This is an optimization exercise on Yosys and OpenROAD, whose aim is small area, not a production implementation.
In this exercise RTL edits were held to simulation tests only and were not proved equivalent to the original.
Some runs may be left out. An edit can pass the tests and still lose a function that they never use.

<file path="flow/run.sh">
#!/bin/bash
# synth_recipe.tcl (not shown) runs the flow's synth.tcl, then flattens the netlist and writes it again
# the make line also repeats each setting of config.mk as NAME=value (left out here)
make -C /OpenROAD-flow-scripts/flow DESIGN_CONFIG=/design/flow/config.mk WORK_HOME=/design/flow/orfs CLKGATE_MAP_FILE= SYNTH_SCRIPT=/design/flow/synth_recipe.tcl finish
</file>
<file path="flow/config.mk">
export PLATFORM = sky130hd
export DESIGN_NAME = lcz80
export DESIGN_NICKNAME = lcz80
export VERILOG_FILES = /design/flow/design.v
export SDC_FILE = /design/flow/constraint.sdc
export NUM_CORES = 4
export LEC_CHECK = 0
export CAP_MARGIN = 20
export CORE_MARGIN = 2
export CORE_UTILIZATION = 40
export SLEW_MARGIN = 20
</file>
<file path="flow/constraint.sdc">
create_clock -name core_clock -period 11.0 [get_ports {clk}]
set_input_delay 2.2000 -clock core_clock [delete_from_list [all_inputs] [get_ports {clk}]]
set_output_delay 2.2000 -clock core_clock [all_outputs]
set_load 0.01 [all_outputs]
</file>
<file path="flow/design.v">
module lcz80_reg (
	DOBH, 
	DOAL, 
	DOCL, 
	DOBL, 
	DOCH, 
	DOAH, 
	AddrC, 
	AddrA, 
	AddrB, 
	DIH, 
	DIL, 
	clk, 
	CEN, 
	WEH, 
	WEL
);
input  [2:0] AddrC;
output [7:0] DOBH;
input  [2:0] AddrA;
input  [2:0] AddrB;
input  [7:0] DIH;
output [7:0] DOAL;
output [7:0] DOCL;
input  [7:0] DIL;
output [7:0] DOBL;
output [7:0] DOCH;
output [7:0] DOAH;
input  clk, CEN, WEH, WEL;
reg [7:0] RegsH [0:7];
reg [7:0] RegsL [0:7];
always @(posedge clk)
begin
	if (CEN)
	begin
		if (WEH) RegsH[AddrA] <= DIH;
		if (WEL) RegsL[AddrA] <= DIL;
	end
end
assign DOAH = RegsH[AddrA];
assign DOAL = RegsL[AddrA];
assign DOBH = RegsH[AddrB];
assign DOBL = RegsL[AddrB];
assign DOCH = RegsH[AddrC];
assign DOCL = RegsL[AddrC];
wire [15:0] IX = { RegsH[3], RegsL[3] };
wire [15:0] IY = { RegsH[7], RegsL[7] };
endmodule
module lcz80_alu (
  Q, 
  F_Out, 
  Arith16, 
  Z16, 
  ALU_Op, 
  IR, 
  ISet, 
  BusA, 
  BusB, 
  F_In
);
input 		  Arith16;
input 		  Z16;
input  [3:0]  ALU_Op;
input  [5:0]  IR;
input  [1:0]  ISet;
input  [7:0]  BusA;
input  [7:0]  BusB;
input  [7:0]  F_In;
output [7:0]  Q;
output [7:0]  F_Out;
reg [7:0]     Q;
reg [7:0]     F_Out;
function [4:0] AddSub4;
input [3:0] A;
input [3:0] B;
input Sub;
input Carry_In;
begin
  AddSub4 = { 1'b0, A } + { 1'b0, (Sub)?~B:B } + {4'h0,Carry_In};
end
endfunction
function [3:0] AddSub3;
input [2:0] A;
input [2:0] B;
input Sub;
input Carry_In;
begin
  AddSub3 = { 1'b0, A } + { 1'b0, (Sub)?~B:B } + {3'h0,Carry_In};
end
endfunction
function [1:0] AddSub1;
input A;
input B;
input Sub;
input Carry_In;
begin
  AddSub1 = { 1'b0, A } + { 1'b0, (Sub)?~B:B } + {1'h0,Carry_In};
end
endfunction
reg UseCarry;
reg Carry7_v;
reg OverFlow_v;
reg HalfCarry_v;
reg Carry_v;
reg [7:0] Q_v;
reg [7:0] BitMask;
always @(ALU_Op or BusA or BusB or F_In or IR)
begin
	case (IR[5:3])
		3'b000 : BitMask = 8'b00000001;
		3'b001 : BitMask = 8'b00000010;
		3'b010 : BitMask = 8'b00000100; 
		3'b011 : BitMask = 8'b00001000; 
		3'b100 : BitMask = 8'b00010000; 
		3'b101 : BitMask = 8'b00100000; 
		3'b110 : BitMask = 8'b01000000; 
		default: BitMask = 8'b10000000; 
	endcase
	UseCarry = ~ ALU_Op[2] && ALU_Op[0];
	{ HalfCarry_v, Q_v[3:0] } = AddSub4(BusA[3:0], BusB[3:0], ALU_Op[1], ALU_Op[1] ^ (UseCarry && F_In[0]) );
	{ Carry7_v, Q_v[6:4]  } = AddSub3(BusA[6:4], BusB[6:4], ALU_Op[1], HalfCarry_v);
	{ Carry_v, Q_v[7] } = AddSub1(BusA[7], BusB[7], ALU_Op[1], Carry7_v);
	OverFlow_v = Carry_v ^ Carry7_v;
end
reg [7:0] Q_t;
reg [8:0] DAA_Q;
always @ (ALU_Op or Arith16 or BitMask or BusA or BusB
	or Carry_v or F_In or HalfCarry_v or IR or ISet
	or OverFlow_v or Q_v or Z16)
begin
  Q_t = 8'hxx;
  DAA_Q = {9{1'bx}}; 
  F_Out = F_In;
	case (ALU_Op)
		4'b0000, 4'b0001,  4'b0010, 4'b0011, 4'b0100, 4'b0101, 4'b0110, 4'b0111 :
		begin
			F_Out[1] = 1'b0;
			F_Out[0] = 1'b0;
			case (ALU_Op[2:0])
				3'b000, 3'b001 :  
				begin
					Q_t = Q_v;
					F_Out[0] = Carry_v;
					F_Out[4] = HalfCarry_v;
					F_Out[2] = OverFlow_v;
				end
				3'b010, 3'b011, 3'b111 :  
				begin
					Q_t = Q_v;
					F_Out[1] = 1'b1;
					F_Out[0] = ~ Carry_v;
					F_Out[4] = ~ HalfCarry_v;
					F_Out[2] = OverFlow_v;
				end
				3'b100 :  
				begin
					Q_t[7:0] = BusA & BusB;
					F_Out[4] = 1'b1;
				end
				3'b101 :  
				begin
					Q_t[7:0] = BusA ^ BusB;
					F_Out[4] = 1'b0;
				end
				default :  
				begin
					Q_t[7:0] = BusA | BusB;
					F_Out[4] = 1'b0;
				end  
			endcase 
		if (ALU_Op[2:0] == 3'b111 ) 
			begin  
				F_Out[3] = BusB[3];
				F_Out[5] = BusB[5];
			end 
		else 
			begin
				F_Out[3] = Q_t[3];
				F_Out[5] = Q_t[5];
			end
		if (Q_t[7:0] == 8'b00000000 ) 
			begin
				F_Out[6] = 1'b1;
				if (Z16 == 1'b1 ) 
					begin
						F_Out[6] = F_In[6];	 
					end
			end 
		else 
			begin
				F_Out[6] = 1'b0;
			end 
		F_Out[7] = Q_t[7];
		case (ALU_Op[2:0])
			3'b000, 3'b001, 3'b010, 3'b011, 3'b111 : ; 
			default :
				F_Out[2] = ~(^Q_t);                    
		endcase
		if (Arith16 == 1'b1 ) 
			begin
				F_Out[7] = F_In[7];
				F_Out[6] = F_In[6];
				F_Out[2] = F_In[2];
			end
		end  
		4'b1100 :
		begin
			F_Out[4] = F_In[4];
			F_Out[0] = F_In[0];
			DAA_Q[7:0] = BusA;
			DAA_Q[8] = 1'b0;
			if (F_In[1] == 1'b0 ) 
				begin
				if (DAA_Q[3:0] > 9 || F_In[4] == 1'b1 ) 
					begin
						if ((DAA_Q[3:0] > 9) ) 
							begin
								F_Out[4] = 1'b1;
							end 
						else 
							begin
								F_Out[4] = 1'b0;
							end
					DAA_Q = DAA_Q + 6;
					end
				if (DAA_Q[8:4] > 9 || F_In[0] == 1'b1 ) 
					begin
						DAA_Q = DAA_Q + 96;  
					end
				end 
			else 
				begin
					if (DAA_Q[3:0] > 9 || F_In[4] == 1'b1 ) 
						begin
							if (DAA_Q[3:0] > 5 ) 
								begin
									F_Out[4] = 1'b0;
								end
							DAA_Q[7:0] = DAA_Q[7:0] - 6;
						end
					if (BusA > 153 || F_In[0] == 1'b1 ) 
						begin
							DAA_Q = DAA_Q - 352;  
						end
				end
			F_Out[3] = DAA_Q[3];
			F_Out[5] = DAA_Q[5];
			F_Out[0] = F_In[0] || DAA_Q[8];
			Q_t = DAA_Q[7:0];
			if (DAA_Q[7:0] == 8'b00000000 ) 
				begin
					F_Out[6] = 1'b1;
				end 
			else 
				begin
					F_Out[6] = 1'b0;
				end
			F_Out[7] = DAA_Q[7];
			F_Out[2] = ~ (^DAA_Q);
		end
		4'b1101, 4'b1110 :
		begin
			Q_t[7:4] = BusA[7:4];
			if (ALU_Op[0] == 1'b1 ) 
				begin
					Q_t[3:0] = BusB[7:4];
				end 
			else 
				begin
					Q_t[3:0] = BusB[3:0];
				end
			F_Out[4] = 1'b0;
			F_Out[1] = 1'b0;
			F_Out[3] = Q_t[3];
			F_Out[5] = Q_t[5];
			if (Q_t[7:0] == 8'b00000000 ) 
				begin
					F_Out[6] = 1'b1;
				end 
			else 
				begin
					F_Out[6] = 1'b0;
				end
			F_Out[7] = Q_t[7];
			F_Out[2] = ~(^Q_t);
		end
		4'b1001 :
		begin
			Q_t[7:0] = BusB & BitMask;
			F_Out[7] = Q_t[7];
			if (Q_t[7:0] == 8'b00000000 ) 
				begin
					F_Out[6] = 1'b1;
					F_Out[2] = 1'b1;
				end 
			else 
				begin
					F_Out[6] = 1'b0;
					F_Out[2] = 1'b0;
				end
			F_Out[4] = 1'b1;
			F_Out[1] = 1'b0;
			F_Out[3] = 1'b0;
			F_Out[5] = 1'b0;
			if (IR[2:0] != 3'b110 ) 
				begin
					F_Out[3] = BusB[3];
					F_Out[5] = BusB[5];
				end
		end	
		4'b1010 :
			Q_t[7:0] = BusB | BitMask;
		4'b1011 :
			Q_t[7:0] = BusB & ~ BitMask;	
		4'b1000 :
		begin
			case (IR[5:3])
				3'b000 :  
				begin
					Q_t[7:1] = BusA[6:0];
					Q_t[0] = BusA[7];
					F_Out[0] = BusA[7];
				end
				3'b010 :  
				begin
					Q_t[7:1] = BusA[6:0];
					Q_t[0] = F_In[0];
					F_Out[0] = BusA[7];
				end  
				3'b001 :  
				begin
					Q_t[6:0] = BusA[7:1];
					Q_t[7] = BusA[0];
					F_Out[0] = BusA[0];
				end 
				3'b011 :  
				begin                        
					Q_t[6:0] = BusA[7:1];
					Q_t[7] = F_In[0];
					F_Out[0] = BusA[0];
				end
				3'b100 :  
				begin
					Q_t[7:1] = BusA[6:0];
					Q_t[0] = 1'b0;
					F_Out[0] = BusA[7];
				end  
				3'b110 :  
				begin
					Q_t[7:1] = BusA[6:0];
					Q_t[0] = 1'b1;
					F_Out[0] = BusA[7];
				end  
				3'b101 :  
				begin
					Q_t[6:0] = BusA[7:1];
					Q_t[7] = BusA[7];
					F_Out[0] = BusA[0];
				end
				default :  
				begin
					Q_t[6:0] = BusA[7:1];
					Q_t[7] = 1'b0;
					F_Out[0] = BusA[0];
				end
			endcase  
			F_Out[4] = 1'b0;
			F_Out[1] = 1'b0;
			F_Out[3] = Q_t[3];
			F_Out[5] = Q_t[5];
			F_Out[7] = Q_t[7];
			if (Q_t[7:0] == 8'b00000000 ) 
				begin
					F_Out[6] = 1'b1;
				end 
			else 
				begin
					F_Out[6] = 1'b0;
				end
			F_Out[2] = ~(^Q_t);
			if (ISet == 2'b00 ) 
				begin
					F_Out[2] = F_In[2];
					F_Out[7] = F_In[7];
					F_Out[6] = F_In[6];
				end
		end   
		default : ;  
	endcase  
	Q = Q_t;
end
endmodule
module lcz80_mcode (
	MCycles, 
	TStates, 
	Prefix, 
	Inc_PC, 
	Inc_WZ, 
	IncDec_16, 
	Read_To_Reg, 
	Read_To_Acc, 
	Set_BusA_To, 
	Set_BusB_To, 
	ALU_Op, 
	Save_ALU, 
	PreserveC, 
	Arith16, 
	Set_Addr_To, 
	IORQ, 
	Jump, 
	JumpE, 
	JumpXY, 
	Call, 
	RstP, 
	LDZ, 
	LDW, 
	LDSPHL, 
	Special_LD, 
	ExchangeDH, 
	ExchangeRp, 
	ExchangeAF, 
	ExchangeRS, 
	I_DJNZ, 
	I_CPL, 
	I_CCF, 
	I_SCF, 
	I_RETN, 
	I_BT, 
	I_BC, 
	I_BTR, 
	I_RLD, 
	I_RRD, 
	I_INRC, 
	SetDI, 
	SetEI, 
	IMode, 
	Halt, 
	NoRead, 
	Write, 
	IR, 
	ISet, 
	MCycle, 
	F, 
	NMICycle, 
	IntCycle
);
input [7:0]           IR		  ;
input [1:0]           ISet        ;
input [6:0]           MCycle      ;
input [7:0]           F           ;
input                 NMICycle    ;
input                 IntCycle    ;
output [2:0]          MCycles     ;
output [2:0]          TStates     ;
output [1:0]          Prefix      ;  
output                Inc_PC      ;
output                Inc_WZ      ;
output [3:0]          IncDec_16   ;  
output                Read_To_Reg ;
output                Read_To_Acc ;
output [3:0]          Set_BusA_To ;  
output [3:0]          Set_BusB_To ;  
output [3:0]          ALU_Op      ;
output                Save_ALU    ;
output                PreserveC   ;
output                Arith16     ;
output [2:0]          Set_Addr_To ;  
output                IORQ        ;
output                Jump        ;
output                JumpE       ;
output                JumpXY      ;
output                Call        ;
output                RstP        ;
output                LDZ         ;
output                LDW         ;
output                LDSPHL      ;
output [2:0]          Special_LD  ;  
output                ExchangeDH  ;
output                ExchangeRp  ;
output                ExchangeAF  ;
output                ExchangeRS  ;
output                I_DJNZ      ;
output                I_CPL       ;
output                I_CCF       ;
output                I_SCF       ;
output                I_RETN      ;
output                I_BT        ;
output                I_BC        ;
output                I_BTR       ;
output                I_RLD       ;
output                I_RRD       ;
output                I_INRC      ;
output                SetDI       ;
output                SetEI       ;
output [1:0]          IMode       ;
output                Halt        ;
output                NoRead      ;
output                Write   	  ;                
reg [2:0]             MCycles     ;
reg [2:0]             TStates     ;
reg [1:0]             Prefix      ;  
reg                   Inc_PC      ;
reg                   Inc_WZ      ;
reg [3:0]             IncDec_16   ;  
reg                   Read_To_Reg ;
reg                   Read_To_Acc ;
reg [3:0]             Set_BusA_To ;  
reg [3:0]             Set_BusB_To ;  
reg [3:0]             ALU_Op      ;
reg                   Save_ALU    ;
reg                   PreserveC   ;
reg                   Arith16     ;
reg [2:0]             Set_Addr_To ;  
reg                   IORQ        ;
reg                   Jump        ;
reg                   JumpE       ;
reg                   JumpXY      ;
reg                   Call        ;
reg                   RstP        ;
reg                   LDZ         ;
reg                   LDW         ;
reg                   LDSPHL      ;
reg [2:0]             Special_LD  ;  
reg                   ExchangeDH  ;
reg                   ExchangeRp  ;
reg                   ExchangeAF  ;
reg                   ExchangeRS  ;
reg                   I_DJNZ      ;
reg                   I_CPL       ;
reg                   I_CCF       ;
reg                   I_SCF       ;
reg                   I_RETN      ;
reg                   I_BT        ;
reg                   I_BC        ;
reg                   I_BTR       ;
reg                   I_RLD       ;
reg                   I_RRD       ;
reg                   I_INRC      ;
reg                   SetDI       ;
reg                   SetEI       ;
reg [1:0]             IMode       ;
reg                   Halt        ;
reg                   NoRead      ;
reg                   Write   	  ;                
localparam            Mode    = 0;
parameter             aNone   = 3'b111;
parameter             aBC     = 3'b000;
parameter             aDE     = 3'b001;
parameter             aXY     = 3'b010;
parameter             aIOA    = 3'b100;
parameter             aSP     = 3'b101;
parameter             aZI     = 3'b110;
function is_cc_true;
	input [7:0] FF;
	input [2:0] cc;
	begin
		case (cc)
			3'b000  : is_cc_true = FF[6] == 1'b0;  
			3'b001  : is_cc_true = FF[6] == 1'b1;  
			3'b010  : is_cc_true = FF[0] == 1'b0;  
			3'b011  : is_cc_true = FF[0] == 1'b1;  
			3'b100  : is_cc_true = FF[2] == 1'b0;  
			3'b101  : is_cc_true = FF[2] == 1'b1;  
			3'b110  : is_cc_true = FF[7] == 1'b0;  
			3'b111  : is_cc_true = FF[7] == 1'b1;  
		endcase
	end
endfunction 
reg [2:0] DDD;
reg [2:0] SSS;
reg [1:0] DPAIR;
always @ (F or IR or ISet or IntCycle or MCycle
		  or NMICycle)
begin
	DDD = IR[5:3];
	SSS = IR[2:0];
	DPAIR = IR[5:4];
	MCycles = 3'b001;
	if (MCycle[0] ) 
		begin
			TStates = 3'b100;
		end 
	else 
		begin
			TStates = 3'b011;
		end
	Prefix = 2'b00;
	Inc_PC = 1'b0;
	Inc_WZ = 1'b0;
	IncDec_16 = 4'b0000;
	Read_To_Acc = 1'b0;
	Read_To_Reg = 1'b0;
	Set_BusB_To = 4'b0000;
	Set_BusA_To = 4'b0000;
	ALU_Op = { 1'b0, IR[5:3] };
	Save_ALU = 1'b0;
	PreserveC = 1'b0;
	Arith16 = 1'b0;
	IORQ = 1'b0;
	Set_Addr_To = aNone;
	Jump = 1'b0;
	JumpE = 1'b0;
	JumpXY = 1'b0;
	Call = 1'b0;
	RstP = 1'b0;
	LDZ = 1'b0;
	LDW = 1'b0;
	LDSPHL = 1'b0;
	Special_LD = 3'b000;
	ExchangeDH = 1'b0;
	ExchangeRp = 1'b0;
	ExchangeAF = 1'b0;
	ExchangeRS = 1'b0;
	I_DJNZ = 1'b0;
	I_CPL = 1'b0;
	I_CCF = 1'b0;
	I_SCF = 1'b0;
	I_RETN = 1'b0;
	I_BT = 1'b0;
	I_BC = 1'b0;
	I_BTR = 1'b0;
	I_RLD = 1'b0;
	I_RRD = 1'b0;
	I_INRC = 1'b0;
	SetDI = 1'b0;
	SetEI = 1'b0;
	IMode = 2'b11;
	Halt = 1'b0;
	NoRead = 1'b0;
	Write = 1'b0;
	case (ISet)
		2'b00  :
		begin
			casez (IR)
				8'b01zzzzzz :
				begin
					if (IR[5:0] == 6'b110110)
						Halt = 1'b1;
					else if (IR[2:0] == 3'b110)
					begin
						MCycles = 3'b010;
						if (MCycle[0])
							Set_Addr_To = aXY;
						if (MCycle[1])
							begin
								Set_BusA_To[2:0] = DDD;
								Read_To_Reg = 1'b1;
							end
					end
					else if (IR[5:3] == 3'b110)
					begin
						MCycles = 3'b010;
						if (MCycle[0])
							begin
								Set_Addr_To = aXY;
								Set_BusB_To[2:0] = SSS;
								Set_BusB_To[3] = 1'b0;
							end
						if (MCycle[1])
							Write = 1'b1;
					end
					else
					begin
						Set_BusB_To[2:0] = SSS;
						ExchangeRp = 1'b1;
						Set_BusA_To[2:0] = DDD;
						Read_To_Reg = 1'b1;
					end
				end                                
				8'b00zzz110 :
				begin
					if (IR[5:3] == 3'b110)
						begin
							MCycles = 3'b011;
						if (MCycle[1])
						begin
							Inc_PC = 1'b1;
							Set_Addr_To = aXY;
							Set_BusB_To[2:0] = SSS;
							Set_BusB_To[3] = 1'b0;
						end
						if (MCycle[2])
							Write = 1'b1;
						end
					else
						begin
							MCycles = 3'b010;
							if (MCycle[1])
								begin
									Inc_PC = 1'b1;
									Set_BusA_To[2:0] = DDD;
									Read_To_Reg = 1'b1;
								end
					end
				end
				8'b00001010  :
				begin
					MCycles = 3'b010;
					if (MCycle[0])
						Set_Addr_To = aBC;
					if (MCycle[1])
						Read_To_Acc = 1'b1;
				end
				8'b00011010  :
				begin
					MCycles = 3'b010;
					if (MCycle[0])
						Set_Addr_To = aDE;
					if (MCycle[1])
						Read_To_Acc = 1'b1;
				end
				8'b00111010  :
				begin
					MCycles = 3'b100;
					if (MCycle[1])
						begin
							Inc_PC = 1'b1;
							LDZ = 1'b1;
						end
					if (MCycle[2])
						begin
							Set_Addr_To = aZI;
							Inc_PC = 1'b1;
						end
					if (MCycle[3])
						begin
							Read_To_Acc = 1'b1;
						end
				end
				8'b00000010  :
				begin
					MCycles = 3'b010;
					if (MCycle[0])
						begin
							Set_Addr_To = aBC;
							Set_BusB_To = 4'b0111;
						end
					if (MCycle[1])
						begin
							Write = 1'b1;
						end
				end
				8'b00010010  :
				begin
					MCycles = 3'b010;
					case (1'b1)
						MCycle[0] :
							begin
								Set_Addr_To = aDE;
								Set_BusB_To = 4'b0111;
							end
						MCycle[1] :
						Write = 1'b1;
						default :;
					endcase
				end
				8'b00110010  :
				begin
					MCycles = 3'b100;
					case (1'b1)
						MCycle[1] :
							begin
								Inc_PC = 1'b1;
								LDZ = 1'b1;
							end
						MCycle[2] :
							begin
								Set_Addr_To = aZI;
								Inc_PC = 1'b1;
								Set_BusB_To = 4'b0111;
							end
						MCycle[3] :
							begin
								Write = 1'b1;
							end
						default :;
					endcase
				end
				8'b00000001,8'b00010001,8'b00100001,8'b00110001  :
				begin
					MCycles = 3'b011;
					case (1'b1)
						MCycle[1] :
							begin
								Inc_PC = 1'b1;
								Read_To_Reg = 1'b1;
								if (DPAIR == 2'b11 ) 
									begin
										Set_BusA_To[3:0] = 4'b1000;
									end 
								else 
									begin
										Set_BusA_To[2:1] = DPAIR;
										Set_BusA_To[0] = 1'b1;
									end
							end
						MCycle[2] :
							begin
							Inc_PC = 1'b1;
							Read_To_Reg = 1'b1;
							if (DPAIR == 2'b11 ) 
								begin
									Set_BusA_To[3:0] = 4'b1001;
								end 
							else 
								begin
									Set_BusA_To[2:1] = DPAIR;
									Set_BusA_To[0] = 1'b0;
								end
							end
						default :;
					endcase
				end
				8'b00101010  :
				begin
					MCycles = 3'b101;
					case (1'b1)
						MCycle[1] :
							begin
								Inc_PC = 1'b1;
								LDZ = 1'b1;
							end
						MCycle[2] :
							begin
								Set_Addr_To = aZI;
								Inc_PC = 1'b1;
								LDW = 1'b1;
							end
						MCycle[3] :
							begin
								Set_BusA_To[2:0] = 3'b101;  
								Read_To_Reg = 1'b1;
								Inc_WZ = 1'b1;
								Set_Addr_To = aZI;
							end
						MCycle[4] :
							begin
								Set_BusA_To[2:0] = 3'b100;  
								Read_To_Reg = 1'b1;
							end
						default :;
					endcase
				end
				8'b00100010  :
				begin
					MCycles = 3'b101;
					case (1'b1)  
						MCycle[1] :
							begin
								Inc_PC = 1'b1;
								LDZ = 1'b1;
							end
						MCycle[2] :
							begin
								Set_Addr_To = aZI;
								Inc_PC = 1'b1;
								LDW = 1'b1;
								Set_BusB_To = 4'b0101;  
							end
						MCycle[3] :
							begin
								Inc_WZ = 1'b1;
								Set_Addr_To = aZI;
								Write = 1'b1;
								Set_BusB_To = 4'b0100;  
							end
						MCycle[4] :                          
							Write = 1'b1;
						default :;
					endcase
				end
				8'b11111001  :
				begin
					TStates = 3'b110;
					LDSPHL = 1'b1;
				end
				8'b11zz0101 :
				begin
					MCycles = 3'b011;
					case (1'b1)  
						MCycle[0] :
							begin
							TStates = 3'b101;
							IncDec_16 = 4'b1111;
							Set_Addr_To = aSP;
							if (DPAIR == 2'b11 ) 
								begin
									Set_BusB_To = 4'b0111;
								end 
							else
								begin
									Set_BusB_To[2:1] = DPAIR;
									Set_BusB_To[0] = 1'b0;
									Set_BusB_To[3] = 1'b0;
								end
							end
						MCycle[1] :
							begin
							IncDec_16 = 4'b1111;
							Set_Addr_To = aSP;
							if (DPAIR == 2'b11 ) 
								begin
									Set_BusB_To = 4'b1011;
								end 
							else 
								begin
									Set_BusB_To[2:1] = DPAIR;
									Set_BusB_To[0] = 1'b1;
									Set_BusB_To[3] = 1'b0;
								end
							Write = 1'b1;
							end
						MCycle[2] :
							Write = 1'b1;
						default :;
					endcase
				end
				8'b11zz0001 :
				begin
					MCycles = 3'b011;
					case (1'b1)  
						MCycle[0] :
							Set_Addr_To = aSP;
						MCycle[1] :
							begin
							IncDec_16 = 4'b0111;
							Set_Addr_To = aSP;
							Read_To_Reg = 1'b1;
							if (DPAIR == 2'b11 ) 
								begin
									Set_BusA_To[3:0] = 4'b1011;
								end 
							else 
								begin
									Set_BusA_To[2:1] = DPAIR;
									Set_BusA_To[0] = 1'b1;
								end
							end
						MCycle[2] :
							begin
							IncDec_16 = 4'b0111;
							Read_To_Reg = 1'b1;
							if (DPAIR == 2'b11 ) 
								begin
									Set_BusA_To[3:0] = 4'b0111;
								end 
							else 
								begin
									Set_BusA_To[2:1] = DPAIR;
									Set_BusA_To[0] = 1'b0;
								end
							end
						default :;
					endcase
				end
				8'b11101011  :
				begin
					ExchangeDH = 1'b1;
				end
				8'b00001000  :
				begin
					ExchangeAF = 1'b1;
				end
				8'b11011001  :
				begin
					ExchangeRS = 1'b1;
				end
				8'b11100011  :
				begin
					MCycles = 3'b101;
					case (1'b1)  
						MCycle[0] :
							Set_Addr_To = aSP;
						MCycle[1] :
							begin
								Read_To_Reg = 1'b1;
								Set_BusA_To = 4'b0101;
								Set_BusB_To = 4'b0101;
								Set_Addr_To = aSP;
							end
						MCycle[2] :
							begin
								IncDec_16 = 4'b0111;
								Set_Addr_To = aSP;
								TStates = 3'b100;
								Write = 1'b1;
							end
						MCycle[3] :
							begin
								Read_To_Reg = 1'b1;
								Set_BusA_To = 4'b0100;
								Set_BusB_To = 4'b0100;
								Set_Addr_To = aSP;
							end
						MCycle[4] :
							begin
								IncDec_16 = 4'b1111;
								TStates = 3'b101;
								Write = 1'b1;
							end
						default :;
					endcase
				end
				8'b10zzzzzz :
				begin
					if (IR[2:0] == 3'b110)
					begin
						MCycles = 3'b010;
						case (1'b1)  
							MCycle[0] :
								Set_Addr_To = aXY;
							MCycle[1] :
								begin
									Read_To_Reg = 1'b1;
									Save_ALU = 1'b1;
									Set_BusB_To[2:0] = SSS;
									Set_BusA_To[2:0] = 3'b111;
								end
							default :;
						endcase
					end
					else
					begin
						Set_BusB_To[2:0] = SSS;
						Set_BusA_To[2:0] = 3'b111;
						Read_To_Reg = 1'b1;
						Save_ALU = 1'b1;
					end  
				end
				8'b11zzz110 :
				begin
					MCycles = 3'b010;
					if (MCycle[1] ) 
						begin
							Inc_PC = 1'b1;
							Read_To_Reg = 1'b1;
							Save_ALU = 1'b1;
							Set_BusB_To[2:0] = SSS;
							Set_BusA_To[2:0] = 3'b111;
						end
				end
				8'b00zzz100 :
				begin
					if (IR[5:3] == 3'b110)
					begin
						MCycles = 3'b011;
						case (1'b1)
							MCycle[0] :
								Set_Addr_To = aXY;
							MCycle[1] :
								begin
									TStates = 3'b100;
									Set_Addr_To = aXY;
									Read_To_Reg = 1'b1;
									Save_ALU = 1'b1;
									PreserveC = 1'b1;
									ALU_Op = 4'b0000;
									Set_BusB_To = 4'b1010;
									Set_BusA_To[2:0] = DDD;
								end
							MCycle[2] :
								Write = 1'b1;
							default :;
						endcase
					end
					else
					begin
						Set_BusB_To = 4'b1010;
						Set_BusA_To[2:0] = DDD;
						Read_To_Reg = 1'b1;
						Save_ALU = 1'b1;
						PreserveC = 1'b1;
						ALU_Op = 4'b0000;
					end
				end
				8'b00zzz101 :
				begin               
					if (IR[5:3] == 3'b110)
					begin
						MCycles = 3'b011;
						case (1'b1)
							MCycle[0] :
								Set_Addr_To = aXY;
							MCycle[1] :
								begin
									TStates = 3'b100;
									Set_Addr_To = aXY;
									ALU_Op = 4'b0010;
									Read_To_Reg = 1'b1;
									Save_ALU = 1'b1;
									PreserveC = 1'b1;
									Set_BusB_To = 4'b1010;
									Set_BusA_To[2:0] = DDD;
								end
							MCycle[2] :
							Write = 1'b1;
							default :;
						endcase
					end
					else
					begin
						Set_BusB_To = 4'b1010;
						Set_BusA_To[2:0] = DDD;
						Read_To_Reg = 1'b1;
						Save_ALU = 1'b1;
						PreserveC = 1'b1;
						ALU_Op = 4'b0010;
					end
				end
				8'b00100111  :
				begin
					Set_BusA_To[2:0] = 3'b111;
					Read_To_Reg = 1'b1;
					ALU_Op = 4'b1100;
					Save_ALU = 1'b1;
				end
				8'b00101111  :
					I_CPL = 1'b1;
				8'b00111111  :
					I_CCF = 1'b1;
				8'b00110111  :
					I_SCF = 1'b1;
				8'b00000000  :
				begin
					if (NMICycle == 1'b1 ) 
					begin
						MCycles = 3'b011;
						case (1'b1)
							MCycle[0] :
								begin
									TStates = 3'b101;
									IncDec_16 = 4'b1111;
									Set_Addr_To = aSP;
									Set_BusB_To = 4'b1101;
								end
							MCycle[1] :
								begin
									TStates = 3'b100;
									Write = 1'b1;
									IncDec_16 = 4'b1111;
									Set_Addr_To = aSP;
									Set_BusB_To = 4'b1100;
								end
							MCycle[2] :
								begin
									TStates = 3'b100;
									Write = 1'b1;
								end
							default :;
						endcase 
					end 
					else if (IntCycle == 1'b1 ) 
					begin
						MCycles = 3'b101;
						case (1'b1) 
							MCycle[0] :
								begin
									LDZ = 1'b1;
									TStates = 3'b101;
									IncDec_16 = 4'b1111;
									Set_Addr_To = aSP;
									Set_BusB_To = 4'b1101;
								end
							MCycle[1] :
								begin
									TStates = 3'b100;
									Write = 1'b1;
									IncDec_16 = 4'b1111;
									Set_Addr_To = aSP;
									Set_BusB_To = 4'b1100;
								end
							MCycle[2] :
								begin
									TStates = 3'b100;
									Write = 1'b1;
								end
							MCycle[3] :
								begin
									Inc_PC = 1'b1;
									LDZ = 1'b1;
								end
							MCycle[4] :
								Jump = 1'b1;
							default :;
						endcase
					end
				end
				8'b11110011  :
					SetDI = 1'b1;
				8'b11111011  :
					SetEI = 1'b1;
				8'b00zz1001  :
				begin
					MCycles = 3'b011;
					case (1'b1)
						MCycle[1] :
							begin
								NoRead = 1'b1;
								ALU_Op = 4'b0000;
								Read_To_Reg = 1'b1;
								Save_ALU = 1'b1;
								Set_BusA_To[2:0] = 3'b101;
								case (IR[5:4])
									0,1,2  :
										begin
											Set_BusB_To[2:1] = IR[5:4];
											Set_BusB_To[0] = 1'b1;
										end
									default :
										Set_BusB_To = 4'b1000;
								endcase
								TStates = 3'b100;
								Arith16 = 1'b1;
							end
						MCycle[2] :
							begin
								NoRead = 1'b1;
								Read_To_Reg = 1'b1;
								Save_ALU = 1'b1;
								ALU_Op = 4'b0001;
								Set_BusA_To[2:0] = 3'b100;
								case (IR[5:4])
									0,1,2  :
										Set_BusB_To[2:1] = IR[5:4];
									default :
										Set_BusB_To = 4'b1001;
								endcase
								Arith16 = 1'b1;
							end
						default :;
					endcase
				end              
				8'b00zz0011 :
				begin
					TStates = 3'b110;
					IncDec_16[3:2] = 2'b01;
					IncDec_16[1:0] = DPAIR;
				end
				8'b00zz1011 :
				begin
					TStates = 3'b110;
					IncDec_16[3:2] = 2'b11;
					IncDec_16[1:0] = DPAIR;
				end
				8'b00000111,
				8'b00010111,
				8'b00001111,
				8'b00011111 :
				begin
					Set_BusA_To[2:0] = 3'b111;
					ALU_Op = 4'b1000;
					Read_To_Reg = 1'b1;
					Save_ALU = 1'b1;
				end
				8'b11000011  :
				begin
					MCycles = 3'b011;
					if (MCycle[1])
						begin
							Inc_PC = 1'b1;
							LDZ = 1'b1;
						end
					if (MCycle[2])
						begin
							Inc_PC = 1'b1;
							Jump = 1'b1;
						end
				end
				8'b11zzz010  :
				begin
					if (IR[5] == 1'b1  ) 
					begin
						case (IR[4:3])
							2'b00  :
								begin
									MCycles = 3'b010;
									case (1'b1)
										MCycle[0] :
											begin
												Set_Addr_To = aBC;
												Set_BusB_To   = 4'b0111;
											end
										MCycle[1] :
											begin
												Write = 1'b1;
												IORQ = 1'b1;
											end
										default :;
									endcase
								end
							2'b01  :
								begin
									MCycles = 3'b100;
									case (1'b1)
										MCycle[1] :
											begin
												Inc_PC = 1'b1;
												LDZ = 1'b1;
											end
										MCycle[2] :
											begin
												Set_Addr_To = aZI;
												Inc_PC = 1'b1;
												Set_BusB_To = 4'b0111;
											end
										MCycle[3] :
											Write = 1'b1;
										default :;
									endcase
								end 
							2'b10  :
								begin
									MCycles = 3'b010;
									case (1'b1)
										MCycle[0] :
											Set_Addr_To = aBC;
										MCycle[1] :
											begin
												Read_To_Acc = 1'b1;
												IORQ = 1'b1;
											end
										default :;
									endcase
								end
							2'b11  :
								begin
									MCycles = 3'b100;
									case (1'b1)
										MCycle[1] :
											begin
												Inc_PC = 1'b1;
												LDZ = 1'b1;
											end
										MCycle[2] :
											begin
												Set_Addr_To = aZI;
												Inc_PC = 1'b1;
											end
										MCycle[3] :
											Read_To_Acc = 1'b1;
										default :;
									endcase
								end
						endcase
					end 
					else 
					begin
						MCycles = 3'b011;
						case (1'b1)  
							MCycle[1] :
								begin
									Inc_PC = 1'b1;
									LDZ = 1'b1;
								end
							MCycle[2] :
								begin
									Inc_PC = 1'b1;
									if (is_cc_true(F, IR[5:3]) ) 
										begin
											Jump = 1'b1;
										end
								end
							default :;
						endcase
					end
				end
				8'b00011000  :
				begin
					MCycles = 3'b011;
					case (1'b1)
						MCycle[1] :
							Inc_PC = 1'b1;
						MCycle[2] :
							begin
								NoRead = 1'b1;
								JumpE = 1'b1;
								TStates = 3'b101;
							end
						default :;
					endcase
				end 
				8'b001zz000  :
				begin
					MCycles = 3'd3;
					case (1'b1)  
						MCycle[1] :
							begin
							Inc_PC = 1'b1;
							case (IR[4:3])
								0 : MCycles = (F[6]) ? 3'd2 : 3'd3;
								1 : MCycles = (!F[6]) ? 3'd2 : 3'd3;
								2 : MCycles = (F[0]) ? 3'd2 : 3'd3;
								3 : MCycles = (!F[0]) ? 3'd2 : 3'd3;
							endcase
							end
						MCycle[2] :
							begin
								NoRead = 1'b1;
								JumpE = 1'b1;
								TStates = 3'd5;
							end
						default :;
					endcase
				end  
				8'b11101001  :
					JumpXY = 1'b1;
				8'b00010000  :
				begin
					MCycles = 3'b011;
					case (1'b1)  
						MCycle[0] :
							begin
								TStates = 3'b101;
								I_DJNZ = 1'b1;
								Set_BusB_To = 4'b1010;
								Set_BusA_To[2:0] = 3'b000;
								Read_To_Reg = 1'b1;
								Save_ALU = 1'b1;
								ALU_Op = 4'b0010;
							end
						MCycle[1] :
							begin
								I_DJNZ = 1'b1;
								Inc_PC = 1'b1;
							end
						MCycle[2] :
							begin
								NoRead = 1'b1;
								JumpE = 1'b1;
								TStates = 3'b101;
							end
						default :;
					endcase
				end
				8'b11001101  :
				begin
					MCycles = 3'b101;
					case (1'b1)
						MCycle[1] :
							begin
								Inc_PC = 1'b1;
								LDZ = 1'b1;
							end
						MCycle[2] :
							begin
								IncDec_16 = 4'b1111;
								Inc_PC = 1'b1;
								TStates = 3'b100;
								Set_Addr_To = aSP;
								LDW = 1'b1;
								Set_BusB_To = 4'b1101;
							end
						MCycle[3] :
							begin
								Write = 1'b1;
								IncDec_16 = 4'b1111;
								Set_Addr_To = aSP;
								Set_BusB_To = 4'b1100;
							end
						MCycle[4] :
							begin
								Write = 1'b1;
								Call = 1'b1;
							end
						default :;
					endcase
				end
				8'b11zzz100  :
				begin
					if (IR[5] == 1'b0  ) 
						begin
						MCycles = 3'b101;
							case (1'b1)
								MCycle[1] :
									begin
										Inc_PC = 1'b1;
										LDZ = 1'b1;
									end
								MCycle[2] :
									begin
										Inc_PC = 1'b1;
										LDW = 1'b1;
										if (is_cc_true(F, IR[5:3]) ) 
											begin
												IncDec_16 = 4'b1111;
												Set_Addr_To = aSP;
												TStates = 3'b100;
												Set_BusB_To = 4'b1101;
											end 
										else 
											begin
												MCycles = 3'b011;
											end
									end
								MCycle[3] :
									begin
										Write = 1'b1;
										IncDec_16 = 4'b1111;
										Set_Addr_To = aSP;
										Set_BusB_To = 4'b1100;
									end
								MCycle[4] :
									begin
										Write = 1'b1;
										Call = 1'b1;
									end
								default :;
							endcase
						end
				end
				8'b11001001  :
				begin
					MCycles = 3'b011;
					case (1'b1)
						MCycle[0] :
							begin
								TStates = 3'b101;
								Set_Addr_To = aSP;
							end
						MCycle[1] :
							begin
								IncDec_16 = 4'b0111;
								Set_Addr_To = aSP;
								LDZ = 1'b1;
							end
						MCycle[2] :
							begin
								Jump = 1'b1;
								IncDec_16 = 4'b0111;
							end
						default :;
					endcase
				end 
				8'b11000000,8'b11001000,8'b11010000,8'b11011000,8'b11100000,8'b11101000,8'b11110000,8'b11111000  :
				begin                  
					if (IR[5] == 1'b1 ) 
						begin
							case (IR[4:3])
								2'b00  :
									begin
									MCycles = 3'b011;
										case (1'b1)
											MCycle[1] :
												begin
													Inc_PC = 1'b1;
													Set_Addr_To = aIOA;
													Set_BusB_To   = 4'b0111;
												end
											MCycle[2] :
												Write = 1'b1;
											default :;
										endcase
									end
								2'b01  :
									begin
									MCycles = 3'b011;
										case (1'b1)
											MCycle[1] :
												begin
													ALU_Op = 4'b0000;
													Inc_PC = 1'b1;
													Read_To_Reg = 1'b1;
													Save_ALU = 1'b1;
													Set_BusA_To = 4'b1000;
													Set_BusB_To = 4'b0110;
												end
											MCycle[2] :
												begin
													NoRead = 1'b1;
													Read_To_Reg = 1'b1;
													Save_ALU = 1'b1;
													ALU_Op = 4'b0001;
													Set_BusA_To = 4'b1001;
													Set_BusB_To = 4'b1110;         
												end
											default :;
										endcase 
									end
								2'b10  :
									begin
									MCycles = 3'b011;
										case (1'b1)
										MCycle[1] :
											begin
												Inc_PC = 1'b1;
												Set_Addr_To = aIOA;
											end
										MCycle[2] :
											Read_To_Acc = 1'b1;
										default :;
									endcase
									end
								2'b11  :
								begin
									MCycles = 3'b101;
									case (1'b1)
										MCycle[1] :
											begin
												Inc_PC = 1'b1;
												LDZ = 1'b1;
											end
										MCycle[2] :
											begin
												Set_Addr_To = aZI;
												Inc_PC = 1'b1;
												LDW = 1'b1;
											end
										MCycle[3] :
											begin
												Set_BusA_To[2:0] = 3'b101;  
												Read_To_Reg = 1'b1;
												Inc_WZ = 1'b1;
												Set_Addr_To = aZI;
											end
										MCycle[4] :
											begin
												Set_BusA_To[2:0] = 3'b100;  
												Read_To_Reg = 1'b1;
											end
										default :;
									endcase
								end  
							endcase
						end 
					else 
						begin
						MCycles = 3'b011;
						case (1'b1)
							MCycle[0] :
								begin
									if (is_cc_true(F, IR[5:3]) )                              
										begin
											Set_Addr_To = aSP;
										end 
									else 
										begin
											MCycles = 3'b001;
										end
									TStates = 3'b101;
								end
							MCycle[1] :
								begin
									IncDec_16 = 4'b0111;
									Set_Addr_To = aSP;
									LDZ = 1'b1;
								end
							MCycle[2] :
								begin
									Jump = 1'b1;
									IncDec_16 = 4'b0111;
								end
							default :;
						endcase
					end
				end
				8'b11000111,8'b11001111,8'b11010111,8'b11011111,8'b11100111,8'b11101111,8'b11110111,8'b11111111  :
				begin
					MCycles = 3'b011;
					case (1'b1)  
						MCycle[0] :
							begin
								TStates = 3'b101;
								IncDec_16 = 4'b1111;
								Set_Addr_To = aSP;
								Set_BusB_To = 4'b1101;
							end
						MCycle[1] :
							begin
								Write = 1'b1;
								IncDec_16 = 4'b1111;
								Set_Addr_To = aSP;
								Set_BusB_To = 4'b1100;
							end
						MCycle[2] :
							begin
								Write = 1'b1;
								RstP = 1'b1;
							end
						default :;
					endcase
				end
				8'b11011011  :
				begin
					MCycles = 3'b011;
					case (1'b1)
						MCycle[1] :
							begin
								Inc_PC = 1'b1;
								Set_Addr_To = aIOA;
							end
						MCycle[2] :
							begin
								Read_To_Acc = 1'b1;
								IORQ = 1'b1;
							end
						default :;
					endcase
				end
				8'b11010011  :
				begin
					MCycles = 3'b011;
					case (1'b1)
						MCycle[1] :
							begin
								Inc_PC = 1'b1;
								Set_Addr_To = aIOA;
								Set_BusB_To = 4'b0111;
							end
						MCycle[2] :
							begin
								Write = 1'b1;
								IORQ = 1'b1;
							end
						default :;
					endcase
				end
				8'b11001011  :
				begin
					Prefix = 2'b01;
				end              
				8'b11101101  :
				begin
					Prefix = 2'b10;
				end
				8'b11011101,8'b11111101  :
				begin
					Prefix = 2'b11;
				end
			endcase  
		end  
		2'b01  :
		begin
			Set_BusA_To[2:0] = IR[2:0];
			Set_BusB_To[2:0] = IR[2:0];
			casez (IR)
				8'b00000000,8'b00000001,8'b00000010,8'b00000011,8'b00000100,8'b00000101,8'b00000111,
				8'b00010000,8'b00010001,8'b00010010,8'b00010011,8'b00010100,8'b00010101,8'b00010111,
				8'b00001000,8'b00001001,8'b00001010,8'b00001011,8'b00001100,8'b00001101,8'b00001111,
				8'b00011000,8'b00011001,8'b00011010,8'b00011011,8'b00011100,8'b00011101,8'b00011111,
				8'b00100000,8'b00100001,8'b00100010,8'b00100011,8'b00100100,8'b00100101,8'b00100111,
				8'b00101000,8'b00101001,8'b00101010,8'b00101011,8'b00101100,8'b00101101,8'b00101111,
				8'b00110000,8'b00110001,8'b00110010,8'b00110011,8'b00110100,8'b00110101,8'b00110111,
				8'b00111000,8'b00111001,8'b00111010,8'b00111011,8'b00111100,8'b00111101,8'b00111111 :
				begin
					if (MCycle[0] ) 
						begin
							ALU_Op = 4'b1000;
							Read_To_Reg = 1'b1;
							Save_ALU = 1'b1;
						end
				end
				8'b00zzz110  :
				begin
					MCycles = 3'b011;
					case (1'b1)  
						MCycle[0], MCycle[6] :
							Set_Addr_To = aXY;
						MCycle[1] :
							begin
								ALU_Op = 4'b1000;
								Read_To_Reg = 1'b1;
								Save_ALU = 1'b1;
								Set_Addr_To = aXY;
								TStates = 3'b100;
							end
						MCycle[2] :
							Write = 1'b1;
						default :;
					endcase 
				end 
				8'b01000000,8'b01000001,8'b01000010,8'b01000011,8'b01000100,8'b01000101,8'b01000111,
				8'b01001000,8'b01001001,8'b01001010,8'b01001011,8'b01001100,8'b01001101,8'b01001111,
				8'b01010000,8'b01010001,8'b01010010,8'b01010011,8'b01010100,8'b01010101,8'b01010111,
				8'b01011000,8'b01011001,8'b01011010,8'b01011011,8'b01011100,8'b01011101,8'b01011111,
				8'b01100000,8'b01100001,8'b01100010,8'b01100011,8'b01100100,8'b01100101,8'b01100111,
				8'b01101000,8'b01101001,8'b01101010,8'b01101011,8'b01101100,8'b01101101,8'b01101111,
				8'b01110000,8'b01110001,8'b01110010,8'b01110011,8'b01110100,8'b01110101,8'b01110111,
				8'b01111000,8'b01111001,8'b01111010,8'b01111011,8'b01111100,8'b01111101,8'b01111111 :
				begin
					if (MCycle[0] )
						begin
							Set_BusB_To[2:0] = IR[2:0];
							ALU_Op = 4'b1001;
						end
				end
				8'b01000110,8'b01001110,8'b01010110,8'b01011110,8'b01100110,8'b01101110,8'b01110110,8'b01111110  :
				begin
					MCycles = 3'b010;
					case (1'b1)
						MCycle[0], MCycle[6] :
							Set_Addr_To = aXY;
						MCycle[1] :
							begin
								ALU_Op = 4'b1001;
								TStates = 3'b100;
							end
						default :;
					endcase 
				end 
				8'b11000000,8'b11000001,8'b11000010,8'b11000011,8'b11000100,8'b11000101,8'b11000111,
				8'b11001000,8'b11001001,8'b11001010,8'b11001011,8'b11001100,8'b11001101,8'b11001111,
				8'b11010000,8'b11010001,8'b11010010,8'b11010011,8'b11010100,8'b11010101,8'b11010111,
				8'b11011000,8'b11011001,8'b11011010,8'b11011011,8'b11011100,8'b11011101,8'b11011111,
				8'b11100000,8'b11100001,8'b11100010,8'b11100011,8'b11100100,8'b11100101,8'b11100111,
				8'b11101000,8'b11101001,8'b11101010,8'b11101011,8'b11101100,8'b11101101,8'b11101111,
				8'b11110000,8'b11110001,8'b11110010,8'b11110011,8'b11110100,8'b11110101,8'b11110111,
				8'b11111000,8'b11111001,8'b11111010,8'b11111011,8'b11111100,8'b11111101,8'b11111111 :
				begin
					if (MCycle[0] ) 
						begin
							ALU_Op = 4'b1010;
							Read_To_Reg = 1'b1;
							Save_ALU = 1'b1;
						end
				end
				8'b11000110,8'b11001110,8'b11010110,8'b11011110,8'b11100110,8'b11101110,8'b11110110,8'b11111110  :
				begin
					MCycles = 3'b011;
					case (1'b1) 
						MCycle[0], MCycle[6] :
							Set_Addr_To = aXY;
						MCycle[1] :
							begin
								ALU_Op = 4'b1010;
								Read_To_Reg = 1'b1;
								Save_ALU = 1'b1;
								Set_Addr_To = aXY;
								TStates = 3'b100;
							end
						MCycle[2] :
							Write = 1'b1;
						default :;
					endcase 
				end 
				8'b10000000,8'b10000001,8'b10000010,8'b10000011,8'b10000100,8'b10000101,8'b10000111,
				8'b10001000,8'b10001001,8'b10001010,8'b10001011,8'b10001100,8'b10001101,8'b10001111,
				8'b10010000,8'b10010001,8'b10010010,8'b10010011,8'b10010100,8'b10010101,8'b10010111,
				8'b10011000,8'b10011001,8'b10011010,8'b10011011,8'b10011100,8'b10011101,8'b10011111,
				8'b10100000,8'b10100001,8'b10100010,8'b10100011,8'b10100100,8'b10100101,8'b10100111,
				8'b10101000,8'b10101001,8'b10101010,8'b10101011,8'b10101100,8'b10101101,8'b10101111,
				8'b10110000,8'b10110001,8'b10110010,8'b10110011,8'b10110100,8'b10110101,8'b10110111,
				8'b10111000,8'b10111001,8'b10111010,8'b10111011,8'b10111100,8'b10111101,8'b10111111 :
				begin
					if (MCycle[0] ) 
						begin
							ALU_Op = 4'b1011;
							Read_To_Reg = 1'b1;
							Save_ALU = 1'b1;
						end
				end
				8'b10000110,8'b10001110,8'b10010110,8'b10011110,8'b10100110,8'b10101110,8'b10110110,8'b10111110  :
				begin
					MCycles = 3'b011;
					case (1'b1)
						MCycle[0], MCycle[6] :
							Set_Addr_To = aXY;
						MCycle[1] :
							begin
								ALU_Op = 4'b1011;
								Read_To_Reg = 1'b1;
								Save_ALU = 1'b1;
								Set_Addr_To = aXY;
								TStates = 3'b100;
							end
						MCycle[2] :
							Write = 1'b1;
						default :;
					endcase 
				end 
			endcase
		end
		default :
		begin : default_ed_block
			casez (IR)
				8'b01010111  :
				begin
					Special_LD = 3'b100;
					TStates = 3'b101;
				end
				8'b01011111  :
				begin
					Special_LD = 3'b101;
					TStates = 3'b101;
				end
				8'b01000111  :
				begin
					Special_LD = 3'b110;
					TStates = 3'b101;
				end
				8'b01001111  :
				begin
					Special_LD = 3'b111;
					TStates = 3'b101;
				end
				8'b01001011,8'b01011011,8'b01101011,8'b01111011  :
				begin
					MCycles = 3'b101;
					case (1'b1)
						MCycle[1] :
							begin
								Inc_PC = 1'b1;
								LDZ = 1'b1;
							end
						MCycle[2] :
							begin
								Set_Addr_To = aZI;
								Inc_PC = 1'b1;
								LDW = 1'b1;
							end
						MCycle[3] :
							begin
								Read_To_Reg = 1'b1;
								if (IR[5:4] == 2'b11 ) 
									begin
										Set_BusA_To = 4'b1000;
									end 
								else 
									begin
										Set_BusA_To[2:1] = IR[5:4];
										Set_BusA_To[0] = 1'b1;
									end
								Inc_WZ = 1'b1;
								Set_Addr_To = aZI;
							end
						MCycle[4] :
							begin
								Read_To_Reg = 1'b1;
								if (IR[5:4] == 2'b11 ) 
									begin
										Set_BusA_To = 4'b1001;
									end 
								else 
									begin
										Set_BusA_To[2:1] = IR[5:4];
										Set_BusA_To[0] = 1'b0;
									end
							end
						default :;
					endcase
				end
				8'b01000011,8'b01010011,8'b01100011,8'b01110011  :
				begin
					MCycles = 3'b101;
					case (1'b1)  
						MCycle[1] :
							begin
								Inc_PC = 1'b1;
								LDZ = 1'b1;
							end
						MCycle[2] :
							begin
								Set_Addr_To = aZI;
								Inc_PC = 1'b1;
								LDW = 1'b1;
								if (IR[5:4] == 2'b11 ) 
									begin
										Set_BusB_To = 4'b1000;
									end 
								else 
									begin
										Set_BusB_To[2:1] = IR[5:4];
										Set_BusB_To[0] = 1'b1;
										Set_BusB_To[3] = 1'b0;
									end
							end
						MCycle[3] :
							begin
								Inc_WZ = 1'b1;
								Set_Addr_To = aZI;
								Write = 1'b1;
								if (IR[5:4] == 2'b11 ) 
									begin
										Set_BusB_To = 4'b1001;
									end 
								else 
									begin
										Set_BusB_To[2:1] = IR[5:4];
										Set_BusB_To[0] = 1'b0;
										Set_BusB_To[3] = 1'b0;
									end
							end
						MCycle[4] :
							begin
								Write = 1'b1;
							end
						default :;
					endcase 
				end
				8'b10100000 , 8'b10101000 , 8'b10110000 , 8'b10111000  :
				begin
					MCycles = 3'b100;
					case (1'b1)
					MCycle[0] :
						begin
							Set_Addr_To = aXY;
							IncDec_16 = 4'b1100;  
						end
					MCycle[1] :
						begin
							Set_BusB_To = 4'b0110;
							Set_BusA_To[2:0] = 3'b111;
							ALU_Op = 4'b0000;
							Set_Addr_To = aDE;
							if (IR[3] == 1'b0 ) 
								begin
									IncDec_16 = 4'b0110;  
								end 
							else 
								begin
									IncDec_16 = 4'b1110;
								end
						end 
					MCycle[2] :
						begin
							I_BT = 1'b1;
							TStates = 3'b101;
							Write = 1'b1;
							if (IR[3] == 1'b0 ) 
								begin
									IncDec_16 = 4'b0101;  
								end 
							else 
								begin
									IncDec_16 = 4'b1101;
								end
						end
					MCycle[3] :
						begin
							NoRead = 1'b1;
							TStates = 3'b101;
						end
					default :;
					endcase 
				end 
				8'b10100001 , 8'b10101001 , 8'b10110001 , 8'b10111001  :
				begin
					MCycles = 3'b100;
					case (1'b1)
						MCycle[0] :
							begin
								Set_Addr_To = aXY;
								IncDec_16 = 4'b1100;  
							end
						MCycle[1] :
							begin
								Set_BusB_To = 4'b0110;
								Set_BusA_To[2:0] = 3'b111;
								ALU_Op = 4'b0111;
								Save_ALU = 1'b1;
								PreserveC = 1'b1;
								if (IR[3] == 1'b0 ) 
									begin
										IncDec_16 = 4'b0110;
									end 
								else 
									begin
										IncDec_16 = 4'b1110;
									end
							end
						MCycle[2] :
							begin
								NoRead = 1'b1;
								I_BC = 1'b1;
								TStates = 3'b101;
							end
						MCycle[3] :
							begin
								NoRead = 1'b1;
								TStates = 3'b101;
							end
						default :;
					endcase 
				end
				8'b01000100,8'b01001100,8'b01010100,8'b01011100,8'b01100100,8'b01101100,8'b01110100,8'b01111100  :
				begin
					ALU_Op = 4'b0010;
					Set_BusB_To = 4'b0111;
					Set_BusA_To = 4'b1010;
					Read_To_Acc = 1'b1;
					Save_ALU = 1'b1;
				end
				8'b01000110,8'b01001110,8'b01100110,8'b01101110  :
				begin
					IMode = 2'b00;
				end
				8'b01010110,8'b01110110  :
					IMode = 2'b01;
				8'b01011110,8'b01110111  :
					IMode = 2'b10;
				8'b01001010,8'b01011010,8'b01101010,8'b01111010  :
				begin
					MCycles = 3'b011;
					case (1'b1)  
					MCycle[1] :
						begin
							NoRead = 1'b1;
							ALU_Op = 4'b0001;
							Read_To_Reg = 1'b1;
							Save_ALU = 1'b1;
							Set_BusA_To[2:0] = 3'b101;
							case (IR[5:4])
								0,1,2  :
									begin
										Set_BusB_To[2:1] = IR[5:4];
										Set_BusB_To[0] = 1'b1;
									end
								default :
									Set_BusB_To = 4'b1000;
							endcase
						TStates = 3'b100;
						end 
					MCycle[2] :
						begin
							NoRead = 1'b1;
							Read_To_Reg = 1'b1;
							Save_ALU = 1'b1;
							ALU_Op = 4'b0001;
							Set_BusA_To[2:0] = 3'b100;
							case (IR[5:4])
								0,1,2  :
									begin
										Set_BusB_To[2:1] = IR[5:4];
										Set_BusB_To[0] = 1'b0;
									end
								default :
									Set_BusB_To = 4'b1001;
							endcase
						end
					default :;
					endcase
				end
				8'b01000010,8'b01010010,8'b01100010,8'b01110010  :
				begin
					MCycles = 3'b011;
					case (1'b1)
					MCycle[1] :
							begin
								NoRead = 1'b1;
								ALU_Op = 4'b0011;
								Read_To_Reg = 1'b1;
								Save_ALU = 1'b1;
								Set_BusA_To[2:0] = 3'b101;
								case (IR[5:4])
									0,1,2  :
										begin
											Set_BusB_To[2:1] = IR[5:4];
											Set_BusB_To[0] = 1'b1;
										end
									default :
										Set_BusB_To = 4'b1000;
								endcase
								TStates = 3'b100;
							end 
						MCycle[2] :
							begin
								NoRead = 1'b1;
								ALU_Op = 4'b0011;
								Read_To_Reg = 1'b1;
								Save_ALU = 1'b1;
								Set_BusA_To[2:0] = 3'b100;
								case (IR[5:4])
									0,1,2  :
										Set_BusB_To[2:1] = IR[5:4];
									default :
										Set_BusB_To = 4'b1001;
								endcase
							end 
						default :;
					endcase
				end
				8'b01101111  :
				begin
					MCycles = 3'b100;
					case (1'b1)
						MCycle[1] :
							begin
								NoRead = 1'b1;
								Set_Addr_To = aXY;
							end
						MCycle[2] :
							begin
								Read_To_Reg = 1'b1;
								Set_BusB_To[2:0] = 3'b110;
								Set_BusA_To[2:0] = 3'b111;
								ALU_Op = 4'b1101;
								TStates = 3'b100;
								Set_Addr_To = aXY;
								Save_ALU = 1'b1;
							end
						MCycle[3] :
							begin
								I_RLD = 1'b1;
								Write = 1'b1;
							end
						default :;
					endcase
				end
				8'b01100111  :
				begin
					MCycles = 3'b100;
					case (1'b1)
						MCycle[1] :
							Set_Addr_To = aXY;
						MCycle[2] :
							begin
								Read_To_Reg = 1'b1;
								Set_BusB_To[2:0] = 3'b110;
								Set_BusA_To[2:0] = 3'b111;
								ALU_Op = 4'b1110;
								TStates = 3'b100;
								Set_Addr_To = aXY;
								Save_ALU = 1'b1;
							end
						MCycle[3] :
							begin
								I_RRD = 1'b1;
								Write = 1'b1;
							end
						default :;
					endcase
				end 
				8'b01000101,8'b01001101,8'b01010101,8'b01011101,8'b01100101,8'b01101101,8'b01110101,8'b01111101  :
				begin
					MCycles = 3'b011;
					case (1'b1) 
						MCycle[0] :
							Set_Addr_To = aSP;
						MCycle[1] :
							begin
								IncDec_16 = 4'b0111;
								Set_Addr_To = aSP;
								LDZ = 1'b1;
							end
						MCycle[2] :
							begin
								Jump = 1'b1;
								IncDec_16 = 4'b0111;
								I_RETN = 1'b1;
							end
						default :;
					endcase 
				end
				8'b01000000,8'b01001000,8'b01010000,8'b01011000,8'b01100000,8'b01101000,8'b01110000,8'b01111000  :
				begin
					MCycles = 3'b010;
					case (1'b1)
						MCycle[0] :
							Set_Addr_To = aBC;
						MCycle[1] :
							begin
								IORQ = 1'b1;
								if (IR[5:3] != 3'b110 ) 
									begin
										Read_To_Reg = 1'b1;
										Set_BusA_To[2:0] = IR[5:3];
									end
								I_INRC = 1'b1;
							end
						default :;
					endcase 
				end
				8'b01000001,8'b01001001,8'b01010001,8'b01011001,8'b01100001,8'b01101001,8'b01110001,8'b01111001  :
				begin
					MCycles = 3'b010;
					case (1'b1)
						MCycle[0] :
							begin
								Set_Addr_To = aBC;
								Set_BusB_To[2:0]        = IR[5:3];
								if (IR[5:3] == 3'b110 ) 
									begin
										Set_BusB_To[3] = 1'b1;
									end
							end
						MCycle[1] :
							begin
								Write = 1'b1;
								IORQ = 1'b1;
							end
						default :;
					endcase 
				end
				8'b10100010 , 8'b10101010 , 8'b10110010 , 8'b10111010  :
				begin
					MCycles = 3'b100;
					case (1'b1)
						MCycle[0] :
							begin
								Set_Addr_To = aBC;
								Set_BusB_To = 4'b1010;
								Set_BusA_To = 4'b0000;
								Read_To_Reg = 1'b1;
								Save_ALU = 1'b1;
								ALU_Op = 4'b0010;
							end
						MCycle[1] :
							begin
								IORQ = 1'b1;
								Set_BusB_To = 4'b0110;
								Set_Addr_To = aXY;
							end
						MCycle[2] :
							begin
								if (IR[3] == 1'b0 ) 
									begin
										IncDec_16 = 4'b0110;
									end 
								else 
									begin
										IncDec_16 = 4'b1110;
									end
								TStates = 3'b100;
								Write = 1'b1;
								I_BTR = 1'b1;
							end 
						MCycle[3] :
							begin
								NoRead = 1'b1;
								TStates = 3'b101;
							end
						default :;
					endcase
				end 
				8'b10100011 , 8'b10101011 , 8'b10110011 , 8'b10111011  :
				begin
					MCycles = 3'b100;
					case (1'b1)
						MCycle[0] :
							begin
								TStates = 3'b101;
								Set_Addr_To = aXY;
								Set_BusB_To = 4'b1010;
								Set_BusA_To = 4'b0000;
								Read_To_Reg = 1'b1;
								Save_ALU = 1'b1;
								ALU_Op = 4'b0010;
							end
						MCycle[1] :
							begin
								Set_BusB_To = 4'b0110;
								Set_Addr_To = aBC;
								if (IR[3] == 1'b0 ) 
									begin
										IncDec_16 = 4'b0110;
									end 
								else 
									begin
										IncDec_16 = 4'b1110;
									end
							end
						MCycle[2] :
							begin
								if (IR[3] == 1'b0 ) 
									begin
										IncDec_16 = 4'b0010;
									end 
								else 
									begin
										IncDec_16 = 4'b1010;
									end
								IORQ = 1'b1;
								Write = 1'b1;
								I_BTR = 1'b1;
							end
						MCycle[3] :
							begin
								NoRead = 1'b1;
								TStates = 3'b101;
							end
						default :;
					endcase
				end
				default : ;
			endcase                 
		end       
	endcase
	if (MCycle[0] ) 
		begin
			TStates = 3'b100;
		end 
	else 
		begin
			TStates = 3'b011;
		end
    if (MCycle[5] ) 
		begin
			Inc_PC = 1'b1;
			if (Mode == 1 ) 
				begin
					Set_Addr_To = aXY;
					TStates = 3'b100;
					Set_BusB_To[2:0] = SSS;
					Set_BusB_To[3] = 1'b0;
				end
			if (IR == 8'b00110110 || IR == 8'b11001011 ) 
				begin
					Set_Addr_To = aNone;
				end
		end
	if (MCycle[6] ) 
		begin
			if (Mode == 0 ) 
				begin
					TStates = 3'b101;
				end
			if (ISet != 2'b01 ) 
				begin
					Set_Addr_To = aXY;
				end
			Set_BusB_To[2:0] = SSS;
			Set_BusB_To[3] = 1'b0;
			if (IR == 8'b00110110 || ISet == 2'b01 ) 
				begin
					Inc_PC = 1'b1;
				end 
			else 
				begin
					NoRead = 1'b1;
				end
		end
end
endmodule
module lcz80_core (
	m1_n, 
	iorq, 
	no_read, 
	write, 
	rfsh_n, 
	halt_n, 
	busak_n, 
	A, 
	dout, 
	mc,
	ts, 
	intcycle_n, 
	IntE, 
	stop,
	reset_n, 
	clk, 
	cen, 
	wait_n, 
	int_n, 
	nmi_n, 
	busrq_n, 
	dinst, 
	di
);
input     	  reset_n;            
input     	  clk;                
input     	  cen;                
input     	  wait_n;             
input     	  int_n;              
input     	  nmi_n;              
input     	  busrq_n;   
input  [7:0]  dinst;  
input  [7:0]  di;
output [15:0] A;  
output [7:0]  dout;     
output [6:0]  mc;     
output [6:0]  ts;         
output    	  m1_n;               
output    	  iorq;               
output    	  no_read;            
output    	  write;              
output    	  rfsh_n;             
output    	  halt_n;             
output    	  busak_n;            
output        intcycle_n;     
output        IntE;           
output        stop;           
reg    		m1_n;          
reg    		iorq;    
reg    		rfsh_n;            
reg    		halt_n;                
reg    		busak_n;               
reg [15:0]  A; 
reg [7:0]   dout;        
reg [6:0]   mc;        
reg [6:0]   ts;        
reg   		intcycle_n;     
reg   		IntE;           
reg   		stop;           
parameter     aNone    = 3'b111;
parameter     aBC      = 3'b000;
parameter     aDE      = 3'b001;
parameter     aXY      = 3'b010;
parameter     aIOA     = 3'b100;
parameter     aSP      = 3'b101;
parameter     aZI      = 3'b110;
reg  [7:0]    ACC, F;
reg  [7:0]    Ap, Fp;
reg  [7:0]    I;
reg  [6:0]    R;
reg  [15:0]   SP, PC;
reg  [7:0]    RegDIH;
reg  [7:0]    RegDIL;
wire [15:0]   RegBusA;
wire [15:0]   RegBusB;
wire [15:0]   RegBusC;
reg  [2:0]    RegAddrA_r;
reg  [2:0]    RegAddrA;
reg  [2:0]    RegAddrB_r;
reg  [2:0]    RegAddrB;
reg  [2:0]    RegAddrC;
reg           RegWEH;
reg           RegWEL;
reg           Alternate;
reg [15:0]    TmpAddr;
reg [7:0]     IR; 
reg [1:0]     ISet; 
reg [15:0]    RegBusA_r;
reg [15:0]    ID16;
reg [7:0]     Save_Mux;
reg [6:0]     tstate;
reg [6:0]     mcycle;
reg           last_mcycle, last_tstate;
reg           IntE_FF1;
reg           IntE_FF2;
reg           Halt_FF;
reg           BusReq_s;
reg           BusAck;
reg           ClkEn;
reg           NMI_s;
reg           INT_s;
reg [1:0]     IStatus;
reg [7:0]     DI_Reg;
reg           T_Res;
reg [1:0]     XY_State;
reg [2:0]     Pre_XY_F_M;
reg           NextIs_XY_Fetch;
reg           XY_Ind;
reg           No_BTR;
reg           BTR_r;
reg           Auto_Wait;
reg           Auto_Wait_t1;
reg           Auto_Wait_t2;
reg           IncDecZ;
reg  [7:0]    BusB;
reg  [7:0]    BusA;
wire [7:0]    ALU_Q;
wire [7:0]    F_Out;
reg [4:0]     Read_To_Reg_r;
reg           Arith16_r;
reg           Z16_r;
reg [3:0]     ALU_Op_r;
reg           Save_ALU_r;
reg           PreserveC_r;
reg [2:0]     mcycles;
wire [2:0]    mcycles_d;
wire [2:0]    tstates;
reg           IntCycle;
reg           NMICycle;
wire          Inc_PC;
wire          Inc_WZ;
wire [3:0]    IncDec_16;
wire [1:0]    Prefix;
wire          Read_To_Acc;
wire          Read_To_Reg;
wire [3:0]    Set_BusB_To;
wire [3:0]    Set_BusA_To;
wire [3:0]    ALU_Op;
wire          Save_ALU;
wire          PreserveC;
wire          Arith16;
wire [2:0]    Set_Addr_To;
wire          Jump;
wire          JumpE;
wire          JumpXY;
wire          Call;
wire          RstP;
wire          LDZ;
wire          LDW;
wire          LDSPHL;
wire          iorq_i;
wire [2:0]    Special_LD;
wire          ExchangeDH;
wire          ExchangeRp;
wire          ExchangeAF;
wire          ExchangeRS;
wire          I_DJNZ;
wire          I_CPL;
wire          I_CCF;
wire          I_SCF;
wire          I_RETN;
wire          I_BT;
wire          I_BC;
wire          I_BTR;
wire          I_RLD;
wire          I_RRD;
wire          I_INRC;
wire          SetDI;
wire          SetEI;
wire [1:0]    IMode;
wire          Halt;
reg [15:0]    PC16;
reg [15:0]    PC16_B;
reg [15:0]    SP16, SP16_A, SP16_B;
reg [15:0]    ID16_B;
reg           Oldnmi_n;
lcz80_mcode i_mcode (
	.IR                   (IR),
	.ISet                 (ISet),
	.MCycle               (mcycle),
	.F                    (F),
	.NMICycle             (NMICycle),
	.IntCycle             (IntCycle),
	.MCycles              (mcycles_d),
	.TStates              (tstates),
	.Prefix               (Prefix),
	.Inc_PC               (Inc_PC),
	.Inc_WZ               (Inc_WZ),
	.IncDec_16            (IncDec_16),
	.Read_To_Acc          (Read_To_Acc),
	.Read_To_Reg          (Read_To_Reg),
	.Set_BusB_To          (Set_BusB_To),
	.Set_BusA_To          (Set_BusA_To),
	.ALU_Op               (ALU_Op),
	.Save_ALU             (Save_ALU),
	.PreserveC            (PreserveC),
	.Arith16              (Arith16),
	.Set_Addr_To          (Set_Addr_To),
	.IORQ                 (iorq_i),
	.Jump                 (Jump),
	.JumpE                (JumpE),
	.JumpXY               (JumpXY),
	.Call                 (Call),
	.RstP                 (RstP),
	.LDZ                  (LDZ),
	.LDW                  (LDW),
	.LDSPHL               (LDSPHL),
	.Special_LD           (Special_LD),
	.ExchangeDH           (ExchangeDH),
	.ExchangeRp           (ExchangeRp),
	.ExchangeAF           (ExchangeAF),
	.ExchangeRS           (ExchangeRS),
	.I_DJNZ               (I_DJNZ),
	.I_CPL                (I_CPL),
	.I_CCF                (I_CCF),
	.I_SCF                (I_SCF),
	.I_RETN               (I_RETN),
	.I_BT                 (I_BT),
	.I_BC                 (I_BC),
	.I_BTR                (I_BTR),
	.I_RLD                (I_RLD),
	.I_RRD                (I_RRD),
	.I_INRC               (I_INRC),
	.SetDI                (SetDI),
	.SetEI                (SetEI),
	.IMode                (IMode),
	.Halt                 (Halt),
	.NoRead               (no_read),
	.Write                (write)
);
lcz80_alu i_alu (
	.Arith16              (Arith16_r),
	.Z16                  (Z16_r),
	.ALU_Op               (ALU_Op_r),
	.IR                   (IR[5:0]),
	.ISet                 (ISet),
	.BusA                 (BusA),
	.BusB                 (BusB),
	.F_In                 (F),
	.Q                    (ALU_Q),
	.F_Out                (F_Out)
);
function [6:0] number_to_bitvec;
input [2:0] num;
begin
	case (num)
		1 : number_to_bitvec = 7'b0000001;
		2 : number_to_bitvec = 7'b0000010;
		3 : number_to_bitvec = 7'b0000100;
		4 : number_to_bitvec = 7'b0001000;
		5 : number_to_bitvec = 7'b0010000;
		6 : number_to_bitvec = 7'b0100000;
		7 : number_to_bitvec = 7'b1000000;
		default : number_to_bitvec = 7'bx;
	endcase
end
endfunction
function [2:0] mcyc_to_number;
input [6:0] mcyc;
begin
	casez (mcyc)
		7'b1zzzzzz : mcyc_to_number = 3'h7;
		7'b01zzzzz : mcyc_to_number = 3'h6;
		7'b001zzzz : mcyc_to_number = 3'h5;
		7'b0001zzz : mcyc_to_number = 3'h4;
		7'b00001zz : mcyc_to_number = 3'h3;
		7'b000001z : mcyc_to_number = 3'h2;
		7'b0000001 : mcyc_to_number = 3'h1;
		default : mcyc_to_number = 3'h1;
	endcase
end
endfunction
always @(mcycle or mcycles or tstate or tstates)
begin
	case (mcycles)
		1 : last_mcycle = mcycle[0];
		2 : last_mcycle = mcycle[1];
		3 : last_mcycle = mcycle[2];
		4 : last_mcycle = mcycle[3];
		5 : last_mcycle = mcycle[4];
		6 : last_mcycle = mcycle[5];
		7 : last_mcycle = mcycle[6];
		default : last_mcycle = 1'bx;
	endcase
	case (tstates)
		0 : last_tstate = tstate[0];
		1 : last_tstate = tstate[1];
		2 : last_tstate = tstate[2];
		3 : last_tstate = tstate[3];
		4 : last_tstate = tstate[4];
		5 : last_tstate = tstate[5];
		6 : last_tstate = tstate[6];
		default : last_tstate = 1'bx;
	endcase
end
  always @(ALU_Q or BusAck or BusB or DI_Reg
	   or ExchangeRp or IR or Save_ALU_r or Set_Addr_To or XY_Ind
	   or XY_State or cen or last_tstate or mcycle)
    begin
      ClkEn = cen && ~ BusAck;
      if (last_tstate)
        T_Res = 1'b1;
      else T_Res = 1'b0;
      if (XY_State != 2'b00 && XY_Ind == 1'b0 &&
          ((Set_Addr_To == aXY) ||
           (mcycle[0] && IR == 8'b11001011) ||
           (mcycle[0] && IR == 8'b00110110)))
        NextIs_XY_Fetch = 1'b1;
      else 
        NextIs_XY_Fetch = 1'b0;
      if (ExchangeRp)
        Save_Mux = BusB;
      else if (!Save_ALU_r)
        Save_Mux = DI_Reg;
      else
        Save_Mux = ALU_Q;
    end  
  always @ (posedge clk or negedge reset_n)
    begin
      if (reset_n == 1'b0 ) 
        begin
          PC <= 0;   
          A <= 0;
          TmpAddr <= 0;
          IR <= 8'b00000000;
          ISet <= 2'b00;
          XY_State <= 2'b00;
          IStatus <= 2'b00;
          mcycles <= 3'b000;
          dout <= 8'b00000000;
          ACC <= 8'hFF;
          F <= 8'hFF;
          Ap <= 8'hFF;
          Fp <= 8'hFF;
          I <= 0;
          R <= 0;
          SP <= 16'hFFFF;
          Alternate <= 1'b0;
          Read_To_Reg_r <= 5'b00000;
          Arith16_r <= 1'b0;
          BTR_r <= 1'b0;
          Z16_r <= 1'b0;
          ALU_Op_r <= 4'b0000;
          Save_ALU_r <= 1'b0;
          PreserveC_r <= 1'b0;
          XY_Ind <= 1'b0;
        end 
      else 
        begin
          if (ClkEn == 1'b1 ) 
            begin
              ALU_Op_r <= 4'b0000;
              Save_ALU_r <= 1'b0;
              Read_To_Reg_r <= 5'b00000;
              mcycles <= mcycles_d;
              if (IMode != 2'b11 ) 
                begin
                  IStatus <= IMode;
                end
              Arith16_r <= Arith16;
              PreserveC_r <= PreserveC;
              if (ISet == 2'b10 && ALU_Op[2] == 1'b0 && ALU_Op[0] == 1'b1 && mcycle[2] ) 
                begin
                  Z16_r <= 1'b1;
                end 
              else 
                begin
                  Z16_r <= 1'b0;
                end
              if (mcycle[0] && (tstate[1] | tstate[2] | tstate[3] )) 
                begin
                  if (tstate[2] && wait_n == 1'b1 ) 
                    begin
						A[7:0] <= {1'b0, R};
						A[15:8] <= I;
						R[6:0] <= R[6:0] + 1;
                      if (Jump == 1'b0 && Call == 1'b0 && NMICycle == 1'b0 && IntCycle == 1'b0 && ~ (Halt_FF == 1'b1 || Halt == 1'b1) ) 
                        begin
                          PC <= PC16;
                        end
                      if (IntCycle == 1'b1 && IStatus == 2'b01 ) 
                        begin
                          IR <= 8'b11111111;
                        end 
                      else if (Halt_FF == 1'b1 || (IntCycle == 1'b1 && IStatus == 2'b10) || NMICycle == 1'b1 ) 
                        begin
                          IR <= 8'b00000000;
			  TmpAddr[7:0] <= dinst;  
                        end 
                      else 
                        begin
                          IR <= dinst;
                        end
                      ISet <= 2'b00;
                      if (Prefix != 2'b00 ) 
                        begin
                          if (Prefix == 2'b11 ) 
                            begin
                              if (IR[5] == 1'b1 ) 
                                begin
                                  XY_State <= 2'b10;
                                end 
                              else 
                                begin
                                  XY_State <= 2'b01;
                                end
                            end 
                          else 
                            begin
                              if (Prefix == 2'b10 ) 
                                begin
                                  XY_State <= 2'b00;
                                  XY_Ind <= 1'b0;
                                end
                              ISet <= Prefix;
                            end
                        end 
                      else 
                        begin
                          XY_State <= 2'b00;
                          XY_Ind <= 1'b0;
                        end
                    end  
                end 
              else 
                begin
                  if (mcycle[5] ) 
                    begin
                      XY_Ind <= 1'b1;
                      if (Prefix == 2'b01 ) 
                        begin
                          ISet <= 2'b01;
                        end
                    end
                  if (T_Res == 1'b1 ) 
                    begin
                      BTR_r <= (I_BT || I_BC || I_BTR) && ~ No_BTR;
                      if (Jump == 1'b1 ) 
                        begin
                          A[15:8] <= DI_Reg;
                          A[7:0] <= TmpAddr[7:0];
                          PC[15:8] <= DI_Reg;
                          PC[7:0] <= TmpAddr[7:0];
                        end 
                      else if (JumpXY == 1'b1 ) 
                        begin
                          A <= RegBusC;
                          PC <= RegBusC;
                        end else if (Call == 1'b1 || RstP == 1'b1 ) 
                          begin
                            A <= TmpAddr;
                            PC <= TmpAddr;
                          end 
                        else if (last_mcycle && NMICycle == 1'b1 ) 
                          begin
                            A <= 16'b0000000001100110;
                            PC <= 16'b0000000001100110;
                          end 
                        else if (mcycle[2] && IntCycle == 1'b1 && IStatus == 2'b10 ) 
                          begin
                            A[15:8] <= I;
                            A[7:0] <= TmpAddr[7:0];
                            PC[15:8] <= I;
                            PC[7:0] <= TmpAddr[7:0];
                          end 
                        else 
                          begin
                            case (Set_Addr_To)
                              aXY :
                                begin
                                  if (XY_State == 2'b00 ) 
                                    begin
                                      A <= RegBusC;
                                    end 
                                  else 
                                    begin
                                      if (NextIs_XY_Fetch == 1'b1 )
                                        begin
                                          A <= PC;
                                        end 
                                      else 
                                        begin
                                          A <= TmpAddr;
                                        end
                                    end  
                                end  
                              aIOA :
                                begin
                                A[15:8] <= ACC;
                                A[7:0] <= DI_Reg;
                                end  
                              aSP :
                                begin
                                  A <= SP;
                                end
                              aBC :
                                begin
                                  if (iorq_i == 1'b1 ) 
                                    begin
                                      A[15:8] <= 8'hFF;
                                      A[7:0] <= RegBusC[7:0];
                                    end 
                                  else 
                                    begin
                                      A <= RegBusC;
                                    end
                                end  
                              aDE :
                                begin
                                  A <= RegBusC;
                                end
                              aZI :
                                begin                                  
                                  if (Inc_WZ == 1'b1 ) 
                                    begin
                                      A <= TmpAddr + 1;
                                    end 
                                  else 
                                    begin
                                      A[15:8] <= DI_Reg;
                                      A[7:0] <= TmpAddr[7:0];
                                    end
                                end  
                              default   :
                                begin                                    
                                  A <= PC;
                                end
                            endcase  
                          end  
                      Save_ALU_r <= Save_ALU;
                      ALU_Op_r <= ALU_Op;
                      if (I_CPL == 1'b1 ) 
                        begin
                          ACC <= ~ ACC;
                          F[5] <= ~ ACC[5];
                          F[4] <= 1'b1;
                          F[3] <= ~ ACC[3];
                          F[1] <= 1'b1;
                        end
                      if (I_CCF == 1'b1 ) 
                        begin
                          F[0] <= ~ F[0];
                          F[5] <= ACC[5];
                          F[4] <= F[0];
                          F[3] <= ACC[3];
                          F[1] <= 1'b0;
                        end
                      if (I_SCF == 1'b1 ) 
                        begin
                          F[0] <= 1'b1;
                          F[5] <= ACC[5];
                          F[4] <= 1'b0;
                          F[3] <= ACC[3];
                          F[1] <= 1'b0;
                        end
                    end  
                  if (tstate[2] && wait_n == 1'b1 ) 
                    begin
                      if (ISet == 2'b01 && mcycle[6] ) 
                        begin
                          IR <= dinst;
                        end
                      if (JumpE == 1'b1 ) 
                        begin
                          PC <= PC16;
                        end 
                      else if (Inc_PC == 1'b1 ) 
                        begin
                          PC <= PC16;
                        end
                      if (BTR_r == 1'b1 ) 
                        begin
                          PC <= PC16;
                        end
                      if (RstP == 1'b1 ) 
                        begin
                          TmpAddr <= { 10'h0, IR[5:3], 3'h0 };
                        end
                    end
                  if (tstate[3] && mcycle[5] ) 
                    begin
                      TmpAddr <= SP16;
                    end
                  if ((tstate[2] && wait_n == 1'b1) || (tstate[4] && mcycle[0]) ) 
                    begin
                      if (IncDec_16[2:0] == 3'b111 ) 
                        begin
                          SP <= SP16;
                        end
                    end
                  if (LDSPHL == 1'b1 ) 
                    begin
                      SP <= RegBusC;
                    end
                  if (ExchangeAF == 1'b1 ) 
                    begin
                      Ap <= ACC;
                      ACC <= Ap;
                      Fp <= F;
                      F <= Fp;
                    end
                  if (ExchangeRS == 1'b1 ) 
                    begin
                      Alternate <= ~ Alternate;
                    end
                end  
              if (tstate[3] ) 
                begin
                  if (LDZ == 1'b1 ) 
                    begin
                      TmpAddr[7:0] <= DI_Reg;
                    end
                  if (LDW == 1'b1 ) 
                    begin
                      TmpAddr[15:8] <= DI_Reg;
                    end
                  if (Special_LD[2] == 1'b1 ) 
                    begin
                      case (Special_LD[1:0])
                        2'b00 :
                          begin
                            ACC <= I;
                            F[2] <= IntE_FF2;
			    F[6] <= (I == 0);
			    F[7] <= I[7];
			    F[4] <= 0;
			    F[1] <= 0; 
                          end
                        2'b01 :
                          begin
                            ACC <= 0;
                            F[2] <= IntE_FF2;
			    F[6] <= (I == 0);
			    F[7] <= I[7];
			    F[4] <= 0;
			    F[1] <= 0; 
                          end
                        2'b10 :
                          I <= ACC;
                        default : ;                     
                      endcase
                    end
                end  
              if ((I_DJNZ == 1'b0 && Save_ALU_r == 1'b1) || ALU_Op_r == 4'b1001 ) 
                begin
                      F[7:1] <= F_Out[7:1];
                      if (PreserveC_r == 1'b0 ) 
                        begin
                          F[0] <= F_Out[0];
                        end
                end  
              if (T_Res == 1'b1 && I_INRC == 1'b1 ) 
                begin
                  F[4] <= 1'b0;
                  F[1] <= 1'b0;
                  if (DI_Reg[7:0] == 8'b00000000 ) 
                    begin
                      F[6] <= 1'b1;
                    end 
                  else 
                    begin
                      F[6] <= 1'b0;
                    end
                  F[7] <= DI_Reg[7];
                  F[2] <= ~ (^DI_Reg[7:0]);
                end  
              if (tstate[1] && Auto_Wait_t1 == 1'b0 ) 
                begin
                  dout <= BusB;
                  if (I_RLD == 1'b1 ) 
                    begin
                      dout[3:0] <= BusA[3:0];
                      dout[7:4] <= BusB[3:0];
                    end
                  if (I_RRD == 1'b1 ) 
                    begin
                      dout[3:0] <= BusB[7:4];
                      dout[7:4] <= BusA[3:0];
                    end
                end
              if (T_Res == 1'b1 ) 
                begin
                  Read_To_Reg_r[3:0] <= Set_BusA_To;
                  Read_To_Reg_r[4] <= Read_To_Reg;
                  if (Read_To_Acc == 1'b1 ) 
                    begin
                      Read_To_Reg_r[3:0] <= 4'b0111;
                      Read_To_Reg_r[4] <= 1'b1;
                    end
                end
              if (tstate[1] && I_BT == 1'b1 ) 
                begin
                  F[3] <= ALU_Q[3];
                  F[5] <= ALU_Q[1];
                  F[4] <= 1'b0;
                  F[1] <= 1'b0;
                end
              if (I_BC == 1'b1 || I_BT == 1'b1 ) 
                begin
                  F[2] <= IncDecZ;
                end
              if ((tstate[1] && Save_ALU_r == 1'b0 && Auto_Wait_t1 == 1'b0) ||
                  (Save_ALU_r == 1'b1 && ALU_Op_r != 4'b0111) ) 
                begin
                  case (Read_To_Reg_r)
                    5'b10111 :
                      ACC <= Save_Mux;
                    5'b10110 :
                      dout <= Save_Mux;
                    5'b11000 :
                      SP[7:0] <= Save_Mux;
                    5'b11001 :
                      SP[15:8] <= Save_Mux;
                    5'b11011 :
                      F <= Save_Mux;
                    default : ;
                  endcase
                end  
            end  
        end  
    end
  always @ (posedge clk)
    begin
      if (ClkEn == 1'b1 ) 
        begin
          RegAddrA_r <=  { Alternate, Set_BusA_To[2:1] };
          if (XY_Ind == 1'b0 && XY_State != 2'b00 && Set_BusA_To[2:1] == 2'b10 ) 
            begin
              RegAddrA_r <= { XY_State[1],  2'b11 };
            end
          RegAddrB_r <= { Alternate, Set_BusB_To[2:1] };
          if (XY_Ind == 1'b0 && XY_State != 2'b00 && Set_BusB_To[2:1] == 2'b10 ) 
            begin
              RegAddrB_r <= { XY_State[1],  2'b11 };
            end
          RegAddrC <= { Alternate,  Set_Addr_To[1:0] };
          if ((JumpXY == 1'b1 || LDSPHL == 1'b1) ) 
            begin
              RegAddrC <= { Alternate, 2'b10 };
            end
          if (((JumpXY == 1'b1 || LDSPHL == 1'b1) && XY_State != 2'b00) || (mcycle[5]) ) 
            begin
              RegAddrC <= { XY_State[1],  2'b11 };
            end
          if (I_DJNZ == 1'b1 && Save_ALU_r == 1'b1 ) 
            begin
              IncDecZ <= F_Out[6];
            end
          if ((tstate[2] || (tstate[3] && mcycle[0])) && IncDec_16[2:0] == 3'b100 ) 
            begin
              if (ID16 == 0 ) 
                begin
                  IncDecZ <= 1'b0;
                end 
              else 
                begin
                  IncDecZ <= 1'b1;
                end
            end
          RegBusA_r <= RegBusA;
        end
    end  
  always @( Alternate or ExchangeDH or IncDec_16
	   or RegAddrA_r or RegAddrB_r or XY_State or mcycle or tstate)
    begin
      if ((tstate[2] || (tstate[3] && mcycle[0] && IncDec_16[2] == 1'b1)) && XY_State == 2'b00)
        RegAddrA = { Alternate, IncDec_16[1:0] };
      else if ((tstate[2] || (tstate[3] && mcycle[0] && IncDec_16[2] == 1'b1)) && IncDec_16[1:0] == 2'b10)
        RegAddrA = { XY_State[1], 2'b11 };
      else if (ExchangeDH == 1'b1 && tstate[3])
        RegAddrA = { Alternate, 2'b10 };
      else if (ExchangeDH == 1'b1 && tstate[4])
        RegAddrA = { Alternate, 2'b01 };
      else
        RegAddrA = RegAddrA_r;
      if (ExchangeDH == 1'b1 && tstate[3])
        RegAddrB = { Alternate, 2'b01 };
      else
        RegAddrB = RegAddrB_r;
    end  
  always @( ALU_Op_r or Auto_Wait_t1 or ExchangeDH
	   or IncDec_16 or Read_To_Reg_r or Save_ALU_r or mcycle
	   or tstate or wait_n)
    begin
      RegWEH = 1'b0;
      RegWEL = 1'b0;
      if ((tstate[1] && ~Save_ALU_r && ~Auto_Wait_t1) ||
          (Save_ALU_r && (ALU_Op_r != 4'b0111)) ) 
        begin
          case (Read_To_Reg_r)
            5'b10000 , 5'b10001 , 5'b10010 , 5'b10011 , 5'b10100 , 5'b10101 :
              begin
                RegWEH = ~ Read_To_Reg_r[0];
                RegWEL = Read_To_Reg_r[0];
              end  
            default : ;
          endcase  
        end  
      if (ExchangeDH && (tstate[3] || tstate[4]) ) 
        begin
          RegWEH = 1'b1;
          RegWEL = 1'b1;
        end
      if (IncDec_16[2] && ((tstate[2] && wait_n && ~mcycle[0]) || (tstate[3] && mcycle[0])) ) 
        begin
          case (IncDec_16[1:0])
            2'b00 , 2'b01 , 2'b10 :
              begin
                RegWEH = 1'b1;
                RegWEL = 1'b1;
              end  
            default : ;
          endcase
        end
    end  
  always @( ExchangeDH or ID16 or IncDec_16 or RegBusA_r
	   or RegBusB or Save_Mux or mcycle or tstate)
    begin
      RegDIH = Save_Mux;
      RegDIL = Save_Mux;
      if (ExchangeDH == 1'b1 && tstate[3] ) 
        begin
          RegDIH = RegBusB[15:8];
          RegDIL = RegBusB[7:0];
        end
      else if (ExchangeDH == 1'b1 && tstate[4] ) 
        begin
          RegDIH = RegBusA_r[15:8];
          RegDIL = RegBusA_r[7:0];
        end
      else if (IncDec_16[2] == 1'b1 && ((tstate[2] && ~mcycle[0]) || (tstate[3] && mcycle[0])) ) 
        begin
          RegDIH = ID16[15:8];
          RegDIL = ID16[7:0];
        end
    end
  lcz80_reg i_reg
    (
     .clk                  (clk),
     .CEN                  (ClkEn),
     .WEH                  (RegWEH),
     .WEL                  (RegWEL),
     .AddrA                (RegAddrA),
     .AddrB                (RegAddrB),
     .AddrC                (RegAddrC),
     .DIH                  (RegDIH),
     .DIL                  (RegDIL),
     .DOAH                 (RegBusA[15:8]),
     .DOAL                 (RegBusA[7:0]),
     .DOBH                 (RegBusB[15:8]),
     .DOBL                 (RegBusB[7:0]),
     .DOCH                 (RegBusC[15:8]),
     .DOCL                 (RegBusC[7:0])
     );
  always @ (posedge clk)
    begin
      if (ClkEn == 1'b1 ) 
        begin
          case (Set_BusB_To)
            4'b0111 :
              BusB <= ACC;
            4'b0000 , 4'b0001 , 4'b0010 , 4'b0011 , 4'b0100 , 4'b0101 :
              begin
                if (Set_BusB_To[0] == 1'b1 ) 
                  begin
                    BusB <= RegBusB[7:0];
                  end 
                else 
                  begin
                    BusB <= RegBusB[15:8];
                  end
              end
            4'b0110 :
              BusB <= DI_Reg;
            4'b1000 :
              BusB <= SP[7:0];
            4'b1001 :
              BusB <= SP[15:8];
            4'b1010 :
              BusB <= 8'b00000001;
            4'b1011 :
              BusB <= F;
            4'b1100 :
              BusB <= PC[7:0];
            4'b1101 :
              BusB <= PC[15:8];
            4'b1110 :
              BusB <= 8'b00000000;
            default :
              BusB <= 8'h0;
          endcase
          case (Set_BusA_To)
            4'b0111 :
              BusA <= ACC;
            4'b0000 , 4'b0001 , 4'b0010 , 4'b0011 , 4'b0100 , 4'b0101 :
              begin
                if (Set_BusA_To[0] == 1'b1 )
                  begin
                    BusA <= RegBusA[7:0];
                  end 
                else 
                  begin
                    BusA <= RegBusA[15:8];
                  end
              end
            4'b0110 :
              BusA <= DI_Reg;
            4'b1000 :
              BusA <= SP[7:0];
            4'b1001 :
              BusA <= SP[15:8];
            4'b1010 :
              BusA <= 8'b00000000;
            default :
              BusA <=  8'h0;
          endcase
        end
    end
  always @ (posedge clk or negedge reset_n)
    begin
      if (reset_n == 1'b0 ) 
        begin
          rfsh_n <= 1'b1;
        end 
      else
        begin
          if (cen == 1'b1 ) 
            begin
              if (mcycle[0] && ((tstate[2]  && wait_n == 1'b1) || tstate[3]) ) 
                begin
                  rfsh_n <= 1'b0;
                end 
              else 
                begin
                  rfsh_n <= 1'b1;
                end
            end
        end
    end 
  always @( BusAck or Halt_FF or I_DJNZ or IntCycle
	   or IntE_FF1 or di or iorq_i or mcycle or tstate)
    begin
      mc = mcycle;
      ts = tstate;
      DI_Reg = di;
      halt_n = ~ Halt_FF;
      busak_n = ~ BusAck;
      intcycle_n = ~ IntCycle;
      IntE = IntE_FF1;
      iorq = iorq_i;
      stop = I_DJNZ;
    end
  always @ (posedge clk or negedge reset_n)
    begin : sync_inputs
      if (~reset_n) 
        begin
          BusReq_s <= 1'b0;
          INT_s <= 1'b0;
          NMI_s <= 1'b0;
          Oldnmi_n <= 1'b0;
        end 
      else
        begin
          if (cen == 1'b1 ) 
            begin
              BusReq_s <= ~ busrq_n;
              INT_s <= ~ int_n;
              if (NMICycle == 1'b1 ) 
                begin
                  NMI_s <= 1'b0;
                end 
              else if (nmi_n == 1'b0 && Oldnmi_n == 1'b1 ) 
                begin
                  NMI_s <= 1'b1;
                end
              Oldnmi_n <= nmi_n;
            end
        end
    end
  always @ (posedge clk or negedge reset_n)
    begin
      if (reset_n == 1'b0 ) 
        begin
          mcycle <= 7'b0000001;
          tstate <= 7'b0000001;
          Pre_XY_F_M <= 3'b000;
          Halt_FF <= 1'b0;
          BusAck <= 1'b0;
          NMICycle <= 1'b0;
          IntCycle <= 1'b0;
          IntE_FF1 <= 1'b0;
          IntE_FF2 <= 1'b0;
          No_BTR <= 1'b0;
          Auto_Wait_t1 <= 1'b0;
          Auto_Wait_t2 <= 1'b0;
          m1_n <= 1'b1;
        end 
      else
        begin
          if (cen == 1'b1 ) 
            begin
              if (T_Res == 1'b1 ) 
                begin
                  Auto_Wait_t1 <= 1'b0;
                end 
              else 
                begin
		  Auto_Wait_t1 <= Auto_Wait || (iorq_i & ~Auto_Wait_t2);
                end
              Auto_Wait_t2 <= Auto_Wait_t1 & !T_Res;
              No_BTR <= (I_BT && (~ IR[4] || ~ F[2])) ||
                        (I_BC && (~ IR[4] || F[6] || ~ F[2])) ||
                        (I_BTR && (~ IR[4] || F[6]));
              if (tstate[2] ) 
                begin
                  if (SetEI == 1'b1 ) 
                    begin
                      if (!NMICycle)
                        IntE_FF1 <= 1'b1;
                      IntE_FF2 <= 1'b1;
                    end
                  if (I_RETN == 1'b1 ) 
                    begin
                      IntE_FF1 <= IntE_FF2;
                    end
                end
              if (tstate[3] ) 
                begin
                  if (SetDI == 1'b1 ) 
                    begin
                      IntE_FF1 <= 1'b0;
                      IntE_FF2 <= 1'b0;
                    end
                end
              if (IntCycle == 1'b1 || NMICycle == 1'b1 ) 
                begin
                  Halt_FF <= 1'b0;
                end
              if (mcycle[0] && tstate[2] && wait_n == 1'b1 ) 
                begin
                  m1_n <= 1'b1;
                end
              if (BusReq_s == 1'b1 && BusAck == 1'b1 ) 
                begin
                end 
              else 
                begin
                  BusAck <= 1'b0;
                  if (tstate[2] && wait_n == 1'b0 ) 
                    begin
                    end 
                  else if (T_Res == 1'b1 ) 
                    begin
                      if (Halt == 1'b1 ) 
                        begin
                          Halt_FF <= 1'b1;
                        end
                      if (BusReq_s == 1'b1 ) 
                        begin
                          BusAck <= 1'b1;
                        end 
                      else 
                        begin
                          tstate <= 7'b0000010;
                          if (NextIs_XY_Fetch == 1'b1 ) 
                            begin
                              mcycle <= 7'b0100000;
                              Pre_XY_F_M <= mcyc_to_number(mcycle);
                              if (IR == 8'b00110110 ) 
                                begin
                                  Pre_XY_F_M <= 3'b010;
                                end
                            end 
                          else if ((mcycle[6]) || (mcycle[5] && ISet != 2'b01) ) 
                            begin
                              mcycle <= number_to_bitvec(Pre_XY_F_M + 1);
                            end 
                          else if ((last_mcycle) ||
                                   No_BTR == 1'b1 ||
                                   (mcycle[1] && I_DJNZ == 1'b1 && IncDecZ == 1'b1) ) 
                            begin
                              m1_n <= 1'b0;
                              mcycle <= 7'b0000001;
                              IntCycle <= 1'b0;
                              NMICycle <= 1'b0;
                              if (NMI_s == 1'b1 && Prefix == 2'b00 ) 
                                begin
                                  NMICycle <= 1'b1;
                                  IntE_FF1 <= 1'b0;
                                end 
                              else if ((IntE_FF1 == 1'b1 && INT_s == 1'b1) && Prefix == 2'b00 && SetEI == 1'b0 ) 
                                begin
                                  IntCycle <= 1'b1;
                                  IntE_FF1 <= 1'b0;
                                  IntE_FF2 <= 1'b0;
                                end
                            end 
                          else 
                            begin
                              mcycle <= { mcycle[5:0], mcycle[6] };
                            end
                        end
                    end 
                  else 
                    begin    
                      if ( ~(Auto_Wait == 1'b1 && Auto_Wait_t2 == 1'b0) &&
                           ~( iorq_i == 1'b1 && Auto_Wait_t1 == 1'b0) ) 
                        begin
                          tstate <= { tstate[5:0], tstate[6] };
                        end
                    end
                end
              if (tstate[0]) 
                begin
                  m1_n <= 1'b0;
                end
            end
        end
    end
  always @( BTR_r or DI_Reg or IncDec_16 or JumpE or PC
	   or RegBusA or RegBusC or SP or tstate)
    begin
      if (JumpE == 1'b1 ) 
        begin
          PC16_B = { {8{DI_Reg[7]}}, DI_Reg };
        end 
      else if (BTR_r == 1'b1 ) 
        begin
          PC16_B = -2;
        end
      else
        begin
          PC16_B = 1;
        end
      if (tstate[3])
        begin
          SP16_A = RegBusC;
          SP16_B = { {8{DI_Reg[7]}}, DI_Reg };
        end
      else
        begin
          SP16_A = SP;
          if (IncDec_16[3] == 1'b1)
            SP16_B = -1;
          else
            SP16_B = 1;
        end
      if (IncDec_16[3])  
        ID16_B = -1;
      else
        ID16_B = 1;
      ID16 = RegBusA + ID16_B;
      PC16 = PC + PC16_B;
      SP16 = SP16_A + SP16_B;
    end  
  always @( IntCycle or NMICycle or mcycle)
    begin
      Auto_Wait = 1'b0;
      if (IntCycle == 1'b1 || NMICycle == 1'b1 ) 
        begin
          if (mcycle[0] ) 
            begin
              Auto_Wait = 1'b1;
            end
        end
    end  
endmodule  
module lcz80 (
	m1_n, 
	mreq_n, 
	iorq_n, 
	rd_n, 
	wr_n, 
	rfsh_n, 
	halt_n, 
	busak_n, 
	A, 
	dout, 
	reset_n, 
	clk, 
	wait_n, 
	int_n, 
	nmi_n, 
	busrq_n, 
	di
);
parameter T2Write = 1;  
parameter IOWait  = 1;  
input         reset_n; 
input         clk; 
input         wait_n; 
input         int_n; 
input         nmi_n; 
input         busrq_n; 
output        m1_n; 
output        mreq_n; 
output        iorq_n; 
output        rd_n; 
output        wr_n; 
output        rfsh_n; 
output        halt_n; 
output        busak_n; 
output [15:0] A;
input  [7:0]  di;
output [7:0]  dout;
reg           mreq_n; 
reg           iorq_n; 
reg           rd_n; 
reg           wr_n; 
wire          cen;
wire          intcycle_n;
wire          no_read;
wire          write;
wire          iorq;
reg  [7:0]    di_reg;
wire [6:0]    mcycle;
wire [6:0]    tstate;
assign    cen = 1;
lcz80_core  i_core (
	.cen (cen),
	.m1_n (m1_n),
	.iorq (iorq),
	.no_read (no_read),
	.write (write),
	.rfsh_n (rfsh_n),
	.halt_n (halt_n),
	.wait_n (wait_n),
	.int_n (int_n),
	.nmi_n (nmi_n),
	.reset_n (reset_n),
	.busrq_n (busrq_n),
	.busak_n (busak_n),
	.clk (clk),
	.IntE (),
	.stop (),
	.A (A),
	.dinst (di),
	.di (di_reg),
	.dout (dout),
	.mc (mcycle),
	.ts (tstate),
	.intcycle_n (intcycle_n)
);  
always @(posedge clk or negedge reset_n)
begin
	if (!reset_n)
		begin
			rd_n   <= 1'b1;
			wr_n   <= 1'b1;
			iorq_n <= 1'b1;
			mreq_n <= 1'b1;
			di_reg <= 0;
		end
	else
		begin
			rd_n <= 1'b1;
			wr_n <= 1'b1;
			iorq_n <= 1'b1;
			mreq_n <= 1'b1;
			if (mcycle[0])
				begin
					if (tstate[1] || (tstate[2] && wait_n == 1'b0))
						begin
							rd_n <= ~ intcycle_n;
							mreq_n <= ~ intcycle_n;
							iorq_n <= intcycle_n;
						end
					if (tstate[3])
						mreq_n <= 1'b0;
				end         
			else
				begin
					if ((tstate[1] || (tstate[2] && wait_n == 1'b0)) && no_read == 1'b0 && write == 1'b0)
						begin
							rd_n <= 1'b0;
							iorq_n <= ~ iorq;
							mreq_n <= iorq;
						end
					if (T2Write == 0)
						begin                          
							if (tstate[2] && write == 1'b1)
								begin
									wr_n <= 1'b0;
									iorq_n <= ~ iorq;
									mreq_n <= iorq;
								end
						end
					else
						begin
							if ((tstate[1] || (tstate[2] && wait_n == 1'b0)) && write == 1'b1)
								begin
									wr_n <= 1'b0;
									iorq_n <= ~ iorq;
									mreq_n <= iorq;
								end
						end
				end
			if (tstate[2] && wait_n == 1'b1)
				di_reg <= di;
		end
end
endmodule
</file>
Run 1, metal layers overlaid:
The bar under the picture is 100 um long.
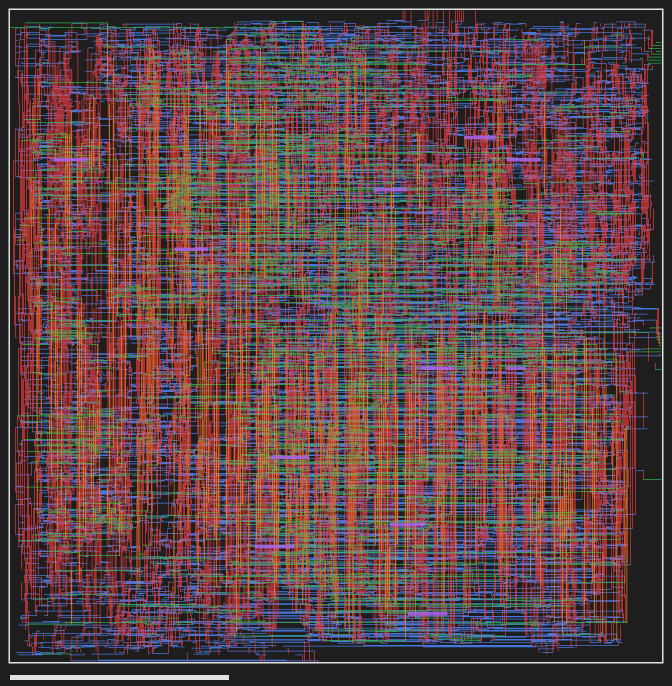
legend:
  green:
    layer: metal 3
    wire_length: 24.9 mm
  purple:
    layer: metal 5
    wire_length: 152 um
  red:
    layer: metal 2
    wire_length: 86.3 mm
  orange:
    layer: metal 4
    wire_length: 16200 um
  blue:
    layer: metal 1
    wire_length: 79.1 mm

Run 1, placement by cell class:
The bar under the picture is 100 um long. Fill, decap, tap and diode cells in gray.
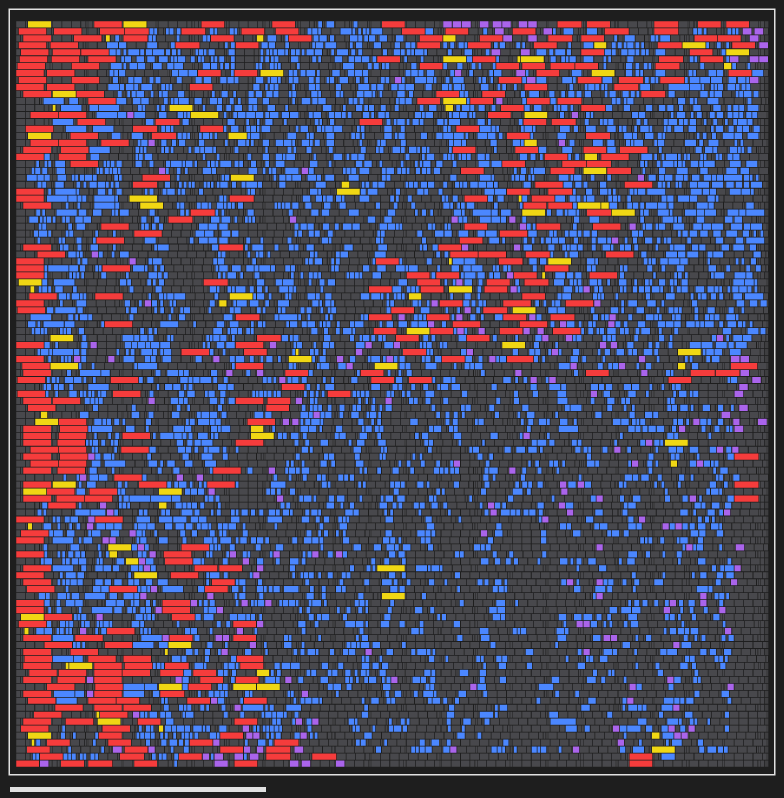
legend:
  purple:
    class: other buffers and delay cells
    cells: 243
  red:
    class: flops
    cells: 366
  yellow:
    class: clock drivers and dummy loads
    cells: 89
  blue:
    class: combinational and other logic
    cells: 3628

Run 1, cell area per tile:
The bar under the picture is 100 um long. 30 x 30 tiles, from black (low) to pale yellow (high), 0 to 100% covered.
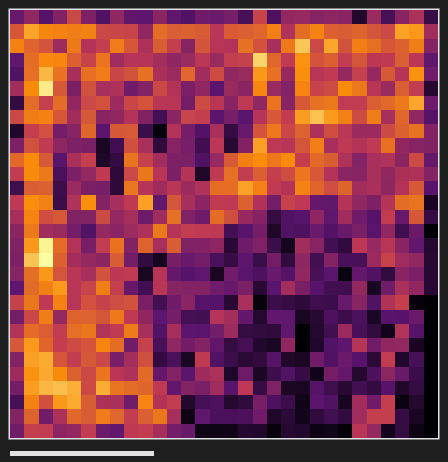
mean over tiles: 41%
fullest tile: 100%
tiles over 75% full: 4.4%
emptiest ninth of the die: bottom right

==> metrics.csv, run 1 <==
stage,metric,value,unit
synth,avgSynthCellArea,7.92,um2
timing,relSlewSlack,17.6,%
finish,reg.largest.list,"i_core.i_reg.RegsH x64, i_core.i_reg.RegsL x64",
placed_design,dpl.cell_count,5381,
clock_network,clockBufferDepth,3,
clock_network,cts_hold_buffers,0,
timing,max_freq,109,MHz
setup_path,crit_fanout,30,
finish,layout-drive-gt1-share,12.3,%
route,via_per_inst,7.13,
timing,worstMarginPinSlew,1.23,ns
timing,slew_viol_final,0,
min_path,min_path_type,reg -> reg,
synth,ys_ff_latch,366,
timing,finalSetupTns,0,ns
grt,antenna_found_initial,19,
finish,final-instance-count-excl-fill,5478,
route,drc,0,
route,drt_iter0_markers,5771,
clock_network,cts.sinks,366,
grt,grt_pass1_wl,288,mm
synth,synth_edf_count,170,
finish,nFillCells,8762,
floorplan,core_area,0.0854,mm2
timing,period_share,83.6,%
run_status,status,"complete, no violations",
synth,async_reset_ff_share,53.6,%
synth,synth_top_cell_by_area,edfxtp_1,
setup_path,start_kind,flop,
floorplan,dieArea,0.0888,mm2
grt,track_usage,45.1,%
floorplan,fp.dieH,298,um
synth,synthesis.instances,4363,
timing,hold_viol,0,
grt,grt-ovfl-total,0,
run 1: layer usage:
metal / vias up / track usage (%) / share of wire (%)
met5: - / 0 / 0.073
met4: 22 / 29.1 / 7.8
met3: 772 / 14.6 / 12
met2: 2902 / 65.7 / 42
met1: 19076 / 57.3 / 38
li1: 16310 / - / -
run 1: through the flow:
step,instance area (um2),setup slack (ns),hold WS (ns),util [%]
2_1_floorplan,34600,4.17,0.435,-
3_3_place_gp,36600,2.35,0.450,42.8
3_5_place_dp,36600,2.28,0.451,42.8
4_1_cts,38200,2.19,0.469,44.7
5_1_grt,38200,1.21,0.493,44.8
6_report,38300,1.81,0.468,44.8
run 1: layout make-up:
cell class	count	area [um2]	area share, %
well taps	1144	1430	3.74
multi-input cells	3511	22700	59.3
flip-flops and latches	366	10100	26.4
clock inverters	25	278	0.726
clock buffers	64	1360	3.56
diodes	8	20.0	0.0523
inverters	117	440	1.15
repair buffers	243	1940	5.08
run 1: cells by family (layout without fill, tap and decap cells):
group / count (synthesis) / after routing / share of synthesized area [%]
buffers and inverters: 486 / 449 / 5.82
muxes: 208 / 208 / 7.60
AOI/OAI and AO/OA: 1505 / 1505 / 28.7
xor gates and xnor gates: 103 / 103 / 2.65
other: 0 / 8 / 0
and+or+nand+nor: 1585 / 1585 / 21.9
DFF: 366 / 366 / 29.2
adders and majority gates: 110 / 110 / 4.15
run 1: worst max-delay path: cells and delay by family, from the launching register on:
kind,cells,cell delay (ns)
XOR/XNOR,1,0.23
flip-flops,1,0.79
adder cells (fa/ha/maj),1,0.51
AND/OR/NAND/NOR,9,2.37
buffers and inverters,2,0.69
AO/OA/AOI/OAI,16,4.26
run 1: final timing paths:
kind	to	slack (ns)	cells past startpoint
max in group asynchronous	i_core.dout[2]	7.24	3
worst max-delay path	i_core.i_reg.RegsH[5][6]	1.81	29
min in group asynchronous	i_core.mcycle[2]	1.55	1
worst max register to register	i_core.i_reg.RegsH[5][6]	1.81	29
worst min-delay path	i_core.R[6]	0.47	1
worst min register to register	i_core.R[6]	0.47	1
Run 1, power grid:
Pins as bars on the die edge. Tap cells in gray.
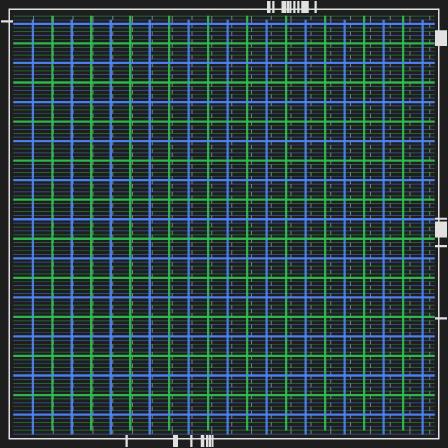

--- run 2 (diff from run 1) ---
--- a/flow/design.v
+++ b/flow/design.v
@@ -70,324 +70,147 @@
 output [7:0]  F_Out;
 reg [7:0]     Q;
 reg [7:0]     F_Out;
-function [4:0] AddSub4;
-input [3:0] A;
-input [3:0] B;
-input Sub;
-input Carry_In;
-begin
-  AddSub4 = { 1'b0, A } + { 1'b0, (Sub)?~B:B } + {4'h0,Carry_In};
-end
-endfunction
-function [3:0] AddSub3;
-input [2:0] A;
-input [2:0] B;
-input Sub;
-input Carry_In;
-begin
-  AddSub3 = { 1'b0, A } + { 1'b0, (Sub)?~B:B } + {3'h0,Carry_In};
-end
-endfunction
-function [1:0] AddSub1;
-input A;
-input B;
-input Sub;
-input Carry_In;
-begin
-  AddSub1 = { 1'b0, A } + { 1'b0, (Sub)?~B:B } + {1'h0,Carry_In};
-end
-endfunction
-reg UseCarry;
-reg Carry7_v;
-reg OverFlow_v;
-reg HalfCarry_v;
-reg Carry_v;
-reg [7:0] Q_v;
-reg [7:0] BitMask;
-always @(ALU_Op or BusA or BusB or F_In or IR)
+wire       Sub = ALU_Op[1];
+wire       Cin = Sub ^ (~ALU_Op[2] & ALU_Op[0] & F_In[0]);
+wire [7:0] Bx  = BusB ^ {8{Sub}};
+wire [4:0] s_lo = {1'b0, BusA[3:0]} + {1'b0, Bx[3:0]} + {4'b0, Cin};
+wire [3:0] s_mid = {1'b0, BusA[6:4]} + {1'b0, Bx[6:4]} + {3'b0, s_lo[4]};
+wire [1:0] s_hi = {1'b0, BusA[7]} + {1'b0, Bx[7]} + {1'b0, s_mid[3]};
+wire [7:0] Q_v = {s_hi[0], s_mid[2:0], s_lo[3:0]};
+wire       HalfCarry_v = s_lo[4];
+wire       Carry7_v = s_mid[3];
+wire       Carry_v = s_hi[1];
+wire       OverFlow_v = Carry_v ^ Carry7_v;
+wire [7:0] BitMask = 8'b1 << IR[5:3];
+wire [3:0] lo = BusA[3:0];
+wire       lo_gt9 = lo[3] & (lo[2] | lo[1]);
+wire       daa_c1 = lo_gt9 | F_In[4];
+wire [8:0] daa_t1_full = {1'b0, BusA} + {1'b0, (daa_c1 ? (F_In[1] ? 8'hFA : 8'h06) : 8'h00)};
+wire [8:0] daa_t1 = {daa_t1_full[8] & ~F_In[1], daa_t1_full[7:0]};
+wire       t1hi_gt9 = daa_t1[8] | (daa_t1[7] & (daa_t1[6] | daa_t1[5]));
+wire       a_gt153 = BusA > 8'd153;
+wire       daa_c2 = F_In[0] | (F_In[1] ? a_gt153 : t1hi_gt9);
+wire [8:0] daa_q = daa_t1 + {1'b0, (daa_c2 ? (F_In[1] ? 8'hA0 : 8'h60) : 8'h00)};
+wire       daa_h = F_In[1] ? (F_In[4] & ~(lo[2] & lo[1]) & ~lo[3]) : lo_gt9;
+reg  [7:0] rot_q;
+reg        rot_c;
+always @(*)
 begin
 	case (IR[5:3])
-		3'b000 : BitMask = 8'b00000001;
-		3'b001 : BitMask = 8'b00000010;
-		3'b010 : BitMask = 8'b00000100; 
-		3'b011 : BitMask = 8'b00001000; 
-		3'b100 : BitMask = 8'b00010000; 
-		3'b101 : BitMask = 8'b00100000; 
-		3'b110 : BitMask = 8'b01000000; 
-		default: BitMask = 8'b10000000; 
+		3'b000 : begin rot_q = {BusA[6:0], BusA[7]}; rot_c = BusA[7]; end  
+		3'b010 : begin rot_q = {BusA[6:0], F_In[0]}; rot_c = BusA[7]; end  
+		3'b001 : begin rot_q = {BusA[0], BusA[7:1]}; rot_c = BusA[0]; end  
+		3'b011 : begin rot_q = {F_In[0], BusA[7:1]}; rot_c = BusA[0]; end  
+		3'b100 : begin rot_q = {BusA[6:0], 1'b0};    rot_c = BusA[7]; end  
+		3'b110 : begin rot_q = {BusA[6:0], 1'b1};    rot_c = BusA[7]; end  
+		3'b101 : begin rot_q = {BusA[7], BusA[7:1]}; rot_c = BusA[0]; end  
+		default: begin rot_q = {1'b0, BusA[7:1]};    rot_c = BusA[0]; end  
 	endcase
-	UseCarry = ~ ALU_Op[2] && ALU_Op[0];
-	{ HalfCarry_v, Q_v[3:0] } = AddSub4(BusA[3:0], BusB[3:0], ALU_Op[1], ALU_Op[1] ^ (UseCarry && F_In[0]) );
-	{ Carry7_v, Q_v[6:4]  } = AddSub3(BusA[6:4], BusB[6:4], ALU_Op[1], HalfCarry_v);
-	{ Carry_v, Q_v[7] } = AddSub1(BusA[7], BusB[7], ALU_Op[1], Carry7_v);
-	OverFlow_v = Carry_v ^ Carry7_v;
 end
 reg [7:0] Q_t;
-reg [8:0] DAA_Q;
-always @ (ALU_Op or Arith16 or BitMask or BusA or BusB
-	or Carry_v or F_In or HalfCarry_v or IR or ISet
-	or OverFlow_v or Q_v or Z16)
+always @(*)
 begin
-  Q_t = 8'hxx;
-  DAA_Q = {9{1'bx}}; 
-  F_Out = F_In;
 	case (ALU_Op)
-		4'b0000, 4'b0001,  4'b0010, 4'b0011, 4'b0100, 4'b0101, 4'b0110, 4'b0111 :
+		4'b0100 : Q_t = BusA & BusB;
+		4'b0101 : Q_t = BusA ^ BusB;
+		4'b0110 : Q_t = BusA | BusB;
+		4'b1000 : Q_t = rot_q;
+		4'b1001 : Q_t = BusB & BitMask;
+		4'b1010 : Q_t = BusB | BitMask;
+		4'b1011 : Q_t = BusB & ~BitMask;
+		4'b1100 : Q_t = daa_q[7:0];
+		4'b1101 : Q_t = {BusA[7:4], BusB[7:4]};
+		4'b1110 : Q_t = {BusA[7:4], BusB[3:0]};
+		default : Q_t = Q_v;
+	endcase
+end
+wire Zero = (Q_t == 8'h00);
+wire Par  = ~(^Q_t);
+always @(*)
+begin
+	Q = Q_t;
+	F_Out = F_In;
+	case (ALU_Op)
+		4'b0000, 4'b0001, 4'b0010, 4'b0011, 4'b0100, 4'b0101, 4'b0110, 4'b0111 :
 		begin
-			F_Out[1] = 1'b0;
-			F_Out[0] = 1'b0;
 			case (ALU_Op[2:0])
-				3'b000, 3'b001 :  
+				3'b000, 3'b001 :
 				begin
-					Q_t = Q_v;
 					F_Out[0] = Carry_v;
 					F_Out[4] = HalfCarry_v;
 					F_Out[2] = OverFlow_v;
 				end
-				3'b010, 3'b011, 3'b111 :  
+				3'b010, 3'b011, 3'b111 :
 				begin
-					Q_t = Q_v;
-					F_Out[1] = 1'b1;
-					F_Out[0] = ~ Carry_v;
-					F_Out[4] = ~ HalfCarry_v;
+					F_Out[0] = ~Carry_v;
+					F_Out[4] = ~HalfCarry_v;
 					F_Out[2] = OverFlow_v;
 				end
-				3'b100 :  
+				default :
 				begin
-					Q_t[7:0] = BusA & BusB;
-					F_Out[4] = 1'b1;
+					F_Out[0] = 1'b0;
+					F_Out[4] = (ALU_Op[2:0] == 3'b100);
+					F_Out[2] = Par;
 				end
-				3'b101 :  
-				begin
-					Q_t[7:0] = BusA ^ BusB;
-					F_Out[4] = 1'b0;
-				end
-				default :  
-				begin
-					Q_t[7:0] = BusA | BusB;
-					F_Out[4] = 1'b0;
-				end  
-			endcase 
-		if (ALU_Op[2:0] == 3'b111 ) 
-			begin  
-				F_Out[3] = BusB[3];
-				F_Out[5] = BusB[5];
-			end 
-		else 
-			begin
-				F_Out[3] = Q_t[3];
-				F_Out[5] = Q_t[5];
-			end
-		if (Q_t[7:0] == 8'b00000000 ) 
-			begin
-				F_Out[6] = 1'b1;
-				if (Z16 == 1'b1 ) 
-					begin
-						F_Out[6] = F_In[6];	 
-					end
-			end 
-		else 
-			begin
-				F_Out[6] = 1'b0;
-			end 
-		F_Out[7] = Q_t[7];
-		case (ALU_Op[2:0])
-			3'b000, 3'b001, 3'b010, 3'b011, 3'b111 : ; 
-			default :
-				F_Out[2] = ~(^Q_t);                    
-		endcase
-		if (Arith16 == 1'b1 ) 
+			endcase
+			F_Out[1] = ALU_Op[1] & ~(ALU_Op[2] & ~ALU_Op[0]);
+			F_Out[3] = (ALU_Op[2:0] == 3'b111) ? BusB[3] : Q_t[3];
+			F_Out[5] = (ALU_Op[2:0] == 3'b111) ? BusB[5] : Q_t[5];
+			F_Out[6] = Zero & ~Z16 | Zero & F_In[6];
+			F_Out[7] = Q_t[7];
+			if (Arith16)
 			begin
 				F_Out[7] = F_In[7];
 				F_Out[6] = F_In[6];
 				F_Out[2] = F_In[2];
 			end
-		end  
+		end
 		4'b1100 :
 		begin
-			F_Out[4] = F_In[4];
-			F_Out[0] = F_In[0];
-			DAA_Q[7:0] = BusA;
-			DAA_Q[8] = 1'b0;
-			if (F_In[1] == 1'b0 ) 
-				begin
-				if (DAA_Q[3:0] > 9 || F_In[4] == 1'b1 ) 
-					begin
-						if ((DAA_Q[3:0] > 9) ) 
-							begin
-								F_Out[4] = 1'b1;
-							end 
-						else 
-							begin
-								F_Out[4] = 1'b0;
-							end
-					DAA_Q = DAA_Q + 6;
-					end
-				if (DAA_Q[8:4] > 9 || F_In[0] == 1'b1 ) 
-					begin
-						DAA_Q = DAA_Q + 96;  
-					end
-				end 
-			else 
-				begin
-					if (DAA_Q[3:0] > 9 || F_In[4] == 1'b1 ) 
-						begin
-							if (DAA_Q[3:0] > 5 ) 
-								begin
-									F_Out[4] = 1'b0;
-								end
-							DAA_Q[7:0] = DAA_Q[7:0] - 6;
-						end
-					if (BusA > 153 || F_In[0] == 1'b1 ) 
-						begin
-							DAA_Q = DAA_Q - 352;  
-						end
-				end
-			F_Out[3] = DAA_Q[3];
-			F_Out[5] = DAA_Q[5];
-			F_Out[0] = F_In[0] || DAA_Q[8];
-			Q_t = DAA_Q[7:0];
-			if (DAA_Q[7:0] == 8'b00000000 ) 
-				begin
-					F_Out[6] = 1'b1;
-				end 
-			else 
-				begin
-					F_Out[6] = 1'b0;
-				end
-			F_Out[7] = DAA_Q[7];
-			F_Out[2] = ~ (^DAA_Q);
+			F_Out[4] = daa_h;
+			F_Out[3] = Q_t[3];
+			F_Out[5] = Q_t[5];
+			F_Out[0] = F_In[0] | daa_q[8];
+			F_Out[6] = Zero;
+			F_Out[7] = Q_t[7];
+			F_Out[2] = Par ^ daa_q[8];
 		end
 		4'b1101, 4'b1110 :
 		begin
-			Q_t[7:4] = BusA[7:4];
-			if (ALU_Op[0] == 1'b1 ) 
-				begin
-					Q_t[3:0] = BusB[7:4];
-				end 
-			else 
-				begin
-					Q_t[3:0] = BusB[3:0];
-				end
 			F_Out[4] = 1'b0;
 			F_Out[1] = 1'b0;
 			F_Out[3] = Q_t[3];
 			F_Out[5] = Q_t[5];
-			if (Q_t[7:0] == 8'b00000000 ) 
-				begin
-					F_Out[6] = 1'b1;
-				end 
-			else 
-				begin
-					F_Out[6] = 1'b0;
-				end
+			F_Out[6] = Zero;
 			F_Out[7] = Q_t[7];
-			F_Out[2] = ~(^Q_t);
+			F_Out[2] = Par;
 		end
 		4'b1001 :
 		begin
-			Q_t[7:0] = BusB & BitMask;
 			F_Out[7] = Q_t[7];
-			if (Q_t[7:0] == 8'b00000000 ) 
-				begin
-					F_Out[6] = 1'b1;
-					F_Out[2] = 1'b1;
-				end 
-			else 
-				begin
-					F_Out[6] = 1'b0;
-					F_Out[2] = 1'b0;
-				end
+			F_Out[6] = Zero;
+			F_Out[2] = Zero;
 			F_Out[4] = 1'b1;
 			F_Out[1] = 1'b0;
-			F_Out[3] = 1'b0;
-			F_Out[5] = 1'b0;
-			if (IR[2:0] != 3'b110 ) 
-				begin
-					F_Out[3] = BusB[3];
-					F_Out[5] = BusB[5];
-				end
-		end	
-		4'b1010 :
-			Q_t[7:0] = BusB | BitMask;
-		4'b1011 :
-			Q_t[7:0] = BusB & ~ BitMask;	
+			F_Out[3] = (IR[2:0] != 3'b110) & BusB[3];
+			F_Out[5] = (IR[2:0] != 3'b110) & BusB[5];
+		end
 		4'b1000 :
 		begin
-			case (IR[5:3])
-				3'b000 :  
-				begin
-					Q_t[7:1] = BusA[6:0];
-					Q_t[0] = BusA[7];
-					F_Out[0] = BusA[7];
-				end
-				3'b010 :  
-				begin
-					Q_t[7:1] = BusA[6:0];
-					Q_t[0] = F_In[0];
-					F_Out[0] = BusA[7];
-				end  
-				3'b001 :  
-				begin
-					Q_t[6:0] = BusA[7:1];
-					Q_t[7] = BusA[0];
-					F_Out[0] = BusA[0];
-				end 
-				3'b011 :  
-				begin                        
-					Q_t[6:0] = BusA[7:1];
-					Q_t[7] = F_In[0];
-					F_Out[0] = BusA[0];
-				end
-				3'b100 :  
-				begin
-					Q_t[7:1] = BusA[6:0];
-					Q_t[0] = 1'b0;
-					F_Out[0] = BusA[7];
-				end  
-				3'b110 :  
-				begin
-					Q_t[7:1] = BusA[6:0];
-					Q_t[0] = 1'b1;
-					F_Out[0] = BusA[7];
-				end  
-				3'b101 :  
-				begin
-					Q_t[6:0] = BusA[7:1];
-					Q_t[7] = BusA[7];
-					F_Out[0] = BusA[0];
-				end
-				default :  
-				begin
-					Q_t[6:0] = BusA[7:1];
-					Q_t[7] = 1'b0;
-					F_Out[0] = BusA[0];
-				end
-			endcase  
+			F_Out[0] = rot_c;
 			F_Out[4] = 1'b0;
 			F_Out[1] = 1'b0;
 			F_Out[3] = Q_t[3];
 			F_Out[5] = Q_t[5];
-			F_Out[7] = Q_t[7];
-			if (Q_t[7:0] == 8'b00000000 ) 
-				begin
-					F_Out[6] = 1'b1;
-				end 
-			else 
-				begin
-					F_Out[6] = 1'b0;
-				end
-			F_Out[2] = ~(^Q_t);
-			if (ISet == 2'b00 ) 
-				begin
-					F_Out[2] = F_In[2];
-					F_Out[7] = F_In[7];
-					F_Out[6] = F_In[6];
-				end
-		end   
-		default : ;  
-	endcase  
-	Q = Q_t;
+			if (ISet != 2'b00)
+			begin
+				F_Out[7] = Q_t[7];
+				F_Out[6] = Zero;
+				F_Out[2] = Par;
+			end
+		end
+		default : ;
+	endcase
 end
 endmodule
 module lcz80_mcode (
@@ -569,8 +392,7 @@
 reg [2:0] DDD;
 reg [2:0] SSS;
 reg [1:0] DPAIR;
-always @ (F or IR or ISet or IntCycle or MCycle
-		  or NMICycle)
+always @(*)
 begin
 	DDD = IR[5:3];
 	SSS = IR[2:0];
@@ -2508,7 +2330,6 @@
 reg [15:0]    TmpAddr;
 reg [7:0]     IR; 
 reg [1:0]     ISet; 
-reg [15:0]    RegBusA_r;
 reg [15:0]    ID16;
 reg [7:0]     Save_Mux;
 reg [6:0]     tstate;
@@ -2594,7 +2415,7 @@
 wire          Halt;
 reg [15:0]    PC16;
 reg [15:0]    PC16_B;
-reg [15:0]    SP16, SP16_A, SP16_B;
+reg [15:0]    SP16;
 reg [15:0]    ID16_B;
 reg           Oldnmi_n;
 lcz80_mcode i_mcode (
@@ -2693,7 +2514,7 @@
 	endcase
 end
 endfunction
-always @(mcycle or mcycles or tstate or tstates)
+always @(*)
 begin
 	case (mcycles)
 		1 : last_mcycle = mcycle[0];
@@ -2716,9 +2537,7 @@
 		default : last_tstate = 1'bx;
 	endcase
 end
-  always @(ALU_Q or BusAck or BusB or DI_Reg
-	   or ExchangeRp or IR or Save_ALU_r or Set_Addr_To or XY_Ind
-	   or XY_State or cen or last_tstate or mcycle)
+  always @(*)
     begin
       ClkEn = cen && ~ BusAck;
       if (last_tstate)
@@ -2738,6 +2557,23 @@
       else
         Save_Mux = ALU_Q;
     end  
+  reg [15:0] JumpT;
+  reg        JumpT_Sel;
+  always @(*)
+    begin
+      JumpT_Sel = Jump || JumpXY || Call || RstP || (last_mcycle && NMICycle) ||
+                  (mcycle[2] && IntCycle && IStatus == 2'b10);
+      if (Jump)
+        JumpT = { DI_Reg, TmpAddr[7:0] };
+      else if (JumpXY)
+        JumpT = RegBusC;
+      else if (Call || RstP)
+        JumpT = TmpAddr;
+      else if (last_mcycle && NMICycle)
+        JumpT = 16'h0066;
+      else
+        JumpT = { I, TmpAddr[7:0] };
+    end
   always @ (posedge clk or negedge reset_n)
     begin
       if (reset_n == 1'b0 ) 
@@ -2858,34 +2694,11 @@
                   if (T_Res == 1'b1 ) 
                     begin
                       BTR_r <= (I_BT || I_BC || I_BTR) && ~ No_BTR;
-                      if (Jump == 1'b1 ) 
+                      if (JumpT_Sel)
                         begin
-                          A[15:8] <= DI_Reg;
-                          A[7:0] <= TmpAddr[7:0];
-                          PC[15:8] <= DI_Reg;
-                          PC[7:0] <= TmpAddr[7:0];
-                        end 
-                      else if (JumpXY == 1'b1 ) 
-                        begin
-                          A <= RegBusC;
-                          PC <= RegBusC;
-                        end else if (Call == 1'b1 || RstP == 1'b1 ) 
-                          begin
-                            A <= TmpAddr;
-                            PC <= TmpAddr;
-                          end 
-                        else if (last_mcycle && NMICycle == 1'b1 ) 
-                          begin
-                            A <= 16'b0000000001100110;
-                            PC <= 16'b0000000001100110;
-                          end 
-                        else if (mcycle[2] && IntCycle == 1'b1 && IStatus == 2'b10 ) 
-                          begin
-                            A[15:8] <= I;
-                            A[7:0] <= TmpAddr[7:0];
-                            PC[15:8] <= I;
-                            PC[7:0] <= TmpAddr[7:0];
-                          end 
+                          A <= JumpT;
+                          PC <= JumpT;
+                        end
                         else 
                           begin
                             case (Set_Addr_To)
@@ -3002,7 +2815,7 @@
                     end
                   if (tstate[3] && mcycle[5] ) 
                     begin
-                      TmpAddr <= SP16;
+                      TmpAddr <= PC16;
                     end
                   if ((tstate[2] && wait_n == 1'b1) || (tstate[4] && mcycle[0]) ) 
                     begin
@@ -3180,11 +2993,9 @@
                   IncDecZ <= 1'b1;
                 end
             end
-          RegBusA_r <= RegBusA;
         end
     end  
-  always @( Alternate or ExchangeDH or IncDec_16
-	   or RegAddrA_r or RegAddrB_r or XY_State or mcycle or tstate)
+  always @(*)
     begin
       if ((tstate[2] || (tstate[3] && mcycle[0] && IncDec_16[2] == 1'b1)) && XY_State == 2'b00)
         RegAddrA = { Alternate, IncDec_16[1:0] };
@@ -3201,9 +3012,7 @@
       else
         RegAddrB = RegAddrB_r;
     end  
-  always @( ALU_Op_r or Auto_Wait_t1 or ExchangeDH
-	   or IncDec_16 or Read_To_Reg_r or Save_ALU_r or mcycle
-	   or tstate or wait_n)
+  always @(*)
     begin
       RegWEH = 1'b0;
       RegWEL = 1'b0;
@@ -3236,8 +3045,7 @@
           endcase
         end
     end  
-  always @( ExchangeDH or ID16 or IncDec_16 or RegBusA_r
-	   or RegBusB or Save_Mux or mcycle or tstate)
+  always @(*)
     begin
       RegDIH = Save_Mux;
       RegDIL = Save_Mux;
@@ -3248,8 +3056,8 @@
         end
       else if (ExchangeDH == 1'b1 && tstate[4] ) 
         begin
-          RegDIH = RegBusA_r[15:8];
-          RegDIL = RegBusA_r[7:0];
+          RegDIH = BusA;
+          RegDIL = BusB;
         end
       else if (IncDec_16[2] == 1'b1 && ((tstate[2] && ~mcycle[0]) || (tstate[3] && mcycle[0])) ) 
         begin
@@ -3279,6 +3087,9 @@
     begin
       if (ClkEn == 1'b1 ) 
         begin
+          if (ExchangeDH && tstate[3])
+            BusB <= RegBusA[7:0];
+          else
           case (Set_BusB_To)
             4'b0111 :
               BusB <= ACC;
@@ -3312,6 +3123,9 @@
             default :
               BusB <= 8'h0;
           endcase
+          if (ExchangeDH && tstate[3])
+            BusA <= RegBusA[15:8];
+          else
           case (Set_BusA_To)
             4'b0111 :
               BusA <= ACC;
@@ -3360,8 +3174,7 @@
             end
         end
     end 
-  always @( BusAck or Halt_FF or I_DJNZ or IntCycle
-	   or IntE_FF1 or di or iorq_i or mcycle or tstate)
+  always @(*)
     begin
       mc = mcycle;
       ts = tstate;
@@ -3540,8 +3353,7 @@
             end
         end
     end
-  always @( BTR_r or DI_Reg or IncDec_16 or JumpE or PC
-	   or RegBusA or RegBusC or SP or tstate)
+  always @(*)
     begin
       if (JumpE == 1'b1 ) 
         begin
@@ -3555,28 +3367,16 @@
         begin
           PC16_B = 1;
         end
-      if (tstate[3])
-        begin
-          SP16_A = RegBusC;
-          SP16_B = { {8{DI_Reg[7]}}, DI_Reg };
-        end
-      else
-        begin
-          SP16_A = SP;
-          if (IncDec_16[3] == 1'b1)
-            SP16_B = -1;
-          else
-            SP16_B = 1;
-        end
       if (IncDec_16[3])  
         ID16_B = -1;
       else
         ID16_B = 1;
       ID16 = RegBusA + ID16_B;
-      PC16 = PC + PC16_B;
-      SP16 = SP16_A + SP16_B;
+      SP16 = SP + ID16_B;
+      PC16 = (tstate[3] ? RegBusC : PC) +
+             (tstate[3] ? { {8{DI_Reg[7]}}, DI_Reg } : PC16_B);
     end  
-  always @( IntCycle or NMICycle or mcycle)
+  always @(*)
     begin
       Auto_Wait = 1'b0;
       if (IntCycle == 1'b1 || NMICycle == 1'b1 ) 
==> flow/flow/run.sh (new file) <==
#!/bin/bash
# Own layout flow: the standard flow (standard.sh) unchanged except that
#  - the combinational logic is mapped with an area-oriented ABC script (flow/area.abc)
#    instead of ORFS's speed script; every other synthesis step, and so every register,
#    is the standard synthesis's;
#  - half/full adders are left to ABC (no ADDER_MAP_FILE cell mapping);
#  - CTS runs without dummy loads, with larger sink clusters (CTS_ARGS replaces
#    the CTS settings of config.mk).
set -euo pipefail
W=$(pwd)
F=$W/flow
sed "s|log_cmd abc {\*}\$abc_args|log_cmd abc -script $F/area.abc {*}[lrange \$abc_args 2 end]|" \
  "$FLOW_HOME/scripts/synth.tcl" > "$W/area_synth_orfs.tcl"
grep -q "$F/area.abc" "$W/area_synth_orfs.tcl"
sed "s|\$::env(SCRIPTS_DIR)/synth.tcl|$W/area_synth_orfs.tcl|" "$W/synth_recipe.tcl" > "$W/area_synth.tcl"
grep -q "$W/area_synth_orfs.tcl" "$W/area_synth.tcl"
sed "s|SYNTH_SCRIPT=$W/synth_recipe.tcl|SYNTH_SCRIPT=$W/area_synth.tcl|" "$W/standard.sh" > "$W/area_standard.sh"
grep -q "SYNTH_SCRIPT=$W/area_synth.tcl" "$W/area_standard.sh"
export ADDER_MAP_FILE=
export CTS_ARGS="-sink_clustering_enable -repair_clock_nets -dont_use_dummy_load -sink_clustering_size 30 -sink_clustering_max_diameter 100 -buf_list sky130_fd_sc_hd__clkbuf_16"
bash "$W/area_standard.sh" > "$W/flow.log" 2>&1
==> flow/flow/area.abc (new file) <==
strash
&get -n
&st
&synch2
&dch -f
&nf -R 1000
&st
&synch2
&dch -f
&nf -R 1000
&st
&synch2
&dch -f
&nf -R 1000
&st
&synch2
&dch -f
&nf -R 1000
&st
&synch2
&dch -f
&nf -R 1000
&put
==> flow/standard.sh (new file) <==
#!/bin/bash
# synth_recipe.tcl (not shown) runs the flow's synth.tcl, then flattens the netlist and writes it again
# the make line also repeats each setting of config.mk as NAME=value (left out here)
make -C /OpenROAD-flow-scripts/flow DESIGN_CONFIG=/design/flow/config.mk WORK_HOME=/design/flow/orfs CLKGATE_MAP_FILE= SYNTH_SCRIPT=/design/flow/synth_recipe.tcl "${@:-finish}"
==> flow/config.mk (replaced) <==
export PLATFORM = sky130hd
export DESIGN_NAME = lcz80
export DESIGN_NICKNAME = lcz80
export VERILOG_FILES = /design/flow/design.v
export SDC_FILE = /design/flow/constraint.sdc
export NUM_CORES = 4
export LEC_CHECK = 0
export CAP_MARGIN = 35
export CORE_MARGIN = 2
export CORE_UTILIZATION = 45
export GPL_TIMING_DRIVEN = 0
export SETUP_SLACK_MARGIN = 0.6
export SLEW_MARGIN = 35
removed: flow/run.sh
Run 2, power grid:
Pins as bars on the die edge. Tap cells in gray.
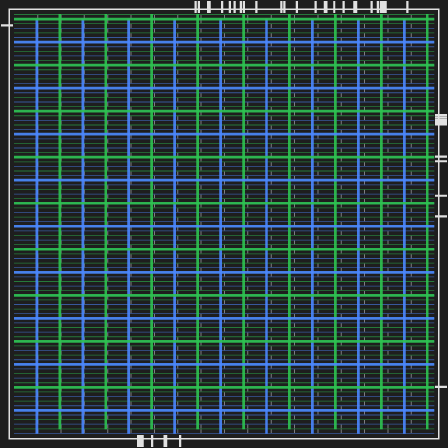
legend:
  blue:
    net: VSS
  green:
    net: VDD
met1 rails: 92
met4 straps: 18
rows: 91
met5 straps: 18
signal pins: 46

Run 2, top view of the die:
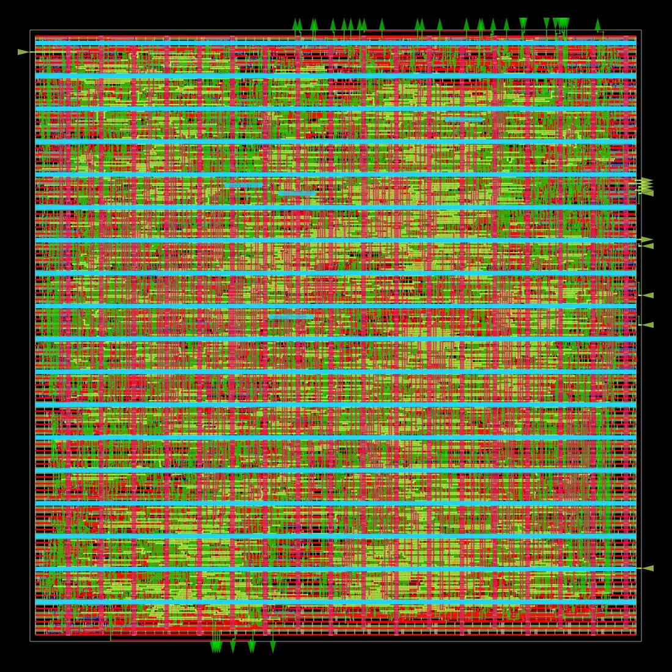
Die ar.: 0.0640 mm2
Die Ht: 253 um
FP Rows: 91
final non-filler cell total: 4414

Run 2, placement by cell class:
The bar under the picture is 100 um long. Fill, decap, tap and diode cells in gray.
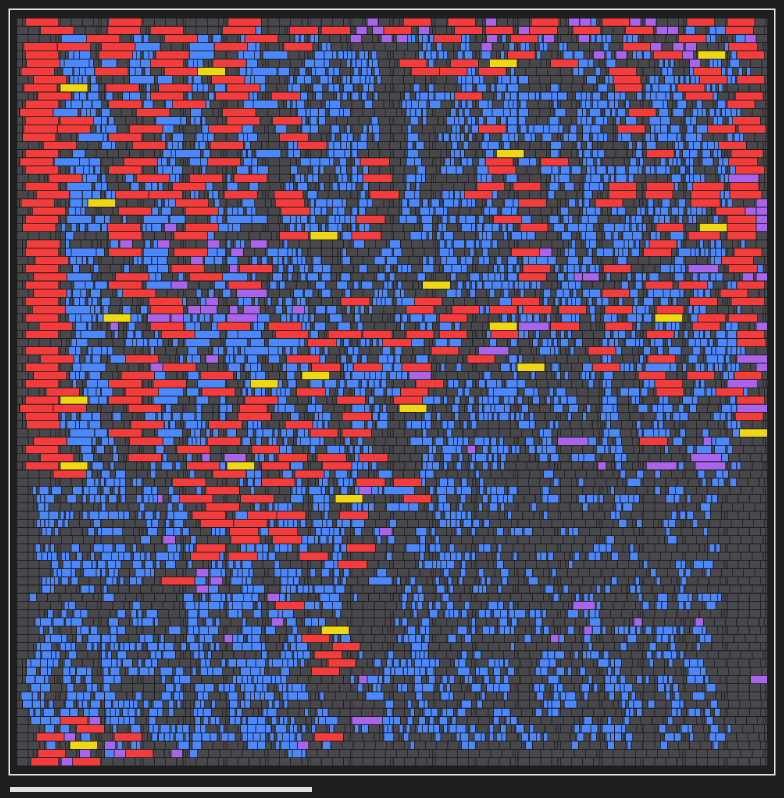
legend:
  blue:
    class: combinational and other logic
    cells: 3145
  yellow:
    class: clock drivers
    cells: 23
  red:
    class: flops
    cells: 350
  purple:
    class: other buffers and delay cells
    cells: 104

==> run 2 against run 1 <==
Effect of this change: still clean on timing, DRC and antenna; hold slack improved by 0.017 ns; register-to-register slack got worse by 1.2 ns; final cell count fell by 19%; maximum frequency fell by 12%; synthesized cell count fell by 20%; core utilization rose by 6.2 points; first-iteration DRC count rose by 8.8%; die area fell by 28%; design area fell by 18%; worst setup slack got worse by 1.2 ns; highest routed layer unchanged.
==> metrics.csv, run 2 <==
stage,metric,value,unit,change
run_status,status,"complete, no violations",,
finish,layout-drive-gt1-share,8.45,%,-3.8 points
synth,synth_edf_count,154,,-9.4%
synth,synth_top_area_share,16.6,%,
route,drt_iter0_markers,6277,,+8.8%
finish,reg.largest.list,"i_core.i_reg.RegsH x64, i_core.i_reg.RegsL x64",,
clock_network,numCtsBuffers,23,,
route,via_per_inst,7.60,,+6.6%
grt,antenna_found_initial,6,,-13
floorplan,core_area,0.0615,mm2,-28%
timing,period_share,94.7,%,+11 points
clock_network,cts_hold_buffers,0,,unchanged
finish,design_area,0.0314,mm2,-18%
synth,synthesis.instances,3495,,-20%
setup_path,r2r_end,i_core.i_reg.RegsH[6][7],,
setup_path,start_kind,flop,,
timing,slew_viol_final,0,,unchanged
timing,finalSetupTns,0,ns,unchanged
placed_design,place_area,0.0306,mm2,-16%
timing,setup_ws,0.585,ns,-1.22 ns
placed_design,dpl.cell_count,4384,,-19%
setup_path,crit_fanout,23,,-23%
timing,worstMarginPinSlew,1.04,ns,-0.182 ns
synth,avgSynthCellArea,7.98,um2,+0.66%
setup_path,end_kind,flop,,
timing,hold_viol,0,,unchanged
min_path,min_path_type,reg -> reg,,
synth,async_reset_ff_share,56.0,%,+2.4 points
synth,synth_top_cell_by_area,edfxtp_1,,
grt,track_usage,46.8,%,+1.7 points
setup_path,endpoint,i_core.i_reg.RegsH[6][7],,
synth,yosysWarnings,5,,
route,vias,33566,,
route,drc,0,,unchanged
placed_design,post-place-ws,-0.530,ns,-2.81 ns
grt,grt-ovfl-total,0,,unchanged
clock_network,cts.sinks,350,,-4.4%
setup_path,ff2ff_setup_slack,0.58,ns,-1.22 ns
timing,max_freq,96.0,MHz,-12%
timing,final.hold.worst_slack,0.485,ns,+0.0174 ns
setup_path,r2r_cells,26,,-10%
synth,synth_area,0.0279,mm2,
clock_network,clockBufferDepth,3,,unchanged
timing,relSlewSlack,28.3,%,+11 points
run 2: changes by cell type after synthesis, moves of 41 or more:
cell      before  now
inv_1        112    0
clkbuf_1     267    0
nor2_1       363  460
mux2_2        57    0
buf_1         44    0
mux2_1         0   41
a21oi_1      324  389
ha_1         102    0
clkinv_1       3   52
nand2_1      580  528
run 2: worst max-delay path, stage by stage (launching register included):
cell       delay (ns)
dfrtp_2          0.76
buf_16           0.24
nand2b_1         0.54
nor3_2           0.21
nor2_1           0.48
nand3_1          0.18
nor3_2           0.38
and2_2           0.34
buf_16           0.20
nand2_1          0.20
or4_1            0.57
nand3_1          0.24
nor2_1           0.08
nor3_2           0.48
or2_0            0.43
o31a_1           0.51
nor2_1           0.33
a222oi_1         0.37
a21boi_1         0.74
nand2_1          0.21
o31a_1           0.38
a2111oi_0        0.69
mux2_1           0.38
o21ai_0          0.11
xnor2_1          0.14
a211oi_2         0.53
o21ai_1          0.34
run 2: area by class of cell:
class | instances | area (um2)
fillers | 5954 | 30100
multi-input cells | 3093 | 18600
flip-flops and latches | 350 | 9640
repair buffers | 104 | 1340
well taps | 790 | 988
clock buffers | 23 | 576
inverters | 52 | 210
diodes | 2 | 5.00
run 2: routing by layer:
| metal | global-route usage [%] | vias up | part of all wire [%] |
|---|---|---|---|
| met2 | 68.1 | 2969 | 41 |
| li1 | - | 13795 | - |
| met1 | 58.5 | 15996 | 36 |
| met5 | 0 | - | 0.037 |
| met3 | 14.3 | 798 | 14 |
| met4 | 34.2 | 8 | 9.6 |
run 2: how the worst min path moves through the flow:
stage	depth (start not counted)	end	slack [ns]
2_1_floorplan	1	i_core.BTR_r	0.44
3_3_place_gp	1	i_core.BTR_r	0.45
3_5_place_dp	2	i_core.A[13]	0.46
4_1_cts	1	i_core.BTR_r	0.49
5_1_grt	1	i_core.BTR_r	0.50
6_report	1	i_core.BTR_r	0.49
run 2: cells by family after synthesis:
logic type	Yosys count	synth area share, %
buffers and inverters	52	0.700
flip-flops	350	34.4
AND/OR/NAND/NOR	1477	23.5
AO/OA/AOI/OAI	1339	30.2
multiplexers	150	7.14
adder cells (fa/ha/maj)	5	0.180
XOR/XNOR	122	3.83
Run 2, register map, names as in the netlist:
The bar under the picture is 100 um long.
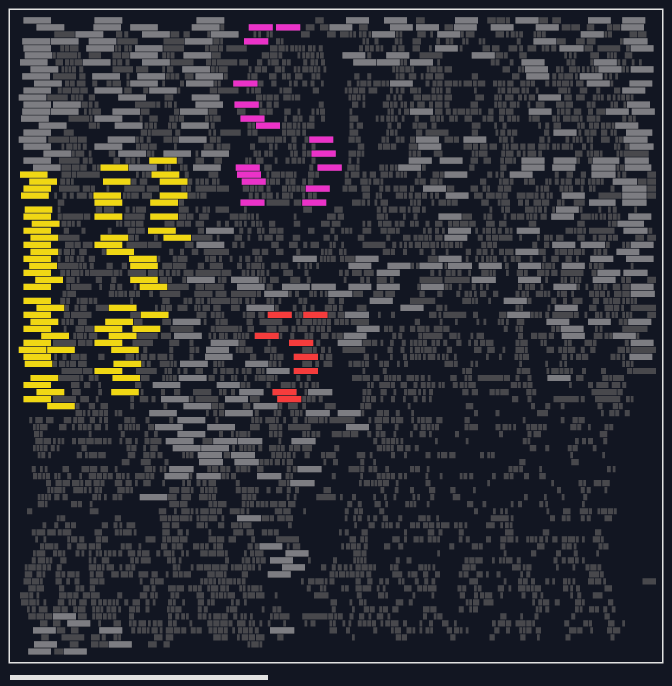

--- run 3 (diff from run 2) ---
--- a/flow/flow/run.sh
+++ b/flow/flow/run.sh
@@ -17,5 +17,5 @@
 sed "s|SYNTH_SCRIPT=$W/synth_recipe.tcl|SYNTH_SCRIPT=$W/area_synth.tcl|" "$W/standard.sh" > "$W/area_standard.sh"
 grep -q "SYNTH_SCRIPT=$W/area_synth.tcl" "$W/area_standard.sh"
 export ADDER_MAP_FILE=
-export CTS_ARGS="-sink_clustering_enable -repair_clock_nets -dont_use_dummy_load -sink_clustering_size 30 -sink_clustering_max_diameter 100 -buf_list sky130_fd_sc_hd__clkbuf_16"
+export CTS_ARGS="-sink_clustering_enable -repair_clock_nets -dont_use_dummy_load -sink_clustering_size 20 -sink_clustering_max_diameter 60 -buf_list sky130_fd_sc_hd__clkbuf_16"
 bash "$W/area_standard.sh" > "$W/flow.log" 2>&1
==> flow/flow/area.abc (replaced) <==
strash
&get -n
&st
&synch2
&dc2
&dch -f
&nf -R 1000
&st
&synch2
&dc2
&dch -f
&nf -R 1000
&st
&synch2
&dc2
&dch -f
&nf -R 1000
&st
&synch2
&dc2
&dch -f
&nf -R 1000
&st
&synch2
&dc2
&dch -f
&nf -R 1000
&st
&dch -f
&nf -R 2000 -E 10
&put
Run 3, register map, names as in the netlist:
The bar under the picture is 50 um long.
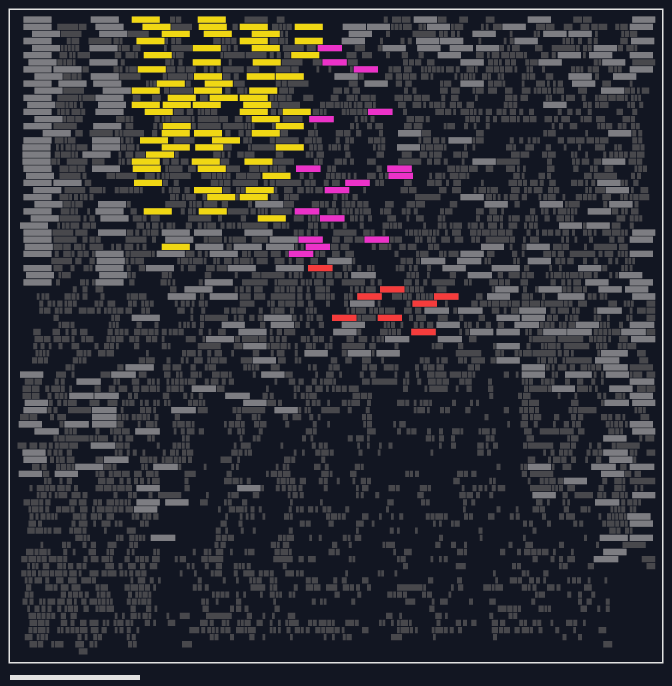
legend:
  red:
    netlist_name: i_core.Ap
    placed_flops: 8
    where: middle
  yellow:
    netlist_name: i_core.i_reg.RegsL
    placed_flops: 64
  magenta:
    netlist_name: i_core.SP
    placed_flops: 16
    where: top middle

Run 3, placement by cell class:
The bar under the picture is 50 um long. Fill, decap, tap and diode cells in gray.
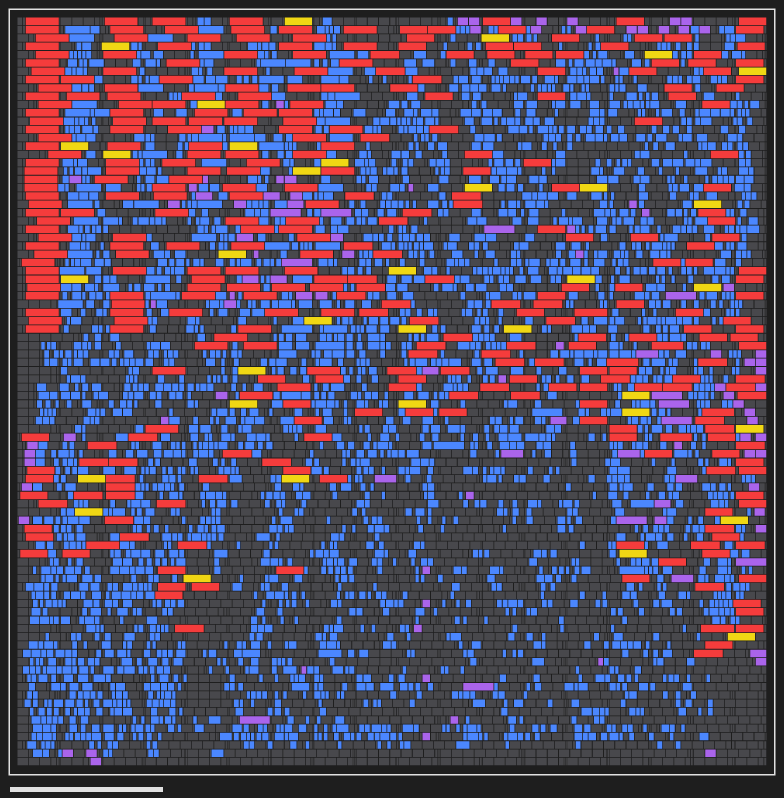
legend:
  yellow:
    class: clock drivers
    cells: 35
  purple:
    class: other buffers and delay cells
    cells: 112
  blue:
    class: combinational and other logic
    cells: 3000
  red:
    class: flops
    cells: 350

==> run 3 against run 2 <==
Effect of this change: global-route usage shrank 0.68 points; synthesized cell count down 4.1%; first-iteration DRC count fell by 9.3%; critical path depth is 8 higher; count of clock-buffer cells in the layout is 12 higher; final cell count down 2.9%; sequential share of layout area is 0.19 points higher; routed wire length is 2.7% lower; core utilization up 0.91 points; area after synthesis fell by 2.4%; critical path type unchanged.
==> metrics.csv, run 3 <==
stage,metric,value,unit,change
run_status,status,"complete, no violations",,
finish,nFillCells,5649,,-5.1%
route,drt_iter0_markers,5692,,-9.3%
clock_network,cts_hold_buffers,0,,unchanged
timing,max_freq,97.0,MHz,+1.1%
route,drc,0,,unchanged
setup_path,crit_buf_inv,5,,+3
clock_network,cts.sinks,350,,unchanged
floorplan,dieArea,0.0624,mm2,-2.4%
synth,synth_top_area_share,17.0,%,+0.41 points
setup_path,crit_family,simple AND/OR/NAND/NOR gates,,
grt,antenna_found_initial,7,,+1
grt,grt-ovfl-total,0,,unchanged
timing,period_share,93.7,%,-1.0 points
setup_path,cp_slowest_cell,dfrtp_4,,
setup_path,cpMostUsedCell,nor2_1,,
timing,worstMarginPinSlew,1.09,ns,+0.0425 ns
finish,area.sequential,0.00963,mm2,about the same
finish,final-instance-count-excl-fill,4284,,-2.9%
min_path,min_path_type,reg -> reg,,
synth,synth_area,0.0272,mm2,-2.4%
clock_network,clockBufferDepth,3,,unchanged
placed_design,dpl.cell_count,4239,,-3.3%
timing,hold_viol,0,,unchanged
setup_path,end_kind,flop,,
finish,layout-drive-gt1-share,9.69,%,+1.2 points
timing,relSlewSlack,27.2,%,-1.1 points
synth,avgSynthCellArea,8.12,um2,+1.8%
synth,synthesis.instances,3350,,-4.1%
setup_path,start_kind,flop,,
finish,multi_input_area,0.0179,mm2,-3.6%
floorplan,fp.dieH,250,um,-1.2%
finish,reg.largest.list,"i_core.i_reg.RegsH x64, i_core.i_reg.RegsL x64",,
timing,slew_viol_final,0,,unchanged
setup_path,slowest_delay,0.62,ns,-0.14 ns
clock_network,numCtsBuffers,35,,+52%
route,vias,32901,,-2.0%
floorplan,rows,90,,-1.1%
synth,synth_edf_count,154,,unchanged
synth,synth_top_cell_by_area,edfxtp_1,,
Run 3, metal layers overlaid:
The bar under the picture is 50 um long.
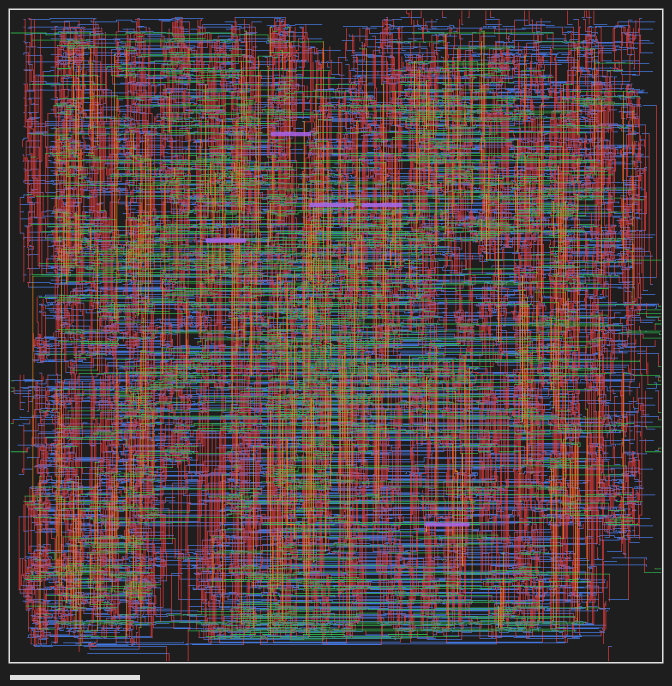
legend:
  green:
    layer: metal 3
    wire_length: 22.7 mm
  red:
    layer: metal 2
    wire_length: 61.3 mm
  purple:
    layer: metal 5
    wire_length: 72.7 um
  orange:
    layer: metal 4
    wire_length: 9610 um
  blue:
    layer: metal 1
    wire_length: 55.1 mm

run 3: layout make-up:
cell class                      count  share of cell area, %
Multi-Input combinational cell   2913                   57.5
Sequential cell                   350                   30.9
Timing Repair Buffer              112                   4.42
Tap cell                          782                   3.14
Clock buffer                       35                   2.81
Inverter                           87                   1.13
Antenna cell                        5                 0.0402
run 3: path summary, 6_finish.rpt:
| check | startpoint | endpoint | slack, ns | cells past startpoint |
|---|---|---|---|---|
| worst max-delay path | i_core.IR[3] | i_core.i_reg.RegsH[1][7] | 0.70 | 34 |
| worst min-delay path | i_core.No_BTR | i_core.BTR_r | 0.46 | 1 |
| worst max register to register | i_core.IR[3] | i_core.i_reg.RegsH[1][7] | 0.70 | 34 |
| worst min register to register | i_core.No_BTR | i_core.BTR_r | 0.46 | 1 |
| max in group asynchronous | reset_n | i_core.ALU_Op_r[1] | 8.17 | 3 |
| min in group asynchronous | reset_n | i_core.mcycle[1] | 1.61 | 1 |
run 3: cell families (layout without fill, tap and decap cells):
kind of cell           after synthesis  after routing  synth area share [%]
buffers and inverters               87            234                  1.20
other                                0              5                     0
AND/OR/NAND/NOR                   1362           1362                  22.1
AO/OA/AOI/OAI                     1311           1311                  31.3
flip-flops                         350            350                  35.3
XOR/XNOR                            98             98                  3.15
multiplexers                       142            142                  6.92
run 3: timing repair:
item                       CTS  global route
cloned                       0             0
setup endpoints to repair  107            73
resized for setup            9            17
pin swaps                    0             1
buffers inserted             0             4
run 3: metrics by stage:
step | setup WS (ns) | area [um2] | setup TNS [ns] | hold WS (ns)
after floorplan | 0.756 | 27200 | 0 | 0.435
after global placement | -8.36 | 28600 | -2098.09 | 0.450
after detailed placement | -0.785 | 30000 | -23.99 | 0.452
after CTS | 0.614 | 31000 | 0 | 0.459
after global routing | 0.582 | 31100 | 0 | 0.496
final | 0.695 | 31200 | 0 | 0.465
run 3: routing by layer:
metal / up-vias / global-route usage, % / routed length, um
li1: 13475 / - / -
met1: 15737 / 60.8 / 55100
met2: 3012 / 66.7 / 61300
met3: 667 / 16.1 / 22700
met4: 10 / 23.6 / 9610
met5: - / 0.154 / 72
Run 3, top view of the die:
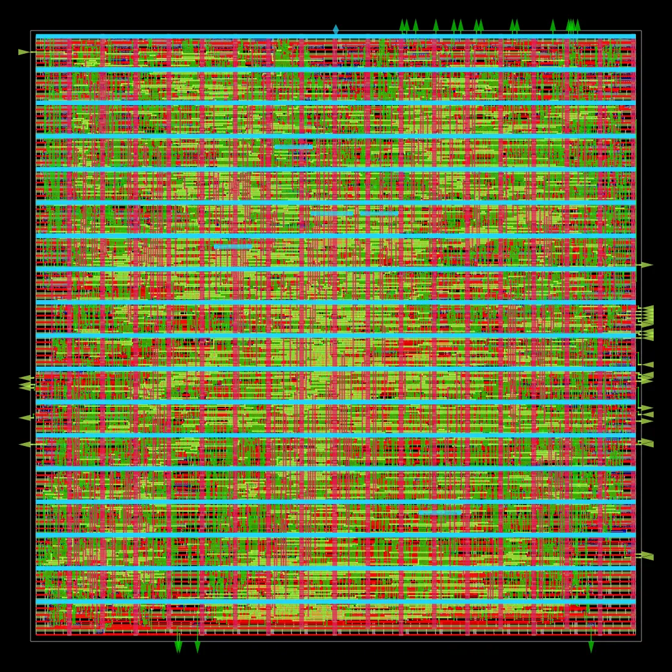

--- run 4 (diff from run 3) ---
--- a/flow/flow/run.sh
+++ b/flow/flow/run.sh
@@ -4,6 +4,7 @@
 #    instead of ORFS's speed script; every other synthesis step, and so every register,
 #    is the standard synthesis's;
 #  - half/full adders are left to ABC (no ADDER_MAP_FILE cell mapping);
+#  - ports are buffered with buf_1 cells (BUFFER_PORTS_ARGS);
 #  - CTS runs without dummy loads, with larger sink clusters (CTS_ARGS replaces
 #    the CTS settings of config.mk).
 set -euo pipefail
@@ -17,5 +18,6 @@
 sed "s|SYNTH_SCRIPT=$W/synth_recipe.tcl|SYNTH_SCRIPT=$W/area_synth.tcl|" "$W/standard.sh" > "$W/area_standard.sh"
 grep -q "SYNTH_SCRIPT=$W/area_synth.tcl" "$W/area_standard.sh"
 export ADDER_MAP_FILE=
+export BUFFER_PORTS_ARGS="-inputs -outputs -buffer_cell sky130_fd_sc_hd__buf_1"
 export CTS_ARGS="-sink_clustering_enable -repair_clock_nets -dont_use_dummy_load -sink_clustering_size 20 -sink_clustering_max_diameter 60 -buf_list sky130_fd_sc_hd__clkbuf_16"
 bash "$W/area_standard.sh" > "$W/flow.log" 2>&1
==> flow/flow/area.abc (replaced) <==
strash
&get -n
&st
&synch2
&dch -f
&nf -R 1000
&st
&synch2
&dch -f
&nf -R 1000
&st
&synch2
&dch -f
&nf -R 1000
&st
&synch2
&dch -f
&nf -R 1000
&st
&synch2
&dch -f
&nf -R 1000
&put
Run 4, top view of the die:
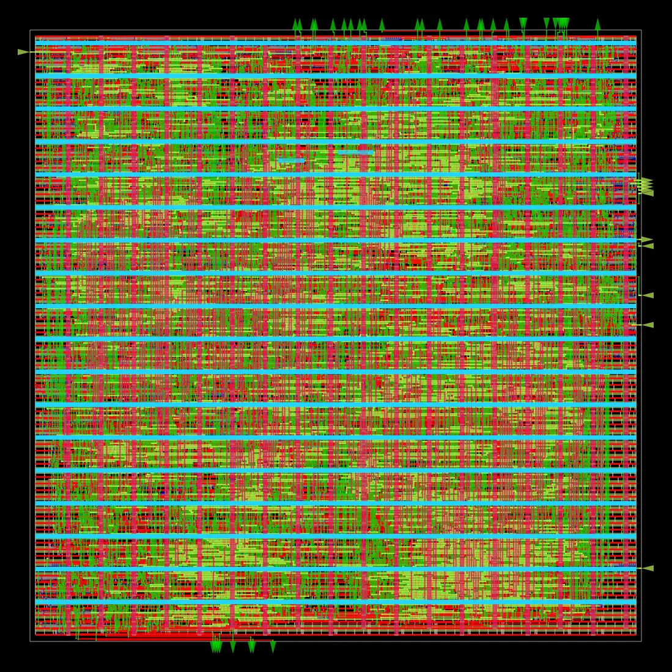
final non-filler cell total: 4433
Top Ports: 46

Run 4, placement by cell class:
The bar under the picture is 100 um long. Fill, decap, tap and diode cells in gray.
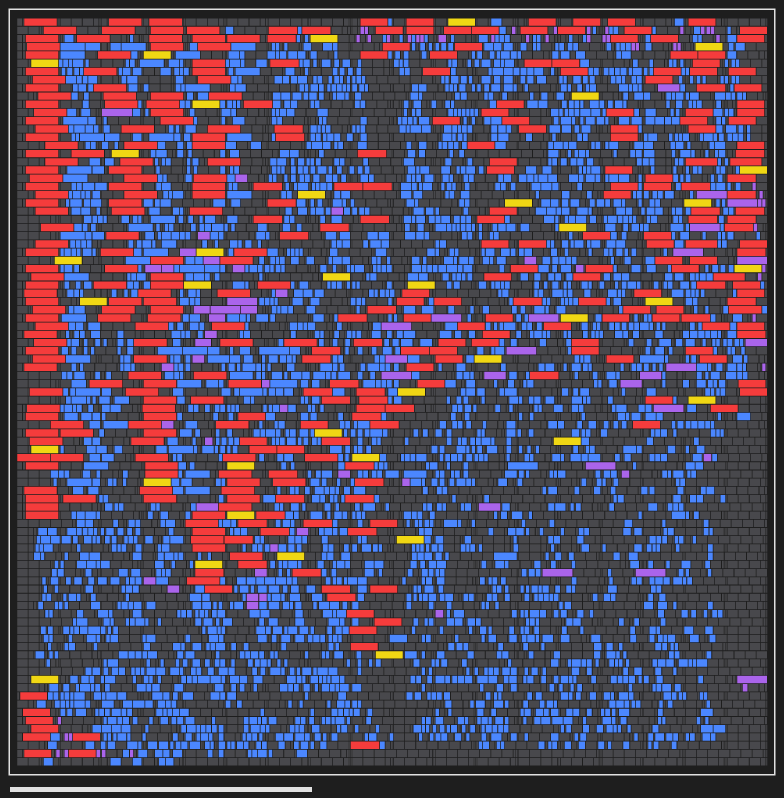
legend:
  blue:
    class: combinational and other logic
    cells: 3145
  yellow:
    class: clock drivers
    cells: 37
  red:
    class: flops
    cells: 350
  purple:
    class: other buffers and delay cells
    cells: 108

Run 4, metal layers overlaid:
The bar under the picture is 100 um long.
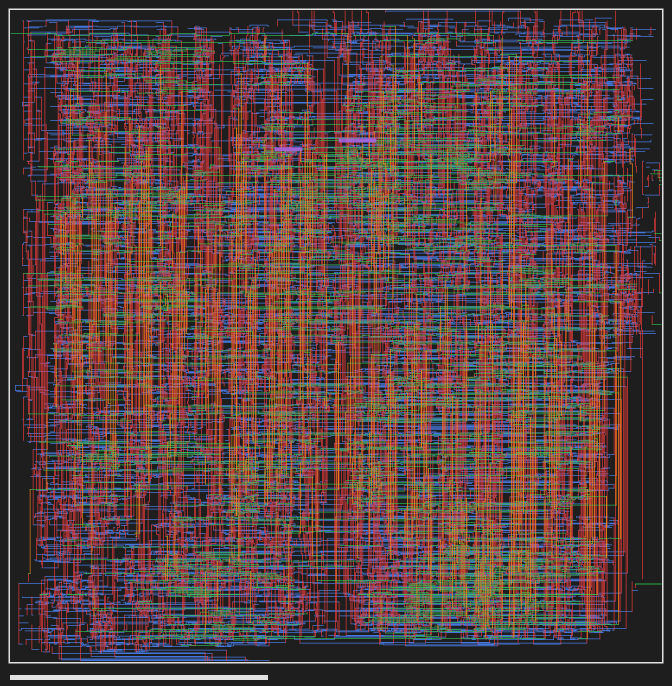
legend:
  purple:
    layer: metal 5
    wire_length: 22.1 um
  orange:
    layer: metal 4
    wire_length: 13500 um
  red:
    layer: metal 2
    wire_length: 64.9 mm
  green:
    layer: metal 3
    wire_length: 20.5 mm
  blue:
    layer: metal 1
    wire_length: 54.2 mm

==> run 4 against run 3 <==
Effect of this change: area after synthesis is 2.5% higher; sequential cell count stayed put; count of clock-buffer cells in the layout is 2 higher; hold slack worse by 0.0050 ns; register-to-register slack worse by 0.22 ns; worst setup slack worse by 0.22 ns; final cell count is 3.5% higher; sequential share of layout area is 0.44 points lower; via count is 2.1% higher; maximum frequency is 2.1% lower.
==> metrics.csv, run 4 <==
stage,metric,value,unit,change
setup_path,r2r-start,i_core.IR[5],,
clock_network,cts.sinks,350,,unchanged
min_path,hold_end,i_core.BTR_r,,
route,vias,33595,,+2.1%
setup_path,cpMostUsedCell,nor2_1,,
route,drt_iter0_markers,6164,,+8.3%
run_status,status,"complete, no violations",,
setup_path,end_kind,flop,,
synth,synth_top_cell_by_area,edfxtp_1,,
clock_network,cts_hold_buffers,0,,unchanged
grt,grt-ovfl-total,0,,unchanged
setup_path,start_kind,flop,,
synth,synth_edf_count,154,,unchanged
timing,hold_viol,0,,unchanged
setup_path,endpoint,i_core.i_reg.RegsH[1][7],,
synth,synth_top_family_by_area,compound AO/OA/AOI/OAI gates,,
setup_path,r2r_end,i_core.i_reg.RegsH[1][7],,
route,drc,0,,unchanged
timing,max_freq,95.0,MHz,-2.1%
placed_design,place_area,0.0306,mm2,+1.7%
synth,synth-compound-area-share,30.2,%,-1.1 points
setup_path,ff2ff_setup_slack,0.48,ns,-0.22 ns
setup_path,cp_slowest_cell,dfrtp_2,,
min_path,min_path_type,reg -> reg,,
floorplan,fp.dieH,253,um,+1.2%
min_path,hold_start,i_core.No_BTR,,
finish,design_area,0.0316,mm2,+1.4%
synth,synthMuxAreaShare,7.14,%,+0.22 points
[run 4: cell types whose count changed after synthesis, sizes merged, moves of 15 or more]
cell	change
a31oi	-24
a22oi	+43
clkinv	-35
a221o	-15
a21oi	+23
o21ai	+85
nand2	+68
o221ai	-25
a221oi	-27
o22ai	-24
nor3	+19
[run 4: worst max-delay path: cells and delay by family, from the launching register on]
| family | cells | cell delay, ns |
|---|---|---|
| DFF | 1 | 0.81 |
| and+or+nand+nor | 14 | 4.95 |
| AOI/OAI and AO/OA | 9 | 2.91 |
| muxes | 1 | 0.37 |
| buffers and inverters | 3 | 0.95 |
| xor gates and xnor gates | 1 | 0.14 |
[run 4: kinds of logic (layout without fill, tap and decap cells)]
family | count (synthesis) | in the layout
buffers and inverters | 52 | 197
multiplexers | 150 | 150
adder cells (fa/ha/maj) | 5 | 5
flip-flops | 350 | 350
AO/OA/AOI/OAI | 1339 | 1339
other | 0 | 3
AND/OR/NAND/NOR | 1477 | 1477
XOR/XNOR | 122 | 122
[run 4: area by class of cell]
| cell class | count | area, um2 | area share, % |
|---|---|---|---|
| Multi-Input combinational cell | 3093 | 18600 | 58.9 |
| Sequential cell | 350 | 9630 | 30.5 |
| Timing Repair Buffer | 108 | 1240 | 3.94 |
| Tap cell | 790 | 988 | 3.13 |
| Clock buffer | 37 | 926 | 2.93 |
| Inverter | 52 | 208 | 0.657 |
| Antenna cell | 3 | 7.51 | 0.0238 |
[run 4: metal layers]
| layer | track usage, % | up-vias | part of all wire (%) |
|---|---|---|---|
| li1 | - | 13863 | - |
| met1 | 57.5 | 16002 | 35 |
| met2 | 70.3 | 2974 | 42 |
| met3 | 13.6 | 752 | 13 |
| met4 | 32.4 | 4 | 8.8 |
| met5 | 0 | - | 0.014 |
[run 4: timing repair]
item                       CTS  global route
setup endpoints to repair   65            57
resized for setup           14            10
buffers inserted             0             0
[run 4: metrics by stage]
step	setup TNS, ns	utilization [%]	worst slack [ns]	instances	hold slack (ns)
floorplan	0	-	1.10	3495	0.435
global placement	-1281.81	47.2	-6.94	4330	0.448
detailed placement	-4.79	49.7	-0.598	4391	0.451
CTS	0	51.3	0.660	4428	0.458
global route	0	51.4	0.638	4430	0.478
finish	0	51.4	0.477	4433	0.460
Run 4, register map, names as in the netlist:
The bar under the picture is 100 um long.
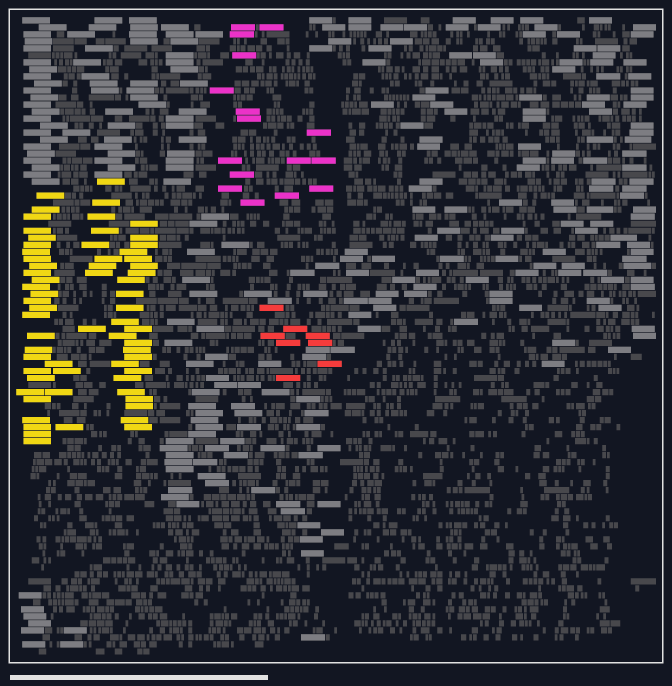

--- run 5 (diff from run 4) ---
--- a/flow/flow/run.sh
+++ b/flow/flow/run.sh
@@ -4,7 +4,6 @@
 #    instead of ORFS's speed script; every other synthesis step, and so every register,
 #    is the standard synthesis's;
 #  - half/full adders are left to ABC (no ADDER_MAP_FILE cell mapping);
-#  - ports are buffered with buf_1 cells (BUFFER_PORTS_ARGS);
 #  - CTS runs without dummy loads, with larger sink clusters (CTS_ARGS replaces
 #    the CTS settings of config.mk).
 set -euo pipefail
@@ -18,6 +17,5 @@
 sed "s|SYNTH_SCRIPT=$W/synth_recipe.tcl|SYNTH_SCRIPT=$W/area_synth.tcl|" "$W/standard.sh" > "$W/area_standard.sh"
 grep -q "SYNTH_SCRIPT=$W/area_synth.tcl" "$W/area_standard.sh"
 export ADDER_MAP_FILE=
-export BUFFER_PORTS_ARGS="-inputs -outputs -buffer_cell sky130_fd_sc_hd__buf_1"
-export CTS_ARGS="-sink_clustering_enable -repair_clock_nets -dont_use_dummy_load -sink_clustering_size 20 -sink_clustering_max_diameter 60 -buf_list sky130_fd_sc_hd__clkbuf_16"
+export CTS_ARGS="-sink_clustering_enable -repair_clock_nets -dont_use_dummy_load -sink_clustering_size 25 -sink_clustering_max_diameter 80 -buf_list sky130_fd_sc_hd__clkbuf_16"
 bash "$W/area_standard.sh" > "$W/flow.log" 2>&1
==> flow/flow/area.abc (replaced) <==
strash
&get -n
&st
&synch2
&dc2
&dch -f
&nf -R 1000
&st
&synch2
&dc2
&dch -f
&nf -R 1000
&st
&synch2
&dc2
&dch -f
&nf -R 1000
&st
&synch2
&dc2
&dch -f
&nf -R 1000
&st
&synch2
&dc2
&dch -f
&nf -R 1000
&st
&dch -f
&nf -R 2000 -E 10
&put
--- a/flow/config.mk
+++ b/flow/config.mk
@@ -5,9 +5,9 @@
 export SDC_FILE = /design/flow/constraint.sdc
 export NUM_CORES = 4
 export LEC_CHECK = 0
-export CAP_MARGIN = 35
+export CAP_MARGIN = 25
 export CORE_MARGIN = 2
 export CORE_UTILIZATION = 45
 export GPL_TIMING_DRIVEN = 0
 export SETUP_SLACK_MARGIN = 0.6
-export SLEW_MARGIN = 35
+export SLEW_MARGIN = 25
Run 5, register map, names as in the netlist:
The bar under the picture is 50 um long.
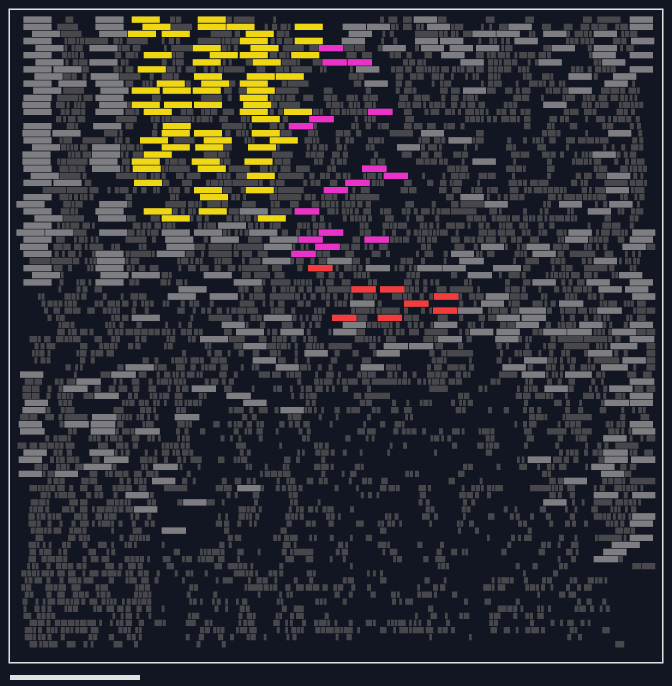
legend:
  red:
    netlist_name: i_core.Ap
    placed_flops: 8
    where: middle
  magenta:
    netlist_name: i_core.SP
    placed_flops: 16
    where: top middle
  yellow:
    netlist_name: i_core.i_reg.RegsL
    placed_flops: 64
not colored: 262

Run 5, metal layers overlaid:
The bar under the picture is 50 um long.
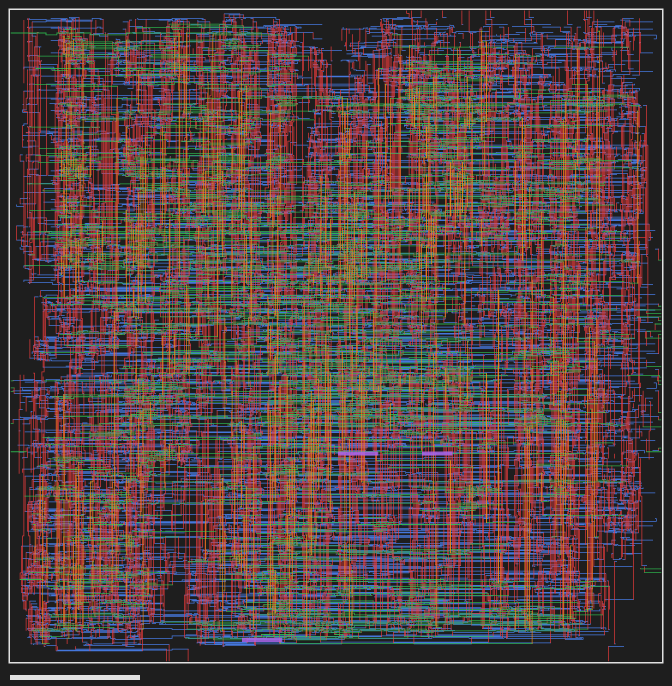
legend:
  blue:
    layer: metal 1
    wire_length: 55.2 mm
  green:
    layer: metal 3
    wire_length: 23.0 mm
  purple:
    layer: metal 5
    wire_length: 37.7 um
  orange:
    layer: metal 4
    wire_length: 9390 um
  red:
    layer: metal 2
    wire_length: 61.1 mm

==> run 5 against run 4 <==
Effect of this change: highest routed layer unchanged; critical endpoint is now i_core.i_reg.RegsH[3][7]; sequential share of layout area is 0.97 points higher; first-iteration DRC count decreased by 3.4%; design area down 3.1%; count of clock-buffer cells in the layout down 12.
==> metrics.csv, run 5 <==
stage,metric,value,unit,change
run_status,status,"complete, no violations",,
clock_network,cts_root_buf,clkbuf_16,,
finish,design_area,0.0306,mm2,-3.1%
route,vias,32910,,-2.0%
timing,max_freq,97.4,MHz,+2.5%
timing,setup_ws,0.730,ns,+0.253 ns
timing,hold_viol,0,,unchanged
floorplan,core_area,0.0600,mm2,
grt,grt-ovfl-total,0,,unchanged
synth,synth_top_cell_by_area,edfxtp_1,,
setup_path,crit_family,simple AND/OR/NAND/NOR gates,,
setup_path,cpMostUsedCell,nor2_1,,
synth,synth_area,0.0272,mm2,
setup_path,end_kind,flop,,
placed_design,place_area,0.0298,mm2,-2.5%
setup_path,cp_slowest_cell,dfrtp_1,,
route,drtPass1Iterations,10,,
floorplan,io_pins,46,,unchanged
clock_network,clkTransAtPathRegs,0.10,ns,
synth,synth_edf_count,154,,unchanged
route,drt_iter0_markers,5954,,-3.4%
timing,period_share,93.4,%,
grt,grt_max_degree,76,,
timing,finalSetupTns,0,ns,unchanged
timing,final.hold.worst_slack,0.490,ns,+0.0299 ns
clock_network,numCtsBuffers,25,,
setup_path,crit_buf_inv,2,,-1
placed_design,post-place-ws,-1.32,ns,-0.726 ns
clock_network,cts.sinks,350,,unchanged
synth,yosysWarnings,5,,
route,drc,0,,unchanged
placed_design,dpl.cell_count,4230,,-3.7%
min_path,min_path_type,reg -> reg,,
finish,final-instance-count-excl-fill,4259,,-3.9%
setup_path,start_kind,flop,,
finish,antenna_cells,0,,-3
synth,synthesis.instances,3350,,
Run 5, top view of the die:
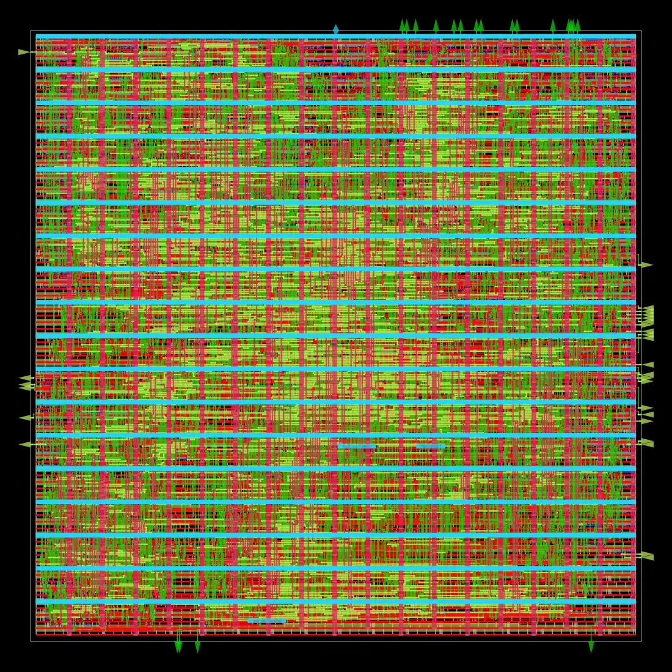
die width: 250 um
Die Ht: 250 um
final WL: 149 mm
Final Util: 51.0%

[run 5: changes by cell type after synthesis, sizes merged, moves of 25 or more]
cell    previous run  this run
a22oi             82        39
o221ai            20        45
o21ai            367       282
a221oi            50        77
clkinv            52        87
nand2            528       460
[run 5: repair_timing]
action / in CTS / in global routing
endpoints found under the setup margin: 123 / 70
hold buffers: 0 / 0
gates resized for setup: 13 / 17
pin swaps: 0 / 1
hold endpoints to repair: 0 / 0
setup buffers: 0 / 4
[run 5: layer usage]
layer  GRT usage [%]  part of all wire (%)
met1            61.0                    37
met3            15.5                    15
met2            66.7                    41
met4            22.8                   6.3
met5               0                 0.025
[run 5: cell families after synthesis]
logic type                share of synthesized area, %
buffers and inverters                             1.20
and+or+nand+nor                                   22.1
DFF                                               35.3
xor gates and xnor gates                          3.15
AOI/OAI and AO/OA                                 31.3
muxes                                             6.92
[run 5: cell type report]
class	instances	area, um2	share of cell area [%]
inverters	87	347	1.13
well taps	782	978	3.19
clock buffers	25	626	2.04
repair buffers	102	1270	4.15
multi-input cells	2913	17800	58.0
flip-flops and latches	350	9630	31.4
[run 5: worst reg2reg max path: cells and delay by family, from the launching register on]
kind	cells	cell delay, ns
DFF	1	0.92
buffers and inverters	2	0.37
and+or+nand+nor	19	5.85
AOI/OAI and AO/OA	9	2.53
xor gates and xnor gates	1	0.24
[run 5: path summary, 6_finish.rpt]
kind	start	end	slack [ns]	cells past startpoint
worst max-delay path	i_core.IR[6]	i_core.i_reg.RegsH[3][7]	0.73	31
worst min-delay path	i_core.No_BTR	i_core.BTR_r	0.49	1
worst max register to register	i_core.IR[6]	i_core.i_reg.RegsH[3][7]	0.73	31
worst min register to register	i_core.No_BTR	i_core.BTR_r	0.49	1
max in group asynchronous	reset_n	i_core.ALU_Op_r[1]	8.23	3
min in group asynchronous	reset_n	i_core.IR[6]	1.57	1
Run 5, placement by cell class:
The bar under the picture is 50 um long. Fill, decap, tap and diode cells in gray.
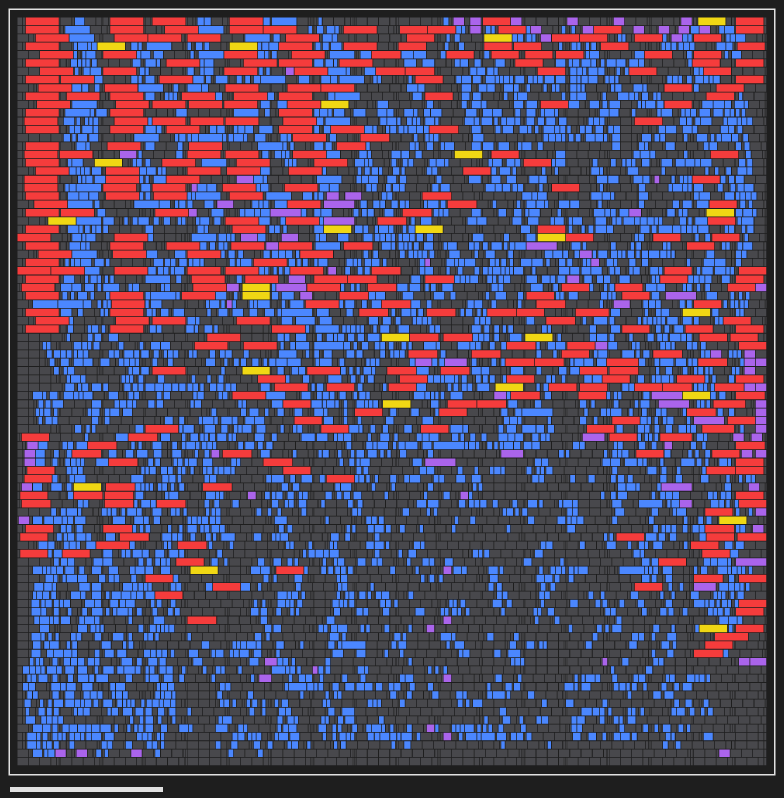

--- run 6 (diff from run 5) ---
--- a/flow/config.mk
+++ b/flow/config.mk
@@ -5,9 +5,9 @@
 export SDC_FILE = /design/flow/constraint.sdc
 export NUM_CORES = 4
 export LEC_CHECK = 0
-export CAP_MARGIN = 25
+export CAP_MARGIN = 35
 export CORE_MARGIN = 2
 export CORE_UTILIZATION = 45
 export GPL_TIMING_DRIVEN = 0
 export SETUP_SLACK_MARGIN = 0.6
-export SLEW_MARGIN = 25
+export SLEW_MARGIN = 35
Run 6, placement by cell class:
The bar under the picture is 50 um long. Fill, decap, tap and diode cells in gray.
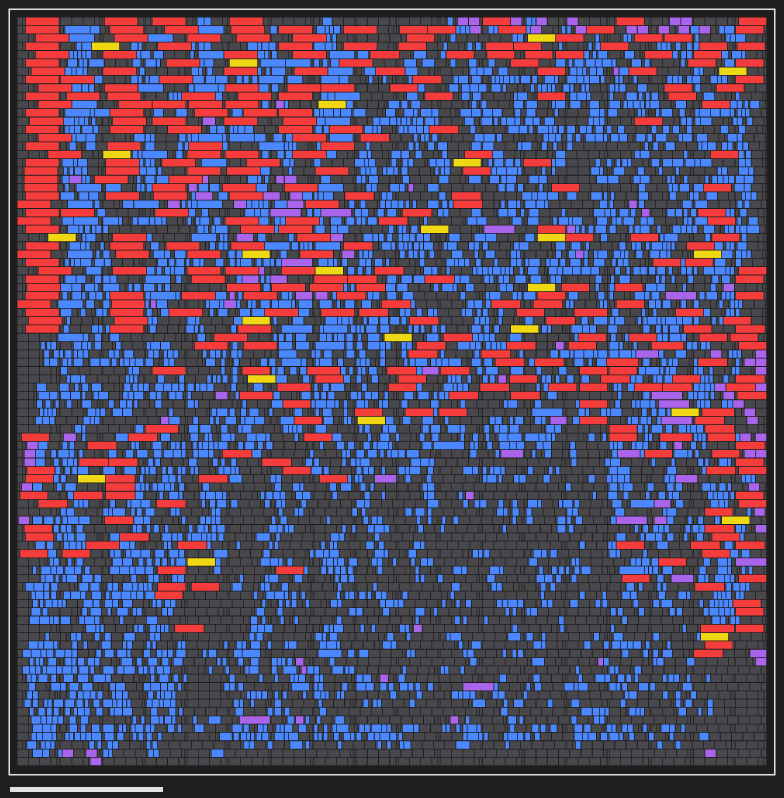
legend:
  blue:
    class: combinational and other logic
    cells: 3000
  purple:
    class: other buffers and delay cells
    cells: 111
  red:
    class: flops
    cells: 350
  yellow:
    class: clock drivers
    cells: 24

Run 6, power grid:
Pins as bars on the die edge. Tap cells in gray.
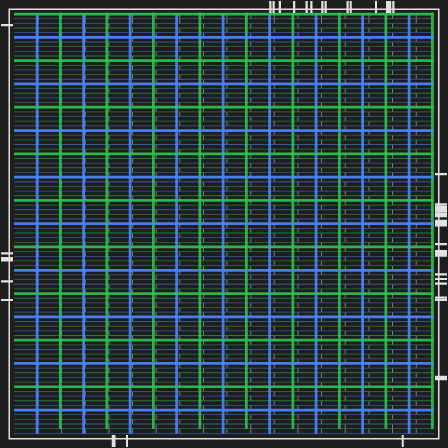
legend:
  blue:
    net: VSS
  green:
    net: VDD
rows: 90
met1 rails: 91
met4 straps: 18

==> run 6 against run 5 <==
Effect of this change: area after synthesis unchanged; worst setup slack worse by 0.19 ns; still clean on timing, DRC and antenna; non-clock buffer count rose by 9; critical endpoint is now i_core.i_reg.RegsH[4][7].
==> metrics.csv, run 6 <==
stage,metric,value,unit,change
clock_network,cts_hold_buffers,0,,unchanged
grt,grt.busiest_layer,met2,,
floorplan,initial_core_util,45.3,%,
synth,synth_area,0.0272,mm2,unchanged
placed_design,hpwl,110,mm,
floorplan,die_w,250,um,unchanged
setup_path,r2r_cells,29,,-6.5%
clock_network,numCtsBuffers,24,,-4.0%
route,drt_iter0_markers,5719,,-3.9%
min_path,hold-path-cell-count,1,,unchanged
finish,final_cell_mix,"nand2_1 (456), nor2_1 (403), a21oi_1 (356), o21ai_0 (271), edfxtp_1 (154)",,
timing,max_freq,95.6,MHz,-1.8%
grt,use_met2,67.0,%,+0.29 points
clock_network,cts.sinks,350,,unchanged
grt,use_met1,60.9,%,-0.082 points
route,drtPass1Iterations,8,,-2
setup_path,r2r_end,i_core.i_reg.RegsH[4][7],,
timing,setup_ws,0.544,ns,-0.186 ns
synth,synthesis.instances,3350,,unchanged
synth,synth_cell_types,66,,
route,routed_wl,148,mm,-0.22%
setup_path,cpMostUsedCell,nor2_1,,
timing,hold_viol,0,,unchanged
setup_path,crit_buf_inv,1,,-1
route,vias,32651,,-0.79%
grt,grt_max_degree,76,,unchanged
setup_path,end_kind,flop,,
placed_design,place_area,0.0300,mm2,+0.84%
grt,grt_pass1_vias,30166,,
synth,synth_edf_count,154,,unchanged
finish,reg.largest.list,"i_core.i_reg.RegsH x64, i_core.i_reg.RegsL x64",,
setup_path,crit_family,simple AND/OR/NAND/NOR gates,,
timing,period_share,95.1,%,+1.7 points
floorplan,fp.dieH,250,um,unchanged
min_path,hold_end,i_core.BTR_r,,
setup_path,r2r-start,i_core.IR[6],,
synth,yosysWarnings,5,,unchanged
timing,setup_viol_count_final,0,,
setup_path,cp_slowest_cell,dfrtp_1,,
setup_path,start_kind,flop,,
grt,grt-ovfl-total,0,,unchanged
floorplan,io_pins,46,,unchanged
clock_network,clkTransAtPathRegs,0.10,ns,about the same
clock_network,cts_root_buf,clkbuf_16,,
flow_run,cap_violations,0,,
placed_design,post-place-ws,-0.785,ns,+0.539 ns
min_path,hold_start,i_core.No_BTR,,
placed_design,dpl.cell_count,4239,,+0.21%
route,drc,0,,unchanged
run_status,status,"complete, no violations",,
grt,grtUsageMet3,15.4,%,-0.083 points
synth,synth_top_cell_by_area,edfxtp_1,,
min_path,min_path_type,reg -> reg,,
timing,finalClockSkew,0.0683,ns,
timing,worstMarginPinSlew,1.12,ns,
Run 6, top view of the die:
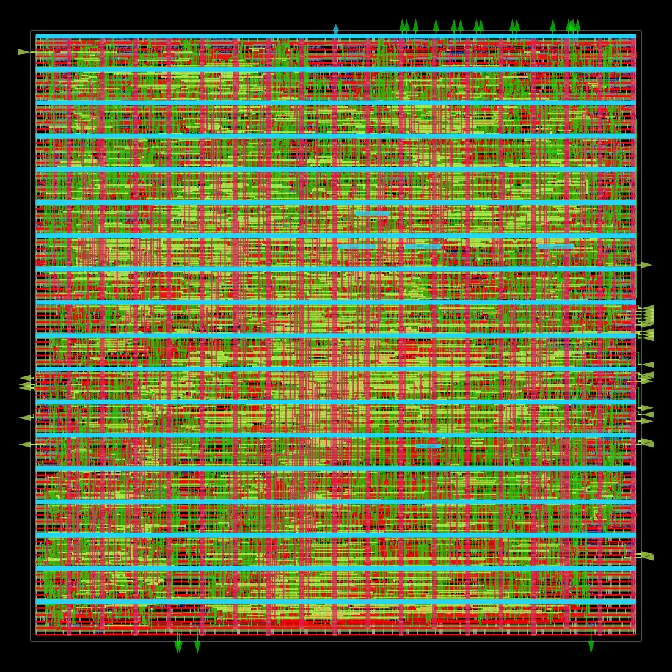
Final Util: 51.4%
Final Cell Area: 0.0309 mm2

run 6: cell counts after synthesis:
Identical to the previous run, type by type.
run 6: worst max-delay path by stage:
stage          cells past startpoint                        to          from  slack, ns
2_1_floorplan                     29  i_core.i_reg.RegsH[0][7]  i_core.IR[3]       0.76
3_3_place_gp                      27  i_core.i_reg.RegsH[0][7]  i_core.IR[3]      -8.36
3_5_place_dp                      28  i_core.i_reg.RegsH[7][5]  i_core.IR[0]      -0.79
4_1_cts                           31  i_core.i_reg.RegsH[4][7]  i_core.IR[1]       0.65
5_1_grt                           31  i_core.i_reg.RegsH[4][7]  i_core.IR[6]       0.54
6_report                          29  i_core.i_reg.RegsH[4][7]  i_core.IR[6]       0.54
run 6: through the flow:
step / setup TNS [ns] / utilization, % / hold WS (ns)
after floorplan: 0 / - / 0.435
after global placement: -2098.09 / 47.7 / 0.450
after detailed placement: -23.99 / 50.1 / 0.452
after CTS: 0 / 51.1 / 0.461
after global routing: 0 / 51.4 / 0.498
final: 0 / 51.4 / 0.464
run 6: cell families after synthesis:
group           count (synthesis)  share of synthesized area, %
flops                         350                          35.3
mux                           142                          6.92
simple gates                 1362                          22.1
buf+inv                        87                          1.20
compound gates               1311                          31.3
xor+xnor                       98                          3.15
run 6: layout make-up:
| cell class | instances | area, um2 |
|---|---|---|
| sequential | 350 | 9630 |
| antenna | 4 | 10.0 |
| inverter | 87 | 353 |
| clock buffer | 24 | 601 |
| multi-input combinational | 2913 | 17900 |
| timing repair buffer | 111 | 1370 |
| tap | 782 | 978 |
| fill | 5686 | 29200 |
run 6: per-layer routing:
metal	part of all wire (%)	vias to the layer above
li1	-	13455
met1	38	15576
met2	41	2963
met3	15	647
met4	6.4	10
met5	0.040	-
run 6: repair_timing:
item                                    in CTS  in global routing
setup buffers                                0                  3
endpoints found under the setup margin     107                 74
pin swaps                                    0                  1
resized for setup                           11                 15
Run 6, register map, names as in the netlist:
The bar under the picture is 50 um long.
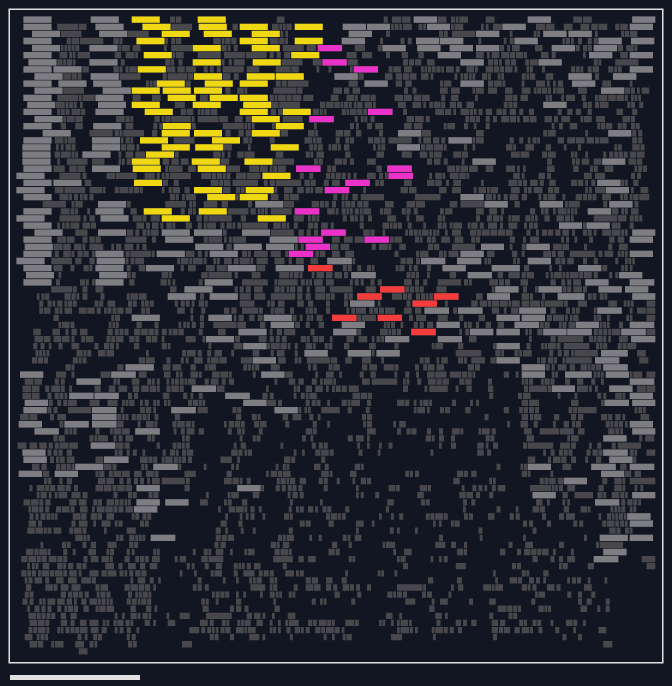

--- run 7 (diff from run 6) ---
--- a/flow/config.mk
+++ b/flow/config.mk
@@ -5,9 +5,9 @@
 export SDC_FILE = /design/flow/constraint.sdc
 export NUM_CORES = 4
 export LEC_CHECK = 0
-export CAP_MARGIN = 35
+export CAP_MARGIN = 20
 export CORE_MARGIN = 2
 export CORE_UTILIZATION = 45
 export GPL_TIMING_DRIVEN = 0
 export SETUP_SLACK_MARGIN = 0.6
-export SLEW_MARGIN = 35
+export SLEW_MARGIN = 20
Run 7, register map, names as in the netlist:
The bar under the picture is 50 um long.
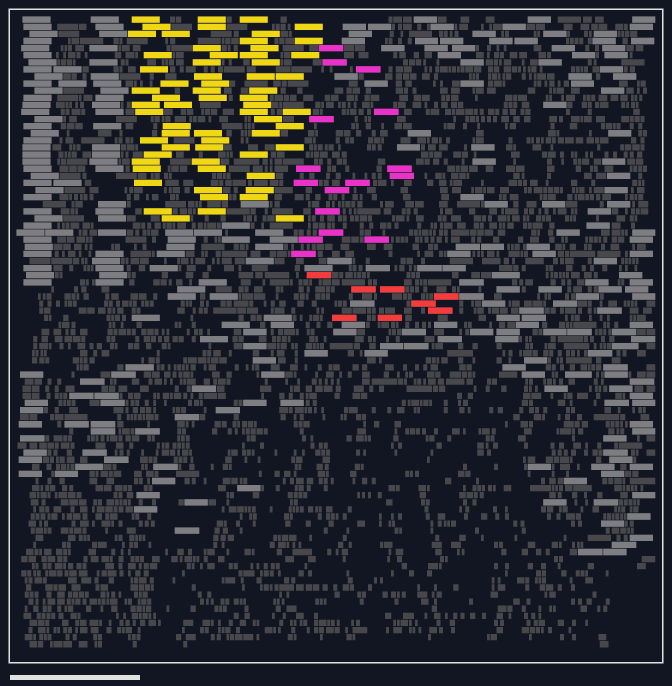
legend:
  magenta:
    netlist_name: i_core.SP
    placed_flops: 16
    where: top middle
  yellow:
    netlist_name: i_core.i_reg.RegsL
    placed_flops: 64
  red:
    netlist_name: i_core.Ap
    placed_flops: 8
    where: middle
not colored: 262

Run 7, top view of the die:
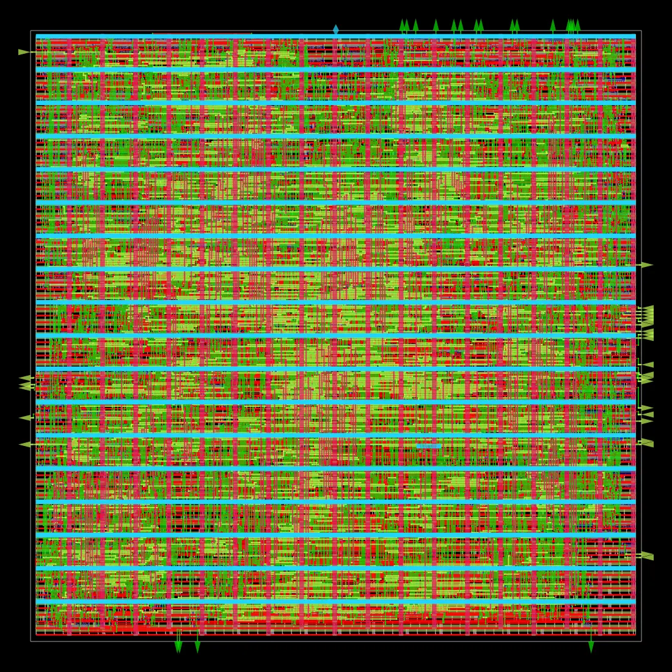
Final Cell Area: 0.0306 mm2
Final Util: 50.9%

Run 7, metal layers overlaid:
The bar under the picture is 50 um long.
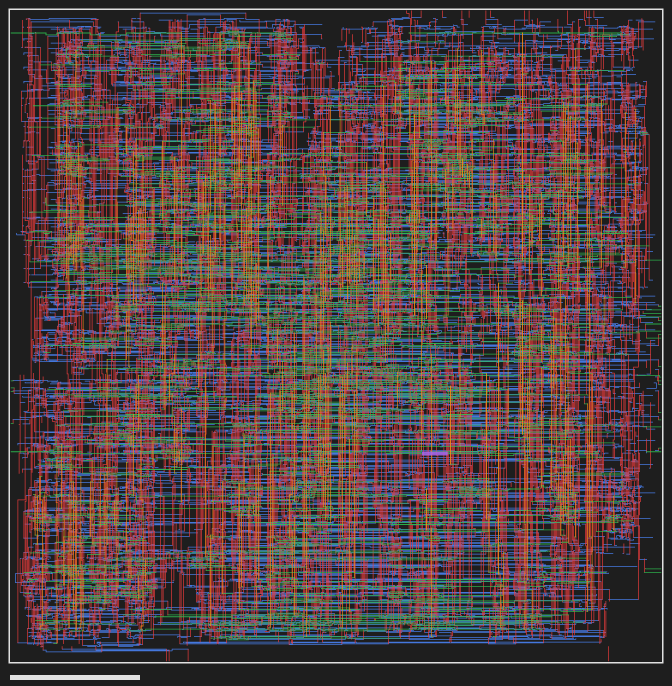
legend:
  blue:
    layer: metal 1
    wire_length: 55.3 mm
  red:
    layer: metal 2
    wire_length: 61.3 mm
  green:
    layer: metal 3
    wire_length: 22.5 mm
  purple:
    layer: metal 5
    wire_length: 8.30 um
  orange:
    layer: metal 4
    wire_length: 9350 um

==> run 7 against run 6 <==
Effect of this change: design area down 0.99%; clock skew down 0.0080 ns; routed wire length about the same; synthesized cell count unchanged; global-route usage up 0.12 points; highest routed layer unchanged; hold slack better by 0.030 ns.
==> metrics.csv, run 7 <==
stage,metric,value,unit,change
route,drt_iter0_markers,6145,,+7.4%
timing,setup_ws,0.773,ns,+0.230 ns
route,vias,32812,,+0.49%
clock_network,clkTransAtPathRegs,0.10,ns,about the same
finish,final_cell_mix,"nand2_1 (457), nor2_1 (425), a21oi_1 (360), o21ai_0 (275), edfxtp_1 (154)",,
timing,setup_viol_count_final,0,,unchanged
floorplan,io_pins,46,,unchanged
route,wl_met1,55.3,mm,-0.89%
synth,synth_cell_types,66,,unchanged
finish,multi_input_area,0.0177,mm2,-1.0%
placed_design,dpl.cell_count,4232,,-0.17%
setup_path,cp_slowest_cell,nor2_2,,
route,drtPass1Iterations,12,,+4
finish,area.sequential,0.00962,mm2,-0.14%
grt,grt-ovfl-total,0,,unchanged
synth,synth_edf_count,154,,unchanged
setup_path,r2r_cells,32,,+10%
clock_network,numCtsBuffers,24,,unchanged
min_path,hold_start,i_core.No_BTR,,
clock_network,cts.sinks,350,,unchanged
route,wl_met2,61.3,mm,+0.58%
grt,grt_pass1_vias,30155,,-0.036%
route,route.met3.wl,22.5,mm,+1.4%
floorplan,die_w,250,um,unchanged
setup_path,r2r-start,i_core.IR[2],,
synth,yosysWarnings,5,,unchanged
setup_path,start_kind,flop,,
timing,period_share,93.0,%,-2.1 points
timing,worstMarginPinSlew,1.22,ns,+0.102 ns
finish,reg.largest.list,"i_core.i_reg.RegsH x64, i_core.i_reg.RegsL x64",,
grt,grt_max_degree,76,,unchanged
route,highest_layer,met5,,
timing,max_freq,97.8,MHz,+2.2%
run_status,status,"complete, no violations",,
min_path,min_path_type,reg -> reg,,
floorplan,initial_core_util,45.3,%,unchanged
placed_design,hpwl,109,mm,-0.63%
run 7: cells by family (layout without fill, tap and decap cells):
logic type      Yosys count  in the layout  share of synthesized area, %
simple gates           1362           1363                          22.1
compound gates         1311           1311                          31.3
flops                   350            350                          35.3
mux                     142            142                          6.92
xor+xnor                 98             98                          3.15
buf+inv                  87            215                          1.20
other cells               0              3                             0
run 7: routing by layer:
layer | GRT usage, % | vias up
met5 | 0 | -
met4 | 22.9 | 2
met3 | 15.2 | 633
met2 | 66.8 | 2995
met1 | 61.4 | 15744
li1 | - | 13438
run 7: area by class of cell:
cell class / count / area share, %
Antenna cell: 3 / 0.0246
Clock buffer: 24 / 1.97
Inverter: 87 / 1.14
Multi-Input combinational cell: 2914 / 58.0
Sequential cell: 350 / 31.5
Tap cell: 782 / 3.20
Timing Repair Buffer: 104 / 4.16
run 7: per-stage QoR:
step	hold slack (ns)
floorplan	0.435
CTS	0.469
global route	0.491
detailed placement	0.461
finish	0.494
global placement	0.450
run 7: worst max-delay path, delay by kind of cell, from the launching register on:
kind	cells	cell delay [ns]
buffers and inverters	3	0.59
AO/OA/AOI/OAI	9	2.39
flip-flops	1	0.71
AND/OR/NAND/NOR	19	5.83
XOR/XNOR	1	0.29
run 7: worst max path at each step:
stage / start / end / slack (ns) / cells after the start
after floorplan: i_core.IR[3] / i_core.i_reg.RegsH[0][7] / 0.76 / 29
after global routing: i_core.IR[0] / i_core.i_reg.RegsH[7][7] / 0.59 / 31
after global placement: i_core.IR[3] / i_core.i_reg.RegsH[0][7] / -8.36 / 27
final: i_core.IR[2] / i_core.i_reg.RegsH[5][7] / 0.77 / 32
after CTS: i_core.IR[6] / i_core.i_reg.RegsH[7][7] / 0.60 / 33
after detailed placement: i_core.IR[0] / i_core.i_reg.RegsH[0][7] / -1.80 / 31
run 7: timing repair:
| item | CTS | global route |
|---|---|---|
| buffers inserted | 0 | 1 |
| resized for setup | 22 | 16 |
| hold endpoints to repair | 0 | 0 |
| setup endpoints to repair | 191 | 70 |
| pin swaps | 0 | 1 |
| hold buffers | 0 | 0 |
| cloned | 0 | 1 |

[port drivers added, routing unchanged]
The flow's constraints put no driver on any port. The routed layouts listed below were extracted and timed again, unchanged, in two steps. Step 1 assumes that a clkbuf_16 drives the clock port and a buf_2 every other input. Step 2 adds t to the input delays and takes it off the output delays; t is the mean of the earliest and latest rising clock arrival at the registers after step 1. Input paths then give back, and output paths get back, about the clock's delay inside the block. a / b / c = ideal / step 1 / step 2; a / b = the first two.
| run | shift t [ns] | setup WS [ns] | latest minus earliest clock arrival (ns) | worst register clock-pin slew, ns | pins driven straight from the clock port |
|---|---|---|---|---|---|
| run 1 | 0.747 | 1.808 / 1.808 / 1.808 | 0.040 / 0.040 | 0.08 / 0.08 | 1 |
| run 2 | 0.641 | 0.585 / 0.585 / 0.585 | 0.162 / 0.162 | 0.12 / 0.12 | 1 |
| run 3 | 0.622 | 0.695 / 0.695 / 0.695 | 0.087 / 0.086 | 0.08 / 0.08 | 1 |
| run 4 | 0.634 | 0.477 / 0.478 / 0.478 | 0.080 / 0.080 | 0.08 / 0.08 | 1 |
| run 5 | 0.642 | 0.730 / 0.730 / 0.730 | 0.067 / 0.066 | 0.10 / 0.10 | 1 |
| run 6 | 0.645 | 0.544 / 0.544 / 0.544 | 0.069 / 0.069 | 0.10 / 0.10 | 1 |
| run 7 | 0.643 | 0.773 / 0.773 / 0.773 | 0.060 / 0.061 | 0.10 / 0.10 | 1 |
After both steps setup and hold are still met in every run listed.
